Source: an optimization exercise on an open RTL-to-GDS flow (aim: small area, a short achievable clock period and few clock cycles per item). Production flows keep margins and buffers that such runs may drop. At most, simulation tests tie the RTL to the original design; equivalence was not proved. Not every run is shown, and edits may drop behaviour that the tests do not exercise. The RTL of runs 2 to 4, 10 and 11 was laid out without a check of its function. Power is estimated from default activity; no workload was simulated.

$ cat flow/flow/run.sh
#!/bin/bash
# Standard layout, with plain buf_1 cells as the port buffers.
set -o pipefail
export BUFFER_PORTS_ARGS="-buffer_cell sky130_fd_sc_hd__buf_1"

bash standard.sh > standard.log 2>&1
$ cat flow/standard.sh
#!/bin/bash
# synth_recipe.tcl (not shown) runs the flow's synth.tcl, then flattens the netlist and writes it again
# the make line also repeats each setting of config.mk as NAME=value (left out here)
make -C /OpenROAD-flow-scripts/flow DESIGN_CONFIG=/design/flow/config.mk WORK_HOME=/design/flow/orfs CLKGATE_MAP_FILE= SYNTH_SCRIPT=/design/flow/synth_recipe.tcl "${@:-finish}"
$ cat flow/design.v
`timescale 1 ns / 1 ps
module sfa_mux4(
  input   wire  [ 3 : 0]   sel       ,
  input   wire  [ 3 : 0]   s_tvalid  ,
  input   wire  [31 : 0]   s0_tdata  ,
  input   wire  [31 : 0]   s1_tdata  ,
  input   wire  [31 : 0]   s2_tdata  ,
  input   wire  [31 : 0]   s3_tdata  ,
  output  wire  [ 3 : 0]   s_tready  ,
  input   wire             m_tready  ,
  output  wire             m_tvalid  ,
  output  wire  [31 : 0]   m_tdata
);
assign m_tvalid = |(sel & s_tvalid);
assign m_tdata  = ({32{sel[0]}} & s0_tdata) | ({32{sel[1]}} & s1_tdata) |
                  ({32{sel[2]}} & s2_tdata) | ({32{sel[3]}} & s3_tdata);
assign s_tready = sel & {4{m_tready}};
endmodule
`timescale 1 ns / 1 ps
module sfa_interconnect(
  output  wire            sn_tready     ,
  input   wire            sn_tvalid     ,
  input   wire  [31 : 0]  sn_tdata      ,
  output  wire            se_tready     ,
  input   wire            se_tvalid     ,
  input   wire  [31 : 0]  se_tdata      ,
  output  wire            ss_tready     ,
  input   wire            ss_tvalid     ,
  input   wire  [31 : 0]  ss_tdata      ,
  output  wire            sw_tready     ,
  input   wire            sw_tvalid     ,
  input   wire  [31 : 0]  sw_tdata      ,
  input   wire            mn_tready     ,
  output  wire            mn_tvalid     ,
  output  wire  [31 : 0]  mn_tdata      ,
  input   wire            me_tready     ,
  output  wire            me_tvalid     ,
  output  wire  [31 : 0]  me_tdata      ,
  input   wire            ms_tready     ,
  output  wire            ms_tvalid     ,
  output  wire  [31 : 0]  ms_tdata      ,
  input   wire            mw_tready     ,
  output  wire            mw_tvalid     ,
  output  wire  [31 : 0]  mw_tdata      ,
  input   wire            macc1_tready  ,
  output  wire            macc1_tvalid  ,
  output  wire  [31 : 0]  macc1_tdata   ,
  input   wire            macc2_tready  ,
  output  wire            macc2_tvalid  ,
  output  wire  [31 : 0]  macc2_tdata   ,
  output  wire            sacc_tready   ,
  input   wire            sacc_tvalid   ,
  input   wire  [31 : 0]  sacc_tdata    ,
  input   wire  [ 3 : 0]  selN          ,
  input   wire  [ 3 : 0]  selE          ,
  input   wire  [ 3 : 0]  selS          ,
  input   wire  [ 3 : 0]  selW          ,
  input   wire  [ 3 : 0]  selA1         ,
  input   wire  [ 3 : 0]  selA2
);
wire [3:0] rN, rE, rS, rW, rA1, rA2;
sfa_mux4 N_OUT_MUX (
  .sel(selN), .s_tvalid({sacc_tvalid, sw_tvalid, ss_tvalid, se_tvalid}),
  .s0_tdata(se_tdata), .s1_tdata(ss_tdata), .s2_tdata(sw_tdata), .s3_tdata(sacc_tdata),
  .s_tready(rN), .m_tready(mn_tready), .m_tvalid(mn_tvalid), .m_tdata(mn_tdata));
sfa_mux4 E_OUT_MUX (
  .sel(selE), .s_tvalid({sacc_tvalid, sw_tvalid, ss_tvalid, sn_tvalid}),
  .s0_tdata(sn_tdata), .s1_tdata(ss_tdata), .s2_tdata(sw_tdata), .s3_tdata(sacc_tdata),
  .s_tready(rE), .m_tready(me_tready), .m_tvalid(me_tvalid), .m_tdata(me_tdata));
sfa_mux4 S_OUT_MUX (
  .sel(selS), .s_tvalid({sacc_tvalid, sw_tvalid, se_tvalid, sn_tvalid}),
  .s0_tdata(sn_tdata), .s1_tdata(se_tdata), .s2_tdata(sw_tdata), .s3_tdata(sacc_tdata),
  .s_tready(rS), .m_tready(ms_tready), .m_tvalid(ms_tvalid), .m_tdata(ms_tdata));
sfa_mux4 W_OUT_MUX (
  .sel(selW), .s_tvalid({sacc_tvalid, ss_tvalid, se_tvalid, sn_tvalid}),
  .s0_tdata(sn_tdata), .s1_tdata(se_tdata), .s2_tdata(ss_tdata), .s3_tdata(sacc_tdata),
  .s_tready(rW), .m_tready(mw_tready), .m_tvalid(mw_tvalid), .m_tdata(mw_tdata));
sfa_mux4 ACC_IN1_MUX (
  .sel(selA1), .s_tvalid({sw_tvalid, ss_tvalid, se_tvalid, sn_tvalid}),
  .s0_tdata(sn_tdata), .s1_tdata(se_tdata), .s2_tdata(ss_tdata), .s3_tdata(sw_tdata),
  .s_tready(rA1), .m_tready(macc1_tready), .m_tvalid(macc1_tvalid), .m_tdata(macc1_tdata));
sfa_mux4 ACC_IN2_MUX (
  .sel(selA2), .s_tvalid({sw_tvalid, ss_tvalid, se_tvalid, sn_tvalid}),
  .s0_tdata(sn_tdata), .s1_tdata(se_tdata), .s2_tdata(ss_tdata), .s3_tdata(sw_tdata),
  .s_tready(rA2), .m_tready(macc2_tready), .m_tvalid(macc2_tvalid), .m_tdata(macc2_tdata));
assign sn_tready   = rE[0] | rS[0] | rW[0] | rA1[0] | rA2[0];
assign se_tready   = rN[0] | rS[1] | rW[1] | rA1[1] | rA2[1];
assign ss_tready   = rN[1] | rE[1] | rW[2] | rA1[2] | rA2[2];
assign sw_tready   = rN[2] | rE[2] | rS[2] | rA1[3] | rA2[3];
assign sacc_tready = rN[3] | rE[3] | rS[3] | rW[3];
endmodule
`timescale 1ns / 1ps
module sfa_control (
  output  wire             sCMD_tready   ,
  input   wire             sCMD_tvalid   ,
  input   wire  [31 : 0]   sCMD_tdata    ,
  input   wire             mRet_tready   ,
  output  wire             mRet_tvalid   ,
  output  wire  [31 : 0]   mRet_tdata    ,
  output  wire             start         ,
  output  wire             run           ,
  input   wire             fin1          ,
  input   wire             fin2          ,
  output  wire             ld1_mode      ,
  output  wire             ld1_index     ,
  output  wire             ld1_size      ,
  output  wire             ld2_mode      ,
  output  wire             ld2_index     ,
  output  wire             ld2_size      ,
  output  reg   [ 3 : 0]   selN          ,   
  output  reg   [ 3 : 0]   selE          ,   
  output  reg   [ 3 : 0]   selS          ,   
  output  reg   [ 3 : 0]   selW          ,   
  output  reg   [ 3 : 0]   selA1         ,   
  output  reg   [ 3 : 0]   selA2         ,   
  input   wire             ACLK          ,
  input   wire             ARESETN
);
  reg        busy;
  wire       take = sCMD_tvalid & ~busy;
  wire [7:0] op   = sCMD_tdata[31:24];
  assign sCMD_tready = ~busy;
  assign start       = take & (op == 8'h0A);
  assign run         = busy;
  assign mRet_tvalid = busy & fin1 & fin2;
  assign mRet_tdata  = 32'h0000FFFF;
  assign ld1_mode  = take & (op == 8'h11);
  assign ld1_index = take & (op == 8'h12);
  assign ld1_size  = take & (op == 8'h13);
  assign ld2_mode  = take & (op == 8'h21);
  assign ld2_index = take & (op == 8'h22);
  assign ld2_size  = take & (op == 8'h23);
  function [3:0] onehot;
    input [3:0] code;
    input [3:0] c0, c1, c2, c3;
    onehot = {code == c3, code == c2, code == c1, code == c0};
  endfunction
  always @(posedge ACLK) begin
    if (take & (op == 8'h01)) begin
      selA1 <= onehot(sCMD_tdata[23:20], 4'd1, 4'd2, 4'd3, 4'd4);
      selA2 <= onehot(sCMD_tdata[19:16], 4'd1, 4'd2, 4'd3, 4'd4);
      selN  <= onehot(sCMD_tdata[15:12], 4'd2, 4'd3, 4'd4, 4'd5);
      selE  <= onehot(sCMD_tdata[11: 8], 4'd1, 4'd3, 4'd4, 4'd5);
      selS  <= onehot(sCMD_tdata[ 7: 4], 4'd1, 4'd2, 4'd4, 4'd5);
      selW  <= onehot(sCMD_tdata[ 3: 0], 4'd1, 4'd2, 4'd3, 4'd5);
    end
  end
  always @(posedge ACLK) begin
    if (!ARESETN)
      busy <= 1'b0;
    else if (start)
      busy <= 1'b1;
    else if (mRet_tvalid & mRet_tready)
      busy <= 1'b0;
  end
endmodule
`timescale 1 ns / 1 ps
module sfa_bif(
  output wire             bram_en       ,
  output wire  [ 3 : 0]   bram_we       ,
  output wire  [31 : 0]   bram_addr     ,
  output wire  [31 : 0]   bram_din      ,
  input  wire  [31 : 0]   bram_dout     ,
  output wire             sBIF_tready   ,
  input  wire             sBIF_tvalid   ,
  input  wire  [31 : 0]   sBIF_tdata    ,
  input  wire             mBIF_tready   ,
  output wire             mBIF_tvalid   ,
  output wire  [31 : 0]   mBIF_tdata    ,
  input  wire             start         ,
  input  wire             run           ,
  output wire             fin           ,
  input  wire             ld_mode       ,
  input  wire             ld_index      ,
  input  wire             ld_size       ,
  input  wire  [23 : 0]   cfg           ,
  input  wire             ACLK          ,
  input  wire             ARESETN
);
reg             mode ;
reg   [11 : 0]  addr ;
reg   [12 : 0]  cnt  ;
reg             nz   ;    
reg             last ;    
reg             v    ;
wire rd   = (run | start) & ~mode & nz & (~v | mBIF_tready);
wire wr   = run & mode & nz & sBIF_tvalid;
wire step = rd | wr;
assign sBIF_tready = run & mode & nz;
assign mBIF_tvalid = v;
assign mBIF_tdata  = bram_dout;
assign bram_en     = ~run | rd | wr;
assign bram_we     = {4{wr}};
assign bram_addr   = {18'd0, addr, 2'd0};
assign bram_din    = sBIF_tdata;
assign fin         = (~nz & ~v) | (wr & last);
always @(posedge ACLK) begin
  if (ld_mode)
    mode <= cfg[0];
  if (ld_index)
    addr <= cfg[11:0];
  else if (step)
    addr <= addr + 12'd1;
  if (ld_size) begin
    cnt  <= cfg[12:0];
    nz   <= |cfg[12:0];
    last <= (cfg[12:0] == 13'd1);
  end
  else if (step) begin
    cnt  <= cnt - 13'd1;
    nz   <= ~last;
    last <= (cnt == 13'd2);
  end
end
always @(posedge ACLK) begin
  if (!ARESETN)
    v <= 1'b0;
  else
    v <= rd | (v & ~mBIF_tready);
end
endmodule
`timescale 1 ns / 1 ps
module sfa_switch #(
  parameter ROW = 0,
  parameter COL = 0
)(
  output  wire            sv_tready     ,
  input   wire            sv_tvalid     ,
  input   wire  [31 : 0]  sv_tdata      ,
  input   wire            mv_tready     ,
  output  wire            mv_tvalid     ,
  output  wire  [31 : 0]  mv_tdata      ,
  output  wire            sh_tready     ,
  input   wire            sh_tvalid     ,
  input   wire  [31 : 0]  sh_tdata      ,
  input   wire            mh_tready     ,
  output  wire            mh_tvalid     ,
  output  wire  [31 : 0]  mh_tdata      ,
  input   wire            macc1_tready  ,
  output  wire            macc1_tvalid  ,
  output  wire  [31 : 0]  macc1_tdata   ,
  input   wire            macc2_tready  ,
  output  wire            macc2_tvalid  ,
  output  wire  [31 : 0]  macc2_tdata   ,
  output  wire            sacc_tready   ,
  input   wire            sacc_tvalid   ,
  input   wire  [31 : 0]  sacc_tdata    ,
  output  wire            sCMD_tready   ,
  input   wire            sCMD_tvalid   ,
  input   wire  [31 : 0]  sCMD_tdata    ,
  input   wire            mRet_tready   ,
  output  wire            mRet_tvalid   ,
  output  wire  [31 : 0]  mRet_tdata    ,
  output  wire            bram1_en      ,
  output  wire  [ 3 : 0]  bram1_we      ,
  output  wire  [31 : 0]  bram1_addr    ,
  output  wire  [31 : 0]  bram1_din     ,
  input   wire  [31 : 0]  bram1_dout    ,
  output  wire            bram2_en      ,
  output  wire  [ 3 : 0]  bram2_we      ,
  output  wire  [31 : 0]  bram2_addr    ,
  output  wire  [31 : 0]  bram2_din     ,
  input   wire  [31 : 0]  bram2_dout    ,
  input   wire            ACLK          ,
  input   wire            ARESETN
);
wire [3:0] selN, selE, selS, selW, selA1, selA2;
wire       start, run, fin1, fin2;
wire       ld1_mode, ld1_index, ld1_size, ld2_mode, ld2_index, ld2_size;
wire        b1r_tready, b1r_tvalid;  wire [31:0] b1r_tdata;
wire        b1w_tready, b1w_tvalid;  wire [31:0] b1w_tdata;
wire        b2r_tready, b2r_tvalid;  wire [31:0] b2r_tdata;
wire        b2w_tready, b2w_tvalid;  wire [31:0] b2w_tdata;
wire        sn_tready, sn_tvalid;  wire [31:0] sn_tdata;
wire        se_tready, se_tvalid;  wire [31:0] se_tdata;
wire        ss_tready, ss_tvalid;  wire [31:0] ss_tdata;
wire        sw_tready, sw_tvalid;  wire [31:0] sw_tdata;
wire        mn_tready, mn_tvalid;  wire [31:0] mn_tdata;
wire        me_tready, me_tvalid;  wire [31:0] me_tdata;
wire        ms_tready, ms_tvalid;  wire [31:0] ms_tdata;
wire        mw_tready, mw_tvalid;  wire [31:0] mw_tdata;
generate
if (ROW == 0) begin : g_row0
  assign sn_tvalid = b1r_tvalid;  assign sn_tdata = b1r_tdata;  assign b1r_tready = sn_tready;
  assign b1w_tvalid = mn_tvalid;  assign b1w_tdata = mn_tdata;  assign mn_tready = b1w_tready;
  assign ss_tvalid = sv_tvalid;   assign ss_tdata = sv_tdata;   assign sv_tready = ss_tready;
  assign mv_tvalid = ms_tvalid;   assign mv_tdata = ms_tdata;   assign ms_tready = mv_tready;
end
else begin : g_row1
  assign ss_tvalid = b1r_tvalid;  assign ss_tdata = b1r_tdata;  assign b1r_tready = ss_tready;
  assign b1w_tvalid = ms_tvalid;  assign b1w_tdata = ms_tdata;  assign ms_tready = b1w_tready;
  assign sn_tvalid = sv_tvalid;   assign sn_tdata = sv_tdata;   assign sv_tready = sn_tready;
  assign mv_tvalid = mn_tvalid;   assign mv_tdata = mn_tdata;   assign mn_tready = mv_tready;
end
if (COL == 0) begin : g_col0
  assign sw_tvalid = b2r_tvalid;  assign sw_tdata = b2r_tdata;  assign b2r_tready = sw_tready;
  assign b2w_tvalid = mw_tvalid;  assign b2w_tdata = mw_tdata;  assign mw_tready = b2w_tready;
  assign se_tvalid = sh_tvalid;   assign se_tdata = sh_tdata;   assign sh_tready = se_tready;
  assign mh_tvalid = me_tvalid;   assign mh_tdata = me_tdata;   assign me_tready = mh_tready;
end
else begin : g_col1
  assign se_tvalid = b2r_tvalid;  assign se_tdata = b2r_tdata;  assign b2r_tready = se_tready;
  assign b2w_tvalid = me_tvalid;  assign b2w_tdata = me_tdata;  assign me_tready = b2w_tready;
  assign sw_tvalid = sh_tvalid;   assign sw_tdata = sh_tdata;   assign sh_tready = sw_tready;
  assign mh_tvalid = mw_tvalid;   assign mh_tdata = mw_tdata;   assign mw_tready = mh_tready;
end
endgenerate
sfa_interconnect u_interconnect(
  .sn_tready(sn_tready), .sn_tvalid(sn_tvalid), .sn_tdata(sn_tdata),
  .se_tready(se_tready), .se_tvalid(se_tvalid), .se_tdata(se_tdata),
  .ss_tready(ss_tready), .ss_tvalid(ss_tvalid), .ss_tdata(ss_tdata),
  .sw_tready(sw_tready), .sw_tvalid(sw_tvalid), .sw_tdata(sw_tdata),
  .mn_tready(mn_tready), .mn_tvalid(mn_tvalid), .mn_tdata(mn_tdata),
  .me_tready(me_tready), .me_tvalid(me_tvalid), .me_tdata(me_tdata),
  .ms_tready(ms_tready), .ms_tvalid(ms_tvalid), .ms_tdata(ms_tdata),
  .mw_tready(mw_tready), .mw_tvalid(mw_tvalid), .mw_tdata(mw_tdata),
  .macc1_tready(macc1_tready), .macc1_tvalid(macc1_tvalid), .macc1_tdata(macc1_tdata),
  .macc2_tready(macc2_tready), .macc2_tvalid(macc2_tvalid), .macc2_tdata(macc2_tdata),
  .sacc_tready(sacc_tready), .sacc_tvalid(sacc_tvalid), .sacc_tdata(sacc_tdata),
  .selN(selN), .selE(selE), .selS(selS), .selW(selW), .selA1(selA1), .selA2(selA2)
);
sfa_control u_control(
  .sCMD_tready(sCMD_tready), .sCMD_tvalid(sCMD_tvalid), .sCMD_tdata(sCMD_tdata),
  .mRet_tready(mRet_tready), .mRet_tvalid(mRet_tvalid), .mRet_tdata(mRet_tdata),
  .start(start), .run(run), .fin1(fin1), .fin2(fin2),
  .ld1_mode(ld1_mode), .ld1_index(ld1_index), .ld1_size(ld1_size),
  .ld2_mode(ld2_mode), .ld2_index(ld2_index), .ld2_size(ld2_size),
  .selN(selN), .selE(selE), .selS(selS), .selW(selW), .selA1(selA1), .selA2(selA2),
  .ACLK(ACLK), .ARESETN(ARESETN)
);
sfa_bif u_bif1(
  .bram_en(bram1_en), .bram_we(bram1_we), .bram_addr(bram1_addr),
  .bram_din(bram1_din), .bram_dout(bram1_dout),
  .sBIF_tready(b1w_tready), .sBIF_tvalid(b1w_tvalid), .sBIF_tdata(b1w_tdata),
  .mBIF_tready(b1r_tready), .mBIF_tvalid(b1r_tvalid), .mBIF_tdata(b1r_tdata),
  .start(start), .run(run), .fin(fin1),
  .ld_mode(ld1_mode), .ld_index(ld1_index), .ld_size(ld1_size), .cfg(sCMD_tdata[23:0]),
  .ACLK(ACLK), .ARESETN(ARESETN)
);
sfa_bif u_bif2(
  .bram_en(bram2_en), .bram_we(bram2_we), .bram_addr(bram2_addr),
  .bram_din(bram2_din), .bram_dout(bram2_dout),
  .sBIF_tready(b2w_tready), .sBIF_tvalid(b2w_tvalid), .sBIF_tdata(b2w_tdata),
  .mBIF_tready(b2r_tready), .mBIF_tvalid(b2r_tvalid), .mBIF_tdata(b2r_tdata),
  .start(start), .run(run), .fin(fin2),
  .ld_mode(ld2_mode), .ld_index(ld2_index), .ld_size(ld2_size), .cfg(sCMD_tdata[23:0]),
  .ACLK(ACLK), .ARESETN(ARESETN)
);
endmodule
`timescale 1 ns / 1 ps
module sfa_link #(
  parameter KIND = 3
)(
  output  wire            s_tready      ,
  input   wire            s_tvalid      ,
  input   wire  [31 : 0]  s_tdata       ,
  input   wire            m_tready      ,
  output  wire            m_tvalid      ,
  output  wire  [31 : 0]  m_tdata       ,
  input   wire            ACLK          ,
  input   wire            ARESETN
);
generate
if (KIND == 0) begin : g_wire
  assign s_tready = m_tready;
  assign m_tvalid = s_tvalid;
  assign m_tdata  = s_tdata;
end
else if (KIND == 1) begin : g_fwd
  reg             out_valid;
  reg   [31 : 0]  out_data;
  assign s_tready = ~out_valid | m_tready;
  assign m_tvalid = out_valid;
  assign m_tdata  = out_data;
  always @(posedge ACLK) begin
    if (!ARESETN)
      out_valid <= 1'b0;
    else if (s_tready)
      out_valid <= s_tvalid;
  end
  always @(posedge ACLK) begin
    if (s_tready)
      out_data <= s_tdata;
  end
end
else if (KIND == 2) begin : g_rdy
  reg             skid_valid;
  reg   [31 : 0]  skid_data;
  assign s_tready = ~skid_valid;
  assign m_tvalid = skid_valid | s_tvalid;
  assign m_tdata  = skid_valid ? skid_data : s_tdata;
  always @(posedge ACLK) begin
    if (!ARESETN)
      skid_valid <= 1'b0;
    else if (skid_valid)
      skid_valid <= ~m_tready;
    else
      skid_valid <= s_tvalid & ~m_tready;
  end
  always @(posedge ACLK) begin
    if (~skid_valid)
      skid_data <= s_tdata;
  end
end
else begin : g_slice
  reg             out_valid ;
  reg   [31 : 0]  out_data  ;
  reg             skid_valid;
  reg   [31 : 0]  skid_data ;
  assign s_tready = ~skid_valid;
  assign m_tvalid = out_valid;
  assign m_tdata  = out_data;
  always @(posedge ACLK) begin
    if (!ARESETN) begin
      out_valid  <= 1'b0;
      skid_valid <= 1'b0;
    end
    else begin
      if (~out_valid | m_tready) begin
        if (skid_valid) begin
          out_valid  <= 1'b1;
          out_data   <= skid_data;
          skid_valid <= 1'b0;
        end
        else begin
          out_valid  <= s_tvalid;
          out_data   <= s_tdata;
        end
      end
      else if (s_tvalid & ~skid_valid) begin
        skid_valid <= 1'b1;
        skid_data  <= s_tdata;
      end
    end
  end
end
endgenerate
endmodule
`timescale 1 ns / 1 ps
module sfa_2x2(
  input   wire            u_switch_00_macc1_tready,
  output  wire            u_switch_00_macc1_tvalid,
  output  wire  [31 : 0]  u_switch_00_macc1_tdata ,
  input   wire            u_switch_00_macc2_tready,
  output  wire            u_switch_00_macc2_tvalid,
  output  wire  [31 : 0]  u_switch_00_macc2_tdata ,
  output  wire            u_switch_00_sacc_tready ,
  input   wire            u_switch_00_sacc_tvalid ,
  input   wire  [31 : 0]  u_switch_00_sacc_tdata  ,
  output  wire            u_switch_00_sCMD_tready ,
  input   wire            u_switch_00_sCMD_tvalid ,
  input   wire  [31 : 0]  u_switch_00_sCMD_tdata  ,
  input   wire            u_switch_00_mRet_tready ,
  output  wire            u_switch_00_mRet_tvalid ,
  output  wire  [31 : 0]  u_switch_00_mRet_tdata  ,
  input   wire            u_switch_01_macc1_tready,
  output  wire            u_switch_01_macc1_tvalid,
  output  wire  [31 : 0]  u_switch_01_macc1_tdata ,
  input   wire            u_switch_01_macc2_tready,
  output  wire            u_switch_01_macc2_tvalid,
  output  wire  [31 : 0]  u_switch_01_macc2_tdata ,
  output  wire            u_switch_01_sacc_tready ,
  input   wire            u_switch_01_sacc_tvalid ,
  input   wire  [31 : 0]  u_switch_01_sacc_tdata  ,
  output  wire            u_switch_01_sCMD_tready ,
  input   wire            u_switch_01_sCMD_tvalid ,
  input   wire  [31 : 0]  u_switch_01_sCMD_tdata  ,
  input   wire            u_switch_01_mRet_tready ,
  output  wire            u_switch_01_mRet_tvalid ,
  output  wire  [31 : 0]  u_switch_01_mRet_tdata  ,
  input   wire            u_switch_10_macc1_tready,
  output  wire            u_switch_10_macc1_tvalid,
  output  wire  [31 : 0]  u_switch_10_macc1_tdata ,
  input   wire            u_switch_10_macc2_tready,
  output  wire            u_switch_10_macc2_tvalid,
  output  wire  [31 : 0]  u_switch_10_macc2_tdata ,
  output  wire            u_switch_10_sacc_tready ,
  input   wire            u_switch_10_sacc_tvalid ,
  input   wire  [31 : 0]  u_switch_10_sacc_tdata  ,
  output  wire            u_switch_10_sCMD_tready ,
  input   wire            u_switch_10_sCMD_tvalid ,
  input   wire  [31 : 0]  u_switch_10_sCMD_tdata  ,
  input   wire            u_switch_10_mRet_tready ,
  output  wire            u_switch_10_mRet_tvalid ,
  output  wire  [31 : 0]  u_switch_10_mRet_tdata  ,
  input   wire            u_switch_11_macc1_tready,
  output  wire            u_switch_11_macc1_tvalid,
  output  wire  [31 : 0]  u_switch_11_macc1_tdata ,
  input   wire            u_switch_11_macc2_tready,
  output  wire            u_switch_11_macc2_tvalid,
  output  wire  [31 : 0]  u_switch_11_macc2_tdata ,
  output  wire            u_switch_11_sacc_tready ,
  input   wire            u_switch_11_sacc_tvalid ,
  input   wire  [31 : 0]  u_switch_11_sacc_tdata  ,
  output  wire            u_switch_11_sCMD_tready ,
  input   wire            u_switch_11_sCMD_tvalid ,
  input   wire  [31 : 0]  u_switch_11_sCMD_tdata  ,
  input   wire            u_switch_11_mRet_tready ,
  output  wire            u_switch_11_mRet_tvalid ,
  output  wire  [31 : 0]  u_switch_11_mRet_tdata  ,
  output  wire            u_bif_00_1_bram_en     ,
  output  wire  [ 3 : 0]  u_bif_00_1_bram_we     ,
  output  wire  [31 : 0]  u_bif_00_1_bram_addr   ,
  output  wire  [31 : 0]  u_bif_00_1_bram_din    ,
  input   wire  [31 : 0]  u_bif_00_1_bram_dout   ,
  output  wire            u_bif_00_2_bram_en     ,
  output  wire  [ 3 : 0]  u_bif_00_2_bram_we     ,
  output  wire  [31 : 0]  u_bif_00_2_bram_addr   ,
  output  wire  [31 : 0]  u_bif_00_2_bram_din    ,
  input   wire  [31 : 0]  u_bif_00_2_bram_dout   ,
  output  wire            u_bif_01_1_bram_en     ,
  output  wire  [ 3 : 0]  u_bif_01_1_bram_we     ,
  output  wire  [31 : 0]  u_bif_01_1_bram_addr   ,
  output  wire  [31 : 0]  u_bif_01_1_bram_din    ,
  input   wire  [31 : 0]  u_bif_01_1_bram_dout   ,
  output  wire            u_bif_01_2_bram_en     ,
  output  wire  [ 3 : 0]  u_bif_01_2_bram_we     ,
  output  wire  [31 : 0]  u_bif_01_2_bram_addr   ,
  output  wire  [31 : 0]  u_bif_01_2_bram_din    ,
  input   wire  [31 : 0]  u_bif_01_2_bram_dout   ,
  output  wire            u_bif_10_1_bram_en     ,
  output  wire  [ 3 : 0]  u_bif_10_1_bram_we     ,
  output  wire  [31 : 0]  u_bif_10_1_bram_addr   ,
  output  wire  [31 : 0]  u_bif_10_1_bram_din    ,
  input   wire  [31 : 0]  u_bif_10_1_bram_dout   ,
  output  wire            u_bif_10_2_bram_en     ,
  output  wire  [ 3 : 0]  u_bif_10_2_bram_we     ,
  output  wire  [31 : 0]  u_bif_10_2_bram_addr   ,
  output  wire  [31 : 0]  u_bif_10_2_bram_din    ,
  input   wire  [31 : 0]  u_bif_10_2_bram_dout   ,
  output  wire            u_bif_11_1_bram_en     ,
  output  wire  [ 3 : 0]  u_bif_11_1_bram_we     ,
  output  wire  [31 : 0]  u_bif_11_1_bram_addr   ,
  output  wire  [31 : 0]  u_bif_11_1_bram_din    ,
  input   wire  [31 : 0]  u_bif_11_1_bram_dout   ,
  output  wire            u_bif_11_2_bram_en     ,
  output  wire  [ 3 : 0]  u_bif_11_2_bram_we     ,
  output  wire  [31 : 0]  u_bif_11_2_bram_addr   ,
  output  wire  [31 : 0]  u_bif_11_2_bram_din    ,
  input   wire  [31 : 0]  u_bif_11_2_bram_dout   ,
  input   wire            ACLK,
  input   wire            ARESETN
);
  localparam K_00_01 = 3;
  localparam K_01_00 = 0;
  localparam K_10_11 = 0;
  localparam K_11_10 = 3;
  localparam K_00_10 = 3;
  localparam K_10_00 = 0;
  localparam K_01_11 = 0;
  localparam K_11_01 = 3;
  wire            l00_01_s_tready;
  wire            l00_01_s_tvalid;
  wire  [31 : 0]  l00_01_s_tdata;
  wire            l00_01_m_tready;
  wire            l00_01_m_tvalid;
  wire  [31 : 0]  l00_01_m_tdata;
  wire            l01_00_s_tready;
  wire            l01_00_s_tvalid;
  wire  [31 : 0]  l01_00_s_tdata;
  wire            l01_00_m_tready;
  wire            l01_00_m_tvalid;
  wire  [31 : 0]  l01_00_m_tdata;
  wire            l10_11_s_tready;
  wire            l10_11_s_tvalid;
  wire  [31 : 0]  l10_11_s_tdata;
  wire            l10_11_m_tready;
  wire            l10_11_m_tvalid;
  wire  [31 : 0]  l10_11_m_tdata;
  wire            l11_10_s_tready;
  wire            l11_10_s_tvalid;
  wire  [31 : 0]  l11_10_s_tdata;
  wire            l11_10_m_tready;
  wire            l11_10_m_tvalid;
  wire  [31 : 0]  l11_10_m_tdata;
  wire            l00_10_s_tready;
  wire            l00_10_s_tvalid;
  wire  [31 : 0]  l00_10_s_tdata;
  wire            l00_10_m_tready;
  wire            l00_10_m_tvalid;
  wire  [31 : 0]  l00_10_m_tdata;
  wire            l10_00_s_tready;
  wire            l10_00_s_tvalid;
  wire  [31 : 0]  l10_00_s_tdata;
  wire            l10_00_m_tready;
  wire            l10_00_m_tvalid;
  wire  [31 : 0]  l10_00_m_tdata;
  wire            l01_11_s_tready;
  wire            l01_11_s_tvalid;
  wire  [31 : 0]  l01_11_s_tdata;
  wire            l01_11_m_tready;
  wire            l01_11_m_tvalid;
  wire  [31 : 0]  l01_11_m_tdata;
  wire            l11_01_s_tready;
  wire            l11_01_s_tvalid;
  wire  [31 : 0]  l11_01_s_tdata;
  wire            l11_01_m_tready;
  wire            l11_01_m_tvalid;
  wire  [31 : 0]  l11_01_m_tdata;
  sfa_link #(.KIND(K_00_01)) u_link_00_01 (
    .s_tready(l00_01_s_tready), .s_tvalid(l00_01_s_tvalid), .s_tdata(l00_01_s_tdata),
    .m_tready(l00_01_m_tready), .m_tvalid(l00_01_m_tvalid), .m_tdata(l00_01_m_tdata),
    .ACLK(ACLK), .ARESETN(ARESETN));
  sfa_link #(.KIND(K_01_00)) u_link_01_00 (
    .s_tready(l01_00_s_tready), .s_tvalid(l01_00_s_tvalid), .s_tdata(l01_00_s_tdata),
    .m_tready(l01_00_m_tready), .m_tvalid(l01_00_m_tvalid), .m_tdata(l01_00_m_tdata),
    .ACLK(ACLK), .ARESETN(ARESETN));
  sfa_link #(.KIND(K_10_11)) u_link_10_11 (
    .s_tready(l10_11_s_tready), .s_tvalid(l10_11_s_tvalid), .s_tdata(l10_11_s_tdata),
    .m_tready(l10_11_m_tready), .m_tvalid(l10_11_m_tvalid), .m_tdata(l10_11_m_tdata),
    .ACLK(ACLK), .ARESETN(ARESETN));
  sfa_link #(.KIND(K_11_10)) u_link_11_10 (
    .s_tready(l11_10_s_tready), .s_tvalid(l11_10_s_tvalid), .s_tdata(l11_10_s_tdata),
    .m_tready(l11_10_m_tready), .m_tvalid(l11_10_m_tvalid), .m_tdata(l11_10_m_tdata),
    .ACLK(ACLK), .ARESETN(ARESETN));
  sfa_link #(.KIND(K_00_10)) u_link_00_10 (
    .s_tready(l00_10_s_tready), .s_tvalid(l00_10_s_tvalid), .s_tdata(l00_10_s_tdata),
    .m_tready(l00_10_m_tready), .m_tvalid(l00_10_m_tvalid), .m_tdata(l00_10_m_tdata),
    .ACLK(ACLK), .ARESETN(ARESETN));
  sfa_link #(.KIND(K_10_00)) u_link_10_00 (
    .s_tready(l10_00_s_tready), .s_tvalid(l10_00_s_tvalid), .s_tdata(l10_00_s_tdata),
    .m_tready(l10_00_m_tready), .m_tvalid(l10_00_m_tvalid), .m_tdata(l10_00_m_tdata),
    .ACLK(ACLK), .ARESETN(ARESETN));
  sfa_link #(.KIND(K_01_11)) u_link_01_11 (
    .s_tready(l01_11_s_tready), .s_tvalid(l01_11_s_tvalid), .s_tdata(l01_11_s_tdata),
    .m_tready(l01_11_m_tready), .m_tvalid(l01_11_m_tvalid), .m_tdata(l01_11_m_tdata),
    .ACLK(ACLK), .ARESETN(ARESETN));
  sfa_link #(.KIND(K_11_01)) u_link_11_01 (
    .s_tready(l11_01_s_tready), .s_tvalid(l11_01_s_tvalid), .s_tdata(l11_01_s_tdata),
    .m_tready(l11_01_m_tready), .m_tvalid(l11_01_m_tvalid), .m_tdata(l11_01_m_tdata),
    .ACLK(ACLK), .ARESETN(ARESETN));
  sfa_switch #(.ROW(0), .COL(0)) u_switch_00 (
    .sv_tready(l10_00_m_tready), .sv_tvalid(l10_00_m_tvalid), .sv_tdata(l10_00_m_tdata),
    .mv_tready(l00_10_s_tready), .mv_tvalid(l00_10_s_tvalid), .mv_tdata(l00_10_s_tdata),
    .sh_tready(l01_00_m_tready), .sh_tvalid(l01_00_m_tvalid), .sh_tdata(l01_00_m_tdata),
    .mh_tready(l00_01_s_tready), .mh_tvalid(l00_01_s_tvalid), .mh_tdata(l00_01_s_tdata),
    .macc1_tready(u_switch_00_macc1_tready), .macc1_tvalid(u_switch_00_macc1_tvalid), .macc1_tdata(u_switch_00_macc1_tdata),
    .macc2_tready(u_switch_00_macc2_tready), .macc2_tvalid(u_switch_00_macc2_tvalid), .macc2_tdata(u_switch_00_macc2_tdata),
    .sacc_tready(u_switch_00_sacc_tready), .sacc_tvalid(u_switch_00_sacc_tvalid), .sacc_tdata(u_switch_00_sacc_tdata),
    .sCMD_tready(u_switch_00_sCMD_tready), .sCMD_tvalid(u_switch_00_sCMD_tvalid), .sCMD_tdata(u_switch_00_sCMD_tdata),
    .mRet_tready(u_switch_00_mRet_tready), .mRet_tvalid(u_switch_00_mRet_tvalid), .mRet_tdata(u_switch_00_mRet_tdata),
    .bram1_en(u_bif_00_1_bram_en), .bram1_we(u_bif_00_1_bram_we), .bram1_addr(u_bif_00_1_bram_addr),
    .bram1_din(u_bif_00_1_bram_din), .bram1_dout(u_bif_00_1_bram_dout),
    .bram2_en(u_bif_00_2_bram_en), .bram2_we(u_bif_00_2_bram_we), .bram2_addr(u_bif_00_2_bram_addr),
    .bram2_din(u_bif_00_2_bram_din), .bram2_dout(u_bif_00_2_bram_dout),
    .ACLK(ACLK), .ARESETN(ARESETN));
  sfa_switch #(.ROW(0), .COL(1)) u_switch_01 (
    .sv_tready(l11_01_m_tready), .sv_tvalid(l11_01_m_tvalid), .sv_tdata(l11_01_m_tdata),
    .mv_tready(l01_11_s_tready), .mv_tvalid(l01_11_s_tvalid), .mv_tdata(l01_11_s_tdata),
    .sh_tready(l00_01_m_tready), .sh_tvalid(l00_01_m_tvalid), .sh_tdata(l00_01_m_tdata),
    .mh_tready(l01_00_s_tready), .mh_tvalid(l01_00_s_tvalid), .mh_tdata(l01_00_s_tdata),
    .macc1_tready(u_switch_01_macc1_tready), .macc1_tvalid(u_switch_01_macc1_tvalid), .macc1_tdata(u_switch_01_macc1_tdata),
    .macc2_tready(u_switch_01_macc2_tready), .macc2_tvalid(u_switch_01_macc2_tvalid), .macc2_tdata(u_switch_01_macc2_tdata),
    .sacc_tready(u_switch_01_sacc_tready), .sacc_tvalid(u_switch_01_sacc_tvalid), .sacc_tdata(u_switch_01_sacc_tdata),
    .sCMD_tready(u_switch_01_sCMD_tready), .sCMD_tvalid(u_switch_01_sCMD_tvalid), .sCMD_tdata(u_switch_01_sCMD_tdata),
    .mRet_tready(u_switch_01_mRet_tready), .mRet_tvalid(u_switch_01_mRet_tvalid), .mRet_tdata(u_switch_01_mRet_tdata),
    .bram1_en(u_bif_01_1_bram_en), .bram1_we(u_bif_01_1_bram_we), .bram1_addr(u_bif_01_1_bram_addr),
    .bram1_din(u_bif_01_1_bram_din), .bram1_dout(u_bif_01_1_bram_dout),
    .bram2_en(u_bif_01_2_bram_en), .bram2_we(u_bif_01_2_bram_we), .bram2_addr(u_bif_01_2_bram_addr),
    .bram2_din(u_bif_01_2_bram_din), .bram2_dout(u_bif_01_2_bram_dout),
    .ACLK(ACLK), .ARESETN(ARESETN));
  sfa_switch #(.ROW(1), .COL(0)) u_switch_10 (
    .sv_tready(l00_10_m_tready), .sv_tvalid(l00_10_m_tvalid), .sv_tdata(l00_10_m_tdata),
    .mv_tready(l10_00_s_tready), .mv_tvalid(l10_00_s_tvalid), .mv_tdata(l10_00_s_tdata),
    .sh_tready(l11_10_m_tready), .sh_tvalid(l11_10_m_tvalid), .sh_tdata(l11_10_m_tdata),
    .mh_tready(l10_11_s_tready), .mh_tvalid(l10_11_s_tvalid), .mh_tdata(l10_11_s_tdata),
    .macc1_tready(u_switch_10_macc1_tready), .macc1_tvalid(u_switch_10_macc1_tvalid), .macc1_tdata(u_switch_10_macc1_tdata),
    .macc2_tready(u_switch_10_macc2_tready), .macc2_tvalid(u_switch_10_macc2_tvalid), .macc2_tdata(u_switch_10_macc2_tdata),
    .sacc_tready(u_switch_10_sacc_tready), .sacc_tvalid(u_switch_10_sacc_tvalid), .sacc_tdata(u_switch_10_sacc_tdata),
    .sCMD_tready(u_switch_10_sCMD_tready), .sCMD_tvalid(u_switch_10_sCMD_tvalid), .sCMD_tdata(u_switch_10_sCMD_tdata),
    .mRet_tready(u_switch_10_mRet_tready), .mRet_tvalid(u_switch_10_mRet_tvalid), .mRet_tdata(u_switch_10_mRet_tdata),
    .bram1_en(u_bif_10_1_bram_en), .bram1_we(u_bif_10_1_bram_we), .bram1_addr(u_bif_10_1_bram_addr),
    .bram1_din(u_bif_10_1_bram_din), .bram1_dout(u_bif_10_1_bram_dout),
    .bram2_en(u_bif_10_2_bram_en), .bram2_we(u_bif_10_2_bram_we), .bram2_addr(u_bif_10_2_bram_addr),
    .bram2_din(u_bif_10_2_bram_din), .bram2_dout(u_bif_10_2_bram_dout),
    .ACLK(ACLK), .ARESETN(ARESETN));
  sfa_switch #(.ROW(1), .COL(1)) u_switch_11 (
    .sv_tready(l01_11_m_tready), .sv_tvalid(l01_11_m_tvalid), .sv_tdata(l01_11_m_tdata),
    .mv_tready(l11_01_s_tready), .mv_tvalid(l11_01_s_tvalid), .mv_tdata(l11_01_s_tdata),
    .sh_tready(l10_11_m_tready), .sh_tvalid(l10_11_m_tvalid), .sh_tdata(l10_11_m_tdata),
    .mh_tready(l11_10_s_tready), .mh_tvalid(l11_10_s_tvalid), .mh_tdata(l11_10_s_tdata),
    .macc1_tready(u_switch_11_macc1_tready), .macc1_tvalid(u_switch_11_macc1_tvalid), .macc1_tdata(u_switch_11_macc1_tdata),
    .macc2_tready(u_switch_11_macc2_tready), .macc2_tvalid(u_switch_11_macc2_tvalid), .macc2_tdata(u_switch_11_macc2_tdata),
    .sacc_tready(u_switch_11_sacc_tready), .sacc_tvalid(u_switch_11_sacc_tvalid), .sacc_tdata(u_switch_11_sacc_tdata),
    .sCMD_tready(u_switch_11_sCMD_tready), .sCMD_tvalid(u_switch_11_sCMD_tvalid), .sCMD_tdata(u_switch_11_sCMD_tdata),
    .mRet_tready(u_switch_11_mRet_tready), .mRet_tvalid(u_switch_11_mRet_tvalid), .mRet_tdata(u_switch_11_mRet_tdata),
    .bram1_en(u_bif_11_1_bram_en), .bram1_we(u_bif_11_1_bram_we), .bram1_addr(u_bif_11_1_bram_addr),
    .bram1_din(u_bif_11_1_bram_din), .bram1_dout(u_bif_11_1_bram_dout),
    .bram2_en(u_bif_11_2_bram_en), .bram2_we(u_bif_11_2_bram_we), .bram2_addr(u_bif_11_2_bram_addr),
    .bram2_din(u_bif_11_2_bram_din), .bram2_dout(u_bif_11_2_bram_dout),
    .ACLK(ACLK), .ARESETN(ARESETN));
endmodule
$ cat flow/constraint.sdc
create_clock -name core_clock -period 8.0 [get_ports {ACLK}]
set_input_delay 1.6000 -clock core_clock [delete_from_list [all_inputs] [get_ports {ACLK}]]
set_output_delay 1.6000 -clock core_clock [all_outputs]
set_load 0.01 [all_outputs]
$ cat flow/config.mk
export PLATFORM = sky130hd
export DESIGN_NAME = sfa_2x2
export DESIGN_NICKNAME = sfa_2x2
export VERILOG_FILES = /design/flow/design.v
export SDC_FILE = /design/flow/constraint.sdc
export NUM_CORES = 8
export LEC_CHECK = 0
export CAP_MARGIN = 20
export CORE_AREA = 5 5 505 505
export DIE_AREA = 0 0 510 510
export PLACE_DENSITY = 0.6
export SETUP_SLACK_MARGIN = 4.0
export SLEW_MARGIN = 20
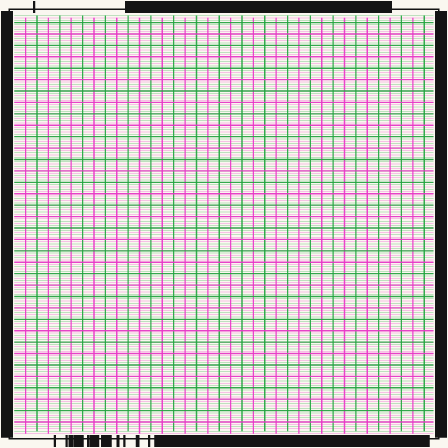
Fig. 1. Floorplan with the power grid (run 1).
Pins as bars on the die edge.
VDD -> green
VSS -> magenta
signal pins = 1490
met5 straps = 36
rows = 183
met4 straps = 36
vertical die dimension: 510 um
Die Wd: 510 um
worst-case vdd ir drop: 0.139 mV
standard cell core area: 249000 um^2

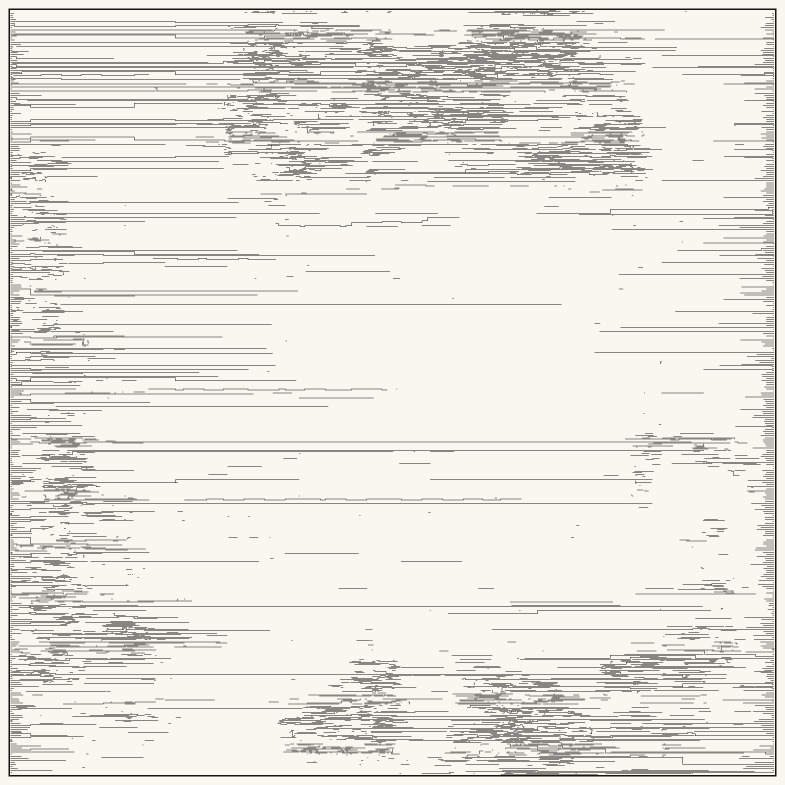
Fig. 2. The metal 3 layer (run 1).
Scale: 1.5 px per um.
share of all routed wire = 15%
nets with wire on the layer = 1911
wire length on this layer = 54.9 mm
post-detailed-routing wire length: 372 mm
met3 usage in global routing: 12.7%

==> summary.txt, run 1 <==
===============================================================================================
CTS Buffer Depth                                                                              3
Core Rows                                                                                   183
First-pass GRT wire length                                                               473 mm
Warning count from the yosys run                                                              3
Number of antenna violations at the first check in global routing                           103
Vias per cell                                                                              5.58
Pins Over Slew Limit                                                                          0
Most common cell after layout, fill and taps aside                                 sky130_fd_sc_hd__nand2_1
Most frequent cells in the layout                                                  sky130_fd_sc_hd__nand2_1 (1178), sky130_fd_sc_hd__buf_1 (775), sky130_fd_sc_hd__a22oi_1 (613), sky130_fd_sc_hd__edfxtp_1 (576), sky130_fd_sc_hd__a222oi_1 (400)
Clock input transition at the sequential cells of the worst setup and hold paths        0.09 ns
Dominant synthesized flop cell                                                     sky130_fd_sc_hd__edfxtp_1
Via count of the routed design                                                            54731
Gates resized, CTS repair                                                                  1407
Hold path start                                                                    u_link_00_10.genblk1.genblk1.g_slice.skid_data[23]
Number of stages on the worst hold path                                                       1
Top cells by instance count after synthesis                                        sky130_fd_sc_hd__nand2_1 (1325), sky130_fd_sc_hd__a22oi_1 (798), sky130_fd_sc_hd__edfxtp_1 (576)
Nature of the critical path endpoint                                                output port
Synthesized netlist cell count                                                             5229
Maximum clock rate                                                                      211 MHz
Area overhead of the layout relative to synthesis                                         35.5%
Internal Dissipation                                                                    5830 uW
Setup WS post-layout                                                                    3.27 ns
Input/output buffers                                                                       1201
Setup total negative slack                                                                 0 ns
Count of fill cells added during filler insertion                                         27150
Reg-to-reg startpoint                                                              u_switch_00.u_control.selS[1]
Cell types with the largest area share after synthesis                             sky130_fd_sc_hd__edfxtp_1 (38%), sky130_fd_sc_hd__a22oi_1 (13%), sky130_fd_sc_hd__nand2_1 (11%)
Maximum number of pins on one net before global-route repair                                 37
Critical path class                                                                      in2out
Hold bufs inserted after CTS                                                                  0
Overall global routing resource usage                                                     26.8%
Final setup skew                                                                      0.0730 ns
Largest stage delay on the critical path                                                0.32 ns
Tightest slew margin relative to the limit                                                28.7%
Congestion Overflow GR                                                                        0
Most frequently used cell type in the post-synthesis netlist                       sky130_fd_sc_hd__nand2_1
Post-synthesis cell type with the largest combined area                            sky130_fd_sc_hd__edfxtp_1
Cell-by-cell listing of the critical path                                          buf_8, a22o_4, a211oi_4, buf_12, nand2_4, a222oi_1, nand2_1, buf_2
Hold_ws                                                                                0.529 ns
Family of cells with the greatest summed delay on the critical path                compound AO/OA/AOI/OAI gates
Minimum setup slack among reg-to-reg paths                                              4.20 ns
Required @ worst endpoint                                                               6.40 ns
Data arrival, critical path                                                             3.13 ns
Highest routing layer actually used                                                        met5
Number of flip-flops and latches in the synthesized netlist                                 596
Post-CTS setup buffer count                                                                 146
IO Count                                                                                   1490
Seq pwr share                                                                             42.3%
WP buf/inv                                                                                    3
Number of cells after detailed placement                                                   9387
Transition time at the pin with the least slew margin                                   1.07 ns
Initial core utilization                                                                  18.4%
Async set-reset flop share out of synthesis                                                  0%
Antenna violation net count after detailed routing                                            0
Remaining routing DRC violations                                                              0
Yosys top cell area share                                                                 37.7%
Leakage power                                                                         0.0219 uW
TritonCTS clock tree                                                                        yes
Nature of the critical path startpoint                                             primary input
HPWL reported at the end of detailed placement                                           293 mm
Run status                                                             timing/DRC/antenna clean
Power density over cell area                                                        130 nW/um^2
Distinct cells, synth                                                                        75
Post-Synthesis Mean Instance Area                                                     8.77 um^2
Routing layer with the top usage in global route                                           met2
Post-place setup slack                                                                  2.34 ns
Routed wire length on met2                                                               155 mm
Iteration-0 DRC count of the detailed router                                              12354
Part of the power in combinational logic                                                  10.7%
Sum of met3 wire segment lengths after detailed routing                                 54.9 mm
Cell type of the slowest stage on the worst timing path                            sky130_fd_sc_hd__a222oi_1
Depth of the worst register-to-register path                                                  8
Layout cell share with drive strength beyond 1                                            23.2%
Psw                                                                                     2230 uW
Hold WC Path Type                                                                       reg2reg
Mapped cell area                                                                     45800 um^2
Total of max-cap violations                                                                   0
Fraction of met2 tracks used by global routing                                            39.6%
Share of total power consumed by net switching                                            27.6%
Drt pass-1 iters                                                                             15
WP depth                                                                                      8
Number of global-route vias before repair                                                 49416
Number of enable-type register cells in the synthesized netlist                             576
Final worst path period need                                                            4.73 ns
Endpoint, Worst Hold                                                               u_link_00_10.genblk1.genblk1.g_slice.out_data[23]
Tcrit/Tclk final                                                                          59.2%
Final cell count without fillers                                                           9806
Post-Route M1 WL                                                                         129 mm
Latest clock arrival within the worst-skew pair                                         0.75 ns
Worst setup path startpoint                                                        u_switch_00_macc1_tready
Count of final setup violators                                                                0
Power share of the clock group                                                            47.0%
Weighted congestion reported at the end of routability-driven placement                   0.996
Critical register-to-register path endpoint                                        u_link_11_01.genblk1.genblk1.g_slice.skid_data[12]
Unrepaired setup endpoints after global routing                                             yes
Worst setup endpoint                                                               u_switch_10_sacc_tready
Endpoints failing hold                                                                        0
Full die area                                                                       260000 um^2
Maximum fanout encountered on the critical timing path                                        3
Post-route cell area                                                                 62100 um^2
Placed cell areas                                                                    52600 um^2
Number of nets in the finished design                                                      6887
Post-synthesis sequential area ratio                                                      38.6%
===============================================================================================
Testbench counts for the RTL of run 1, summed over its fixed seeds: cycles 75,526, words 73,380.
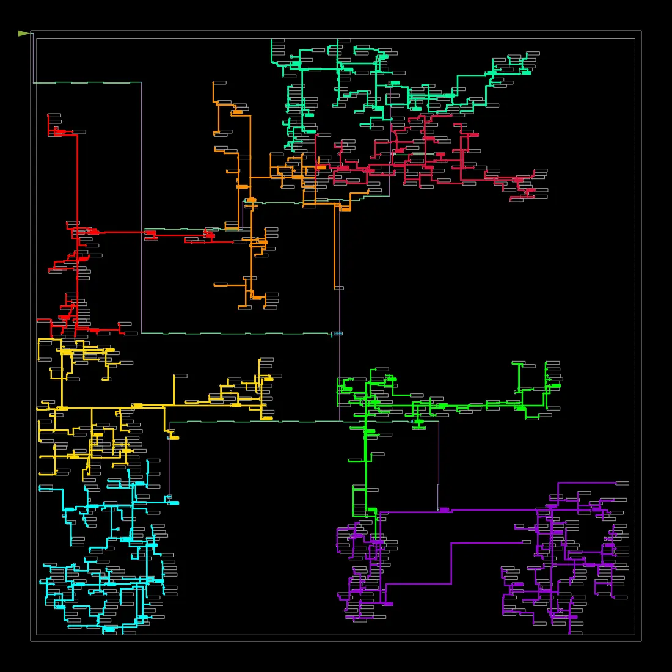
Fig. 3. Clock tree branches (run 1).
total number of sequential cells: 596
level count of the clock H-tree: 3
clock root buffer: sky130_fd_sc_hd__clkbuf_16
total number of clock tree sinks: 596
number of clock buffers inserted by TritonCTS: 82

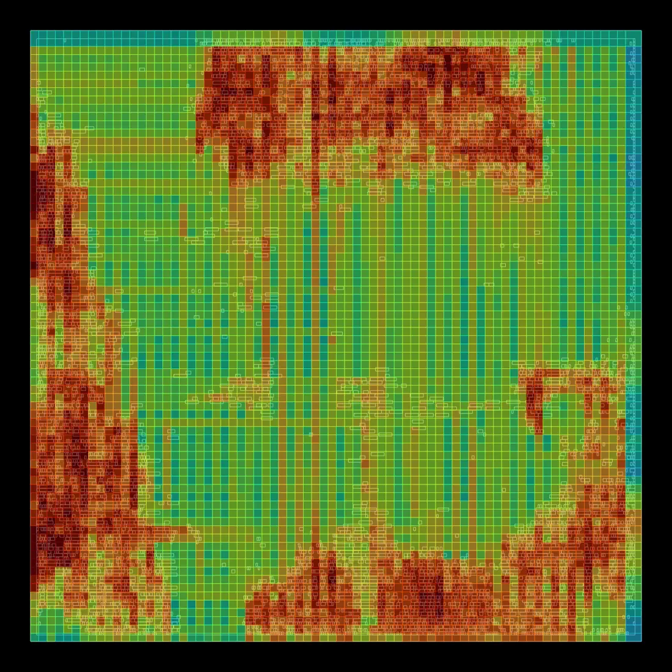
Fig. 4. Routing congestion map (run 1).
WL/cell: 37.9 um
Final Util: 25.0%
global-route met1 utilization: 30.6%

-- run 1: through the flow --
step | utilization [%] | total power, uW
2_1_floorplan | - | 3840
3_3_place_gp | 21.2 | 4110
3_5_place_dp | 21.2 | 4120
4_1_cts | 24.5 | 8080
5_1_grt | 24.9 | 8270
6_report | 25.0 | 8060
-- run 1: final cells by class --
cell class,count,area (um^2),area share (%)
antenna,82,205,0.330
clock buffer,89,2080,3.35
clock inverter,60,632,1.02
inverter,42,170,0.274
multi-input combinational,4083,27300,44.0
sequential,596,17700,28.5
tap,3330,4170,6.71
timing repair buffer,1524,9820,15.8
-- run 1: power by group through the flow --
stage	combinational (uW)	clock, uW	sequential [uW]
after floorplan	371	0	3470
after detailed placement	643	0	3480
after CTS	803	3870	3410
final	859	3790	3410
after global placement	638	0	3480
after global routing	888	3970	3410
-- run 1: cell families after synthesis --
kind of cell             share of synthesized area, %
AND/OR/NAND/NOR                                  19.0
AO/OA/AOI/OAI                                    25.7
buffers and inverters                            9.68
flip-flops                                       38.6
XOR/XNOR                                         2.96
multiplexers                                     3.34
adder cells (fa/ha/maj)                         0.655
other                                          0.0164
Fig. 5: run 1, I/O pins on the die edge
Scale: 1 px per um. Pins as bars across the die edge, other pins in grey.
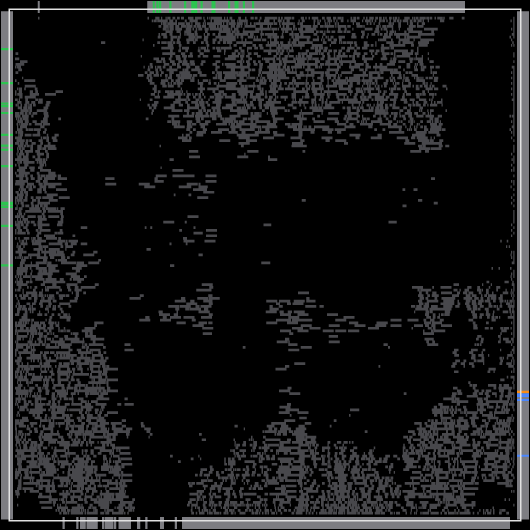

==> run 2: changes to the inputs <==
--- a/flow/design.v
+++ b/flow/design.v
@@ -97,10 +97,9 @@
   input   wire             mRet_tready   ,
   output  wire             mRet_tvalid   ,
   output  wire  [31 : 0]   mRet_tdata    ,
-  output  wire             start         ,
   output  wire             run           ,
-  input   wire             fin1          ,
-  input   wire             fin2          ,
+  input   wire             done1         ,
+  input   wire             done2         ,
   output  wire             ld1_mode      ,
   output  wire             ld1_index     ,
   output  wire             ld1_size      ,
@@ -120,9 +119,8 @@
   wire       take = sCMD_tvalid & ~busy;
   wire [7:0] op   = sCMD_tdata[31:24];
   assign sCMD_tready = ~busy;
-  assign start       = take & (op == 8'h0A);
   assign run         = busy;
-  assign mRet_tvalid = busy & fin1 & fin2;
+  assign mRet_tvalid = busy & done1 & done2;
   assign mRet_tdata  = 32'h0000FFFF;
   assign ld1_mode  = take & (op == 8'h11);
   assign ld1_index = take & (op == 8'h12);
@@ -148,7 +146,7 @@
   always @(posedge ACLK) begin
     if (!ARESETN)
       busy <= 1'b0;
-    else if (start)
+    else if (take & (op == 8'h0A))
       busy <= 1'b1;
     else if (mRet_tvalid & mRet_tready)
       busy <= 1'b0;
@@ -167,9 +165,8 @@
   input  wire             mBIF_tready   ,
   output wire             mBIF_tvalid   ,
   output wire  [31 : 0]   mBIF_tdata    ,
-  input  wire             start         ,
   input  wire             run           ,
-  output wire             fin           ,
+  output wire             done          ,
   input  wire             ld_mode       ,
   input  wire             ld_index      ,
   input  wire             ld_size       ,
@@ -180,20 +177,19 @@
 reg             mode ;
 reg   [11 : 0]  addr ;
 reg   [12 : 0]  cnt  ;
-reg             nz   ;    
-reg             last ;    
+reg             nz   ;
 reg             v    ;
-wire rd   = (run | start) & ~mode & nz & (~v | mBIF_tready);
-wire wr   = run & mode & nz & sBIF_tvalid;
+wire rd   = run & ~mode & nz & (~v | mBIF_tready);
+wire wr   = run &  mode & nz & sBIF_tvalid;
 wire step = rd | wr;
 assign sBIF_tready = run & mode & nz;
 assign mBIF_tvalid = v;
 assign mBIF_tdata  = bram_dout;
-assign bram_en     = ~run | rd | wr;
+assign bram_en     = step;
 assign bram_we     = {4{wr}};
 assign bram_addr   = {18'd0, addr, 2'd0};
 assign bram_din    = sBIF_tdata;
-assign fin         = (~nz & ~v) | (wr & last);
+assign done        = ~nz & ~v;
 always @(posedge ACLK) begin
   if (ld_mode)
     mode <= cfg[0];
@@ -202,14 +198,12 @@
   else if (step)
     addr <= addr + 12'd1;
   if (ld_size) begin
-    cnt  <= cfg[12:0];
-    nz   <= |cfg[12:0];
-    last <= (cfg[12:0] == 13'd1);
+    cnt <= cfg[12:0];
+    nz  <= |cfg[12:0];
   end
   else if (step) begin
-    cnt  <= cnt - 13'd1;
-    nz   <= ~last;
-    last <= (cnt == 13'd2);
+    cnt <= cnt - 13'd1;
+    nz  <= (cnt != 13'd1);
   end
 end
 always @(posedge ACLK) begin
@@ -265,7 +259,7 @@
   input   wire            ARESETN
 );
 wire [3:0] selN, selE, selS, selW, selA1, selA2;
-wire       start, run, fin1, fin2;
+wire       run, done1, done2;
 wire       ld1_mode, ld1_index, ld1_size, ld2_mode, ld2_index, ld2_size;
 wire        b1r_tready, b1r_tvalid;  wire [31:0] b1r_tdata;
 wire        b1w_tready, b1w_tvalid;  wire [31:0] b1w_tdata;
@@ -322,7 +316,7 @@
 sfa_control u_control(
   .sCMD_tready(sCMD_tready), .sCMD_tvalid(sCMD_tvalid), .sCMD_tdata(sCMD_tdata),
   .mRet_tready(mRet_tready), .mRet_tvalid(mRet_tvalid), .mRet_tdata(mRet_tdata),
-  .start(start), .run(run), .fin1(fin1), .fin2(fin2),
+  .run(run), .done1(done1), .done2(done2),
   .ld1_mode(ld1_mode), .ld1_index(ld1_index), .ld1_size(ld1_size),
   .ld2_mode(ld2_mode), .ld2_index(ld2_index), .ld2_size(ld2_size),
   .selN(selN), .selE(selE), .selS(selS), .selW(selW), .selA1(selA1), .selA2(selA2),
@@ -333,7 +327,7 @@
   .bram_din(bram1_din), .bram_dout(bram1_dout),
   .sBIF_tready(b1w_tready), .sBIF_tvalid(b1w_tvalid), .sBIF_tdata(b1w_tdata),
   .mBIF_tready(b1r_tready), .mBIF_tvalid(b1r_tvalid), .mBIF_tdata(b1r_tdata),
-  .start(start), .run(run), .fin(fin1),
+  .run(run), .done(done1),
   .ld_mode(ld1_mode), .ld_index(ld1_index), .ld_size(ld1_size), .cfg(sCMD_tdata[23:0]),
   .ACLK(ACLK), .ARESETN(ARESETN)
 );
@@ -342,7 +336,7 @@
   .bram_din(bram2_din), .bram_dout(bram2_dout),
   .sBIF_tready(b2w_tready), .sBIF_tvalid(b2w_tvalid), .sBIF_tdata(b2w_tdata),
   .mBIF_tready(b2r_tready), .mBIF_tvalid(b2r_tvalid), .mBIF_tdata(b2r_tdata),
-  .start(start), .run(run), .fin(fin2),
+  .run(run), .done(done2),
   .ld_mode(ld2_mode), .ld_index(ld2_index), .ld_size(ld2_size), .cfg(sCMD_tdata[23:0]),
   .ACLK(ACLK), .ARESETN(ARESETN)
 );
@@ -542,12 +536,12 @@
   input   wire            ARESETN
 );
   localparam K_00_01 = 3;
-  localparam K_01_00 = 0;
-  localparam K_10_11 = 0;
+  localparam K_01_00 = 3;
+  localparam K_10_11 = 3;
   localparam K_11_10 = 3;
   localparam K_00_10 = 3;
-  localparam K_10_00 = 0;
-  localparam K_01_11 = 0;
+  localparam K_10_00 = 3;
+  localparam K_01_11 = 3;
   localparam K_11_01 = 3;
   wire            l00_01_s_tready;
   wire            l00_01_s_tvalid;
==> flow/run.sh (new file) <==
#!/bin/bash
# synth_recipe.tcl (not shown) runs the flow's synth.tcl, then flattens the netlist and writes it again
# the make line also repeats each setting of config.mk as NAME=value (left out here)
make -C /OpenROAD-flow-scripts/flow DESIGN_CONFIG=/design/flow/config.mk WORK_HOME=/design/flow/orfs CLKGATE_MAP_FILE= SYNTH_SCRIPT=/design/flow/synth_recipe.tcl finish
==> flow/config.mk (replaced) <==
export PLATFORM = sky130hd
export DESIGN_NAME = sfa_2x2
export DESIGN_NICKNAME = sfa_2x2
export VERILOG_FILES = /design/flow/design.v
export SDC_FILE = /design/flow/constraint.sdc
export NUM_CORES = 8
export LEC_CHECK = 0
export CAP_MARGIN = 20
export CORE_MARGIN = 2
export CORE_UTILIZATION = 25
export PLACE_DENSITY = 0.5
export SLEW_MARGIN = 20
removed: flow/flow/run.sh
removed: flow/standard.sh
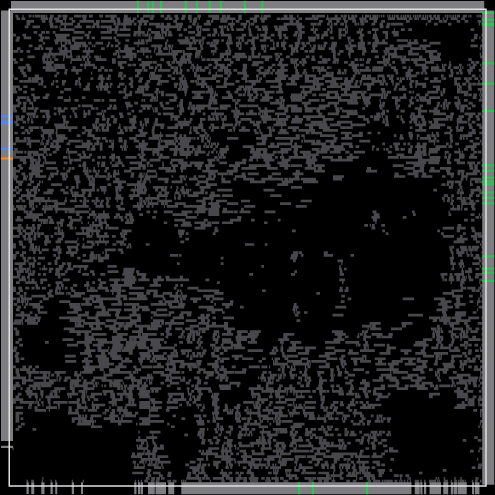
Fig. 6. I/O pins on the die edge (run 2).
Scale: 1 px per um. Pins as bars across the die edge, other pins in grey.
`u_bif_01_1_bram_din` -> green  # pins 32, direction output, edge 19 right, 10 top, 3 bottom
`u_bif_10_2_bram_we` -> blue  # pins 4, direction output, edge left
`u_switch_10_mRet_tready` -> orange  # pins 1, direction input, edge left
all pins by edge = 513 top, 348 right, 317 left, 312 bottom
vertical die dimension: 475 um
Die Wd: 475 um
input/output buffers: 1201

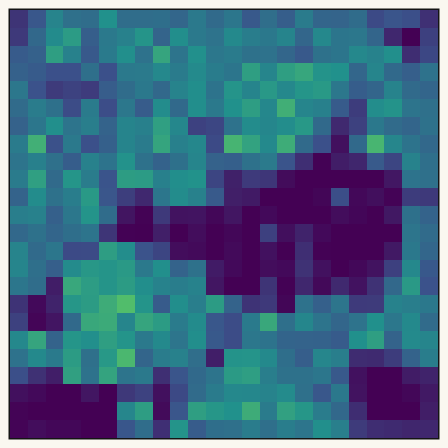
Fig. 7. Local utilization (run 2).
24 x 24 tiles, from dark purple (low) to yellow (high), 0 to 100% covered.
densest ninth of the die = top centre
fullest tile = 70%
mean over tiles = 31%
nearly empty tiles = 12%
emptiest ninth of the die = middle right
Final Util: 33.2%
initial core utilization: 25.2%

==> run 2 against run 1 <==
Effect of this change:
- still clean on timing, DRC and antenna
- worst setup slack worse by 1.4 ns
- hold slack gained 0.011 ns
- combinational power grew 68%
- sequential share of layout area up 6.1 points
- fmax decreased by 23%
- critical path depth fell by 2
- critical endpoint is now u_bif_01_2_bram_en
==> summary.txt, run 2 <==
===============================================================================================
Cell-by-cell listing of the critical path                                          clkdlybuf4s50_1, a22oi_1, nand4_1, o21ai_0, nand2b_1, clkdlybuf4s50_1
Worst-case vdd ir drop                                                                 0.168 mV
HPWL reported at the end of detailed placement                                           310 mm
Final worst path period need                                                            6.16 ns
WP buf/inv                                                                                    2
Area overhead of the layout relative to synthesis                                         31.8%
Power consumed by combinational cells                                                   1440 uW
Most frequently used cell type in the post-synthesis netlist                       sky130_fd_sc_hd__a22oi_1
Multi-input gate area in the final layout                                            26900 um^2
Full die area                                                                       226000 um^2
Leakage power                                                                         0.0258 uW
Hold WC Path Type                                                                       reg2reg
Placed cell areas                                                                    69300 um^2
Vias per cell                                                                              5.96
Antenna diodes                                                                               78
Number of signal-net buffers in the layout                                                 1356
Clock network contribution to total cell area                                             5.00%
Seq pwr share                                                                             43.6%
Proportion of cell area occupied by multi-input gates                                     36.8%
Final cell count without fillers                                                           9701
CTS Buffer Depth                                                                              3
Number of global-route vias before repair                                                 51871
Level count of the clock H-tree                                                               3
Number of stages on the worst hold path                                                       1
Setup total negative slack                                                                 0 ns
Hold_ws                                                                                0.540 ns
Depth of the worst register-to-register path                                                  5
Power share of the clock group                                                            44.2%
Internal Dissipation                                                                    8500 uW
Layout cell share with drive strength beyond 1                                            9.66%
Most common cell after layout, fill and taps aside                                 sky130_fd_sc_hd__a22oi_1
Most frequent cells in the layout                                                  sky130_fd_sc_hd__a22oi_1 (1600), sky130_fd_sc_hd__clkdlybuf4s50_1 (1200), sky130_fd_sc_hd__nand2_1 (900), sky130_fd_sc_hd__edfxtp_1 (824), sky130_fd_sc_hd__conb_1 (288)
Count of fill cells added during filler insertion                                         22553
Cell group occupying the most layout area                                          multi-input gates
Async set-reset flop share out of synthesis                                                  0%
Maximum clock rate                                                                      162 MHz
IO Count                                                                                   1490
Clock root buffer                                                                  sky130_fd_sc_hd__clkbuf_16
Final setup skew                                                                      0.0505 ns
Worst setup path startpoint                                                        u_switch_01_macc1_tready
Clock network power                                                                     5210 uW
Reg-to-reg startpoint                                                              u_switch_01.u_control.selA2[1]
Cell types with the largest area share after synthesis                             sky130_fd_sc_hd__edfxtp_1 (45%), sky130_fd_sc_hd__a22oi_1 (22%), sky130_fd_sc_hd__nand2_1 (6.1%)
Drt pass-1 iters                                                                             10
Endpoints failing hold                                                                        0
Setup WS post-layout                                                                    1.84 ns
Number of nets in the finished design                                                      7131
Seq group                                                                               5130 uW
Synthesized netlist cell count                                                             5636
Endpoint, Worst Hold                                                               u_link_00_01.genblk1.genblk1.g_slice.out_data[5]
Family of cells with the greatest summed delay on the critical path                compound AO/OA/AOI/OAI gates
Post-CTS setup buffer count                                                                   0
Number of clock buffers inserted by TritonCTS                                               107
Maximum number of pins on one net before global-route repair                                 40
Via count of the routed design                                                            57779
Minimum setup slack among reg-to-reg paths                                              4.54 ns
Post-place setup slack                                                                  1.99 ns
Power density over cell area                                                        161 nW/um^2
Share of the final layout cell area in sequential cells                                   34.6%
Latest clock arrival within the worst-skew pair                                         0.80 ns
Nature of the critical path startpoint                                             primary input
Post-detailed-routing wire length                                                        406 mm
Post-route cell area                                                                 73100 um^2
Required @ worst endpoint                                                               6.40 ns
Core Rows                                                                                   172
Crit path top cell by count                                                        sky130_fd_sc_hd__clkdlybuf4s50_1
Number of enable-type register cells in the synthesized netlist                             824
Nature of the critical path endpoint                                                output port
Warning count from the yosys run                                                              3
Data arrival, critical path                                                             4.56 ns
Pins Over Slew Limit                                                                          0
Unrepaired setup endpoints after global routing                                              no
Total of max-cap violations                                                                   0
Yosys top cell area share                                                                 44.6%
Post-synthesis sequential area ratio                                                      45.6%
TritonCTS clock tree                                                                        yes
Distinct cells, synth                                                                        58
Number of clock buffer instances in the layout                                              133
Hold path start                                                                    u_link_00_01.genblk1.genblk1.g_slice.skid_data[5]
Remaining routing DRC violations                                                              0
Run status                                                             timing/DRC/antenna clean
Count of final setup violators                                                                0
Hold bufs inserted after CTS                                                                  0
Tightest slew margin relative to the limit                                                17.2%
Iteration-0 DRC count of the detailed router                                               9752
Multi-input logic cell count                                                               4208
Total number of sequential cells                                                            852
Post-synthesis cell type with the largest combined area                            sky130_fd_sc_hd__edfxtp_1
Standard cell core area                                                             220000 um^2
Transition time at the pin with the least slew margin                                   1.24 ns
Share of total power consumed by net switching                                            27.8%
Tcrit/Tclk final                                                                          77.0%
Weighted congestion reported at the end of routability-driven placement                   0.957
Mapped cell area                                                                     55500 um^2
Maximum fanout encountered on the critical timing path                                        4
Part of the power in combinational logic                                                  12.2%
Logic inverters                                                                              48
Antenna violation net count after detailed routing                                            0
Critical path class                                                                      in2out
Dominant synthesized flop cell                                                     sky130_fd_sc_hd__edfxtp_1
Number of antenna violations at the first check in global routing                           163
Gates resized, CTS repair                                                                     0
Tap Cells                                                                                  2958
Power group with the largest share                                                 the clock network
Psw                                                                                     3270 uW
Power, Total                                                                           11800 uW
Congestion Overflow GR                                                                        0
Critical register-to-register path endpoint                                        u_switch_01.u_bif2.cnt[2]
Total number of clock tree sinks                                                            852
Largest stage delay on the critical path                                                0.91 ns
Cell type of the slowest stage on the worst timing path                            sky130_fd_sc_hd__o21ai_0
Area of all sequential standard cells                                                25300 um^2
Number of cells after detailed placement                                                   9422
Clock input transition at the sequential cells of the worst setup and hold paths        0.06 ns
Top cells by instance count after synthesis                                        sky130_fd_sc_hd__a22oi_1 (1600), sky130_fd_sc_hd__nand2_1 (900), sky130_fd_sc_hd__edfxtp_1 (824)
Post-Synthesis Mean Instance Area                                                     9.85 um^2
Layout buffering overhead excluding clock cells                                           18.0%
First-pass GRT wire length                                                               517 mm
Number of flip-flops and latches in the synthesized netlist                                 852
===============================================================================================
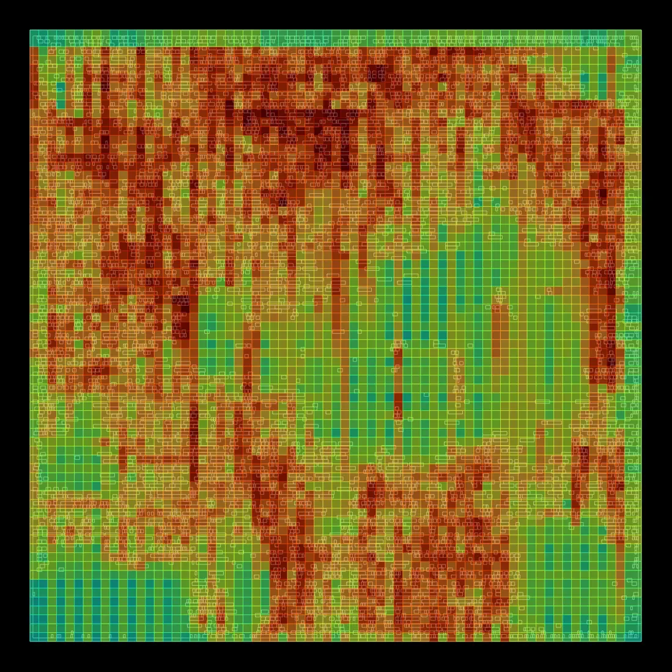
Fig. 8. Routing congestion map (run 2).
overall global routing resource usage: 34.1%
met3 usage in global routing: 11.8%
WL/cell: 41.8 um

[run 2: cell count changes after synthesis, sizes merged, moves of 17 or more]
cell / delta
a21oi: -17
a222oi: -400
a22oi: +802
and3: -22
clkbuf: +34
edfxtp: +248
mux2: +129
nand2: -427
nand2b: +24
nand3: +18
nor4: +18
[run 2: per-layer routing]
metal  GRT usage, %  up-vias  part of all wire, %  routed length (um)
li1               -    23130                    -                   -
met1           41.2    28757                   37              149000
met2           51.4     4758                   43              176000
met3           11.8     1054                   12               49200
met4           22.5       80                  7.8               31500
met5              0        -                 0.15                 602
[run 2: cell families after synthesis]
group	after synthesis	synth area share, %
compound gates	1883	24.6
simple gates	1589	13.3
buf+inv	862	8.05
flops	852	45.6
mux	265	5.38
xor+xnor	159	2.51
fa+ha+maj	24	0.541
other cells	2	0.0135
[run 2: worst max path at each step]
stage / slack [ns] / depth (start not counted) / endpoint
CTS: 1.97 / 6 / u_bif_01_2_bram_en
floorplan: 2.89 / 3 / u_switch_00.u_control.selA1[0]
global placement: 1.98 / 6 / u_bif_01_2_bram_en
finish: 1.84 / 6 / u_bif_01_2_bram_en
global route: 1.94 / 6 / u_bif_01_2_bram_en
detailed placement: 1.99 / 6 / u_bif_01_2_bram_en
Fig. 9: run 2, the metal 3 layer
Scale: 1.5 px per um.
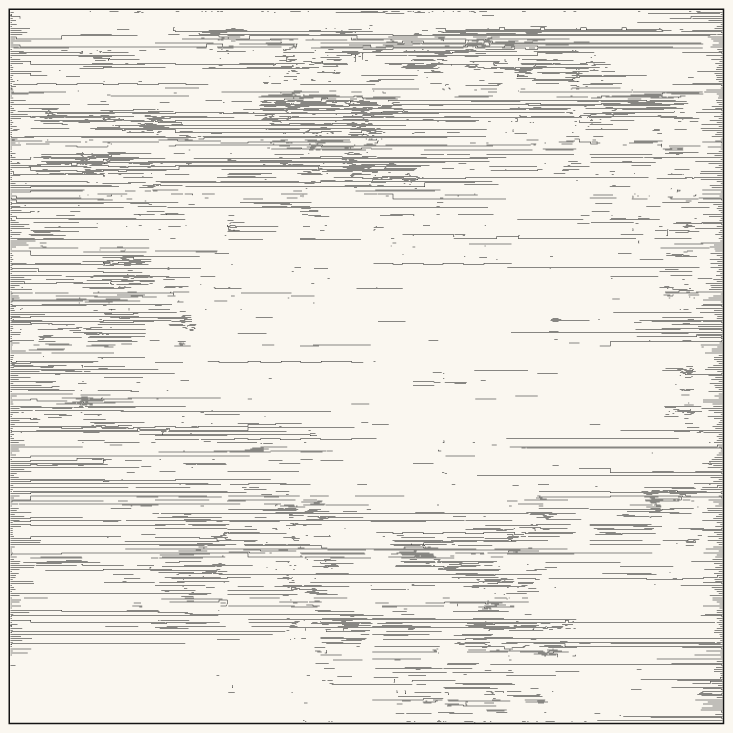

==> run 3: changes to the inputs <==
--- a/flow/design.v
+++ b/flow/design.v
@@ -536,12 +536,12 @@
   input   wire            ARESETN
 );
   localparam K_00_01 = 3;
-  localparam K_01_00 = 3;
-  localparam K_10_11 = 3;
+  localparam K_01_00 = 0;
+  localparam K_10_11 = 0;
   localparam K_11_10 = 3;
   localparam K_00_10 = 3;
-  localparam K_10_00 = 3;
-  localparam K_01_11 = 3;
+  localparam K_10_00 = 0;
+  localparam K_01_11 = 0;
   localparam K_11_01 = 3;
   wire            l00_01_s_tready;
   wire            l00_01_s_tvalid;
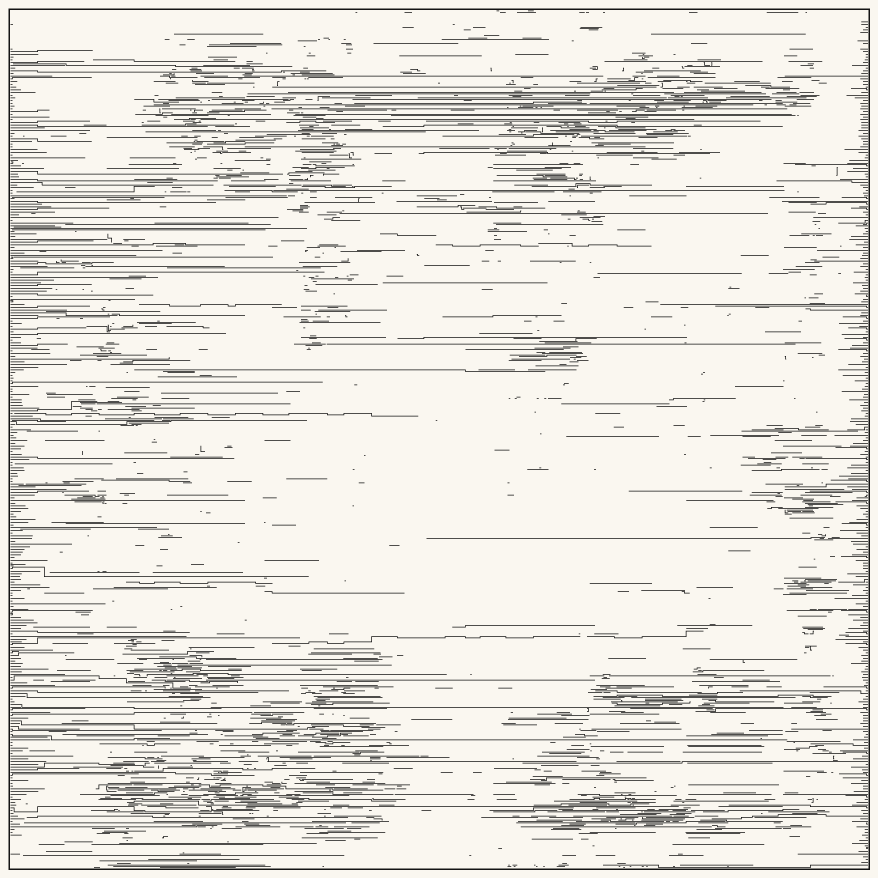
Fig. 10. The metal 3 layer (run 3).
Scale: 2 px per um.
main direction = horizontal
wire length on this layer = 39.7 mm
share of all routed wire = 12%
nets with wire on the layer = 1499
longest straight run = 325 um
via count of the routed design: 51139
post-detailed-routing wire length: 328 mm
met3 usage in global routing: 12.0%

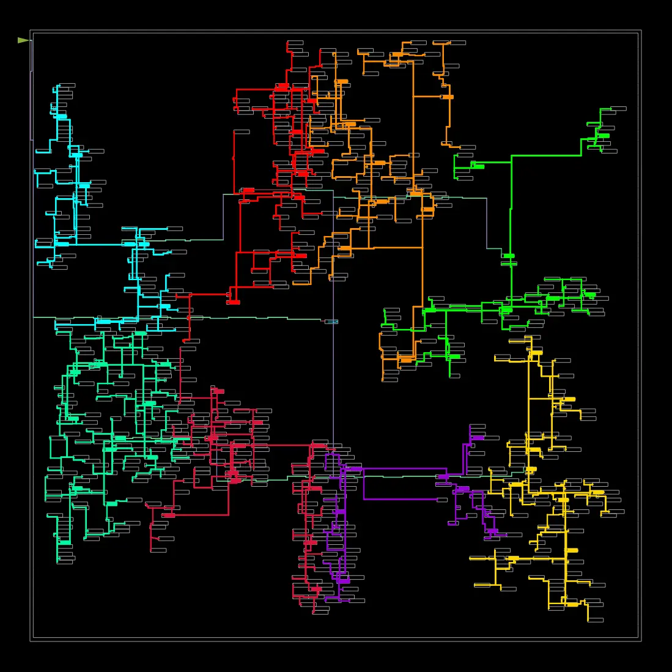
Fig. 11. Clock tree branches (run 3).
total number of clock tree sinks: 588
total number of sequential cells: 588
number of clock buffers inserted by TritonCTS: 77

==> run 3 against run 2 <==
Effect of this change:
- still clean on timing, DRC and antenna
- register-to-register slack worse by 0.62 ns
- total power shrank 34%
- routed wire length decreased by 19%
- sequential power decreased by 34%
- worst setup slack worse by 0.41 ns
- fmax shrank 6.3%
==> summary.txt, run 3 <==
===============================================================================================
Run status                                                             timing/DRC/antenna clean
Most frequently used cell type in the post-synthesis netlist                       sky130_fd_sc_hd__nand2_1
Number of global-route vias before repair                                                 47108
Seq pwr share                                                                             43.1%
Hold bufs inserted after CTS                                                                  0
Layout cell share with drive strength beyond 1                                            7.28%
Post-CTS setup buffer count                                                                   0
Clock input transition at the sequential cells of the worst setup and hold paths        0.06 ns
Share of total power consumed by net switching                                            26.3%
Final worst path period need                                                            6.57 ns
Die Wd                                                                                   429 um
Maximum clock rate                                                                      152 MHz
Multi-input logic cell count                                                               4009
Number of enable-type register cells in the synthesized netlist                             568
Mapped cell area                                                                     45200 um^2
Required @ worst endpoint                                                               6.40 ns
Top cells by instance count after synthesis                                        sky130_fd_sc_hd__nand2_1 (1268), sky130_fd_sc_hd__a22oi_1 (801), sky130_fd_sc_hd__edfxtp_1 (568)
Psw                                                                                     2060 uW
Vias per cell                                                                              5.99
WL/cell                                                                                 38.5 um
Dominant synthesized flop cell                                                     sky130_fd_sc_hd__edfxtp_1
Maximum number of pins on one net before global-route repair                                 38
Setup WS post-layout                                                                    1.43 ns
Unrepaired setup endpoints after global routing                                              no
Critical register-to-register path endpoint                                        u_link_11_01.genblk1.genblk1.g_slice.skid_data[10]
Share of the final layout cell area in sequential cells                                   28.7%
Proportion of cell area occupied by multi-input gates                                     40.2%
Post-synthesis cell type with the largest combined area                            sky130_fd_sc_hd__edfxtp_1
Post-synthesis xor/xnor area fraction                                                     3.18%
Core Rows                                                                                   156
Pins Over Slew Limit                                                                          0
Number of flip-flops and latches in the synthesized netlist                                 588
Synthesized netlist cell count                                                             5147
Post-place setup slack                                                                  1.59 ns
Clock root buffer                                                                  sky130_fd_sc_hd__clkbuf_16
Final setup skew                                                                      0.0577 ns
Initial core utilization                                                                  25.1%
HPWL reported at the end of detailed placement                                           251 mm
Tightest slew margin relative to the limit                                                21.0%
Latest clock arrival within the worst-skew pair                                         0.73 ns
Setup total negative slack                                                                 0 ns
Congestion Overflow GR                                                                        0
Layout buffering overhead excluding clock cells                                           21.5%
Multiplexer fraction of the synthesized cell area                                         3.41%
Yosys top cell area share                                                                 37.7%
Antenna violation net count after detailed routing                                            0
Complex-gate fraction of the synthesized area                                             25.7%
Number of antenna violations at the first check in global routing                            94
IO Count                                                                                   1490
Standard cell core area                                                             180000 um^2
Critical path class                                                                      in2out
Minimum setup slack among reg-to-reg paths                                              3.92 ns
Cell types with the largest area share after synthesis                             sky130_fd_sc_hd__edfxtp_1 (38%), sky130_fd_sc_hd__a22oi_1 (13%), sky130_fd_sc_hd__nand2_1 (11%)
Clock network contribution to total cell area                                             4.23%
Internal Dissipation                                                                    5760 uW
Warning count from the yosys run                                                              3
Power share of the clock group                                                            46.4%
Post-synthesis sequential area ratio                                                      38.6%
Depth of the worst register-to-register path                                                  5
Worst setup path startpoint                                                        u_switch_01_sacc_tvalid
Transition time at the pin with the least slew margin                                   1.18 ns
Number of nets in the finished design                                                      6610
Antenna diodes                                                                               53
Power density over cell area                                                        129 nW/um^2
Worst-case vdd ir drop                                                                 0.145 mV
Count of final setup violators                                                                0
Vertical die dimension                                                                   429 um
Overall global routing resource usage                                                     33.8%
Routed wire length on met2                                                               149 mm
Async set-reset flop share out of synthesis                                                  0%
Weighted congestion reported at the end of routability-driven placement                   0.948
Endpoints failing hold                                                                        0
Area overhead of the layout relative to synthesis                                         34.5%
Gates resized, CTS repair                                                                     0
Number of clock buffer instances in the layout                                               97
Hold WC Path Type                                                                       reg2reg
Routing layer with the top usage in global route                                           met2
CTS Buffer Depth                                                                              3
Number of stages on the worst hold path                                                       1
Iteration-0 DRC count of the detailed router                                               9825
Most common cell after layout, fill and taps aside                                 sky130_fd_sc_hd__nand2_1
Simple-gate share of the synthesized area                                                 18.6%
Cell group occupying the most layout area                                          multi-input gates
Global-route met1 utilization                                                             38.9%
Level count of the clock H-tree                                                               3
First-pass GRT wire length                                                               431 mm
Sum of met3 wire segment lengths after detailed routing                                 39.7 mm
Reg-to-reg startpoint                                                              u_switch_00.u_control.selA1[1]
Maximum fanout encountered on the critical timing path                                        5
Total of max-cap violations                                                                   0
Drt pass-1 iters                                                                             14
Tap Cells                                                                                  2370
Area of all sequential standard cells                                                17500 um^2
Input/output buffers                                                                       1201
Worst setup endpoint                                                               u_bif_00_2_bram_en
Adder-cell area share of the yosys netlist                                               0.664%
Hold path start                                                                    u_link_00_10.genblk1.genblk1.g_slice.skid_data[27]
Count of fill cells added during filler insertion                                         18642
Post-Route M1 WL                                                                         117 mm
TritonCTS clock tree                                                                        yes
Main combinational cell family by area after synthesis                             compound AO/OA/AOI/OAI gates
Leakage power                                                                         0.0212 uW
Tcrit/Tclk final                                                                          82.2%
Remaining routing DRC violations                                                              0
Nature of the critical path startpoint                                             primary input
Number of signal-net buffers in the layout                                                 1340
Multi-input gate area in the final layout                                            24500 um^2
Endpoint, Worst Hold                                                               u_link_00_10.genblk1.genblk1.g_slice.out_data[27]
Data arrival, critical path                                                             4.97 ns
Highest routing layer actually used                                                        met5
Post-Synthesis Mean Instance Area                                                     8.78 um^2
Fraction of met2 tracks used by global routing                                            54.3%
Logic inverters                                                                              36
Most frequent cells in the layout                                                  sky130_fd_sc_hd__nand2_1 (1268), sky130_fd_sc_hd__clkdlybuf4s50_1 (1201), sky130_fd_sc_hd__a22oi_1 (801), sky130_fd_sc_hd__edfxtp_1 (568), sky130_fd_sc_hd__a222oi_1 (404)
Distinct cells, synth                                                                        61
Part of the power in combinational logic                                                  10.6%
Nature of the critical path endpoint                                                output port
===============================================================================================
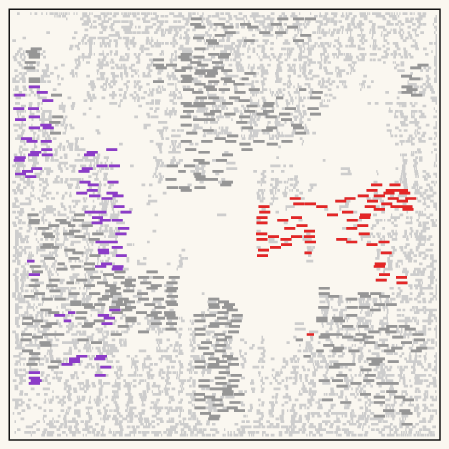
Fig. 12. Hierarchy map of the flops (run 3).
Scale: 1 px per um.
`u_switch_11` -> purple  # flops 81
`u_link_00_10` -> red  # flops 66, where middle right
not coloured = 441
final cell count without fillers: 8538
full die area: 184000 um^2

## run 3: power groups by stage
stage / logic, uW / clock network (uW) / registers (uW)
CTS: 804 / 3700 / 3360
finish: 826 / 3620 / 3370
global route: 859 / 3800 / 3360
detailed placement: 800 / 0 / 3430
global placement: 795 / 0 / 3430
floorplan: 364 / 0 / 3420
## run 3: metrics by stage
stage	utilization [%]	total power (uW)	hold slack, ns	cells	area, um^2
2_1_floorplan	-	3780	0.495	5433	46300
3_3_place_gp	32.2	4220	0.519	8340	58100
3_5_place_dp	32.2	4230	0.520	8343	58100
4_1_cts	33.7	7870	0.528	8485	60700
5_1_grt	33.7	8020	0.548	8498	60700
6_report	33.7	7810	0.529	8538	60800
## run 3: worst max-delay path, cell delays in order
cell and delay, ns:
sky130_fd_sc_hd__clkdlybuf4s50_1 0.80, sky130_fd_sc_hd__a22o_1 0.50, sky130_fd_sc_hd__o21ai_0 0.21, sky130_fd_sc_hd__a31oi_1 0.86, sky130_fd_sc_hd__a21oi_1 0.17, sky130_fd_sc_hd__inv_1 0.24
sky130_fd_sc_hd__clkdlybuf4s50_1 0.58
Fig. 13: run 3, floorplan with the power grid
Pins as bars on the die edge.
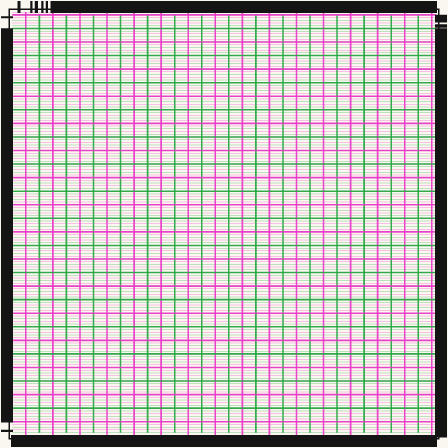

==> run 4: changes to the inputs <==
--- a/flow/design.v
+++ b/flow/design.v
@@ -97,9 +97,10 @@
   input   wire             mRet_tready   ,
   output  wire             mRet_tvalid   ,
   output  wire  [31 : 0]   mRet_tdata    ,
+  output  wire             start         ,
   output  wire             run           ,
-  input   wire             done1         ,
-  input   wire             done2         ,
+  input   wire             fin1          ,
+  input   wire             fin2          ,
   output  wire             ld1_mode      ,
   output  wire             ld1_index     ,
   output  wire             ld1_size      ,
@@ -119,8 +120,9 @@
   wire       take = sCMD_tvalid & ~busy;
   wire [7:0] op   = sCMD_tdata[31:24];
   assign sCMD_tready = ~busy;
+  assign start       = take & (op == 8'h0A);
   assign run         = busy;
-  assign mRet_tvalid = busy & done1 & done2;
+  assign mRet_tvalid = busy & fin1 & fin2;
   assign mRet_tdata  = 32'h0000FFFF;
   assign ld1_mode  = take & (op == 8'h11);
   assign ld1_index = take & (op == 8'h12);
@@ -146,7 +148,7 @@
   always @(posedge ACLK) begin
     if (!ARESETN)
       busy <= 1'b0;
-    else if (take & (op == 8'h0A))
+    else if (start)
       busy <= 1'b1;
     else if (mRet_tvalid & mRet_tready)
       busy <= 1'b0;
@@ -162,11 +164,16 @@
   output wire             sBIF_tready   ,
   input  wire             sBIF_tvalid   ,
   input  wire  [31 : 0]   sBIF_tdata    ,
+  input  wire  [ 3 : 0]   sBIF_sel      ,
+  input  wire  [ 3 : 0]   sBIF_srcv     ,
   input  wire             mBIF_tready   ,
   output wire             mBIF_tvalid   ,
   output wire  [31 : 0]   mBIF_tdata    ,
+  input  wire  [ 4 : 0]   mBIF_sel      ,
+  input  wire  [ 4 : 0]   mBIF_rdy      ,
+  input  wire             start         ,
   input  wire             run           ,
-  output wire             done          ,
+  output wire             fin           ,
   input  wire             ld_mode       ,
   input  wire             ld_index      ,
   input  wire             ld_size       ,
@@ -177,19 +184,24 @@
 reg             mode ;
 reg   [11 : 0]  addr ;
 reg   [12 : 0]  cnt  ;
-reg             nz   ;
+wire            nz   = |cnt;              
+wire            last = (cnt == 13'd1);    
 reg             v    ;
-wire rd   = run & ~mode & nz & (~v | mBIF_tready);
-wire wr   = run &  mode & nz & sBIF_tvalid;
+wire rarm = run & ~mode & nz;
+wire warm = run &  mode & nz;
+wire en   = ~(run & ~mode & v) | (|(mBIF_sel & mBIF_rdy));
+wire rd0  = start & ~mode & nz;      
+wire rd   = (rarm & en) | rd0;
+wire wr   = warm & sBIF_tvalid;
 wire step = rd | wr;
-assign sBIF_tready = run & mode & nz;
+assign sBIF_tready = warm;
 assign mBIF_tvalid = v;
 assign mBIF_tdata  = bram_dout;
-assign bram_en     = step;
-assign bram_we     = {4{wr}};
+assign bram_en     = en;
+assign bram_we     = {4{warm}};
 assign bram_addr   = {18'd0, addr, 2'd0};
 assign bram_din    = sBIF_tdata;
-assign done        = ~nz & ~v;
+assign fin         = (~nz & ~v) | (warm & last & sBIF_tvalid);
 always @(posedge ACLK) begin
   if (ld_mode)
     mode <= cfg[0];
@@ -197,20 +209,16 @@
     addr <= cfg[11:0];
   else if (step)
     addr <= addr + 12'd1;
-  if (ld_size) begin
+  if (ld_size)
     cnt <= cfg[12:0];
-    nz  <= |cfg[12:0];
-  end
-  else if (step) begin
+  else if (step)
     cnt <= cnt - 13'd1;
-    nz  <= (cnt != 13'd1);
-  end
 end
 always @(posedge ACLK) begin
   if (!ARESETN)
     v <= 1'b0;
   else
-    v <= rd | (v & ~mBIF_tready);
+    v <= en ? rd : v;
 end
 endmodule
 `timescale 1 ns / 1 ps
@@ -259,7 +267,7 @@
   input   wire            ARESETN
 );
 wire [3:0] selN, selE, selS, selW, selA1, selA2;
-wire       run, done1, done2;
+wire       start, run, fin1, fin2;
 wire       ld1_mode, ld1_index, ld1_size, ld2_mode, ld2_index, ld2_size;
 wire        b1r_tready, b1r_tvalid;  wire [31:0] b1r_tdata;
 wire        b1w_tready, b1w_tvalid;  wire [31:0] b1w_tdata;
@@ -299,6 +307,34 @@
   assign mh_tvalid = mw_tvalid;   assign mh_tdata = mw_tdata;   assign mw_tready = mh_tready;
 end
 endgenerate
+wire [3:0] b1w_sel, b1w_srcv, b2w_sel, b2w_srcv;
+wire [4:0] b1r_sel, b1r_rdy, b2r_sel, b2r_rdy;
+generate
+if (ROW == 0) begin : g_t1n
+  assign b1w_sel  = selN;
+  assign b1w_srcv = {sacc_tvalid, sw_tvalid, ss_tvalid, se_tvalid};
+  assign b1r_sel  = {selA2[0], selA1[0], selW[0], selS[0], selE[0]};
+  assign b1r_rdy  = {macc2_tready, macc1_tready, mw_tready, ms_tready, me_tready};
+end
+else begin : g_t1s
+  assign b1w_sel  = selS;
+  assign b1w_srcv = {sacc_tvalid, sw_tvalid, se_tvalid, sn_tvalid};
+  assign b1r_sel  = {selA2[2], selA1[2], selW[2], selE[1], selN[1]};
+  assign b1r_rdy  = {macc2_tready, macc1_tready, mw_tready, me_tready, mn_tready};
+end
+if (COL == 0) begin : g_t2w
+  assign b2w_sel  = selW;
+  assign b2w_srcv = {sacc_tvalid, ss_tvalid, se_tvalid, sn_tvalid};
+  assign b2r_sel  = {selA2[3], selA1[3], selS[2], selE[2], selN[2]};
+  assign b2r_rdy  = {macc2_tready, macc1_tready, ms_tready, me_tready, mn_tready};
+end
+else begin : g_t2e
+  assign b2w_sel  = selE;
+  assign b2w_srcv = {sacc_tvalid, sw_tvalid, ss_tvalid, sn_tvalid};
+  assign b2r_sel  = {selA2[1], selA1[1], selW[1], selS[1], selN[0]};
+  assign b2r_rdy  = {macc2_tready, macc1_tready, mw_tready, ms_tready, mn_tready};
+end
+endgenerate
 sfa_interconnect u_interconnect(
   .sn_tready(sn_tready), .sn_tvalid(sn_tvalid), .sn_tdata(sn_tdata),
   .se_tready(se_tready), .se_tvalid(se_tvalid), .se_tdata(se_tdata),
@@ -316,7 +352,7 @@
 sfa_control u_control(
   .sCMD_tready(sCMD_tready), .sCMD_tvalid(sCMD_tvalid), .sCMD_tdata(sCMD_tdata),
   .mRet_tready(mRet_tready), .mRet_tvalid(mRet_tvalid), .mRet_tdata(mRet_tdata),
-  .run(run), .done1(done1), .done2(done2),
+  .start(start), .run(run), .fin1(fin1), .fin2(fin2),
   .ld1_mode(ld1_mode), .ld1_index(ld1_index), .ld1_size(ld1_size),
   .ld2_mode(ld2_mode), .ld2_index(ld2_index), .ld2_size(ld2_size),
   .selN(selN), .selE(selE), .selS(selS), .selW(selW), .selA1(selA1), .selA2(selA2),
@@ -326,8 +362,10 @@
   .bram_en(bram1_en), .bram_we(bram1_we), .bram_addr(bram1_addr),
   .bram_din(bram1_din), .bram_dout(bram1_dout),
   .sBIF_tready(b1w_tready), .sBIF_tvalid(b1w_tvalid), .sBIF_tdata(b1w_tdata),
+  .sBIF_sel(b1w_sel), .sBIF_srcv(b1w_srcv),
   .mBIF_tready(b1r_tready), .mBIF_tvalid(b1r_tvalid), .mBIF_tdata(b1r_tdata),
-  .run(run), .done(done1),
+  .mBIF_sel(b1r_sel), .mBIF_rdy(b1r_rdy),
+  .start(start), .run(run), .fin(fin1),
   .ld_mode(ld1_mode), .ld_index(ld1_index), .ld_size(ld1_size), .cfg(sCMD_tdata[23:0]),
   .ACLK(ACLK), .ARESETN(ARESETN)
 );
@@ -335,8 +373,10 @@
   .bram_en(bram2_en), .bram_we(bram2_we), .bram_addr(bram2_addr),
   .bram_din(bram2_din), .bram_dout(bram2_dout),
   .sBIF_tready(b2w_tready), .sBIF_tvalid(b2w_tvalid), .sBIF_tdata(b2w_tdata),
+  .sBIF_sel(b2w_sel), .sBIF_srcv(b2w_srcv),
   .mBIF_tready(b2r_tready), .mBIF_tvalid(b2r_tvalid), .mBIF_tdata(b2r_tdata),
-  .run(run), .done(done2),
+  .mBIF_sel(b2r_sel), .mBIF_rdy(b2r_rdy),
+  .start(start), .run(run), .fin(fin2),
   .ld_mode(ld2_mode), .ld_index(ld2_index), .ld_size(ld2_size), .cfg(sCMD_tdata[23:0]),
   .ACLK(ACLK), .ARESETN(ARESETN)
 );
==> flow/flow/run.sh (new file) <==
#!/bin/bash
# Standard layout, with plain buf_1 cells as the port buffers.
set -o pipefail
export BUFFER_PORTS_ARGS="-buffer_cell sky130_fd_sc_hd__buf_1"
export PLACE_PINS_ARGS="-min_distance 1 -min_distance_in_tracks"
bash standard.sh > standard.log 2>&1
==> flow/standard.sh (new file) <==
#!/bin/bash
# synth_recipe.tcl (not shown) runs the flow's synth.tcl, then flattens the netlist and writes it again
# the make line also repeats each setting of config.mk as NAME=value (left out here)
make -C /OpenROAD-flow-scripts/flow DESIGN_CONFIG=/design/flow/config.mk WORK_HOME=/design/flow/orfs CLKGATE_MAP_FILE= SYNTH_SCRIPT=/design/flow/synth_recipe.tcl "${@:-finish}"
--- a/flow/config.mk
+++ b/flow/config.mk
@@ -6,7 +6,8 @@
 export NUM_CORES = 8
 export LEC_CHECK = 0
 export CAP_MARGIN = 20
-export CORE_MARGIN = 2
-export CORE_UTILIZATION = 25
-export PLACE_DENSITY = 0.5
+export CORE_AREA = 5 5 395 395
+export DIE_AREA = 0 0 400 400
+export PLACE_DENSITY = 0.6
+export SETUP_SLACK_MARGIN = 3.4
 export SLEW_MARGIN = 20
removed: flow/run.sh
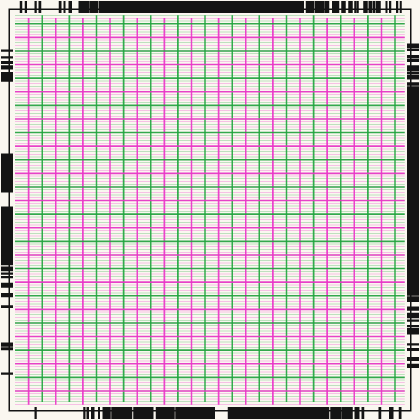
Fig. 14. Floorplan with the power grid (run 4).
Scale: 1 px per um. Pins as bars on the die edge.
VSS -> magenta
VDD -> green
signal pins = 1490
rows = 143
Die Wd: 400 um
vertical die dimension: 400 um
standard cell core area: 152000 um^2
worst-case vdd ir drop: 0.152 mV

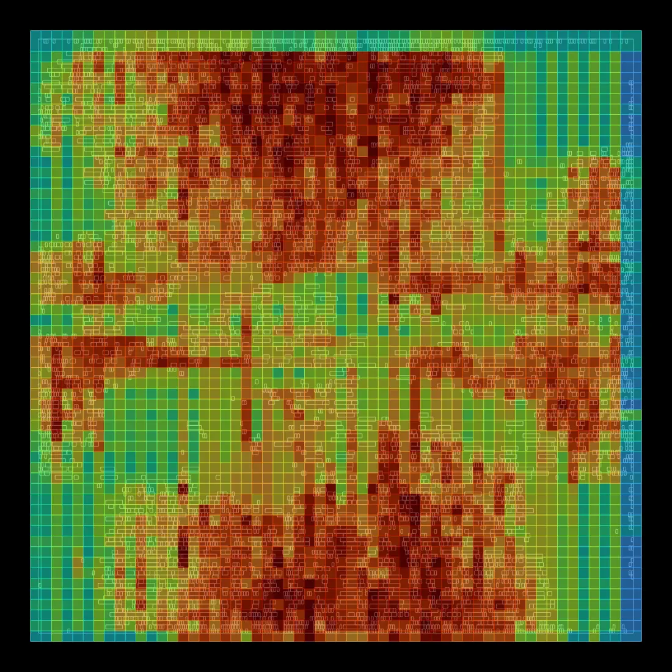
Fig. 15. Routing congestion map (run 4).
Final Util: 35.4%
fraction of met2 tracks used by global routing: 48.8%
overall global routing resource usage: 34.1%

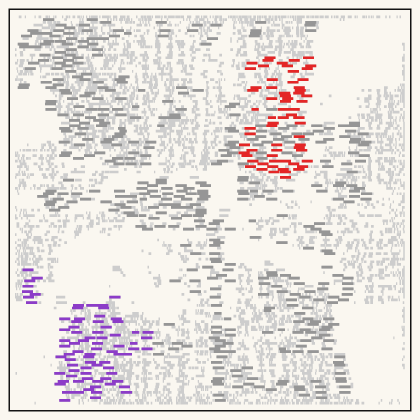
Fig. 16. Hierarchy map of the flops (run 4).
Scale: 1 px per um.
`u_link_00_10` -> red  # flops 66
`u_switch_11` -> purple  # flops 79, where lower left
final cell count without fillers: 8276
full die area: 160000 um^2

==> run 4 against run 3 <==
Effect of this change:
- clock power about the same
- register-to-register slack lost 0.29 ns
- routed wire length down 11%
- non-clock buffer count rose by 42
- total power decreased by 2.4%
- hold slack lost 0.0077 ns
- utilization up 1.7 points
- critical path depth unchanged
- via count up 2.4%
- synthesized cell count decreased by 0.49%
- sequential share of layout area is 3.4 points higher
- highest routed layer unchanged
==> summary.txt, run 4 <==
===============================================================================================
Drt pass-1 iters                                                                             27
Routing layer with the top usage in global route                                           met2
Post-place setup slack                                                                  2.64 ns
Maximum number of pins on one net before global-route repair                                 39
Vias per cell                                                                              6.33
Met3 usage in global routing                                                              11.3%
Number of antenna violations at the first check in global routing                           104
Layout buffering overhead excluding clock cells                                           11.1%
Sum of met3 wire segment lengths after detailed routing                                 39.6 mm
Post-CTS setup buffer count                                                                  40
Tcrit/Tclk final                                                                          62.6%
Cell group occupying the most layout area                                          multi-input gates
Layout cell share with drive strength beyond 1                                            9.63%
Multi-input logic cell count                                                               4001
WP buf/inv                                                                                    2
Warning count from the yosys run                                                              3
Adder-cell area share of the yosys netlist                                               0.670%
WL/cell                                                                                 35.5 um
Hold bufs inserted after CTS                                                                  0
Number of signal-net buffers in the layout                                                 1382
Number of enable-type register cells in the synthesized netlist                             560
Maximum fanout encountered on the critical timing path                                        4
Nature of the critical path startpoint                                                 register
Multiplexer fraction of the synthesized cell area                                         3.49%
Remaining routing DRC violations                                                              0
Total number of clock tree sinks                                                            580
Post-route cell area                                                                 53700 um^2
Clock root buffer                                                                  sky130_fd_sc_hd__clkbuf_16
Power density over cell area                                                        142 nW/um^2
Clock network contribution to total cell area                                             4.74%
Main combinational cell family by area after synthesis                             compound AO/OA/AOI/OAI gates
Maximum clock rate                                                                      200 MHz
Antenna diodes                                                                               91
Most common cell after layout, fill and taps aside                                 sky130_fd_sc_hd__nand2_1
Cell-by-cell listing of the critical path                                          or4_4, o41ai_4, bufinv_8, a221o_2, a222oi_1, nand2_1, buf_2
Mapped cell area                                                                     44800 um^2
Post-synthesis sequential area ratio                                                      38.4%
HPWL reported at the end of detailed placement                                           212 mm
Transition time at the pin with the least slew margin                                   1.11 ns
Highest routing layer actually used                                                        met5
Congestion Overflow GR                                                                        0
Weighted congestion reported at the end of routability-driven placement                    1.06
Unrepaired setup endpoints after global routing                                             yes
Logic inverters                                                                              54
Setup total negative slack                                                                 0 ns
First-pass GRT wire length                                                               384 mm
CTS Buffer Depth                                                                              3
Setup WS post-layout                                                                    2.99 ns
IO Count                                                                                   1490
Count of final setup violators                                                                0
Top cells by instance count after synthesis                                        sky130_fd_sc_hd__nand2_1 (1248), sky130_fd_sc_hd__a22oi_1 (802), sky130_fd_sc_hd__edfxtp_1 (560)
Total number of sequential cells                                                            580
Area overhead of the layout relative to synthesis                                         19.8%
Most frequent cells in the layout                                                  sky130_fd_sc_hd__nand2_1 (1194), sky130_fd_sc_hd__buf_1 (1173), sky130_fd_sc_hd__a22oi_1 (787), sky130_fd_sc_hd__edfxtp_1 (560), sky130_fd_sc_hd__a222oi_1 (395)
Dominant synthesized flop cell                                                     sky130_fd_sc_hd__edfxtp_1
Antenna violation net count after detailed routing                                            0
Critical path class                                                                     reg2out
Multi-input gate area in the final layout                                            25000 um^2
Post-Route M1 WL                                                                         103 mm
Number of global-route vias before repair                                                 46897
Number of clock buffers inserted by TritonCTS                                                75
Routed wire length on met2                                                               120 mm
Latest clock arrival within the worst-skew pair                                         0.69 ns
Area of all sequential standard cells                                                17200 um^2
Yosys top cell area share                                                                 37.5%
Core Rows                                                                                   143
Leakage power                                                                         0.0184 uW
Simple-gate share of the synthesized area                                                 18.3%
Required @ worst endpoint                                                               6.40 ns
Global-route met1 utilization                                                             41.1%
Data arrival, critical path                                                             3.41 ns
Final worst path period need                                                            5.01 ns
Endpoints failing hold                                                                        0
Number of clock buffer instances in the layout                                               90
Run status                                                             timing/DRC/antenna clean
Most frequently used cell type in the post-synthesis netlist                       sky130_fd_sc_hd__nand2_1
Number of flip-flops and latches in the synthesized netlist                                 580
Complex-gate fraction of the synthesized area                                             26.4%
Post-Synthesis Mean Instance Area                                                     8.75 um^2
Post-synthesis cell type with the largest combined area                            sky130_fd_sc_hd__edfxtp_1
Tightest slew margin relative to the limit                                                25.1%
Async set-reset flop share out of synthesis                                                  0%
Nature of the critical path endpoint                                                output port
Count of fill cells added during filler insertion                                         15906
Post-synthesis xor/xnor area fraction                                                     2.99%
Initial core utilization                                                                  29.6%
Post-detailed-routing wire length                                                        293 mm
Number of cells after detailed placement                                                   7985
Family of cells with the greatest summed delay on the critical path                compound AO/OA/AOI/OAI gates
Hold WC Path Type                                                                       reg2reg
TritonCTS clock tree                                                                        yes
Cell types with the largest area share after synthesis                             sky130_fd_sc_hd__edfxtp_1 (38%), sky130_fd_sc_hd__a22oi_1 (13%), sky130_fd_sc_hd__nand2_1 (10%)
Level count of the clock H-tree                                                               3
Clock input transition at the sequential cells of the worst setup and hold paths        0.06 ns
Placed cell areas                                                                    49800 um^2
Proportion of cell area occupied by multi-input gates                                     46.5%
Cell type of the slowest stage on the worst timing path                            sky130_fd_sc_hd__or4_4
Number of nets in the finished design                                                      6652
Largest stage delay on the critical path                                                0.58 ns
Distinct cells, synth                                                                        71
Input/output buffers                                                                       1201
Final setup skew                                                                      0.0410 ns
Synthesized netlist cell count                                                             5122
Hold_ws                                                                                0.521 ns
Power, Total                                                                            7630 uW
Via count of the routed design                                                            52355
Total of max-cap violations                                                                   0
Gates resized, CTS repair                                                                    96
Share of the final layout cell area in sequential cells                                   32.1%
Tap Cells                                                                                  2030
Pins Over Slew Limit                                                                          0
Iteration-0 DRC count of the detailed router                                              11268
===============================================================================================
==> run 4: cell count changes in the layout (fill, tap and decap cells not counted), sizes merged, moves of 15 or more <==
cell           delta
clkdlybuf4s50  -1201
nand2            -20
nand4            -15
xnor2            +26
xor2             -37
diode            +38
buf            +1231
inv              +20
==> run 4: worst paths after layout <==
path                                                           from  cells past startpoint  slack, ns                                            endpoint
hold reg to reg   u_link_00_01.genblk1.genblk1.g_slice.skid_data[2]                      1       0.52    u_link_00_01.genblk1.genblk1.g_slice.out_data[2]
setup / recovery                          u_switch_00.u_bif2.cnt[9]                      7       2.99                             u_switch_01_sacc_tready
setup reg to reg                          u_switch_10.u_bif2.cnt[0]                     10       3.63  u_link_00_10.genblk1.genblk1.g_slice.skid_data[10]
hold / removal    u_link_00_01.genblk1.genblk1.g_slice.skid_data[2]                      1       0.52    u_link_00_01.genblk1.genblk1.g_slice.out_data[2]
==> run 4: power by group <==
part	switching (uW)	total, uW	internal (uW)
logic	492	677	186
registers	18.5	3330	3310
clock network	1500	3630	2120
Fig. 17: run 4, clock tree branches
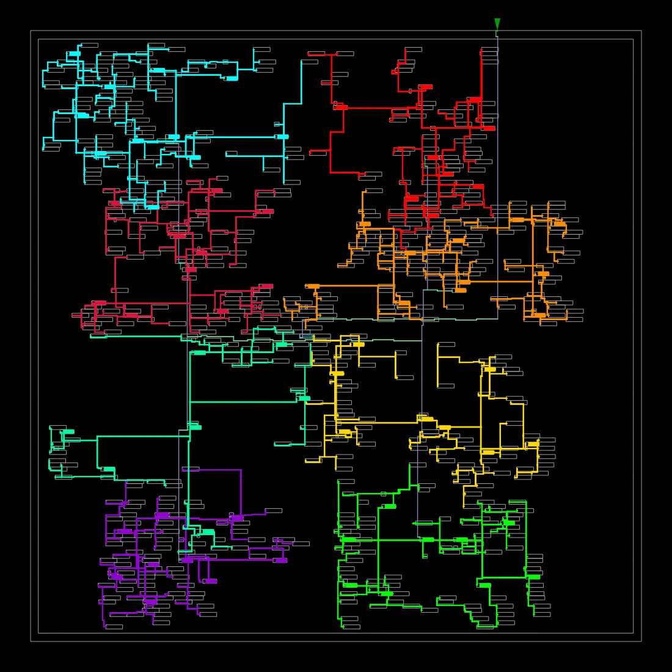

==> run 5: changes to the inputs <==
--- a/flow/design.v
+++ b/flow/design.v
@@ -184,8 +184,8 @@
 reg             mode ;
 reg   [11 : 0]  addr ;
 reg   [12 : 0]  cnt  ;
-wire            nz   = |cnt;              
-wire            last = (cnt == 13'd1);    
+reg             nz   ;    
+reg             last ;    
 reg             v    ;
 wire rarm = run & ~mode & nz;
 wire warm = run &  mode & nz;
@@ -209,10 +209,16 @@
     addr <= cfg[11:0];
   else if (step)
     addr <= addr + 12'd1;
-  if (ld_size)
-    cnt <= cfg[12:0];
-  else if (step)
-    cnt <= cnt - 13'd1;
+  if (ld_size) begin
+    cnt  <= cfg[12:0];
+    nz   <= |cfg[12:0];
+    last <= (cfg[12:0] == 13'd1);
+  end
+  else if (step) begin
+    cnt  <= cnt - 13'd1;
+    nz   <= ~last;
+    last <= (cnt == 13'd2);
+  end
 end
 always @(posedge ACLK) begin
   if (!ARESETN)
--- a/flow/config.mk
+++ b/flow/config.mk
@@ -10,4 +10,4 @@
 export DIE_AREA = 0 0 400 400
 export PLACE_DENSITY = 0.6
 export SETUP_SLACK_MARGIN = 3.4
-export SLEW_MARGIN = 20
+export SLEW_MARGIN = 60
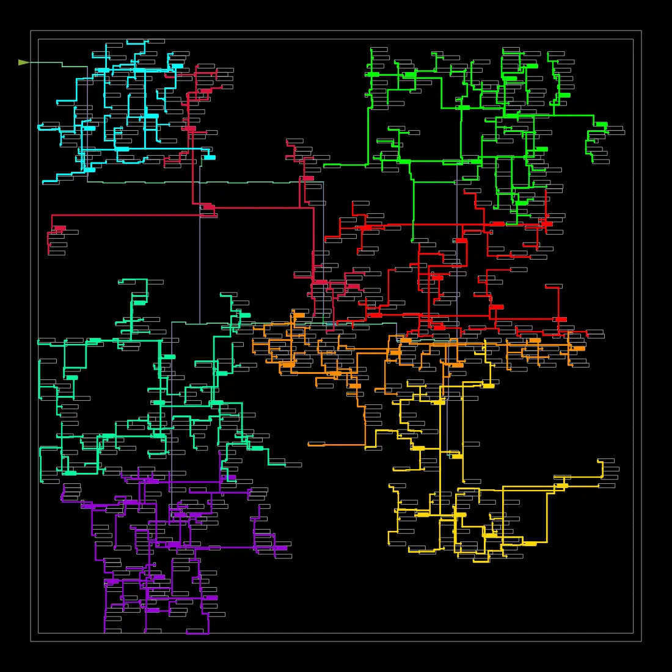
Fig. 18. Clock tree branches (run 5).
number of clock buffers inserted by TritonCTS: 79
total number of sequential cells: 596
total number of clock tree sinks: 596

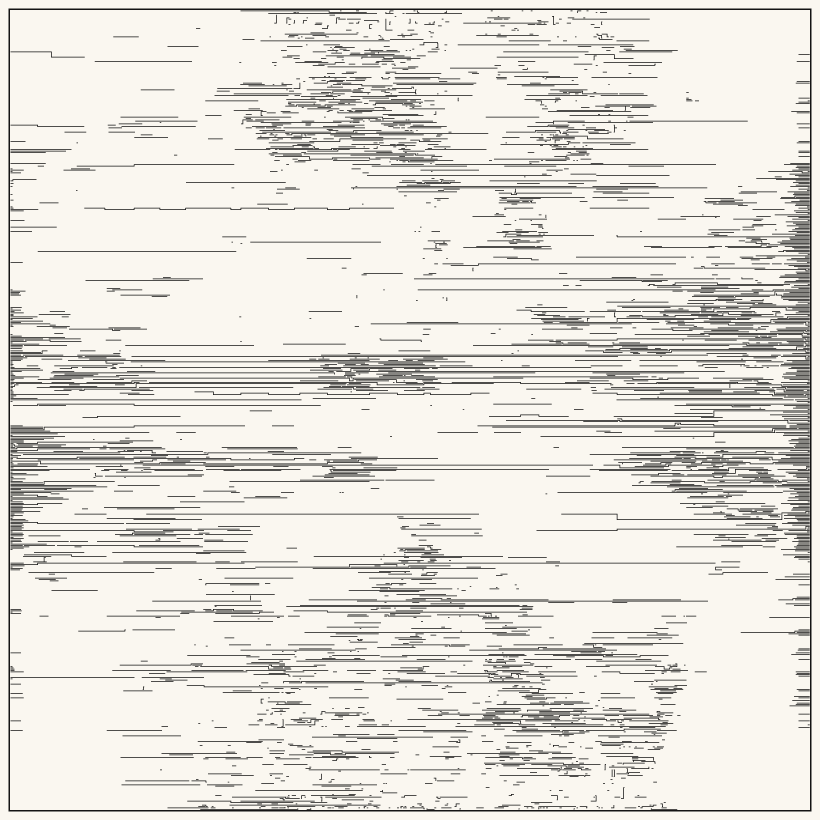
Fig. 19. The metal 3 layer (run 5).
Scale: 2 px per um.
nets with wire on the layer = 1683
wire length on this layer = 38.8 mm
main direction = horizontal
post-detailed-routing wire length: 285 mm
met3 usage in global routing: 11.6%
via count of the routed design: 52518

==> run 5 against run 4 <==
Effect of this change:
- count of clock-buffer cells in the layout grew 3
- final cell count grew 1.1%
- hold slack gained 0.012 ns
- total power grew 0.12%
- combinational power shrank 3.5%
- global-route usage shrank 0.84 points
- still clean
==> summary.txt, run 5 <==
===============================================================================================
Most common cell after layout, fill and taps aside                                 sky130_fd_sc_hd__nand2_1
Latest clock arrival within the worst-skew pair                                         0.68 ns
Critical register-to-register path endpoint                                        u_link_11_10.genblk1.genblk1.g_slice.skid_data[4]
Run status                                                             timing/DRC/antenna clean
Unrepaired setup endpoints after global routing                                             yes
Nature of the critical path startpoint                                             primary input
Synthesized netlist cell count                                                             5198
Number of signal-net buffers in the layout                                                 1417
Distinct cells, synth                                                                        67
Core Rows                                                                                   143
Final worst path period need                                                            4.69 ns
Full die area                                                                       160000 um^2
Post-CTS setup buffer count                                                                  13
HPWL reported at the end of detailed placement                                           207 mm
Final setup skew                                                                      0.0392 ns
Layout cell share with drive strength beyond 1                                            10.4%
Cell types with the largest area share after synthesis                             sky130_fd_sc_hd__edfxtp_1 (38%), sky130_fd_sc_hd__a22oi_1 (13%), sky130_fd_sc_hd__nand2_1 (11%)
Post-route cell area                                                                 54800 um^2
Reg-to-reg startpoint                                                              u_switch_00.u_control.busy
Most frequent cells in the layout                                                  sky130_fd_sc_hd__nand2_1 (1197), sky130_fd_sc_hd__buf_1 (1175), sky130_fd_sc_hd__a22oi_1 (790), sky130_fd_sc_hd__edfxtp_1 (576), sky130_fd_sc_hd__a222oi_1 (398)
Cell group occupying the most layout area                                          multi-input gates
Number of clock buffer instances in the layout                                               93
TritonCTS clock tree                                                                        yes
Antenna violation net count after detailed routing                                            0
Level count of the clock H-tree                                                               3
Depth of the worst register-to-register path                                                  6
Number of nets in the finished design                                                      6736
Endpoint, Worst Hold                                                               u_link_00_01.genblk1.genblk1.g_slice.out_data[15]
Power density over cell area                                                        139 nW/um^2
First-pass GRT wire length                                                               379 mm
Count of final setup violators                                                                0
Async set-reset flop share out of synthesis                                                  0%
Area of all sequential standard cells                                                17700 um^2
Maximum fanout encountered on the critical timing path                                        4
Antenna diodes                                                                              100
Main combinational cell family by area after synthesis                             compound AO/OA/AOI/OAI gates
Critical path class                                                                      in2out
Yosys top cell area share                                                                 38.0%
Number of enable-type register cells in the synthesized netlist                             576
Input/output buffers                                                                       1201
Logic inverters                                                                              31
Complex-gate fraction of the synthesized area                                             25.9%
Number of cells after detailed placement                                                   8101
Adder-cell area share of the yosys netlist                                               0.659%
Share of the final layout cell area in sequential cells                                   32.3%
Dominant synthesized flop cell                                                     sky130_fd_sc_hd__edfxtp_1
Clock input transition at the sequential cells of the worst setup and hold paths        0.06 ns
Number of global-route vias before repair                                                 47138
Leakage power                                                                         0.0185 uW
Die Wd                                                                                   400 um
Routed wire length on met2                                                               120 mm
Most frequently used cell type in the post-synthesis netlist                       sky130_fd_sc_hd__nand2_1
Clock network contribution to total cell area                                             4.63%
Standard cell core area                                                             152000 um^2
Post-synthesis cell type with the largest combined area                            sky130_fd_sc_hd__edfxtp_1
Vertical die dimension                                                                   400 um
Gates resized, CTS repair                                                                    44
Post-Route M1 WL                                                                         100 mm
IO Count                                                                                   1490
Hold bufs inserted after CTS                                                                  0
Maximum clock rate                                                                      213 MHz
Warning count from the yosys run                                                              3
Post-synthesis sequential area ratio                                                      38.8%
Pins Over Slew Limit                                                                          0
Clock root buffer                                                                  sky130_fd_sc_hd__clkbuf_16
Hold path start                                                                    u_link_00_01.genblk1.genblk1.g_slice.skid_data[15]
Endpoints failing hold                                                                        0
Iteration-0 DRC count of the detailed router                                              10599
Number of flip-flops and latches in the synthesized netlist                                 596
Simple-gate share of the synthesized area                                                 18.5%
Final cell count without fillers                                                           8369
Multi-input gate area in the final layout                                            25200 um^2
Data arrival, critical path                                                             3.09 ns
Worst-case vdd ir drop                                                                 0.150 mV
Number of antenna violations at the first check in global routing                            99
Transition time at the pin with the least slew margin                                  0.673 ns
Final Util                                                                                36.2%
Post-Synthesis Mean Instance Area                                                     8.77 um^2
Power, Total                                                                            7640 uW
Area overhead of the layout relative to synthesis                                         20.3%
Setup WS post-layout                                                                    3.31 ns
Count of fill cells added during filler insertion                                         15828
Drt pass-1 iters                                                                             17
Post-synthesis xor/xnor area fraction                                                     3.08%
Nature of the critical path endpoint                                                output port
Sum of met3 wire segment lengths after detailed routing                                 38.8 mm
Vias per cell                                                                              6.28
Placed cell areas                                                                    51300 um^2
Mapped cell area                                                                     45600 um^2
Maximum number of pins on one net before global-route repair                                 39
Initial core utilization                                                                  30.1%
Congestion Overflow GR                                                                        0
Hold WC Path Type                                                                       reg2reg
Remaining routing DRC violations                                                              0
Weighted congestion reported at the end of routability-driven placement                    1.03
Post-place setup slack                                                                  2.79 ns
Highest routing layer actually used                                                        met5
Multiplexer fraction of the synthesized cell area                                         3.39%
===============================================================================================
Testbench counts for the RTL of run 5, summed over its fixed seeds: cycles 75,526, words 73,380.
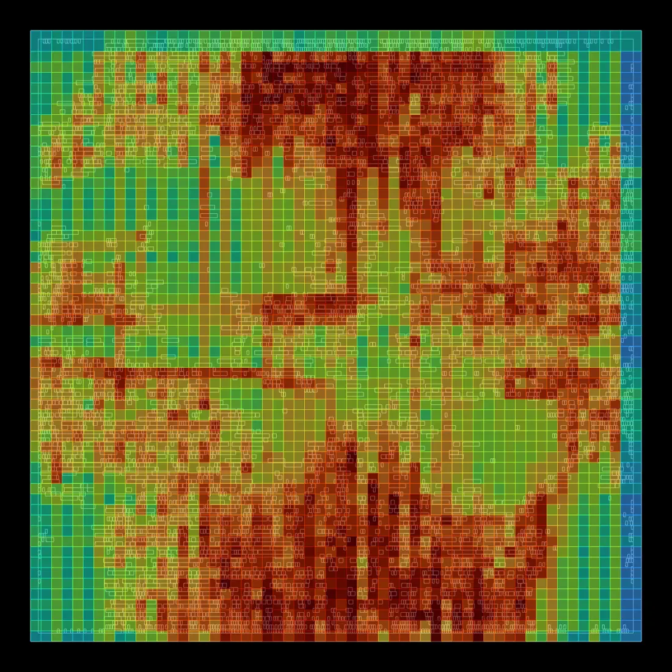
Fig. 20. Routing congestion map (run 5).
WL/cell: 34.1 um
fraction of met2 tracks used by global routing: 49.1%
global-route met1 utilization: 40.0%
overall global routing resource usage: 33.2%
routing layer with the top usage in global route: met2

==> run 5: critical path: stages <==
cell	delay (ns)
sky130_fd_sc_hd__buf_6	0.11
sky130_fd_sc_hd__a22oi_2	0.17
sky130_fd_sc_hd__nand2_4	0.17
sky130_fd_sc_hd__a221o_1	0.40
sky130_fd_sc_hd__and3_4	0.18
sky130_fd_sc_hd__o221a_4	0.31
sky130_fd_sc_hd__buf_6	0.13
==> run 5: how the worst max path moves through the flow <==
stage,startpoint,to,slack (ns)
2_1_floorplan,u_switch_10_macc1_tready,u_bif_10_1_bram_en,3.68
4_1_cts,u_switch_00_macc1_tready,u_switch_01_sacc_tready,3.29
3_3_place_gp,u_switch_00_macc1_tready,u_bif_10_1_bram_en,2.73
6_report,u_switch_01_sacc_tvalid,u_switch_00_mRet_tvalid,3.31
3_5_place_dp,u_switch_00_macc1_tready,u_bif_01_1_bram_en,2.79
5_1_grt,u_switch_00_macc1_tready,u_switch_01_sacc_tready,3.26
==> run 5: report_power, final <==
| group | switching [uW] | total (uW) | internal (uW) |
|---|---|---|---|
| sequential | 12.5 | 3410 | 3390 |
| combinational | 461 | 653 | 192 |
| clock | 1540 | 3580 | 2040 |
Fig. 21: run 5, hierarchy map of the flops
Scale: 1 px per um.
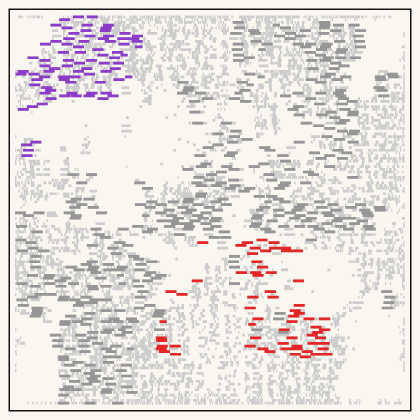

==> run 6: changes to the inputs <==
==> flow/flow/run.sh (replaced) <==
#!/bin/bash
# Standard layout (standard.sh), with plain buf_1 cells as the port buffers
# and pins placed one track apart so that a smaller die holds them.
set -o pipefail
export BUFFER_PORTS_ARGS="-buffer_cell sky130_fd_sc_hd__buf_1"
export PLACE_PINS_ARGS="-min_distance 1 -min_distance_in_tracks"
bash standard.sh > standard.log 2>&1
--- a/flow/config.mk
+++ b/flow/config.mk
@@ -8,6 +8,6 @@
 export CAP_MARGIN = 20
 export CORE_AREA = 5 5 395 395
 export DIE_AREA = 0 0 400 400
-export PLACE_DENSITY = 0.6
+export PLACE_DENSITY = 0.75
 export SETUP_SLACK_MARGIN = 3.4
 export SLEW_MARGIN = 60
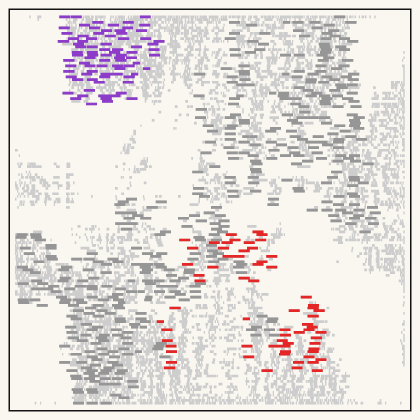
Fig. 22. Hierarchy map of the flops (run 6).
Scale: 1 px per um.
`u_link_00_10` -> red  # flops 66
`u_switch_11` -> purple  # flops 83, where upper left
final cell count without fillers: 8352
Final Util: 36.0%

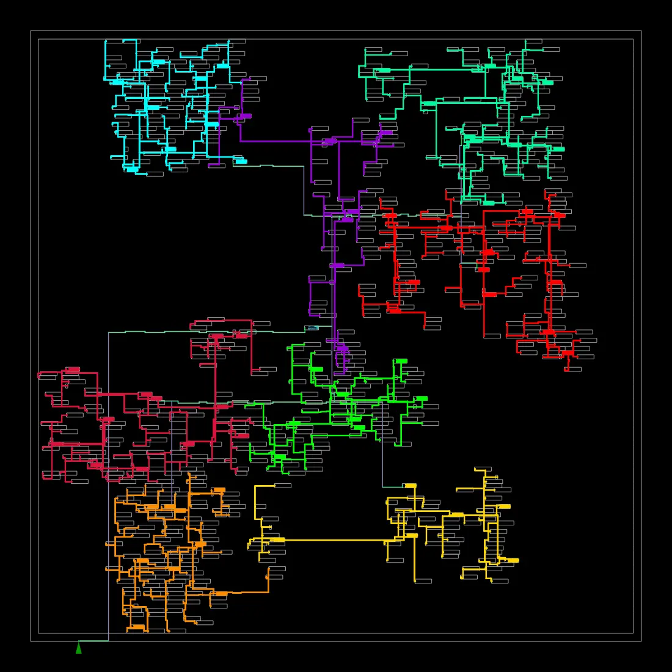
Fig. 23. Clock tree branches (run 6).
number of clock buffers inserted by TritonCTS: 74

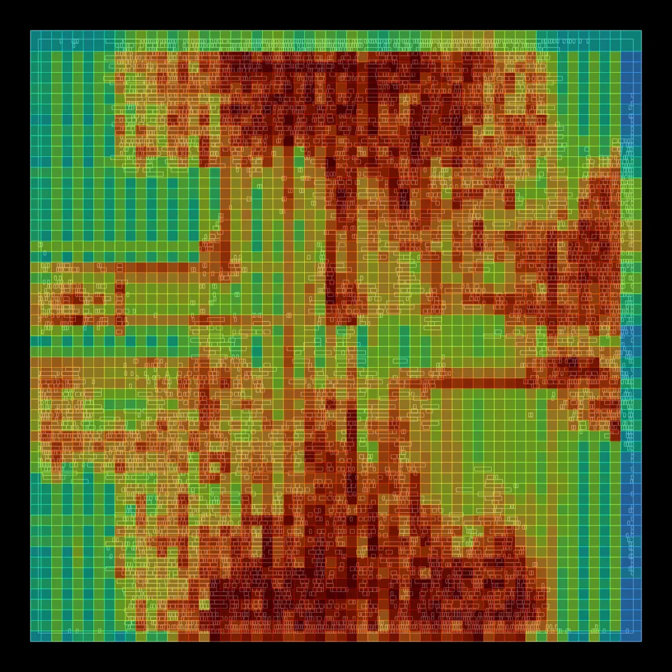
Fig. 24. Routing congestion map (run 6).
global-route met1 utilization: 39.3%
WL/cell: 34.8 um
fraction of met2 tracks used by global routing: 47.9%

==> run 6 against run 5 <==
Effect of this change:
- synthesized cell count stayed put
- sequential power hardly changed
- global-route usage is 0.50 points higher
- count of clock-buffer cells in the layout is 1 lower
- non-clock buffer count is 11 lower
- clock skew is 0.0038 ns lower
- via count is 3.0% higher
==> summary.txt, run 6 <==
===============================================================================================
Hold bufs inserted after CTS                                                                  0
Total number of clock tree sinks                                                            596
Sum of met3 wire segment lengths after detailed routing                                 42.6 mm
Setup total negative slack                                                                 0 ns
Level count of the clock H-tree                                                               3
Highest routing layer actually used                                                        met5
Hold WC Path Type                                                                       reg2reg
Warning count from the yosys run                                                              3
Die Wd                                                                                   400 um
Power, Total                                                                            7550 uW
Clock input transition at the sequential cells of the worst setup and hold paths        0.06 ns
Main combinational cell family by area after synthesis                             compound AO/OA/AOI/OAI gates
Power consumed by combinational cells                                                    654 uW
Setup WS post-layout                                                                    3.31 ns
Area overhead of the layout relative to synthesis                                         19.8%
Maximum fanout encountered on the critical timing path                                        4
First-pass GRT wire length                                                               383 mm
Most frequently used cell type in the post-synthesis netlist                       sky130_fd_sc_hd__nand2_1
Maximum number of pins on one net before global-route repair                                 39
Final setup skew                                                                      0.0355 ns
Post-route cell area                                                                 54600 um^2
Transition time at the pin with the least slew margin                                  0.695 ns
Post-Synthesis Mean Instance Area                                                     8.77 um^2
Core Rows                                                                                   143
Overall global routing resource usage                                                     33.7%
Number of flip-flops and latches in the synthesized netlist                                 596
Part of the power in combinational logic                                                   8.7%
Met3 usage in global routing                                                              13.5%
Endpoints failing hold                                                                        0
Synthesized netlist cell count                                                             5198
Clock network power                                                                     3490 uW
Tightest slew margin relative to the limit                                                53.7%
Leakage power                                                                         0.0185 uW
Tcrit/Tclk final                                                                          58.6%
Standard cell core area                                                             152000 um^2
Post-synthesis sequential area ratio                                                      38.8%
Post-Route M1 WL                                                                        98.3 mm
Vias per cell                                                                              6.47
Power group with the largest share                                                 the clock network
CTS Buffer Depth                                                                              3
Most common cell after layout, fill and taps aside                                 sky130_fd_sc_hd__nand2_1
Total of max-cap violations                                                                   0
Input/output buffers                                                                       1201
Iteration-0 DRC count of the detailed router                                              12459
Distinct cells, synth                                                                        67
Full die area                                                                       160000 um^2
Cell types with the largest area share after synthesis                             sky130_fd_sc_hd__edfxtp_1 (38%), sky130_fd_sc_hd__a22oi_1 (13%), sky130_fd_sc_hd__nand2_1 (11%)
Critical path class                                                                      in2out
Post-synthesis cell type with the largest combined area                            sky130_fd_sc_hd__edfxtp_1
Crit path top cell by count                                                        sky130_fd_sc_hd__buf_6
Unrepaired setup endpoints after global routing                                             yes
Maximum clock rate                                                                      213 MHz
Number of enable-type register cells in the synthesized netlist                             576
TritonCTS clock tree                                                                        yes
Weighted congestion reported at the end of routability-driven placement                    1.03
Power share of the clock group                                                            46.2%
Nature of the critical path startpoint                                             primary input
Placed cell areas                                                                    51000 um^2
Count of final setup violators                                                                0
Layout cell share with drive strength beyond 1                                            10.3%
Drt pass-1 iters                                                                             30
Number of global-route vias before repair                                                 48336
Seq pwr share                                                                             45.1%
Yosys top cell area share                                                                 38.0%
Seq group                                                                               3400 uW
Internal Dissipation                                                                    5570 uW
Multi-input gate area in the final layout                                            25300 um^2
Worst-case vdd ir drop                                                                 0.165 mV
Routing layer with the top usage in global route                                           met2
Post-detailed-routing wire length                                                        291 mm
Routed wire length on met2                                                               118 mm
Final worst path period need                                                            4.69 ns
Required @ worst endpoint                                                               6.40 ns
Multiplexer fraction of the synthesized cell area                                         3.39%
Latest clock arrival within the worst-skew pair                                         0.69 ns
Cell type of the slowest stage on the worst timing path                            sky130_fd_sc_hd__a221o_1
Data arrival, critical path                                                             3.09 ns
Number of antenna violations at the first check in global routing                           121
Cell-by-cell listing of the critical path                                          buf_6, a22oi_2, nand2_4, a221o_1, and3_4, o221a_4, buf_6
Post-synthesis xor/xnor area fraction                                                     3.08%
Nature of the critical path endpoint                                                output port
Dominant synthesized flop cell                                                     sky130_fd_sc_hd__edfxtp_1
Area of all sequential standard cells                                                17700 um^2
Most frequent cells in the layout                                                  sky130_fd_sc_hd__nand2_1 (1200), sky130_fd_sc_hd__buf_1 (1169), sky130_fd_sc_hd__a22oi_1 (779), sky130_fd_sc_hd__edfxtp_1 (576), sky130_fd_sc_hd__a222oi_1 (398)
Family of cells with the greatest summed delay on the critical path                compound AO/OA/AOI/OAI gates
Count of fill cells added during filler insertion                                         15503
Top cells by instance count after synthesis                                        sky130_fd_sc_hd__nand2_1 (1282), sky130_fd_sc_hd__a22oi_1 (800), sky130_fd_sc_hd__edfxtp_1 (576)
Number of nets in the finished design                                                      6720
Clock root buffer                                                                  sky130_fd_sc_hd__clkbuf_16
Vertical die dimension                                                                   400 um
Antenna violation net count after detailed routing                                            0
HPWL reported at the end of detailed placement                                           209 mm
Async set-reset flop share out of synthesis                                                  0%
Via count of the routed design                                                            54069
Run status                                                             timing/DRC/antenna clean
Complex-gate fraction of the synthesized area                                             25.9%
Simple-gate share of the synthesized area                                                 18.5%
Mapped cell area                                                                     45600 um^2
Post-place setup slack                                                                  2.89 ns
Hold_ws                                                                                0.541 ns
Remaining routing DRC violations                                                              0
Psw                                                                                     1970 uW
Number of cells after detailed placement                                                   8081
Initial core utilization                                                                  30.1%
Largest stage delay on the critical path                                                0.41 ns
Adder-cell area share of the yosys netlist                                               0.659%
Pins Over Slew Limit                                                                          0
Congestion Overflow GR                                                                        0
WP buf/inv                                                                                    2
IO Count                                                                                   1490
Share of total power consumed by net switching                                            26.1%
Power density over cell area                                                        138 nW/um^2
===============================================================================================
run 6: cell counts after synthesis:
Identical to the previous run, type by type.
run 6: layout make-up:
class	instances	area share [%]
well taps	2030	4.65
diodes	99	0.454
flip-flops and latches	596	32.4
inverters	31	0.218
multi-input cells	4053	46.3
clock buffers	92	3.51
clock inverters	45	0.967
repair buffers	1406	11.5
run 6: final timing paths:
| kind | endpoint | slack (ns) | startpoint | depth (start not counted) |
|---|---|---|---|---|
| worst min-delay path | u_link_11_01.genblk1.genblk1.g_slice.out_data[27] | 0.54 | u_link_11_01.genblk1.genblk1.g_slice.skid_data[27] | 1 |
| worst max-delay path | u_switch_00_mRet_tvalid | 3.31 | u_switch_01_sacc_tvalid | 7 |
| worst min register to register | u_link_11_01.genblk1.genblk1.g_slice.out_data[27] | 0.54 | u_link_11_01.genblk1.genblk1.g_slice.skid_data[27] | 1 |
| worst max register to register | u_link_11_10.genblk1.genblk1.g_slice.skid_data[7] | 4.65 | u_switch_00.u_control.busy | 8 |
run 6: timing repair:
action,4_1_cts,5_1_grt
setup endpoints to repair,25,89
endpoints found under the hold margin,0,0
resized for setup,37,89
pin swaps,17,48
buffers inserted,13,14
Fig. 25: run 6, floorplan with the power grid
Scale: 1 px per um. Pins as bars on the die edge.
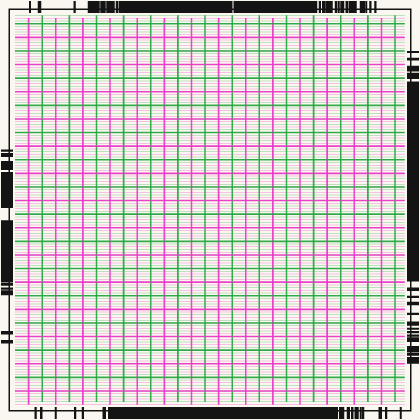

==> run 7: changes to the inputs <==
--- a/flow/config.mk
+++ b/flow/config.mk
@@ -8,6 +8,6 @@
 export CAP_MARGIN = 20
 export CORE_AREA = 5 5 395 395
 export DIE_AREA = 0 0 400 400
-export PLACE_DENSITY = 0.75
-export SETUP_SLACK_MARGIN = 3.4
+export PLACE_DENSITY = 0.6
+export SETUP_SLACK_MARGIN = 3.6
 export SLEW_MARGIN = 60
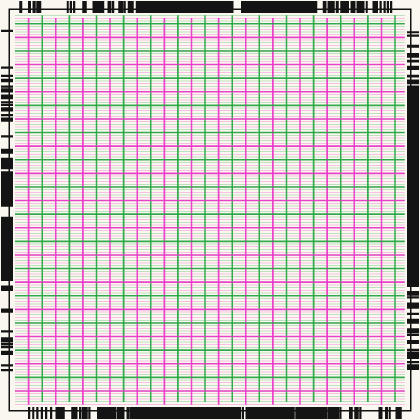
Fig. 26. Floorplan with the power grid (run 7).
Scale: 1 px per um. Pins as bars on the die edge.
VDD -> green
VSS -> magenta
signal pins = 1490
rows = 143
met4 straps = 28
worst-case vdd ir drop: 0.151 mV

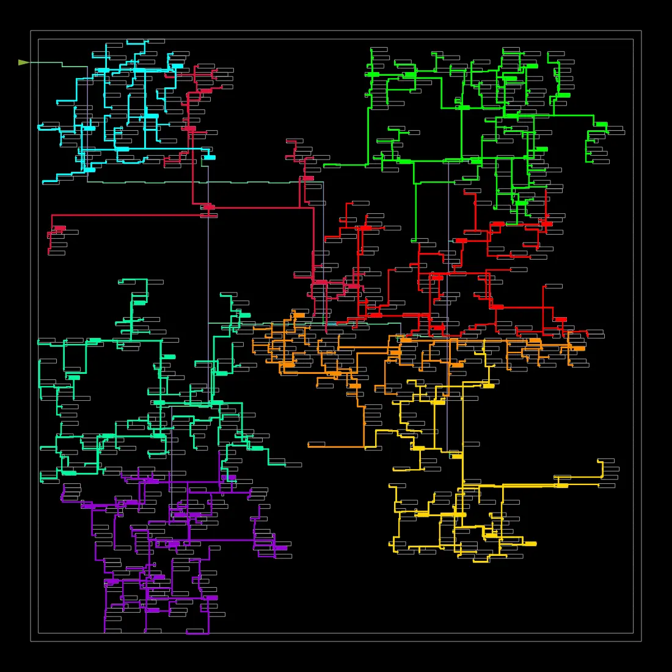
Fig. 27. Clock tree branches (run 7).
number of clock buffers inserted by TritonCTS: 79

==> run 7 against run 6 <==
Effect of this change:
- utilization grew 1.4 points
- critical path depth is the same
- combinational power grew 7.5%
- sequential cell count is the same
- critical path type unchanged
- largest power group unchanged
==> summary.txt, run 7 <==
===============================================================================================
Dominant synthesized flop cell                                                     sky130_fd_sc_hd__edfxtp_1
Congestion Overflow GR                                                                        0
Number of signal-net buffers in the layout                                                 1476
Power density over cell area                                                        136 nW/um^2
Standard cell core area                                                             152000 um^2
Count of final setup violators                                                                0
Total of max-cap violations                                                                   0
Post-synthesis sequential area ratio                                                      38.8%
Cell group occupying the most layout area                                          multi-input gates
First-pass GRT wire length                                                               381 mm
Input/output buffers                                                                       1201
Full die area                                                                       160000 um^2
Die Wd                                                                                   400 um
Global-route met1 utilization                                                             40.3%
Logic inverters                                                                              31
Drt pass-1 iters                                                                             17
Psw                                                                                     2040 uW
Warning count from the yosys run                                                              3
Core Rows                                                                                   143
Maximum clock rate                                                                      214 MHz
Depth of the worst register-to-register path                                                 25
Number of flip-flops and latches in the synthesized netlist                                 596
TritonCTS clock tree                                                                        yes
Latest clock arrival within the worst-skew pair                                         0.68 ns
Seq pwr share                                                                             44.3%
Transition time at the pin with the least slew margin                                  0.675 ns
CTS Buffer Depth                                                                              3
Layout buffering overhead excluding clock cells                                           13.1%
Routed wire length on met2                                                               120 mm
Antenna violation net count after detailed routing                                            0
Setup total negative slack                                                                 0 ns
Power consumed by combinational cells                                                    703 uW
IO Count                                                                                   1490
Number of antenna violations at the first check in global routing                            87
Total number of clock tree sinks                                                            596
Multi-input gate area in the final layout                                            26100 um^2
WP buf/inv                                                                                    2
WP depth                                                                                      7
Via count of the routed design                                                            52859
Vias per cell                                                                              6.28
Crit path top cell by count                                                        sky130_fd_sc_hd__buf_6
Number of enable-type register cells in the synthesized netlist                             576
Tap Cells                                                                                  2030
Top cells by instance count after synthesis                                        sky130_fd_sc_hd__nand2_1 (1282), sky130_fd_sc_hd__a22oi_1 (800), sky130_fd_sc_hd__edfxtp_1 (576)
Endpoints failing hold                                                                        0
Post-Synthesis Mean Instance Area                                                     8.77 um^2
Required @ worst endpoint                                                               6.40 ns
Share of total power consumed by net switching                                            26.5%
Data arrival, critical path                                                             3.07 ns
Power, Total                                                                            7700 uW
Final worst path period need                                                            4.67 ns
Area overhead of the layout relative to synthesis                                         24.4%
Cell-by-cell listing of the critical path                                          buf_6, a22oi_2, nand2_4, a221o_1, and3_4, o221a_4, buf_6
Clock input transition at the sequential cells of the worst setup and hold paths        0.06 ns
Async set-reset flop share out of synthesis                                                  0%
Pins Over Slew Limit                                                                          0
Yosys top cell area share                                                                 38.0%
Post-synthesis cell type with the largest combined area                            sky130_fd_sc_hd__edfxtp_1
Maximum number of pins on one net before global-route repair                                 39
Run status                                                             timing/DRC/antenna clean
Distinct cells, synth                                                                        67
Number of global-route vias before repair                                                 47589
Hold path start                                                                    u_link_00_01.genblk1.genblk1.g_slice.skid_data[15]
Post-route cell area                                                                 56700 um^2
Share of the final layout cell area in sequential cells                                   31.2%
Power group with the largest share                                                 the clock network
Number of cells after detailed placement                                                   8101
Level count of the clock H-tree                                                               3
Post-Route M1 WL                                                                         101 mm
Sum of met3 wire segment lengths after detailed routing                                 39.1 mm
Proportion of cell area occupied by multi-input gates                                     46.1%
Total number of sequential cells                                                            596
Post-place setup slack                                                                  2.79 ns
Remaining routing DRC violations                                                              0
Most frequently used cell type in the post-synthesis netlist                       sky130_fd_sc_hd__nand2_1
Count of fill cells added during filler insertion                                         15704
Part of the power in combinational logic                                                   9.1%
Seq group                                                                               3410 uW
Vertical die dimension                                                                   400 um
Gates resized, CTS repair                                                                   227
Post-detailed-routing wire length                                                        287 mm
Clock root buffer                                                                  sky130_fd_sc_hd__clkbuf_16
Routing layer with the top usage in global route                                           met2
Nature of the critical path endpoint                                                output port
Cell type of the slowest stage on the worst timing path                            sky130_fd_sc_hd__a221o_1
Family of cells with the greatest summed delay on the critical path                compound AO/OA/AOI/OAI gates
Multi-input logic cell count                                                               4053
Highest routing layer actually used                                                        met5
Hold bufs inserted after CTS                                                                  0
Nature of the critical path startpoint                                             primary input
Hold WC Path Type                                                                       reg2reg
Mapped cell area                                                                     45600 um^2
Placed cell areas                                                                    51300 um^2
Clock network contribution to total cell area                                             4.48%
Unrepaired setup endpoints after global routing                                             yes
Number of clock buffer instances in the layout                                               93
Maximum fanout encountered on the critical timing path                                        4
Hold_ws                                                                                0.529 ns
Leakage power                                                                         0.0198 uW
Most frequent cells in the layout                                                  sky130_fd_sc_hd__nand2_1 (1149), sky130_fd_sc_hd__buf_1 (1045), sky130_fd_sc_hd__a22oi_1 (685), sky130_fd_sc_hd__edfxtp_1 (576), sky130_fd_sc_hd__a222oi_1 (398)
Post-CTS setup buffer count                                                                  46
Antenna diodes                                                                               85
Initial core utilization                                                                  30.1%
Clock network power                                                                     3590 uW
Final setup skew                                                                      0.0387 ns
Layout cell share with drive strength beyond 1                                            15.8%
Number of nets in the finished design                                                      6795
Weighted congestion reported at the end of routability-driven placement                    1.03
Setup WS post-layout                                                                    3.33 ns
Largest stage delay on the critical path                                                0.39 ns
Tcrit/Tclk final                                                                          58.4%
Internal Dissipation                                                                    5660 uW
Final cell count without fillers                                                           8413
Most common cell after layout, fill and taps aside                                 sky130_fd_sc_hd__nand2_1
Tightest slew margin relative to the limit                                                55.0%
Synthesized netlist cell count                                                             5198
Area of all sequential standard cells                                                17700 um^2
Number of stages on the worst hold path                                                       1
Critical path class                                                                      in2out
Worst setup path startpoint                                                        u_switch_01_sacc_tvalid
Reg-to-reg startpoint                                                              u_switch_00.u_control.selA1[0]
Iteration-0 DRC count of the detailed router                                              10572
Power share of the clock group                                                            46.6%
Cell types with the largest area share after synthesis                             sky130_fd_sc_hd__edfxtp_1 (38%), sky130_fd_sc_hd__a22oi_1 (13%), sky130_fd_sc_hd__nand2_1 (11%)
HPWL reported at the end of detailed placement                                           207 mm
===============================================================================================
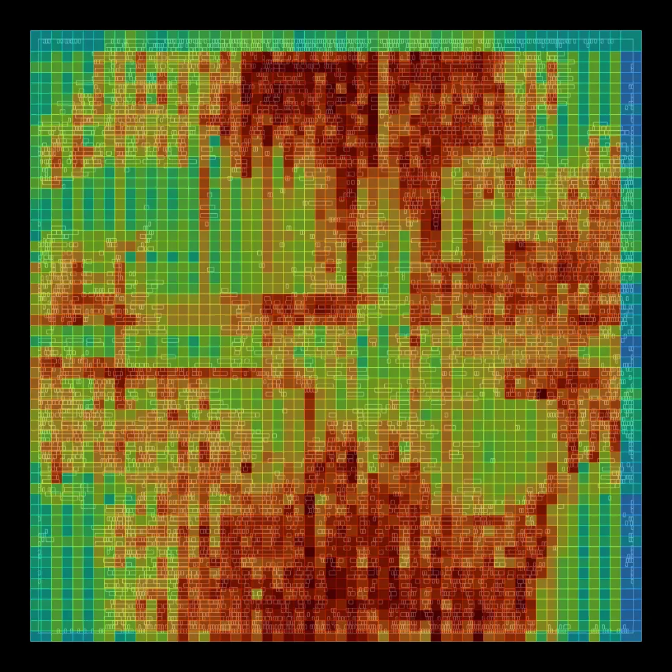
Fig. 28. Routing congestion map (run 7).
Final Util: 37.4%
fraction of met2 tracks used by global routing: 48.7%
WL/cell: 34.1 um
overall global routing resource usage: 33.4%
met3 usage in global routing: 11.8%

run 7: cell counts after synthesis:
Identical to the previous run, type by type.
run 7: worst register-to-register path, delay by kind of cell, from the launching register on:
family / cells / cell delay (ns)
AO/OA/AOI/OAI: 3 / 0.73
buffers and inverters: 21 / 2.78
flip-flops: 1 / 0.35
AND/OR/NAND/NOR: 1 / 0.10
run 7: path summary, 6_finish.rpt:
| path | slack (ns) | endpoint |
|---|---|---|
| worst min register to register | 0.53 | u_link_00_01.genblk1.genblk1.g_slice.out_data[15] |
| worst max-delay path | 3.33 | u_switch_00_mRet_tvalid |
| worst max register to register | 3.99 | u_switch_00.u_bif1.v |
| worst min-delay path | 0.53 | u_link_00_01.genblk1.genblk1.g_slice.out_data[15] |
run 7: logic make-up (layout without fill, tap and decap cells):
logic type / after synthesis / in the layout / share of synthesized area (%)
flip-flops: 596 / 596 / 38.8
adder cells (fa/ha/maj): 24 / 24 / 0.659
AO/OA/AOI/OAI: 1505 / 1505 / 25.9
other: 2 / 373 / 0.0165
AND/OR/NAND/NOR: 1939 / 1939 / 18.5
buffers and inverters: 835 / 1649 / 9.59
XOR/XNOR: 160 / 160 / 3.08
multiplexers: 137 / 137 / 3.39
Fig. 29: run 7, the metal 3 layer
Scale: 2 px per um.
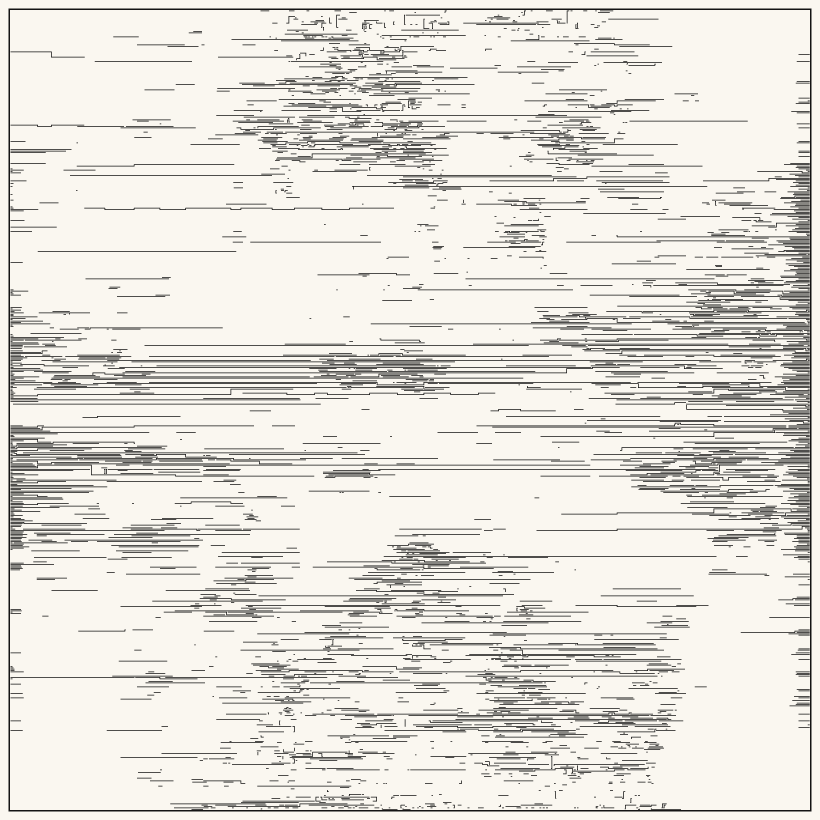

==> run 8: changes to the inputs <==
--- a/flow/design.v
+++ b/flow/design.v
@@ -201,7 +201,7 @@
 assign bram_we     = {4{warm}};
 assign bram_addr   = {18'd0, addr, 2'd0};
 assign bram_din    = sBIF_tdata;
-assign fin         = (~nz & ~v) | (warm & last & sBIF_tvalid);
+assign fin         = (~nz & ~v) | (warm & last & (|(sBIF_sel & sBIF_srcv)));
 always @(posedge ACLK) begin
   if (ld_mode)
     mode <= cfg[0];
@@ -230,7 +230,9 @@
 `timescale 1 ns / 1 ps
 module sfa_switch #(
   parameter ROW = 0,
-  parameter COL = 0
+  parameter COL = 0,
+  parameter VWIRE = 0,
+  parameter HWIRE = 0
 )(
   output  wire            sv_tready     ,
   input   wire            sv_tvalid     ,
@@ -314,29 +316,38 @@
 end
 endgenerate
 wire [3:0] b1w_sel, b1w_srcv, b2w_sel, b2w_srcv;
+wire slowN = (ROW == 1) && (VWIRE != 0);
+wire slowS = (ROW == 0) && (VWIRE != 0);
+wire slowE = (COL == 0) && (HWIRE != 0);
+wire slowW = (COL == 1) && (HWIRE != 0);
+wire [3:0] b1w_slow, b2w_slow;
 wire [4:0] b1r_sel, b1r_rdy, b2r_sel, b2r_rdy;
 generate
 if (ROW == 0) begin : g_t1n
   assign b1w_sel  = selN;
   assign b1w_srcv = {sacc_tvalid, sw_tvalid, ss_tvalid, se_tvalid};
+  assign b1w_slow = {1'b0, slowW, slowS, slowE};
   assign b1r_sel  = {selA2[0], selA1[0], selW[0], selS[0], selE[0]};
   assign b1r_rdy  = {macc2_tready, macc1_tready, mw_tready, ms_tready, me_tready};
 end
 else begin : g_t1s
   assign b1w_sel  = selS;
   assign b1w_srcv = {sacc_tvalid, sw_tvalid, se_tvalid, sn_tvalid};
+  assign b1w_slow = {1'b0, slowW, slowE, slowN};
   assign b1r_sel  = {selA2[2], selA1[2], selW[2], selE[1], selN[1]};
   assign b1r_rdy  = {macc2_tready, macc1_tready, mw_tready, me_tready, mn_tready};
 end
 if (COL == 0) begin : g_t2w
   assign b2w_sel  = selW;
   assign b2w_srcv = {sacc_tvalid, ss_tvalid, se_tvalid, sn_tvalid};
+  assign b2w_slow = {1'b0, slowS, slowE, slowN};
   assign b2r_sel  = {selA2[3], selA1[3], selS[2], selE[2], selN[2]};
   assign b2r_rdy  = {macc2_tready, macc1_tready, ms_tready, me_tready, mn_tready};
 end
 else begin : g_t2e
   assign b2w_sel  = selE;
   assign b2w_srcv = {sacc_tvalid, sw_tvalid, ss_tvalid, sn_tvalid};
+  assign b2w_slow = {1'b0, slowW, slowS, slowN};
   assign b2r_sel  = {selA2[1], selA1[1], selW[1], selS[1], selN[0]};
   assign b2r_rdy  = {macc2_tready, macc1_tready, mw_tready, ms_tready, mn_tready};
 end
@@ -368,7 +379,7 @@
   .bram_en(bram1_en), .bram_we(bram1_we), .bram_addr(bram1_addr),
   .bram_din(bram1_din), .bram_dout(bram1_dout),
   .sBIF_tready(b1w_tready), .sBIF_tvalid(b1w_tvalid), .sBIF_tdata(b1w_tdata),
-  .sBIF_sel(b1w_sel), .sBIF_srcv(b1w_srcv),
+  .sBIF_sel(b1w_sel), .sBIF_srcv(b1w_srcv & ~b1w_slow),
   .mBIF_tready(b1r_tready), .mBIF_tvalid(b1r_tvalid), .mBIF_tdata(b1r_tdata),
   .mBIF_sel(b1r_sel), .mBIF_rdy(b1r_rdy),
   .start(start), .run(run), .fin(fin1),
@@ -379,7 +390,7 @@
   .bram_en(bram2_en), .bram_we(bram2_we), .bram_addr(bram2_addr),
   .bram_din(bram2_din), .bram_dout(bram2_dout),
   .sBIF_tready(b2w_tready), .sBIF_tvalid(b2w_tvalid), .sBIF_tdata(b2w_tdata),
-  .sBIF_sel(b2w_sel), .sBIF_srcv(b2w_srcv),
+  .sBIF_sel(b2w_sel), .sBIF_srcv(b2w_srcv & ~b2w_slow),
   .mBIF_tready(b2r_tready), .mBIF_tvalid(b2r_tvalid), .mBIF_tdata(b2r_tdata),
   .mBIF_sel(b2r_sel), .mBIF_rdy(b2r_rdy),
   .start(start), .run(run), .fin(fin2),
@@ -669,7 +680,7 @@
     .s_tready(l11_01_s_tready), .s_tvalid(l11_01_s_tvalid), .s_tdata(l11_01_s_tdata),
     .m_tready(l11_01_m_tready), .m_tvalid(l11_01_m_tvalid), .m_tdata(l11_01_m_tdata),
     .ACLK(ACLK), .ARESETN(ARESETN));
-  sfa_switch #(.ROW(0), .COL(0)) u_switch_00 (
+  sfa_switch #(.ROW(0), .COL(0), .VWIRE(1), .HWIRE(1)) u_switch_00 (
     .sv_tready(l10_00_m_tready), .sv_tvalid(l10_00_m_tvalid), .sv_tdata(l10_00_m_tdata),
     .mv_tready(l00_10_s_tready), .mv_tvalid(l00_10_s_tvalid), .mv_tdata(l00_10_s_tdata),
     .sh_tready(l01_00_m_tready), .sh_tvalid(l01_00_m_tvalid), .sh_tdata(l01_00_m_tdata),
@@ -684,7 +695,7 @@
     .bram2_en(u_bif_00_2_bram_en), .bram2_we(u_bif_00_2_bram_we), .bram2_addr(u_bif_00_2_bram_addr),
     .bram2_din(u_bif_00_2_bram_din), .bram2_dout(u_bif_00_2_bram_dout),
     .ACLK(ACLK), .ARESETN(ARESETN));
-  sfa_switch #(.ROW(0), .COL(1)) u_switch_01 (
+  sfa_switch #(.ROW(0), .COL(1), .VWIRE(0), .HWIRE(0)) u_switch_01 (
     .sv_tready(l11_01_m_tready), .sv_tvalid(l11_01_m_tvalid), .sv_tdata(l11_01_m_tdata),
     .mv_tready(l01_11_s_tready), .mv_tvalid(l01_11_s_tvalid), .mv_tdata(l01_11_s_tdata),
     .sh_tready(l00_01_m_tready), .sh_tvalid(l00_01_m_tvalid), .sh_tdata(l00_01_m_tdata),
@@ -699,7 +710,7 @@
     .bram2_en(u_bif_01_2_bram_en), .bram2_we(u_bif_01_2_bram_we), .bram2_addr(u_bif_01_2_bram_addr),
     .bram2_din(u_bif_01_2_bram_din), .bram2_dout(u_bif_01_2_bram_dout),
     .ACLK(ACLK), .ARESETN(ARESETN));
-  sfa_switch #(.ROW(1), .COL(0)) u_switch_10 (
+  sfa_switch #(.ROW(1), .COL(0), .VWIRE(0), .HWIRE(0)) u_switch_10 (
     .sv_tready(l00_10_m_tready), .sv_tvalid(l00_10_m_tvalid), .sv_tdata(l00_10_m_tdata),
     .mv_tready(l10_00_s_tready), .mv_tvalid(l10_00_s_tvalid), .mv_tdata(l10_00_s_tdata),
     .sh_tready(l11_10_m_tready), .sh_tvalid(l11_10_m_tvalid), .sh_tdata(l11_10_m_tdata),
@@ -714,7 +725,7 @@
     .bram2_en(u_bif_10_2_bram_en), .bram2_we(u_bif_10_2_bram_we), .bram2_addr(u_bif_10_2_bram_addr),
     .bram2_din(u_bif_10_2_bram_din), .bram2_dout(u_bif_10_2_bram_dout),
     .ACLK(ACLK), .ARESETN(ARESETN));
-  sfa_switch #(.ROW(1), .COL(1)) u_switch_11 (
+  sfa_switch #(.ROW(1), .COL(1), .VWIRE(1), .HWIRE(1)) u_switch_11 (
     .sv_tready(l01_11_m_tready), .sv_tvalid(l01_11_m_tvalid), .sv_tdata(l01_11_m_tdata),
     .mv_tready(l11_01_s_tready), .mv_tvalid(l11_01_s_tvalid), .mv_tdata(l11_01_s_tdata),
     .sh_tready(l10_11_m_tready), .sh_tvalid(l10_11_m_tvalid), .sh_tdata(l10_11_m_tdata),
--- a/flow/config.mk
+++ b/flow/config.mk
@@ -9,5 +9,5 @@
 export CORE_AREA = 5 5 395 395
 export DIE_AREA = 0 0 400 400
 export PLACE_DENSITY = 0.6
-export SETUP_SLACK_MARGIN = 3.6
+export SETUP_SLACK_MARGIN = 3.4
 export SLEW_MARGIN = 60
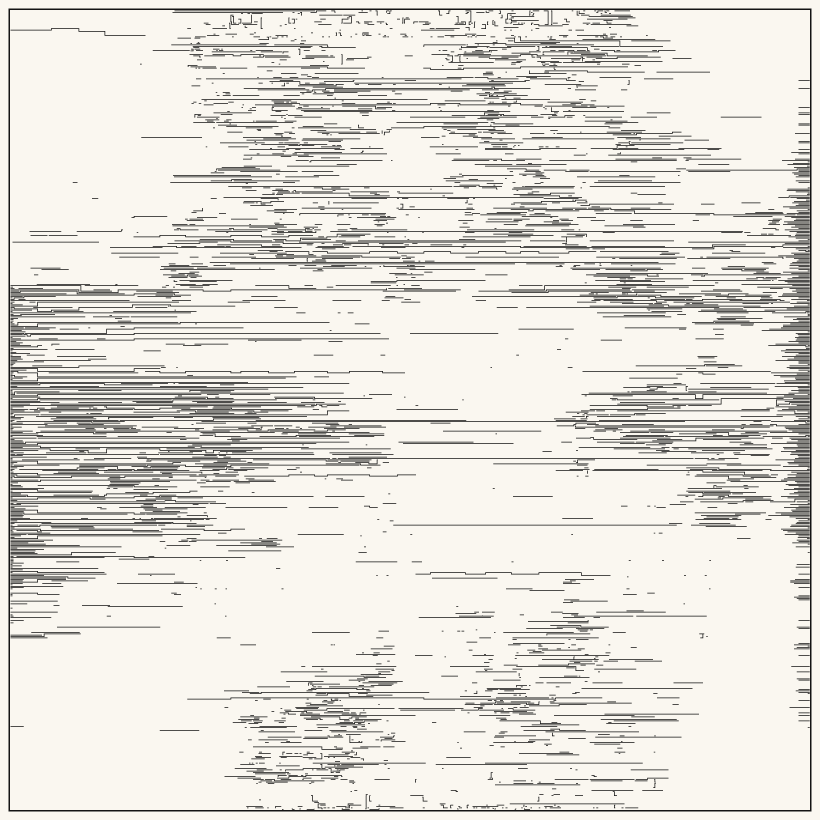
Fig. 30. The metal 3 layer (run 8).
Scale: 2 px per um.
wire length on this layer = 40.9 mm
nets with wire on the layer = 1772
longest straight run = 242 um
share of all routed wire = 14%
main direction = horizontal
via count of the routed design: 52852
met3 usage in global routing: 12.7%

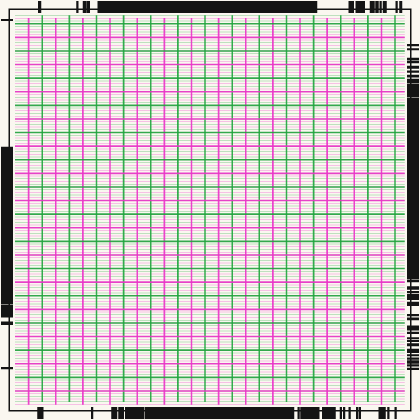
Fig. 31. Floorplan with the power grid (run 8).
Scale: 1 px per um. Pins as bars on the die edge.
VSS -> magenta
VDD -> green
met5 straps = 28
rows = 143
met4 straps = 28
signal pins = 1490
met1 rails = 144
worst-case vdd ir drop: 0.164 mV

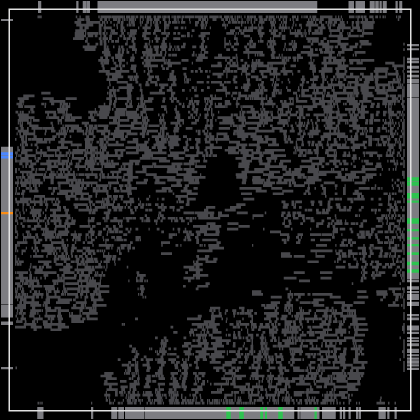
Fig. 32. I/O pins on the die edge (run 8).
Scale: 1 px per um. Pins as bars across the die edge, other pins in grey.
`u_switch_10_mRet_tready` -> orange  # pins 1, direction input, edge left
`u_bif_10_2_bram_we` -> blue  # pins 4, direction output, edge left
`u_bif_01_1_bram_din` -> green  # pins 32, direction output, edge 21 right, 11 bottom

==> run 8 against run 7 <==
Effect of this change:
- fmax is 1.1% higher
- largest power group unchanged
- final area is 3.4% lower
- sequential power is 3% higher
- clock power is 6.1% higher
- largest cell class unchanged
==> summary.txt, run 8 <==
======================================================================================
Run status                                                    timing/DRC/antenna clean
CTS Buffer Depth                                                                     3
Most frequent cells in the layout                                         sky130_fd_sc_hd__nand2_1 (1215), sky130_fd_sc_hd__buf_1 (1171), sky130_fd_sc_hd__a22oi_1 (783), sky130_fd_sc_hd__edfxtp_1 (576), sky130_fd_sc_hd__a222oi_1 (400)
Post-detailed-routing wire length                                               292 mm
Cell types with the largest area share after synthesis                    sky130_fd_sc_hd__edfxtp_1 (38%), sky130_fd_sc_hd__a22oi_1 (13%), sky130_fd_sc_hd__nand2_1 (11%)
Placed cell areas                                                           51100 um^2
Area of all sequential standard cells                                       17700 um^2
Distinct cells, synth                                                               55
Internal Dissipation                                                           5910 uW
Unrepaired setup endpoints after global routing                                    yes
Initial core utilization                                                         30.0%
Part of the power in combinational logic                                         12.1%
Routing layer with the top usage in global route                                  met2
Top cells by instance count after synthesis                               sky130_fd_sc_hd__nand2_1 (1291), sky130_fd_sc_hd__a22oi_1 (800), sky130_fd_sc_hd__edfxtp_1 (576)
Hold_ws                                                                       0.523 ns
Adder-cell area share of the yosys netlist                                      0.660%
Hold bufs inserted after CTS                                                         0
Critical path class                                                             in2out
Largest stage delay on the critical path                                       0.33 ns
Standard cell core area                                                    152000 um^2
Vias per cell                                                                     6.29
Setup total negative slack                                                        0 ns
Psw                                                                            2410 uW
Final worst path period need                                                   4.62 ns
Sum of met3 wire segment lengths after detailed routing                        40.9 mm
Nature of the critical path startpoint                                    primary input
Die Wd                                                                          400 um
Weighted congestion reported at the end of routability-driven placement           1.02
Number of antenna violations at the first check in global routing                  118
Iteration-0 DRC count of the detailed router                                     12293
Post-CTS setup buffer count                                                          5
Post-Route M1 WL                                                                101 mm
Vertical die dimension                                                          400 um
Main combinational cell family by area after synthesis                    compound AO/OA/AOI/OAI gates
Overall global routing resource usage                                            33.9%
Cell type of the slowest stage on the worst timing path                   sky130_fd_sc_hd__a222oi_1
Area overhead of the layout relative to synthesis                                20.3%
Power consumed by combinational cells                                          1000 uW
Seq pwr share                                                                    42.1%
Post-route cell area                                                        54800 um^2
Number of flip-flops and latches in the synthesized netlist                        596
Number of global-route vias before repair                                        46920
Post-Synthesis Mean Instance Area                                            8.72 um^2
Number of clock buffers inserted by TritonCTS                                       79
Yosys top cell area share                                                        38.0%
Seq group                                                                      3510 uW
Gates resized, CTS repair                                                           25
Full die area                                                              160000 um^2
Most frequently used cell type in the post-synthesis netlist              sky130_fd_sc_hd__nand2_1
Complex-gate fraction of the synthesized area                                    25.5%
Maximum clock rate                                                             216 MHz
Congestion Overflow GR                                                               0
Global-route met1 utilization                                                    40.2%
Core Rows                                                                          143
Simple-gate share of the synthesized area                                        18.8%
Final setup skew                                                             0.0527 ns
Routed wire length on met2                                                      122 mm
Total of max-cap violations                                                          0
Count of fill cells added during filler insertion                                15883
Power density over cell area                                               152 nW/um^2
WL/cell                                                                        34.7 um
Drt pass-1 iters                                                                    16
Layout cell share with drive strength beyond 1                                   10.2%
Count of final setup violators                                                       0
Async set-reset flop share out of synthesis                                         0%
Data arrival, critical path                                                    3.02 ns
Leakage power                                                                0.0203 uW
Power share of the clock group                                                   45.8%
Family of cells with the greatest summed delay on the critical path       compound AO/OA/AOI/OAI gates
======================================================================================
Testbench counts for the RTL of run 8, summed over its fixed seeds: cycles 75,747, words 73,380.
==> run 8: stage by stage <==
step                      total power (uW)  cells  setup WS, ns
after CTS                             8320   8268          3.30
after floorplan                       4030   5502          3.83
after global routing                  8540   8353          3.29
after global placement                4480   8073          2.73
final                                 8320   8406          3.38
after detailed placement              4500   8117          3.09
==> run 8: final timing paths <==
kind                                                       from                                                  to  slack [ns]  cells after the start
max                                    u_switch_00_macc1_tready                                  u_bif_10_1_bram_en        3.38                      8
min          u_link_00_01.genblk1.genblk1.g_slice.skid_data[12]   u_link_00_01.genblk1.genblk1.g_slice.out_data[12]        0.52                      1
max reg2reg                      u_switch_11.u_control.selA1[3]  u_link_00_10.genblk1.genblk1.g_slice.skid_data[20]        4.63                      7
min reg2reg  u_link_00_01.genblk1.genblk1.g_slice.skid_data[12]   u_link_00_01.genblk1.genblk1.g_slice.out_data[12]        0.52                      1
==> run 8: cell type report <==
cell class / instances / share of cell area (%)
multi-input cells: 4067 / 45.8
flip-flops and latches: 596 / 32.3
repair buffers: 1416 / 11.5
well taps: 2030 / 4.64
clock buffers: 87 / 3.67
clock inverters: 59 / 1.33
diodes: 116 / 0.530
inverters: 35 / 0.240
Fig. 33: run 8, hierarchy map of the flops
Scale: 1 px per um.
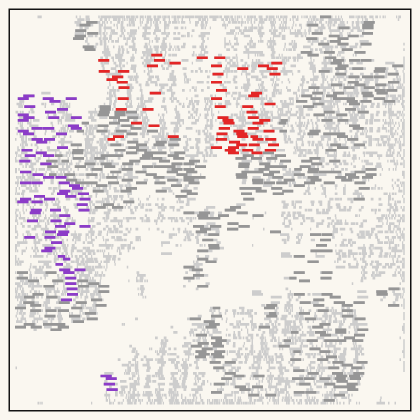

==> run 9: changes to the inputs <==
--- a/flow/config.mk
+++ b/flow/config.mk
@@ -7,6 +7,8 @@
 export LEC_CHECK = 0
 export CAP_MARGIN = 20
 export CORE_AREA = 5 5 395 395
+export CTS_CLUSTER_DIAMETER = 80
+export CTS_CLUSTER_SIZE = 25
 export DIE_AREA = 0 0 400 400
 export PLACE_DENSITY = 0.6
 export SETUP_SLACK_MARGIN = 3.4
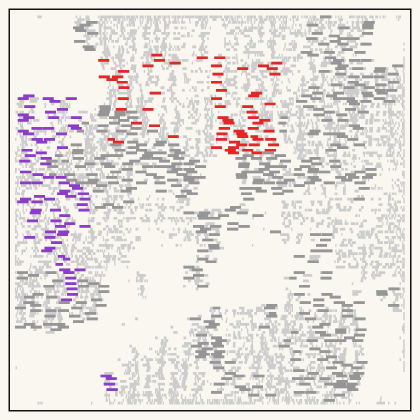
Fig. 34. Hierarchy map of the flops (run 9).
Scale: 1 px per um.
`u_switch_11` -> purple  # flops 83
`u_link_00_10` -> red  # flops 66, where top centre
Final Util: 35.5%
final cell count without fillers: 8341

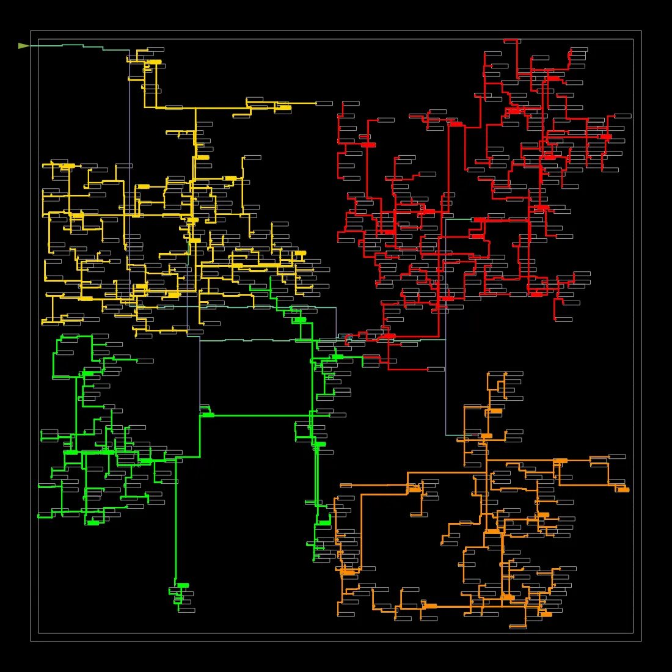
Fig. 35. Clock tree branches (run 9).
level count of the clock H-tree: 2
number of clock buffers inserted by TritonCTS: 51

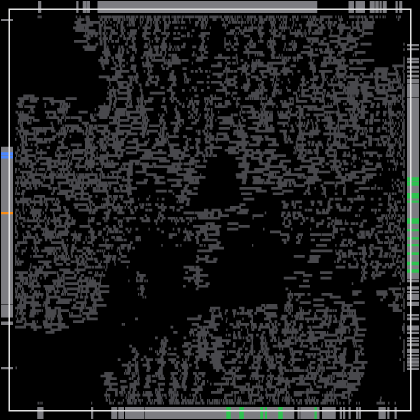
Fig. 36. I/O pins on the die edge (run 9).
Scale: 1 px per um. Pins as bars across the die edge, other pins in grey.
`u_bif_01_1_bram_din` -> green  # pins 32, direction output, edge 21 right, 11 bottom
`u_bif_10_2_bram_we` -> blue  # pins 4, direction output, edge left
`u_switch_10_mRet_tready` -> orange  # pins 1, direction input, edge left
all pins by edge = 506 top, 414 bottom, 329 right, 241 left

==> run 9 against run 8 <==
Effect of this change:
- combinational power is essentially flat
- final cell count shrank 0.77%
- total power shrank 11%
- clock skew grew 0.0018 ns
- final area shrank 1.7%
- utilization shrank 0.60 points
- die area is the same
- clock power shrank 24%
- largest power group is now registers
==> summary.txt, run 9 <==
===============================================================================================
Run status                                                             timing/DRC/antenna clean
Maximum number of pins on one net before global-route repair                                 39
Leakage power                                                                         0.0198 uW
Multi-input gate area in the final layout                                            25100 um^2
Yosys top cell area share                                                                 38.0%
IO Count                                                                                   1490
Data arrival, critical path                                                             3.03 ns
Minimum setup slack among reg-to-reg paths                                              4.60 ns
Area overhead of the layout relative to synthesis                                         18.3%
Clock root buffer                                                                  sky130_fd_sc_hd__clkbuf_16
Number of antenna violations at the first check in global routing                           119
Clock input transition at the sequential cells of the worst setup and hold paths        0.09 ns
Tightest slew margin relative to the limit                                                55.9%
Die Wd                                                                                   400 um
Endpoints failing hold                                                                        0
Adder-cell area share of the yosys netlist                                               0.660%
Full die area                                                                       160000 um^2
Worst-case vdd ir drop                                                                 0.153 mV
Congestion Overflow GR                                                                        0
Top cells by instance count after synthesis                                        sky130_fd_sc_hd__nand2_1 (1291), sky130_fd_sc_hd__a22oi_1 (800), sky130_fd_sc_hd__edfxtp_1 (576)
Routing layer with the top usage in global route                                           met2
Weighted congestion reported at the end of routability-driven placement                    1.02
Number of stages on the worst hold path                                                       1
Distinct cells, synth                                                                        55
Post-Synthesis Mean Instance Area                                                     8.72 um^2
Required @ worst endpoint                                                               6.40 ns
Hold path start                                                                    u_link_11_10.genblk1.genblk1.g_slice.skid_data[16]
CTS Buffer Depth                                                                              3
Critical path class                                                                      in2out
Post-place setup slack                                                                  3.09 ns
Simple-gate share of the synthesized area                                                 18.8%
Hold WC Path Type                                                                       reg2reg
Async set-reset flop share out of synthesis                                                  0%
Cell types with the largest area share after synthesis                             sky130_fd_sc_hd__edfxtp_1 (38%), sky130_fd_sc_hd__a22oi_1 (13%), sky130_fd_sc_hd__nand2_1 (11%)
First-pass GRT wire length                                                               382 mm
Count of fill cells added during filler insertion                                         15955
Critical register-to-register path endpoint                                        u_link_00_10.genblk1.genblk1.g_slice.skid_data[12]
Depth of the worst register-to-register path                                                  7
Family of cells with the greatest summed delay on the critical path                compound AO/OA/AOI/OAI gates
Worst setup endpoint                                                               u_bif_10_1_bram_en
Pins Over Slew Limit                                                                          0
WP depth                                                                                      8
Maximum fanout encountered on the critical timing path                                        4
Vias per cell                                                                              6.31
Transition time at the pin with the least slew margin                                  0.662 ns
Worst setup path startpoint                                                        u_switch_00_macc1_tready
Standard cell core area                                                             152000 um^2
Layout cell share with drive strength beyond 1                                            9.62%
Nature of the critical path startpoint                                             primary input
Endpoint, Worst Hold                                                               u_link_11_10.genblk1.genblk1.g_slice.out_data[16]
Post-synthesis cell type with the largest combined area                            sky130_fd_sc_hd__edfxtp_1
Multiplexer fraction of the synthesized cell area                                         3.42%
HPWL reported at the end of detailed placement                                           213 mm
Number of global-route vias before repair                                                 46414
Most frequent cells in the layout                                                  sky130_fd_sc_hd__nand2_1 (1208), sky130_fd_sc_hd__buf_1 (1175), sky130_fd_sc_hd__a22oi_1 (786), sky130_fd_sc_hd__edfxtp_1 (576), sky130_fd_sc_hd__a222oi_1 (400)
Core Rows                                                                                   143
Input/output buffers                                                                       1201
Via count of the routed design                                                            52638
Fraction of met2 tracks used by global routing                                            50.0%
Most common cell after layout, fill and taps aside                                 sky130_fd_sc_hd__nand2_1
Post-Route M1 WL                                                                        99.7 mm
Total number of clock tree sinks                                                            596
TritonCTS clock tree                                                                        yes
Number of flip-flops and latches in the synthesized netlist                                 596
Setup WS post-layout                                                                    3.37 ns
Number of enable-type register cells in the synthesized netlist                             576
===============================================================================================
## run 9: cell counts after synthesis
Identical to the previous run, type by type.
## run 9: repair_timing
| action | in CTS | in global routing |
|---|---|---|
| pin swaps | 6 | 38 |
| hold buffers | 0 | 0 |
| hold endpoints to repair | 0 | 0 |
| gates resized for setup | 26 | 74 |
| setup buffers | 5 | 13 |
| endpoints found under the setup margin | 33 | 100 |
## run 9: area by class of cell
type,count,area share [%]
multi-input combinational,4067,46.6
sequential,596,32.9
timing repair buffer,1412,11.6
tap,2030,4.72
clock buffer,56,2.44
clock inverter,39,1.07
antenna,106,0.493
inverter,35,0.244
## run 9: where the power goes
group | switching [uW] | internal, uW
combinational | 732 | 268
sequential | 69.7 | 3430
clock | 1510 | 1400
## run 9: through the flow
step | utilization (%) | hold slack, ns | instance area (um^2) | power, uW | instances
6_report | 35.5 | 0.516 | 53800 | 7410 | 8341
4_1_cts | 35.0 | 0.531 | 53100 | 7390 | 8217
3_5_place_dp | 33.7 | 0.534 | 51100 | 4500 | 8117
3_3_place_gp | 33.4 | 0.531 | 50600 | 4480 | 8073
2_1_floorplan | - | 0.525 | 46600 | 4030 | 5502
5_1_grt | 35.5 | 0.536 | 53700 | 7610 | 8294
Fig. 37: run 9, the metal 3 layer
Scale: 2 px per um.
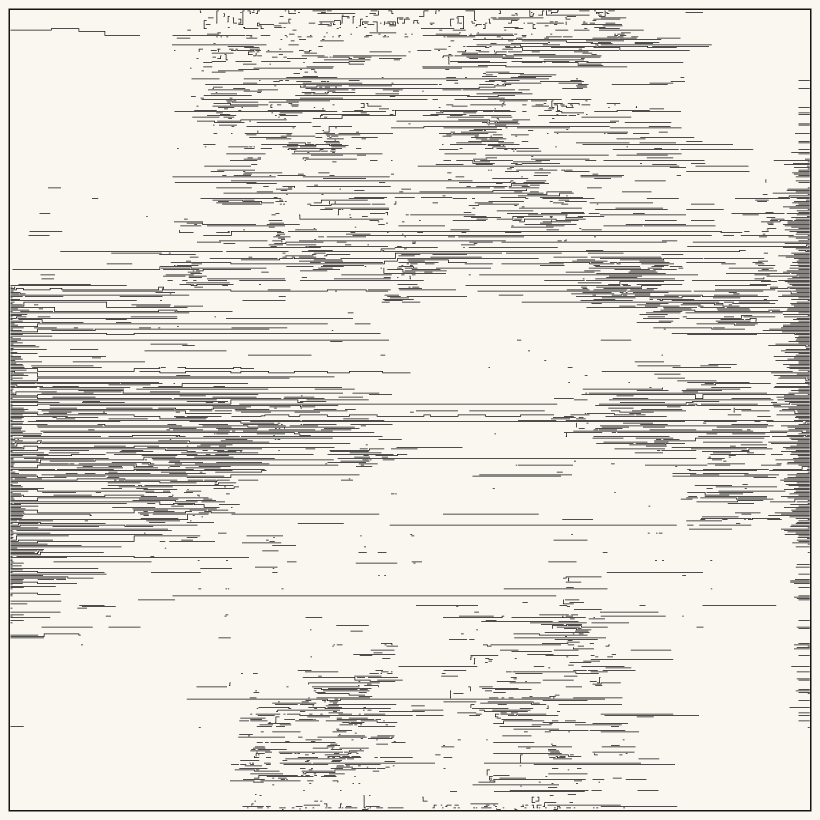

==> run 10: changes to the inputs <==
--- a/flow/design.v
+++ b/flow/design.v
@@ -593,12 +593,12 @@
   input   wire            ARESETN
 );
   localparam K_00_01 = 3;
-  localparam K_01_00 = 0;
-  localparam K_10_11 = 0;
+  localparam K_01_00 = 3;
+  localparam K_10_11 = 3;
   localparam K_11_10 = 3;
   localparam K_00_10 = 3;
-  localparam K_10_00 = 0;
-  localparam K_01_11 = 0;
+  localparam K_10_00 = 3;
+  localparam K_01_11 = 3;
   localparam K_11_01 = 3;
   wire            l00_01_s_tready;
   wire            l00_01_s_tvalid;
@@ -680,7 +680,7 @@
     .s_tready(l11_01_s_tready), .s_tvalid(l11_01_s_tvalid), .s_tdata(l11_01_s_tdata),
     .m_tready(l11_01_m_tready), .m_tvalid(l11_01_m_tvalid), .m_tdata(l11_01_m_tdata),
     .ACLK(ACLK), .ARESETN(ARESETN));
-  sfa_switch #(.ROW(0), .COL(0), .VWIRE(1), .HWIRE(1)) u_switch_00 (
+  sfa_switch #(.ROW(0), .COL(0), .VWIRE(0), .HWIRE(0)) u_switch_00 (
     .sv_tready(l10_00_m_tready), .sv_tvalid(l10_00_m_tvalid), .sv_tdata(l10_00_m_tdata),
     .mv_tready(l00_10_s_tready), .mv_tvalid(l00_10_s_tvalid), .mv_tdata(l00_10_s_tdata),
     .sh_tready(l01_00_m_tready), .sh_tvalid(l01_00_m_tvalid), .sh_tdata(l01_00_m_tdata),
@@ -725,7 +725,7 @@
     .bram2_en(u_bif_10_2_bram_en), .bram2_we(u_bif_10_2_bram_we), .bram2_addr(u_bif_10_2_bram_addr),
     .bram2_din(u_bif_10_2_bram_din), .bram2_dout(u_bif_10_2_bram_dout),
     .ACLK(ACLK), .ARESETN(ARESETN));
-  sfa_switch #(.ROW(1), .COL(1), .VWIRE(1), .HWIRE(1)) u_switch_11 (
+  sfa_switch #(.ROW(1), .COL(1), .VWIRE(0), .HWIRE(0)) u_switch_11 (
     .sv_tready(l01_11_m_tready), .sv_tvalid(l01_11_m_tvalid), .sv_tdata(l01_11_m_tdata),
     .mv_tready(l11_01_s_tready), .mv_tvalid(l11_01_s_tvalid), .mv_tdata(l11_01_s_tdata),
     .sh_tready(l10_11_m_tready), .sh_tvalid(l10_11_m_tvalid), .sh_tdata(l10_11_m_tdata),
--- a/flow/config.mk
+++ b/flow/config.mk
@@ -7,9 +7,7 @@
 export LEC_CHECK = 0
 export CAP_MARGIN = 20
 export CORE_AREA = 5 5 395 395
-export CTS_CLUSTER_DIAMETER = 80
-export CTS_CLUSTER_SIZE = 25
 export DIE_AREA = 0 0 400 400
 export PLACE_DENSITY = 0.6
-export SETUP_SLACK_MARGIN = 3.4
+export SETUP_SLACK_MARGIN = 4.0
 export SLEW_MARGIN = 60
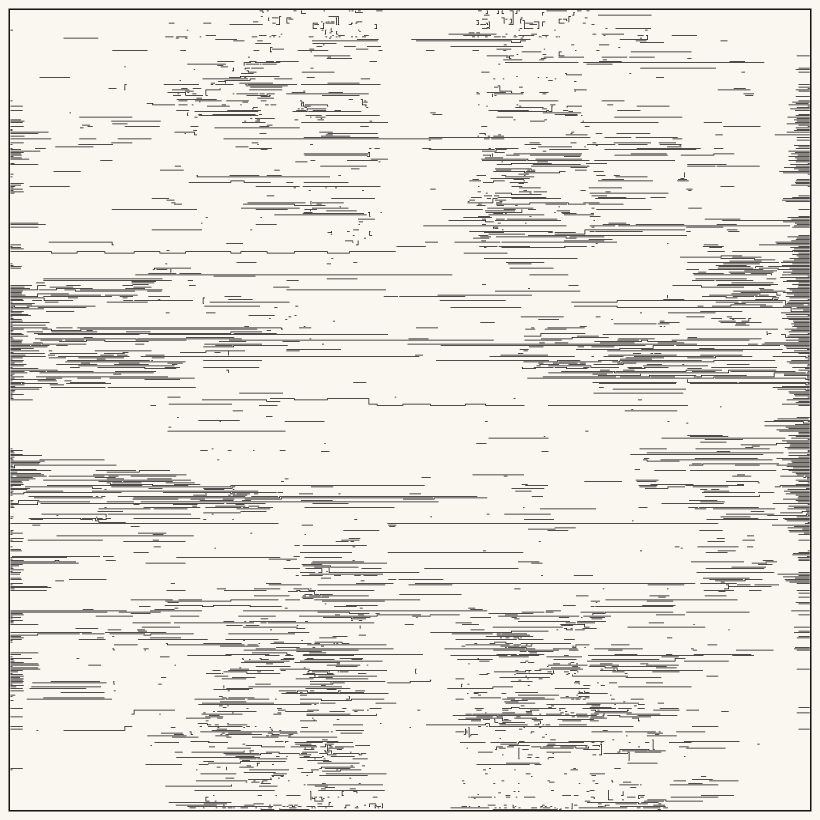
Fig. 38. The metal 3 layer (run 10).
Scale: 2 px per um.
longest straight run = 165 um
share of all routed wire = 11%
met3 usage in global routing: 8.74%
post-detailed-routing wire length: 297 mm
via count of the routed design: 57256

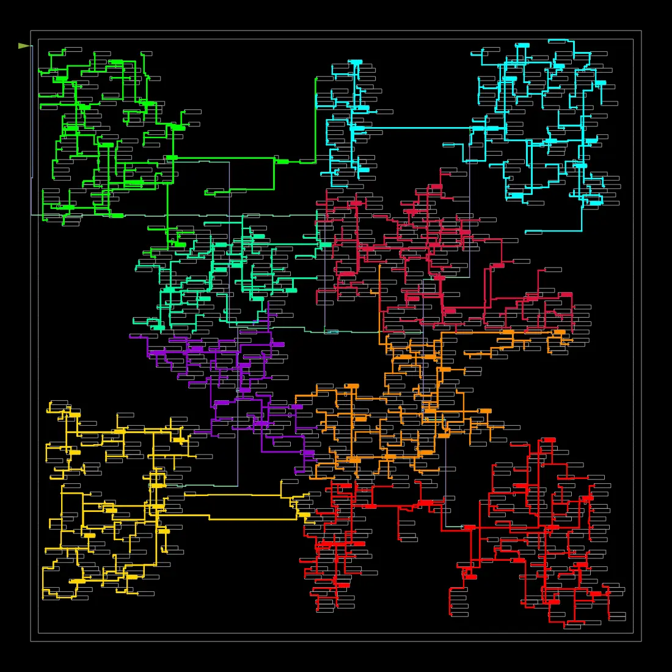
Fig. 39. Clock tree branches (run 10).
total number of sequential cells: 860
level count of the clock H-tree: 3

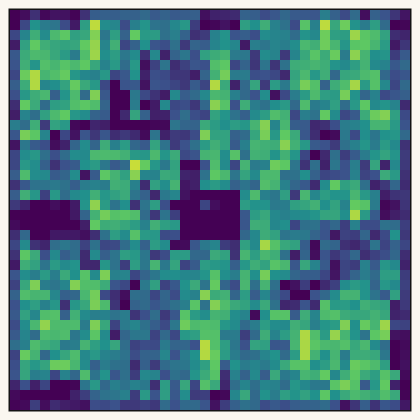
Fig. 40. Local utilization (run 10).
Scale: 1 px per um. 40 x 40 tiles, from dark purple (low) to yellow (high), 0 to 100% covered.
mean over tiles = 40%
nearly empty tiles = 5.9%
tiles over 75% full = 4.9%
Final Util: 44.0%
initial core utilization: 37.0%

==> run 10 against run 9 <==
Effect of this change:
- still clean
- via count increased by 8.8%
- clock skew rose by 0.036 ns
- hold slack better by 0.0064 ns
- critical endpoint is now u_switch_11_mRet_tvalid
- largest power group unchanged
==> summary.txt, run 10 <==
===============================================================================================
Run status                                                             timing/DRC/antenna clean
Maximum fanout encountered on the critical timing path                                        4
Standard cell core area                                                             152000 um^2
WP depth                                                                                      6
Core Rows                                                                                   143
Post-Synthesis Mean Instance Area                                                     9.85 um^2
Number of antenna violations at the first check in global routing                            42
TritonCTS clock tree                                                                        yes
Yosys top cell area share                                                                 44.5%
Remaining routing DRC violations                                                              0
Multiplexer fraction of the synthesized cell area                                         5.30%
Minimum setup slack among reg-to-reg paths                                              4.31 ns
Hold path start                                                                    u_link_01_00.genblk1.genblk1.g_slice.skid_data[6]
Hold WC Path Type                                                                       reg2reg
WP buf/inv                                                                                    2
Clock root buffer                                                                  sky130_fd_sc_hd__clkbuf_16
Number of global-route vias before repair                                                 51785
Seq pwr share                                                                             47.4%
Power consumed by combinational cells                                                    728 uW
Number of clock buffers inserted by TritonCTS                                               102
Iteration-0 DRC count of the detailed router                                               8165
Warning count from the yosys run                                                              3
Die Wd                                                                                   400 um
Synthesized netlist cell count                                                             5699
Worst setup path startpoint                                                        u_switch_11_sacc_tvalid
Unrepaired setup endpoints after global routing                                             yes
Drt pass-1 iters                                                                              7
Sum of met3 wire segment lengths after detailed routing                                 33.3 mm
Nature of the critical path endpoint                                                output port
Post-synthesis cell type with the largest combined area                            sky130_fd_sc_hd__edfxtp_1
Routed wire length on met2                                                               127 mm
Part of the power in combinational logic                                                   7.0%
Power share of the clock group                                                            45.6%
Routing layer with the top usage in global route                                           met2
Clock input transition at the sequential cells of the worst setup and hold paths        0.06 ns
Simple-gate share of the synthesized area                                                 13.5%
Cell-by-cell listing of the critical path                                          buf_12, a22oi_2, a21boi_2, a31o_2, and2_4, buf_6
Worst setup endpoint                                                               u_switch_11_mRet_tvalid
Post-CTS setup buffer count                                                                  46
Latest clock arrival within the worst-skew pair                                         0.76 ns
Largest stage delay on the critical path                                                0.27 ns
Share of total power consumed by net switching                                            25.1%
Endpoints failing hold                                                                        0
Vias per cell                                                                              6.46
Congestion Overflow GR                                                                        0
Most frequent cells in the layout                                                  sky130_fd_sc_hd__a22oi_1 (1584), sky130_fd_sc_hd__buf_1 (1071), sky130_fd_sc_hd__edfxtp_1 (832), sky130_fd_sc_hd__nand2_1 (828), sky130_fd_sc_hd__nor2_1 (290)
Number of enable-type register cells in the synthesized netlist                             832
Worst-case vdd ir drop                                                                 0.181 mV
Fraction of met2 tracks used by global routing                                            51.7%
Overall global routing resource usage                                                     34.8%
Mapped cell area                                                                     56100 um^2
Global-route met1 utilization                                                             45.5%
Tcrit/Tclk final                                                                          51.3%
Post-Route M1 WL                                                                         114 mm
Pins Over Slew Limit                                                                          0
Antenna violation net count after detailed routing                                            0
Hold bufs inserted after CTS                                                                  0
Main combinational cell family by area after synthesis                             compound AO/OA/AOI/OAI gates
Critical path class                                                                      in2out
Distinct cells, synth                                                                        62
Total of max-cap violations                                                                   0
Data arrival, critical path                                                             2.51 ns
IO Count                                                                                   1490
Post-route cell area                                                                 66700 um^2
Leakage power                                                                         0.0209 uW
Tightest slew margin relative to the limit                                                58.0%
Setup total negative slack                                                                 0 ns
Dominant synthesized flop cell                                                     sky130_fd_sc_hd__edfxtp_1
Highest routing layer actually used                                                        met5
Async set-reset flop share out of synthesis                                                  0%
===============================================================================================
## run 10: cell count changes in the layout (fill, tap and decap cells not counted), moves of 52 or more
cell	change
sky130_fd_sc_hd__buf_1	-104
sky130_fd_sc_hd__nand2_1	-380
sky130_fd_sc_hd__clkbuf_16	+52
sky130_fd_sc_hd__a222oi_1	-400
sky130_fd_sc_hd__diode_2	-60
sky130_fd_sc_hd__edfxtp_1	+256
sky130_fd_sc_hd__a22oi_1	+798
sky130_fd_sc_hd__mux2_2	+128
## run 10: area by class of cell
type,instances,area [um^2]
clock buffers,115,2620
multi-input cells,4245,28100
fillers,14728,84800
flip-flops and latches,860,25600
well taps,2030,2540
inverters,51,191
repair buffers,1443,6920
diodes,46,115
clock inverters,76,728
## run 10: metrics by stage
stage,utilization [%],setup slack [ns],hold slack (ns),total power (uW)
3_5_place_dp,40.8,3.64,0.530,5680
5_1_grt,44.0,3.86,0.542,10700
2_1_floorplan,-,4.08,0.523,5400
3_3_place_gp,40.2,3.51,0.527,5660
6_report,44.0,3.89,0.522,10400
4_1_cts,43.6,3.90,0.510,10400
Fig. 41: run 10, routing congestion map
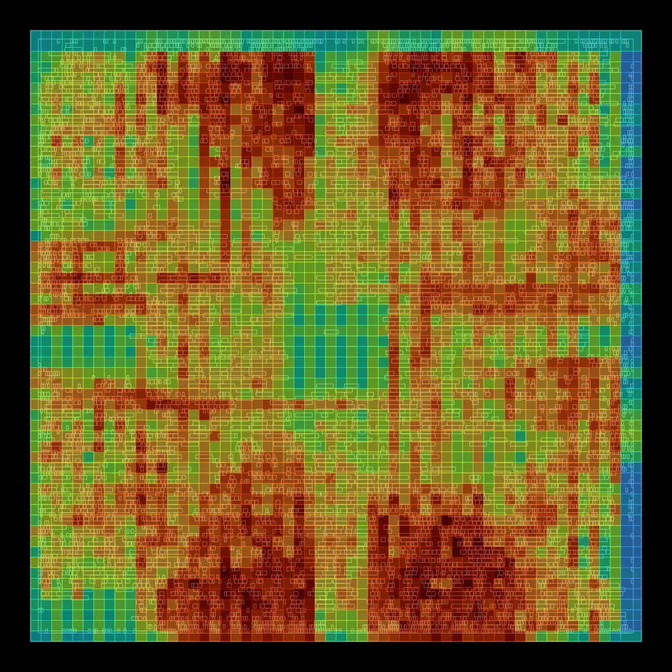

==> run 11: too many edits to list; what changed since run 10 <==
flow/design.v: 743 -> 1589 lines; modules unchanged: 0
  sfa_5to1_mux: new, 91 lines
  sfa_interconnect: edited, 72 -> 199 lines
  sfa_control: edited, 64 -> 216 lines
  sfa_bif: edited, 72 -> 137 lines
  sfa_switch: edited, 170 -> 141 lines
  sfa_link: edited, 88 -> 41 lines
  sfa_2x2: edited, 253 -> 757 lines
  removed: sfa_mux4
==> module sfa_control as of run 11 <==
module sfa_control (
  output  wire             sCMD_tready   ,
  input   wire             sCMD_tvalid   ,
  input   wire  [31 : 0]   sCMD_tdata    ,
  input   wire             mRet_tready   ,
  output  wire             mRet_tvalid   ,
  output  wire  [31 : 0]   mRet_tdata    ,
  output  wire             BC1_ap_start  ,
  input   wire             BC1_ap_done   ,
  input   wire             BC1_ap_idle   ,
  input   wire             BC1_ap_ready  ,
  output  wire             BC1_MODE      ,
  output  wire  [23 : 0]   BC1_INDEX     ,
  output  wire  [23 : 0]   BC1_SIZE      ,
  output  wire  [23 : 0]   BC1_STRIDE    ,
  output  wire             BC2_ap_start  ,
  input   wire             BC2_ap_done   ,
  input   wire             BC2_ap_idle   ,
  input   wire             BC2_ap_ready  ,
  output  wire             BC2_MODE      ,
  output  wire  [23 : 0]   BC2_INDEX     ,
  output  wire  [23 : 0]   BC2_SIZE      ,
  output  wire  [23 : 0]   BC2_STRIDE    ,
  output  wire  [ 3 : 0]   IN1_CONF      ,
  output  wire  [ 3 : 0]   IN2_CONF      ,
  output  wire  [ 3 : 0]   N_CONF        ,
  output  wire  [ 3 : 0]   E_CONF        ,
  output  wire  [ 3 : 0]   S_CONF        ,
  output  wire  [ 3 : 0]   W_CONF        ,
  input   wire             ACLK          ,
  input   wire             ARESETN
);
  localparam Fetch           = 6'd1;
  localparam Decode          = 6'd2;
  localparam VAMSET          = 6'd3;
  localparam VAMSTART        = 6'd4;
  localparam VAMDONE         = 6'd5;
  localparam VAMDONE_PLUS    = 6'd6;
  localparam WRITE_BACK      = 6'd7;
  localparam VSET          = 8'h1;
  localparam VSTART        = 8'hA;
  localparam VBC1_MODE     = 8'h11;
  localparam VBC1_INDEX    = 8'h12;
  localparam VBC1_SIZE     = 8'h13;
  localparam VBC1_STRIDE   = 8'h14;
  localparam VBC2_MODE     = 8'h21;
  localparam VBC2_INDEX    = 8'h22;
  localparam VBC2_SIZE     = 8'h23;
  localparam VBC2_STRIDE   = 8'h24;
  wire       condition_done;
  reg [ 5:0] state       ;
  reg [31:0] instruction ;
  reg [31:0] ret         ;
  reg [31:0] rPRSTART    ;
  reg [31:0] rPRDONE     ;
  reg        rDone1      ;
  reg        rDone2      ;
  wire       wDone1      ;
  wire       wDone2      ;
  assign sCMD_tready   = (state == Fetch);
  assign mRet_tvalid   = (state == WRITE_BACK);
  assign mRet_tdata   = ret;
  reg        rBC1_ap_start;
  reg        rBC2_ap_start;
  reg [3:0]  rIN1_CONF;
  reg [3:0]  rIN2_CONF;
  reg [3:0]  rN_CONF;
  reg [3:0]  rE_CONF;
  reg [3:0]  rS_CONF;
  reg [3:0]  rW_CONF;
  reg [23:0] rBC1_INDEX  ;
  reg [23:0] rBC1_SIZE   ;
  reg [23:0] rBC1_STRIDE ;
  reg        rBC1_MODE   ;
  reg [23:0] rBC2_INDEX  ;
  reg [23:0] rBC2_SIZE   ;
  reg [23:0] rBC2_STRIDE ;
  reg        rBC2_MODE   ;
  assign condition_done = BC1_ap_done & BC2_ap_done;
  assign wDone1 = rDone1 | BC1_ap_done;
  assign wDone2 = rDone2 | BC2_ap_done;
  assign IN1_CONF    = rIN1_CONF ;
  assign IN2_CONF    = rIN2_CONF ;
  assign N_CONF     = rN_CONF  ;
  assign E_CONF     = rE_CONF  ;
  assign S_CONF     = rS_CONF  ;
  assign W_CONF     = rW_CONF  ;
  assign BC1_ap_start = rBC1_ap_start ;
  assign BC1_INDEX    = rBC1_INDEX    ;
  assign BC1_SIZE     = rBC1_SIZE     ;
  assign BC1_STRIDE   = rBC1_STRIDE   ;
  assign BC1_MODE     = rBC1_MODE     ;
  assign BC2_ap_start = rBC2_ap_start ;
  assign BC2_INDEX    = rBC2_INDEX    ;
  assign BC2_SIZE     = rBC2_SIZE     ;
  assign BC2_STRIDE   = rBC2_STRIDE   ;
  assign BC2_MODE     = rBC2_MODE     ;
  always @(posedge ACLK)
  begin
    if(!ARESETN) begin
      state <= Fetch;
      rBC1_ap_start <= 1'd0;
      rBC2_ap_start <= 1'd0;
      rBC1_MODE    <=  1'd0;
      rBC1_INDEX   <= 24'd0;
      rBC1_SIZE    <= 24'd0;
      rBC1_STRIDE  <= 24'd0;
      rBC2_MODE    <=  1'd0;
      rBC2_INDEX   <= 24'd0;
      rBC2_SIZE    <= 24'd0;
      rBC2_STRIDE  <= 24'd0;
      instruction  <= 32'd0;
      ret          <= 32'd0;
      rDone1       <= 1'd0;
      rDone2       <= 1'd0;
    end
    else begin
      case (state)
        Fetch: begin
          if (sCMD_tvalid == 1) begin
            instruction  <= sCMD_tdata;
            state        <= Decode;
          end
          else begin
            state        <= Fetch;
          end
        end
        Decode: begin
          case (instruction[31 : 24])
            VSET        : state <= VAMSET;
            VSTART      : begin
              state <= VAMSTART;
            end
            VBC1_INDEX  : begin
              rBC1_INDEX  <= instruction[23 : 0];
              state       <= Fetch;
            end
            VBC1_SIZE   : begin
              rBC1_SIZE   <= instruction[23 : 0];
              state       <= Fetch;
            end
            VBC1_STRIDE : begin
              rBC1_STRIDE <= instruction[23 : 0];
              state       <= Fetch;
            end
            VBC1_MODE : begin
              rBC1_MODE   <= instruction[0];
              state       <= Fetch;
            end
            VBC2_INDEX  : begin
              rBC2_INDEX  <= instruction[23 : 0];
              state       <= Fetch;
            end
            VBC2_SIZE   : begin
              rBC2_SIZE   <= instruction[23 : 0];
              state       <= Fetch;
            end
            VBC2_STRIDE : begin
              rBC2_STRIDE <= instruction[23 : 0];
              state       <= Fetch;
            end
            VBC2_MODE : begin
              rBC2_MODE   <= instruction[0];
              state       <= Fetch;
            end
            default: begin
              state       <= Fetch;
            end
          endcase
        end
        VAMSET: begin
          rIN1_CONF  <= instruction[23 : 20];
          rIN2_CONF  <= instruction[19 : 16];
          rN_CONF   <= instruction[15 : 12];
          rE_CONF   <= instruction[11 :  8];
          rS_CONF   <= instruction[ 7 :  4];
          rW_CONF   <= instruction[ 3 :  0];
          state <=  Fetch;
        end
        VAMSTART: begin
          if (BC1_ap_idle == 1 & BC2_ap_idle == 1) begin
            rBC1_ap_start <= 1;
            rBC2_ap_start <= 1;
            rDone1 <= 0;
            rDone2 <= 0;
            state <= VAMDONE;
          end
          else begin
            state <= VAMSTART;
          end
        end
        VAMDONE: begin
          rBC1_ap_start <= 0;
          rBC2_ap_start <= 0;
          rDone1 <= wDone1;
          rDone2 <= wDone2;
          if (wDone1 == 1 & wDone2 == 1) begin
            ret   <= 32'hFFFF   ;
            state <= WRITE_BACK ;
          end
          else begin
            state <= VAMDONE;
          end
        end
        WRITE_BACK: begin
          if (mRet_tready == 1) begin
            state        <= Fetch;
          end
          else begin
            state        <= WRITE_BACK;
          end
        end
      endcase
    end
  end
endmodule
==> module sfa_switch as of run 11 <==
module sfa_switch(
  output  wire            sn_tready     ,
  input   wire            sn_tvalid     ,
  input   wire  [31 : 0]  sn_tdata      ,
  output  wire            se_tready     ,
  input   wire            se_tvalid     ,
  input   wire  [31 : 0]  se_tdata      ,
  output  wire            ss_tready     ,
  input   wire            ss_tvalid     ,
  input   wire  [31 : 0]  ss_tdata      ,
  output  wire            sw_tready     ,
  input   wire            sw_tvalid     ,
  input   wire  [31 : 0]  sw_tdata      ,
  input   wire            mn_tready     ,
  output  wire            mn_tvalid     ,
  output  wire  [31 : 0]  mn_tdata      ,
  input   wire            me_tready     ,
  output  wire            me_tvalid     ,
  output  wire  [31 : 0]  me_tdata      ,
  input   wire            ms_tready     ,
  output  wire            ms_tvalid     ,
  output  wire  [31 : 0]  ms_tdata      ,
  input   wire            mw_tready     ,
  output  wire            mw_tvalid     ,
  output  wire  [31 : 0]  mw_tdata      ,
  input   wire            macc1_tready  ,
  output  wire            macc1_tvalid  ,
  output  wire  [31 : 0]  macc1_tdata   ,
  input   wire            macc2_tready  ,
  output  wire            macc2_tvalid  ,
  output  wire  [31 : 0]  macc2_tdata   ,
  output  wire            sacc_tready   ,
  input   wire            sacc_tvalid   ,
  input   wire  [31 : 0]  sacc_tdata    ,
  output  wire            sCMD_tready   ,
  input   wire            sCMD_tvalid   ,
  input   wire  [31 : 0]  sCMD_tdata    ,
  input   wire            mRet_tready   ,
  output  wire            mRet_tvalid   ,
  output  wire  [31 : 0]  mRet_tdata    ,
  output  wire            BC1_ap_start  ,
  input   wire            BC1_ap_done   ,
  input   wire            BC1_ap_idle   ,
  input   wire            BC1_ap_ready  ,
  output  wire            BC1_MODE      ,
  output  wire  [23 : 0]  BC1_INDEX     ,
  output  wire  [23 : 0]  BC1_SIZE      ,
  output  wire  [23 : 0]  BC1_STRIDE    ,
  output  wire            BC2_ap_start  ,
  input   wire            BC2_ap_done   ,
  input   wire            BC2_ap_idle   ,
  input   wire            BC2_ap_ready  ,
  output  wire            BC2_MODE      ,
  output  wire  [23 : 0]  BC2_INDEX     ,
  output  wire  [23 : 0]  BC2_SIZE      ,
  output  wire  [23 : 0]  BC2_STRIDE    ,
  input   wire            ACLK          ,
  input   wire            ARESETN
);
wire  [ 3 : 0]  IN1_CONF;
wire  [ 3 : 0]  IN2_CONF;
wire  [ 3 : 0]  N_CONF  ;
wire  [ 3 : 0]  E_CONF  ;
wire  [ 3 : 0]  S_CONF  ;
wire  [ 3 : 0]  W_CONF  ;
sfa_interconnect u_interconnect(
  .sn_tready      (sn_tready      ) ,
  .sn_tvalid      (sn_tvalid      ) ,
  .sn_tdata       (sn_tdata       ) ,
  .se_tready      (se_tready      ) ,
  .se_tvalid      (se_tvalid      ) ,
  .se_tdata       (se_tdata       ) ,
  .ss_tready      (ss_tready      ) ,
  .ss_tvalid      (ss_tvalid      ) ,
  .ss_tdata       (ss_tdata       ) ,
  .sw_tready      (sw_tready      ) ,
  .sw_tvalid      (sw_tvalid      ) ,
  .sw_tdata       (sw_tdata       ) ,
  .mn_tready      (mn_tready      ) ,
  .mn_tvalid      (mn_tvalid      ) ,
  .mn_tdata       (mn_tdata       ) ,
  .me_tready      (me_tready      ) ,
  .me_tvalid      (me_tvalid      ) ,
  .me_tdata       (me_tdata       ) ,
  .ms_tready      (ms_tready      ) ,
  .ms_tvalid      (ms_tvalid      ) ,
  .ms_tdata       (ms_tdata       ) ,
  .mw_tready      (mw_tready      ) ,
  .mw_tvalid      (mw_tvalid      ) ,
  .mw_tdata       (mw_tdata       ) ,
  .macc1_tready   (macc1_tready   ) ,
  .macc1_tvalid   (macc1_tvalid   ) ,
  .macc1_tdata    (macc1_tdata    ) ,
  .macc2_tready   (macc2_tready   ) ,
  .macc2_tvalid   (macc2_tvalid   ) ,
  .macc2_tdata    (macc2_tdata    ) ,
  .sacc_tready    (sacc_tready    ) ,
  .sacc_tvalid    (sacc_tvalid    ) ,
  .sacc_tdata     (sacc_tdata     ) ,
  .N_CONF         (N_CONF         ) ,
  .E_CONF         (E_CONF         ) ,
  .S_CONF         (S_CONF         ) ,
  .W_CONF         (W_CONF         ) ,
  .IN1_CONF       (IN1_CONF       ) ,
  .IN2_CONF       (IN2_CONF       ) ,
  .ACLK           (ACLK           ) ,
  .ARESETN        (ARESETN        )
);
sfa_control u_control(
  .sCMD_tready    (sCMD_tready    ) ,
  .sCMD_tvalid    (sCMD_tvalid    ) ,
  .sCMD_tdata     (sCMD_tdata     ) ,
  .mRet_tready    (mRet_tready    ) ,
  .mRet_tvalid    (mRet_tvalid    ) ,
  .mRet_tdata     (mRet_tdata     ) ,
  .BC1_ap_start   (BC1_ap_start   ) ,
  .BC1_ap_done    (BC1_ap_done    ) ,
  .BC1_ap_idle    (BC1_ap_idle    ) ,
  .BC1_ap_ready   (BC1_ap_ready   ) ,
  .BC1_MODE       (BC1_MODE       ) ,
  .BC1_INDEX      (BC1_INDEX      ) ,
  .BC1_SIZE       (BC1_SIZE       ) ,
  .BC1_STRIDE     (BC1_STRIDE     ) ,
  .BC2_ap_start   (BC2_ap_start   ) ,
  .BC2_ap_done    (BC2_ap_done    ) ,
  .BC2_ap_idle    (BC2_ap_idle    ) ,
  .BC2_ap_ready   (BC2_ap_ready   ) ,
  .BC2_MODE       (BC2_MODE       ) ,
  .BC2_INDEX      (BC2_INDEX      ) ,
  .BC2_SIZE       (BC2_SIZE       ) ,
  .BC2_STRIDE     (BC2_STRIDE     ) ,
  .IN1_CONF       (IN1_CONF       ) ,
  .IN2_CONF       (IN2_CONF       ) ,
  .N_CONF         (N_CONF         ) ,
  .E_CONF         (E_CONF         ) ,
  .S_CONF         (S_CONF         ) ,
  .W_CONF         (W_CONF         ) ,
  .ACLK           (ACLK           ) ,
  .ARESETN        (ARESETN        )
);
endmodule
==> module sfa_bif as of run 11 <==
module sfa_bif(
  output reg              bram_en       ,
  output reg   [ 3 : 0]   bram_we       ,
  output wire  [31 : 0]   bram_addr     ,
  output wire  [31 : 0]   bram_din      ,
  input  wire  [31 : 0]   bram_dout     ,
  output wire             sBIF_tready   ,
  input  wire             sBIF_tvalid   ,
  input  wire  [31 : 0]   sBIF_tdata    ,
  input  wire             mBIF_tready   ,
  output wire             mBIF_tvalid   ,
  output wire  [31 : 0]   mBIF_tdata    ,
  input  wire             ap_start      ,
  output reg              ap_done       ,
  output reg              ap_idle       ,
  input  wire             MODE          ,
  input  wire  [23 : 0]   INDEX         ,
  input  wire  [23 : 0]   SIZE          ,
  input  wire  [23 : 0]   STRIDE        ,
  input  wire             ACLK          ,
  input  wire             ARESETN
);
localparam IDEL            = 5'b10000;  
localparam BRAM_READ       = 5'b01000;  
localparam AXIs_SEND       = 5'b00100;  
localparam BRAM_WRITE      = 5'b00010;  
localparam AXIs_Receive    = 5'b00001;  
reg   [ 4 : 0]   state          ;
reg   [15 : 0]   i_reg          ;
wire             condition      ;
wire   [23 : 0]  wINDEX         ;
wire   [23 : 0]  wSIZE          ;
wire   [23 : 0]  wbound         ;
assign wINDEX = $signed(INDEX);
assign wSIZE  = $signed(SIZE);
assign wbound = wINDEX + wSIZE;
assign condition = (i_reg == wbound ? 1'b1 : 1'b0);
assign bram_din            = sBIF_tdata ;
assign mBIF_tdata          = bram_dout  ;
assign bram_addr           = i_reg << 32'd2;
assign mBIF_tvalid         = (state == AXIs_SEND) ;
assign sBIF_tready         = (state == AXIs_Receive);
always @(posedge ACLK) begin
  if ((state == IDEL) & (ap_start == 0)) begin
    i_reg <= wINDEX;
  end
  else if ((state == BRAM_READ | state == BRAM_WRITE) & (condition != 1)) begin
    i_reg <= i_reg + 1;
  end
end
always @(*) begin
  if ((ap_start != 1) & (state == IDEL)) begin
    ap_idle = 1;
  end
  else begin
    ap_idle = 0;
  end
end
always @(*) begin
  if (ap_start == 1 & SIZE == 24'd0) begin
    ap_done  = 1;
  end
  else if ((state == BRAM_READ | state == AXIs_Receive) & (condition == 1)) begin
    ap_done = 1;
  end
  else begin
    ap_done = 0;
  end
end
always @(*) begin
  if ((state == BRAM_READ | state == AXIs_Receive) & (ap_done != 1)) begin
    bram_en = 1;
  end
  else begin
    bram_en = 0;
  end
end
always @(*) begin
  if (state == AXIs_Receive & ap_done != 1) begin
    bram_we = 4'hF;
  end
  else begin
    bram_we = 4'h0;
  end
end
always @(posedge ACLK) begin
  if (!ARESETN) begin
    state <= IDEL;
  end
  else begin
    case (state)
      IDEL: begin
        if (ap_start) begin
          if (!MODE) begin
            state <= BRAM_READ;
          end
          else begin
            state <= AXIs_Receive;
          end
        end
      end
      BRAM_READ: begin
        if (condition != 1) begin
          state <= AXIs_SEND;
        end
        else begin
          state <= IDEL;
        end
      end
      AXIs_SEND: begin
        if (mBIF_tready == 1) begin
          state <= BRAM_READ;
        end
        else begin
          state <= AXIs_SEND;
        end
      end
      AXIs_Receive: begin
        if (condition != 1) begin
          if (sBIF_tvalid == 1) begin
            state     <= BRAM_WRITE;
          end
          else begin
            state <= AXIs_Receive;
          end
        end
        else begin
          state <= IDEL;
        end
      end
      BRAM_WRITE: begin
        state <= AXIs_Receive;
      end
    endcase
  end
end
endmodule
==> module sfa_link as of run 11 <==
module sfa_link(
  output  wire            s_tready      ,
  input   wire            s_tvalid      ,
  input   wire  [31 : 0]  s_tdata       ,
  input   wire            m_tready      ,
  output  wire            m_tvalid      ,
  output  wire  [31 : 0]  m_tdata       ,
  input   wire            ACLK          ,
  input   wire            ARESETN
);
reg             out_valid ;
reg   [31 : 0]  out_data  ;
reg             skid_valid;
reg   [31 : 0]  skid_data ;
assign s_tready = ~skid_valid;
assign m_tvalid = out_valid;
assign m_tdata  = out_data;
always @(posedge ACLK) begin
  if (!ARESETN) begin
    out_valid  <= 1'b0;
    skid_valid <= 1'b0;
  end
  else begin
    if (~out_valid | m_tready) begin
      if (skid_valid) begin
        out_valid  <= 1'b1;
        out_data   <= skid_data;
        skid_valid <= 1'b0;
      end
      else begin
        out_valid  <= s_tvalid;
        out_data   <= s_tdata;
      end
    end
    else if (s_tvalid & ~skid_valid) begin
      skid_valid <= 1'b1;
      skid_data  <= s_tdata;
    end
  end
end
endmodule
==> flow/run.sh (new file) <==
#!/bin/bash
# synth_recipe.tcl (not shown) runs the flow's synth.tcl, then flattens the netlist and writes it again
# the make line also repeats each setting of config.mk as NAME=value (left out here)
make -C /OpenROAD-flow-scripts/flow DESIGN_CONFIG=/design/flow/config.mk WORK_HOME=/design/flow/orfs CLKGATE_MAP_FILE= SYNTH_SCRIPT=/design/flow/synth_recipe.tcl finish
==> flow/config.mk (replaced) <==
export PLATFORM = sky130hd
export DESIGN_NAME = sfa_2x2
export DESIGN_NICKNAME = sfa_2x2
export VERILOG_FILES = /design/flow/design.v
export SDC_FILE = /design/flow/constraint.sdc
export NUM_CORES = 8
export LEC_CHECK = 0
export CAP_MARGIN = 20
export CORE_MARGIN = 2
export CORE_UTILIZATION = 25
export PLACE_DENSITY = 0.5
export SLEW_MARGIN = 20
removed: flow/flow/run.sh
removed: flow/standard.sh
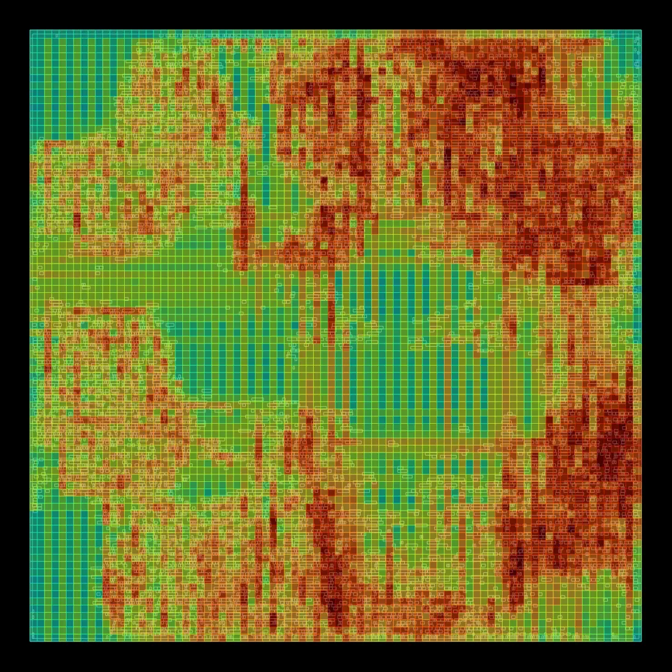
Fig. 42. Routing congestion map (run 11).
met3 usage in global routing: 10.1%
WL/cell: 34.5 um

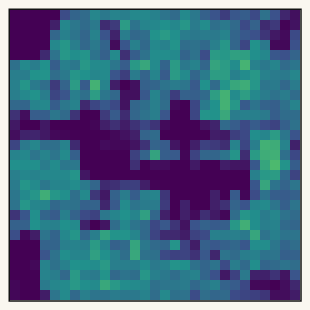
Fig. 43. Local utilization (run 11).
Scale: 0.5 px per um. 29 x 29 tiles, from dark purple (low) to yellow (high), 0 to 100% covered.
mean over tiles = 30%
emptiest ninth of the die = centre
fullest tile = 68%
nearly empty tiles = 15%
Final Util: 32.1%
initial core utilization: 25.1%
standard cell core area: 331000 um^2

==> run 11 against run 10 <==
Effect of this change:
- still clean
- sequential share of layout area shrank 6.1 points
- via count grew 51%
- sequential power grew 59%
- global-route usage shrank 5.4 points
- utilization shrank 12 points
- clock power grew 74%
- register-to-register slack lost 1.1 ns
- non-clock buffer count grew 17
- final area grew 59%
- routed wire length grew 76%
- total power grew 71%
- critical endpoint is now u_bif_01_1_bram_we[0]
- largest cell class unchanged
- largest power group is now the clock network
- highest routed layer unchanged
==> summary.txt, run 11 <==
===============================================================================================
Run status                                                             timing/DRC/antenna clean
Psw                                                                                     4930 uW
Setup total negative slack                                                                 0 ns
Clock network contribution to total cell area                                             5.52%
Level count of the clock H-tree                                                               4
Layout cell share with drive strength beyond 1                                            8.64%
Cell types with the largest area share after synthesis                             sky130_fd_sc_hd__edfxtp_1 (27%), sky130_fd_sc_hd__dfxtp_1 (15%), sky130_fd_sc_hd__nand2_1 (12%)
Number of enable-type register cells in the synthesized netlist                             736
Hold WC Path Type                                                                       reg2reg
Antenna diodes                                                                              100
Cell type of the slowest stage on the worst timing path                            sky130_fd_sc_hd__a2111oi_0
Transition time at the pin with the least slew margin                                   1.23 ns
Input/output buffers                                                                       1297
Async set-reset flop share out of synthesis                                                  0%
Drt pass-1 iters                                                                             17
Synthesized netlist cell count                                                             9649
Number of global-route vias before repair                                                 78741
Maximum clock rate                                                                      139 MHz
Main combinational cell family by area after synthesis                             compound AO/OA/AOI/OAI gates
Post-synthesis sequential area ratio                                                      41.1%
Final setup skew                                                                      0.0738 ns
Cell-by-cell listing of the critical path                                          ha_1, fa_1, a21oi_1, o21ai_0, a2111oi_0, o311ai_0, a31oi_1, mux2i_1, a211oi_1, a41oi_1, and2_1, clkdlybuf4s50_1
Final cell count without fillers                                                          15162
Yosys top cell area share                                                                 26.6%
Total number of sequential cells                                                           1340
Post-Synthesis Mean Instance Area                                                     8.61 um^2
Count of final setup violators                                                                0
Iteration-0 DRC count of the detailed router                                              16348
Remaining routing DRC violations                                                              0
Critical register-to-register path endpoint                                        u_switch_01.u_control.state[1]
Post-route cell area                                                                106000 um^2
Number of flip-flops and latches in the synthesized netlist                                1340
Most common cell after layout, fill and taps aside                                 sky130_fd_sc_hd__nand2_1
Latest clock arrival within the worst-skew pair                                         0.87 ns
Placed cell areas                                                                    99900 um^2
Final worst path period need                                                            7.17 ns
Endpoint, Worst Hold                                                               u_switch_10.u_control.rDone1
Multi-input gate area in the final layout                                            45700 um^2
Most frequently used cell type in the post-synthesis netlist                       sky130_fd_sc_hd__nand2_1
Share of total power consumed by net switching                                            27.7%
Tap Cells                                                                                  4366
Most frequent cells in the layout                                                  sky130_fd_sc_hd__nand2_1 (2748), sky130_fd_sc_hd__clkdlybuf4s50_1 (1296), sky130_fd_sc_hd__a21oi_1 (835), sky130_fd_sc_hd__edfxtp_1 (736), sky130_fd_sc_hd__a222oi_1 (656)
Hold bufs inserted after CTS                                                                  0
Warning count from the yosys run                                                              4
Post-detailed-routing wire length                                                        523 mm
Clock input transition at the sequential cells of the worst setup and hold paths        0.06 ns
Sum of met3 wire segment lengths after detailed routing                                 61.0 mm
Number of signal-net buffers in the layout                                                 1460
Count of fill cells added during filler insertion                                         34621
WP buf/inv                                                                                    1
Maximum number of pins on one net before global-route repair                                182
Depth of the worst register-to-register path                                                 13
Number of stages on the worst hold path                                                       2
Data arrival, critical path                                                             5.57 ns
Area overhead of the layout relative to synthesis                                         27.7%
Highest routing layer actually used                                                        met5
Number of cells after detailed placement                                                  14741
Vias per cell                                                                              5.71
Reg-to-reg startpoint                                                              u_switch_01.u_control.rBC1_INDEX[0]
Proportion of cell area occupied by multi-input gates                                     43.1%
Power, Total                                                                           17800 uW
Post-synthesis xor/xnor area fraction                                                     3.63%
Nature of the critical path endpoint                                                output port
Post-synthesis cell type with the largest combined area                            sky130_fd_sc_hd__edfxtp_1
Critical path class                                                                     reg2out
Mapped cell area                                                                     83100 um^2
Complex-gate fraction of the synthesized area                                             21.7%
Tightest slew margin relative to the limit                                                17.5%
Congestion Overflow GR                                                                        0
Internal Dissipation                                                                   12900 uW
Post-place setup slack                                                                  1.85 ns
Hold path start                                                                    u_switch_10.u_control.rDone1
Unrepaired setup endpoints after global routing                                              no
IO Count                                                                                   1490
Overall global routing resource usage                                                     29.4%
Simple-gate share of the synthesized area                                                 20.6%
Number of antenna violations at the first check in global routing                           183
Routed wire length on met2                                                               216 mm
Weighted congestion reported at the end of routability-driven placement                   0.999
Dominant synthesized flop cell                                                     sky130_fd_sc_hd__edfxtp_1
Post-CTS setup buffer count                                                                   0
Total of max-cap violations                                                                   0
Number of nets in the finished design                                                     11294
Number of clock buffer instances in the layout                                              238
Part of the power in combinational logic                                                  10.1%
Maximum fanout encountered on the critical timing path                                        4
Multi-input logic cell count                                                               7487
Largest stage delay on the critical path                                                0.86 ns
Adder-cell area share of the yosys netlist                                                3.08%
Distinct cells, synth                                                                       114
Multiplexer fraction of the synthesized cell area                                         3.96%
Gates resized, CTS repair                                                                     0
Post-Route M1 WL                                                                         205 mm
Layout buffering overhead excluding clock cells                                           13.5%
Leakage power                                                                         0.0398 uW
Seq pwr share                                                                             43.8%
Tcrit/Tclk final                                                                          89.6%
Top cells by instance count after synthesis                                        sky130_fd_sc_hd__nand2_1 (2751), sky130_fd_sc_hd__a21oi_1 (835), sky130_fd_sc_hd__edfxtp_1 (736)
TritonCTS clock tree                                                                        yes
Family of cells with the greatest summed delay on the critical path                compound AO/OA/AOI/OAI gates
Setup WS post-layout                                                                   0.831 ns
First-pass GRT wire length                                                               697 mm
Full die area                                                                       337000 um^2
Cell group occupying the most layout area                                          multi-input gates
Total number of clock tree sinks                                                           1340
CTS Buffer Depth                                                                              4
Nature of the critical path startpoint                                                 register
Via count of the routed design                                                            86625
===============================================================================================
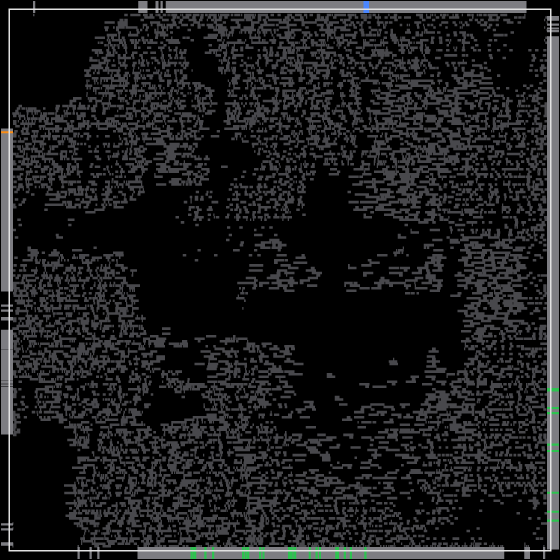
Fig. 44. I/O pins on the die edge (run 11).
Pins as bars across the die edge, other pins in grey.
`u_bif_01_1_bram_din` -> green  # pins 32, direction output, edge 23 bottom, 9 right
`u_switch_10_mRet_tready` -> orange  # pins 1, direction input, edge left
`u_bif_10_2_bram_we` -> blue  # pins 4, direction output, edge top
Die Wd: 581 um
vertical die dimension: 581 um

==> run 11: per-layer routing <==
metal / up-vias / global-route usage (%)
met5: - / 0.0283
met4: 58 / 18.9
met3: 1195 / 10.1
met2: 5649 / 42.7
met1: 42243 / 37.0
li1: 37480 / -
==> run 11: how the worst max path moves through the flow <==
stage	start	end	depth (start not counted)
after CTS	u_switch_01.u_control.rBC1_INDEX[0]	u_bif_01_1_bram_we[0]	12
after global routing	u_switch_01.u_control.rBC1_INDEX[0]	u_bif_01_1_bram_we[0]	12
final	u_switch_01.u_control.rBC1_INDEX[0]	u_bif_01_1_bram_we[0]	12
after detailed placement	u_switch_01.u_control.rBC1_INDEX[0]	u_bif_01_1_bram_we[0]	12
after global placement	u_switch_01.u_control.rBC1_INDEX[0]	u_bif_01_1_bram_we[3]	12
after floorplan	u_switch_00_macc2_tready	u_link_mw_01_se_00.skid_data[0]	4
==> run 11: power by group through the flow <==
stage | clock [uW] | combinational (uW) | sequential, uW
floorplan | 0 | 681 | 7680
global placement | 0 | 1740 | 7930
detailed placement | 0 | 1730 | 7920
CTS | 8420 | 1740 | 7780
global route | 8660 | 1850 | 7800
finish | 8230 | 1800 | 7800

==> gallery <==
I/O pins on the die edge.
Scale: 1 px per um. Pins as bars across the die edge, other pins in grey.
panel A
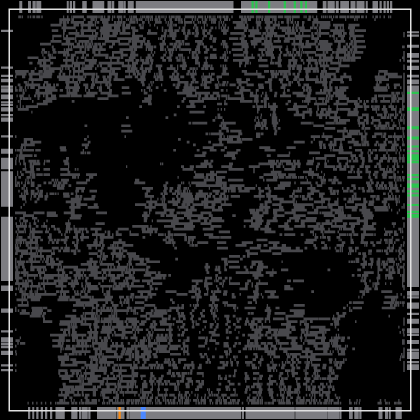
panel B
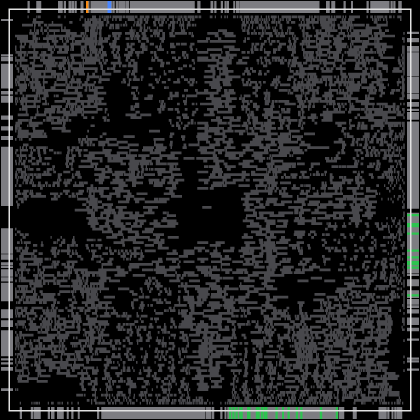
panel C
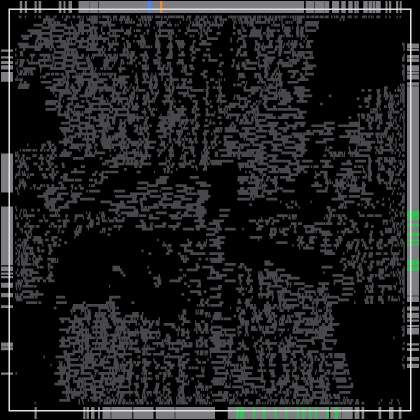
panel D
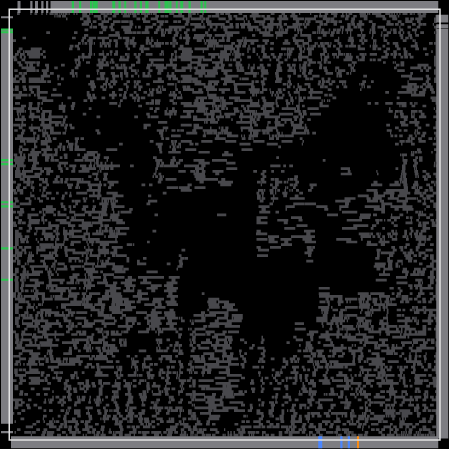
- largest die: panel D
Run 5 is panel A.
Run 10 is panel B.
Run 3 is panel D.
Run 4 is panel C.

Key to panel B:
`u_bif_10_2_bram_we` -> blue  # pins 4, direction output, edge top
`u_bif_01_1_bram_din` -> green  # pins 32, direction output, edge 21 bottom, 11 right
`u_switch_10_mRet_tready` -> orange  # pins 1, direction input, edge top


==> screenshots <==
Routing congestion map.
(a)
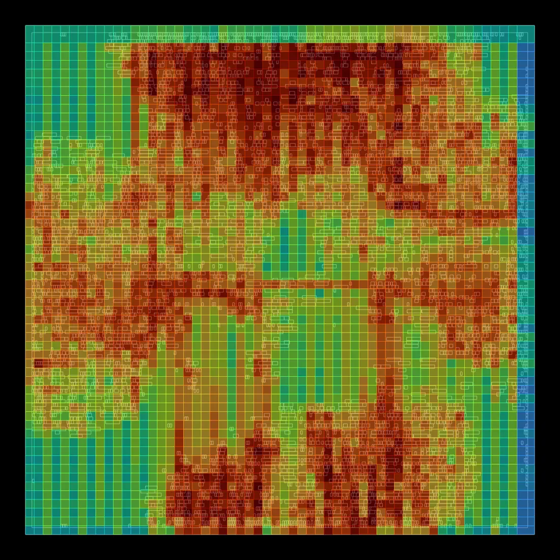
(b)
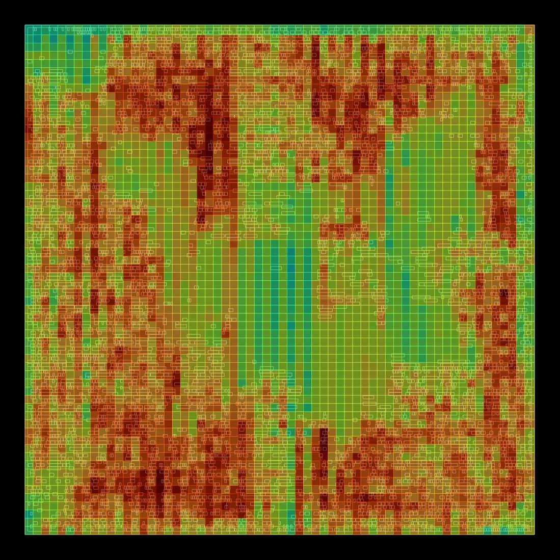
- run 9 = (a)
- run 3 = (b)

==> afterwards: timing with drivers on the ports <==
In the flow no input, the clock included, has a driving cell. The finished layouts below were timed again as built, in two steps.
Step 1 (the two cells are an assumption about what drives the block):
set clk [get_ports {ACLK}]
set_driving_cell -lib_cell sky130_fd_sc_hd__clkbuf_16 $clk
set_driving_cell -lib_cell sky130_fd_sc_hd__buf_2 [delete_from_list [all_inputs] $clk]
Step 2 adds t to the input delays and takes it off the output delays; t is the mean of the earliest and latest rising clock arrival at the registers after step 1. Input paths then give back, and output paths get back, about the clock's delay inside the block.
a / b / c = ideal ports / drivers / drivers and shift; a / b = the first two.
run	shift t [ns]	slack for setup (ns)	worst setup path after step 2
run 1	0.806	3.266 / 3.206 / 3.206	input to output
run 2	0.877	1.838 / 1.718 / 1.718	input to output
run 3	0.793	1.425 / 1.401 / 1.401	input to output
run 4	0.744	2.992 / 2.916 / 3.167	input to register
run 5	0.733	3.315 / 3.246 / 3.246	input to output
run 6	0.742	3.313 / 3.243 / 3.243	input to output
run 7	0.735	3.325 / 3.254 / 2.854	input to register
run 8	0.768	3.377 / 3.281 / 3.281	input to output
run 9	0.754	3.365 / 3.273 / 3.273	input to output
run 10	0.792	3.893 / 3.801 / 3.408	input to register
run 11	0.934	0.831 / 0.733 / 1.667	register to output
After both steps every run listed still meets setup and hold. For run 10, which loses most, drivers alone change the setup slack by -0.092 ns; drivers and shift together by -0.485 ns.
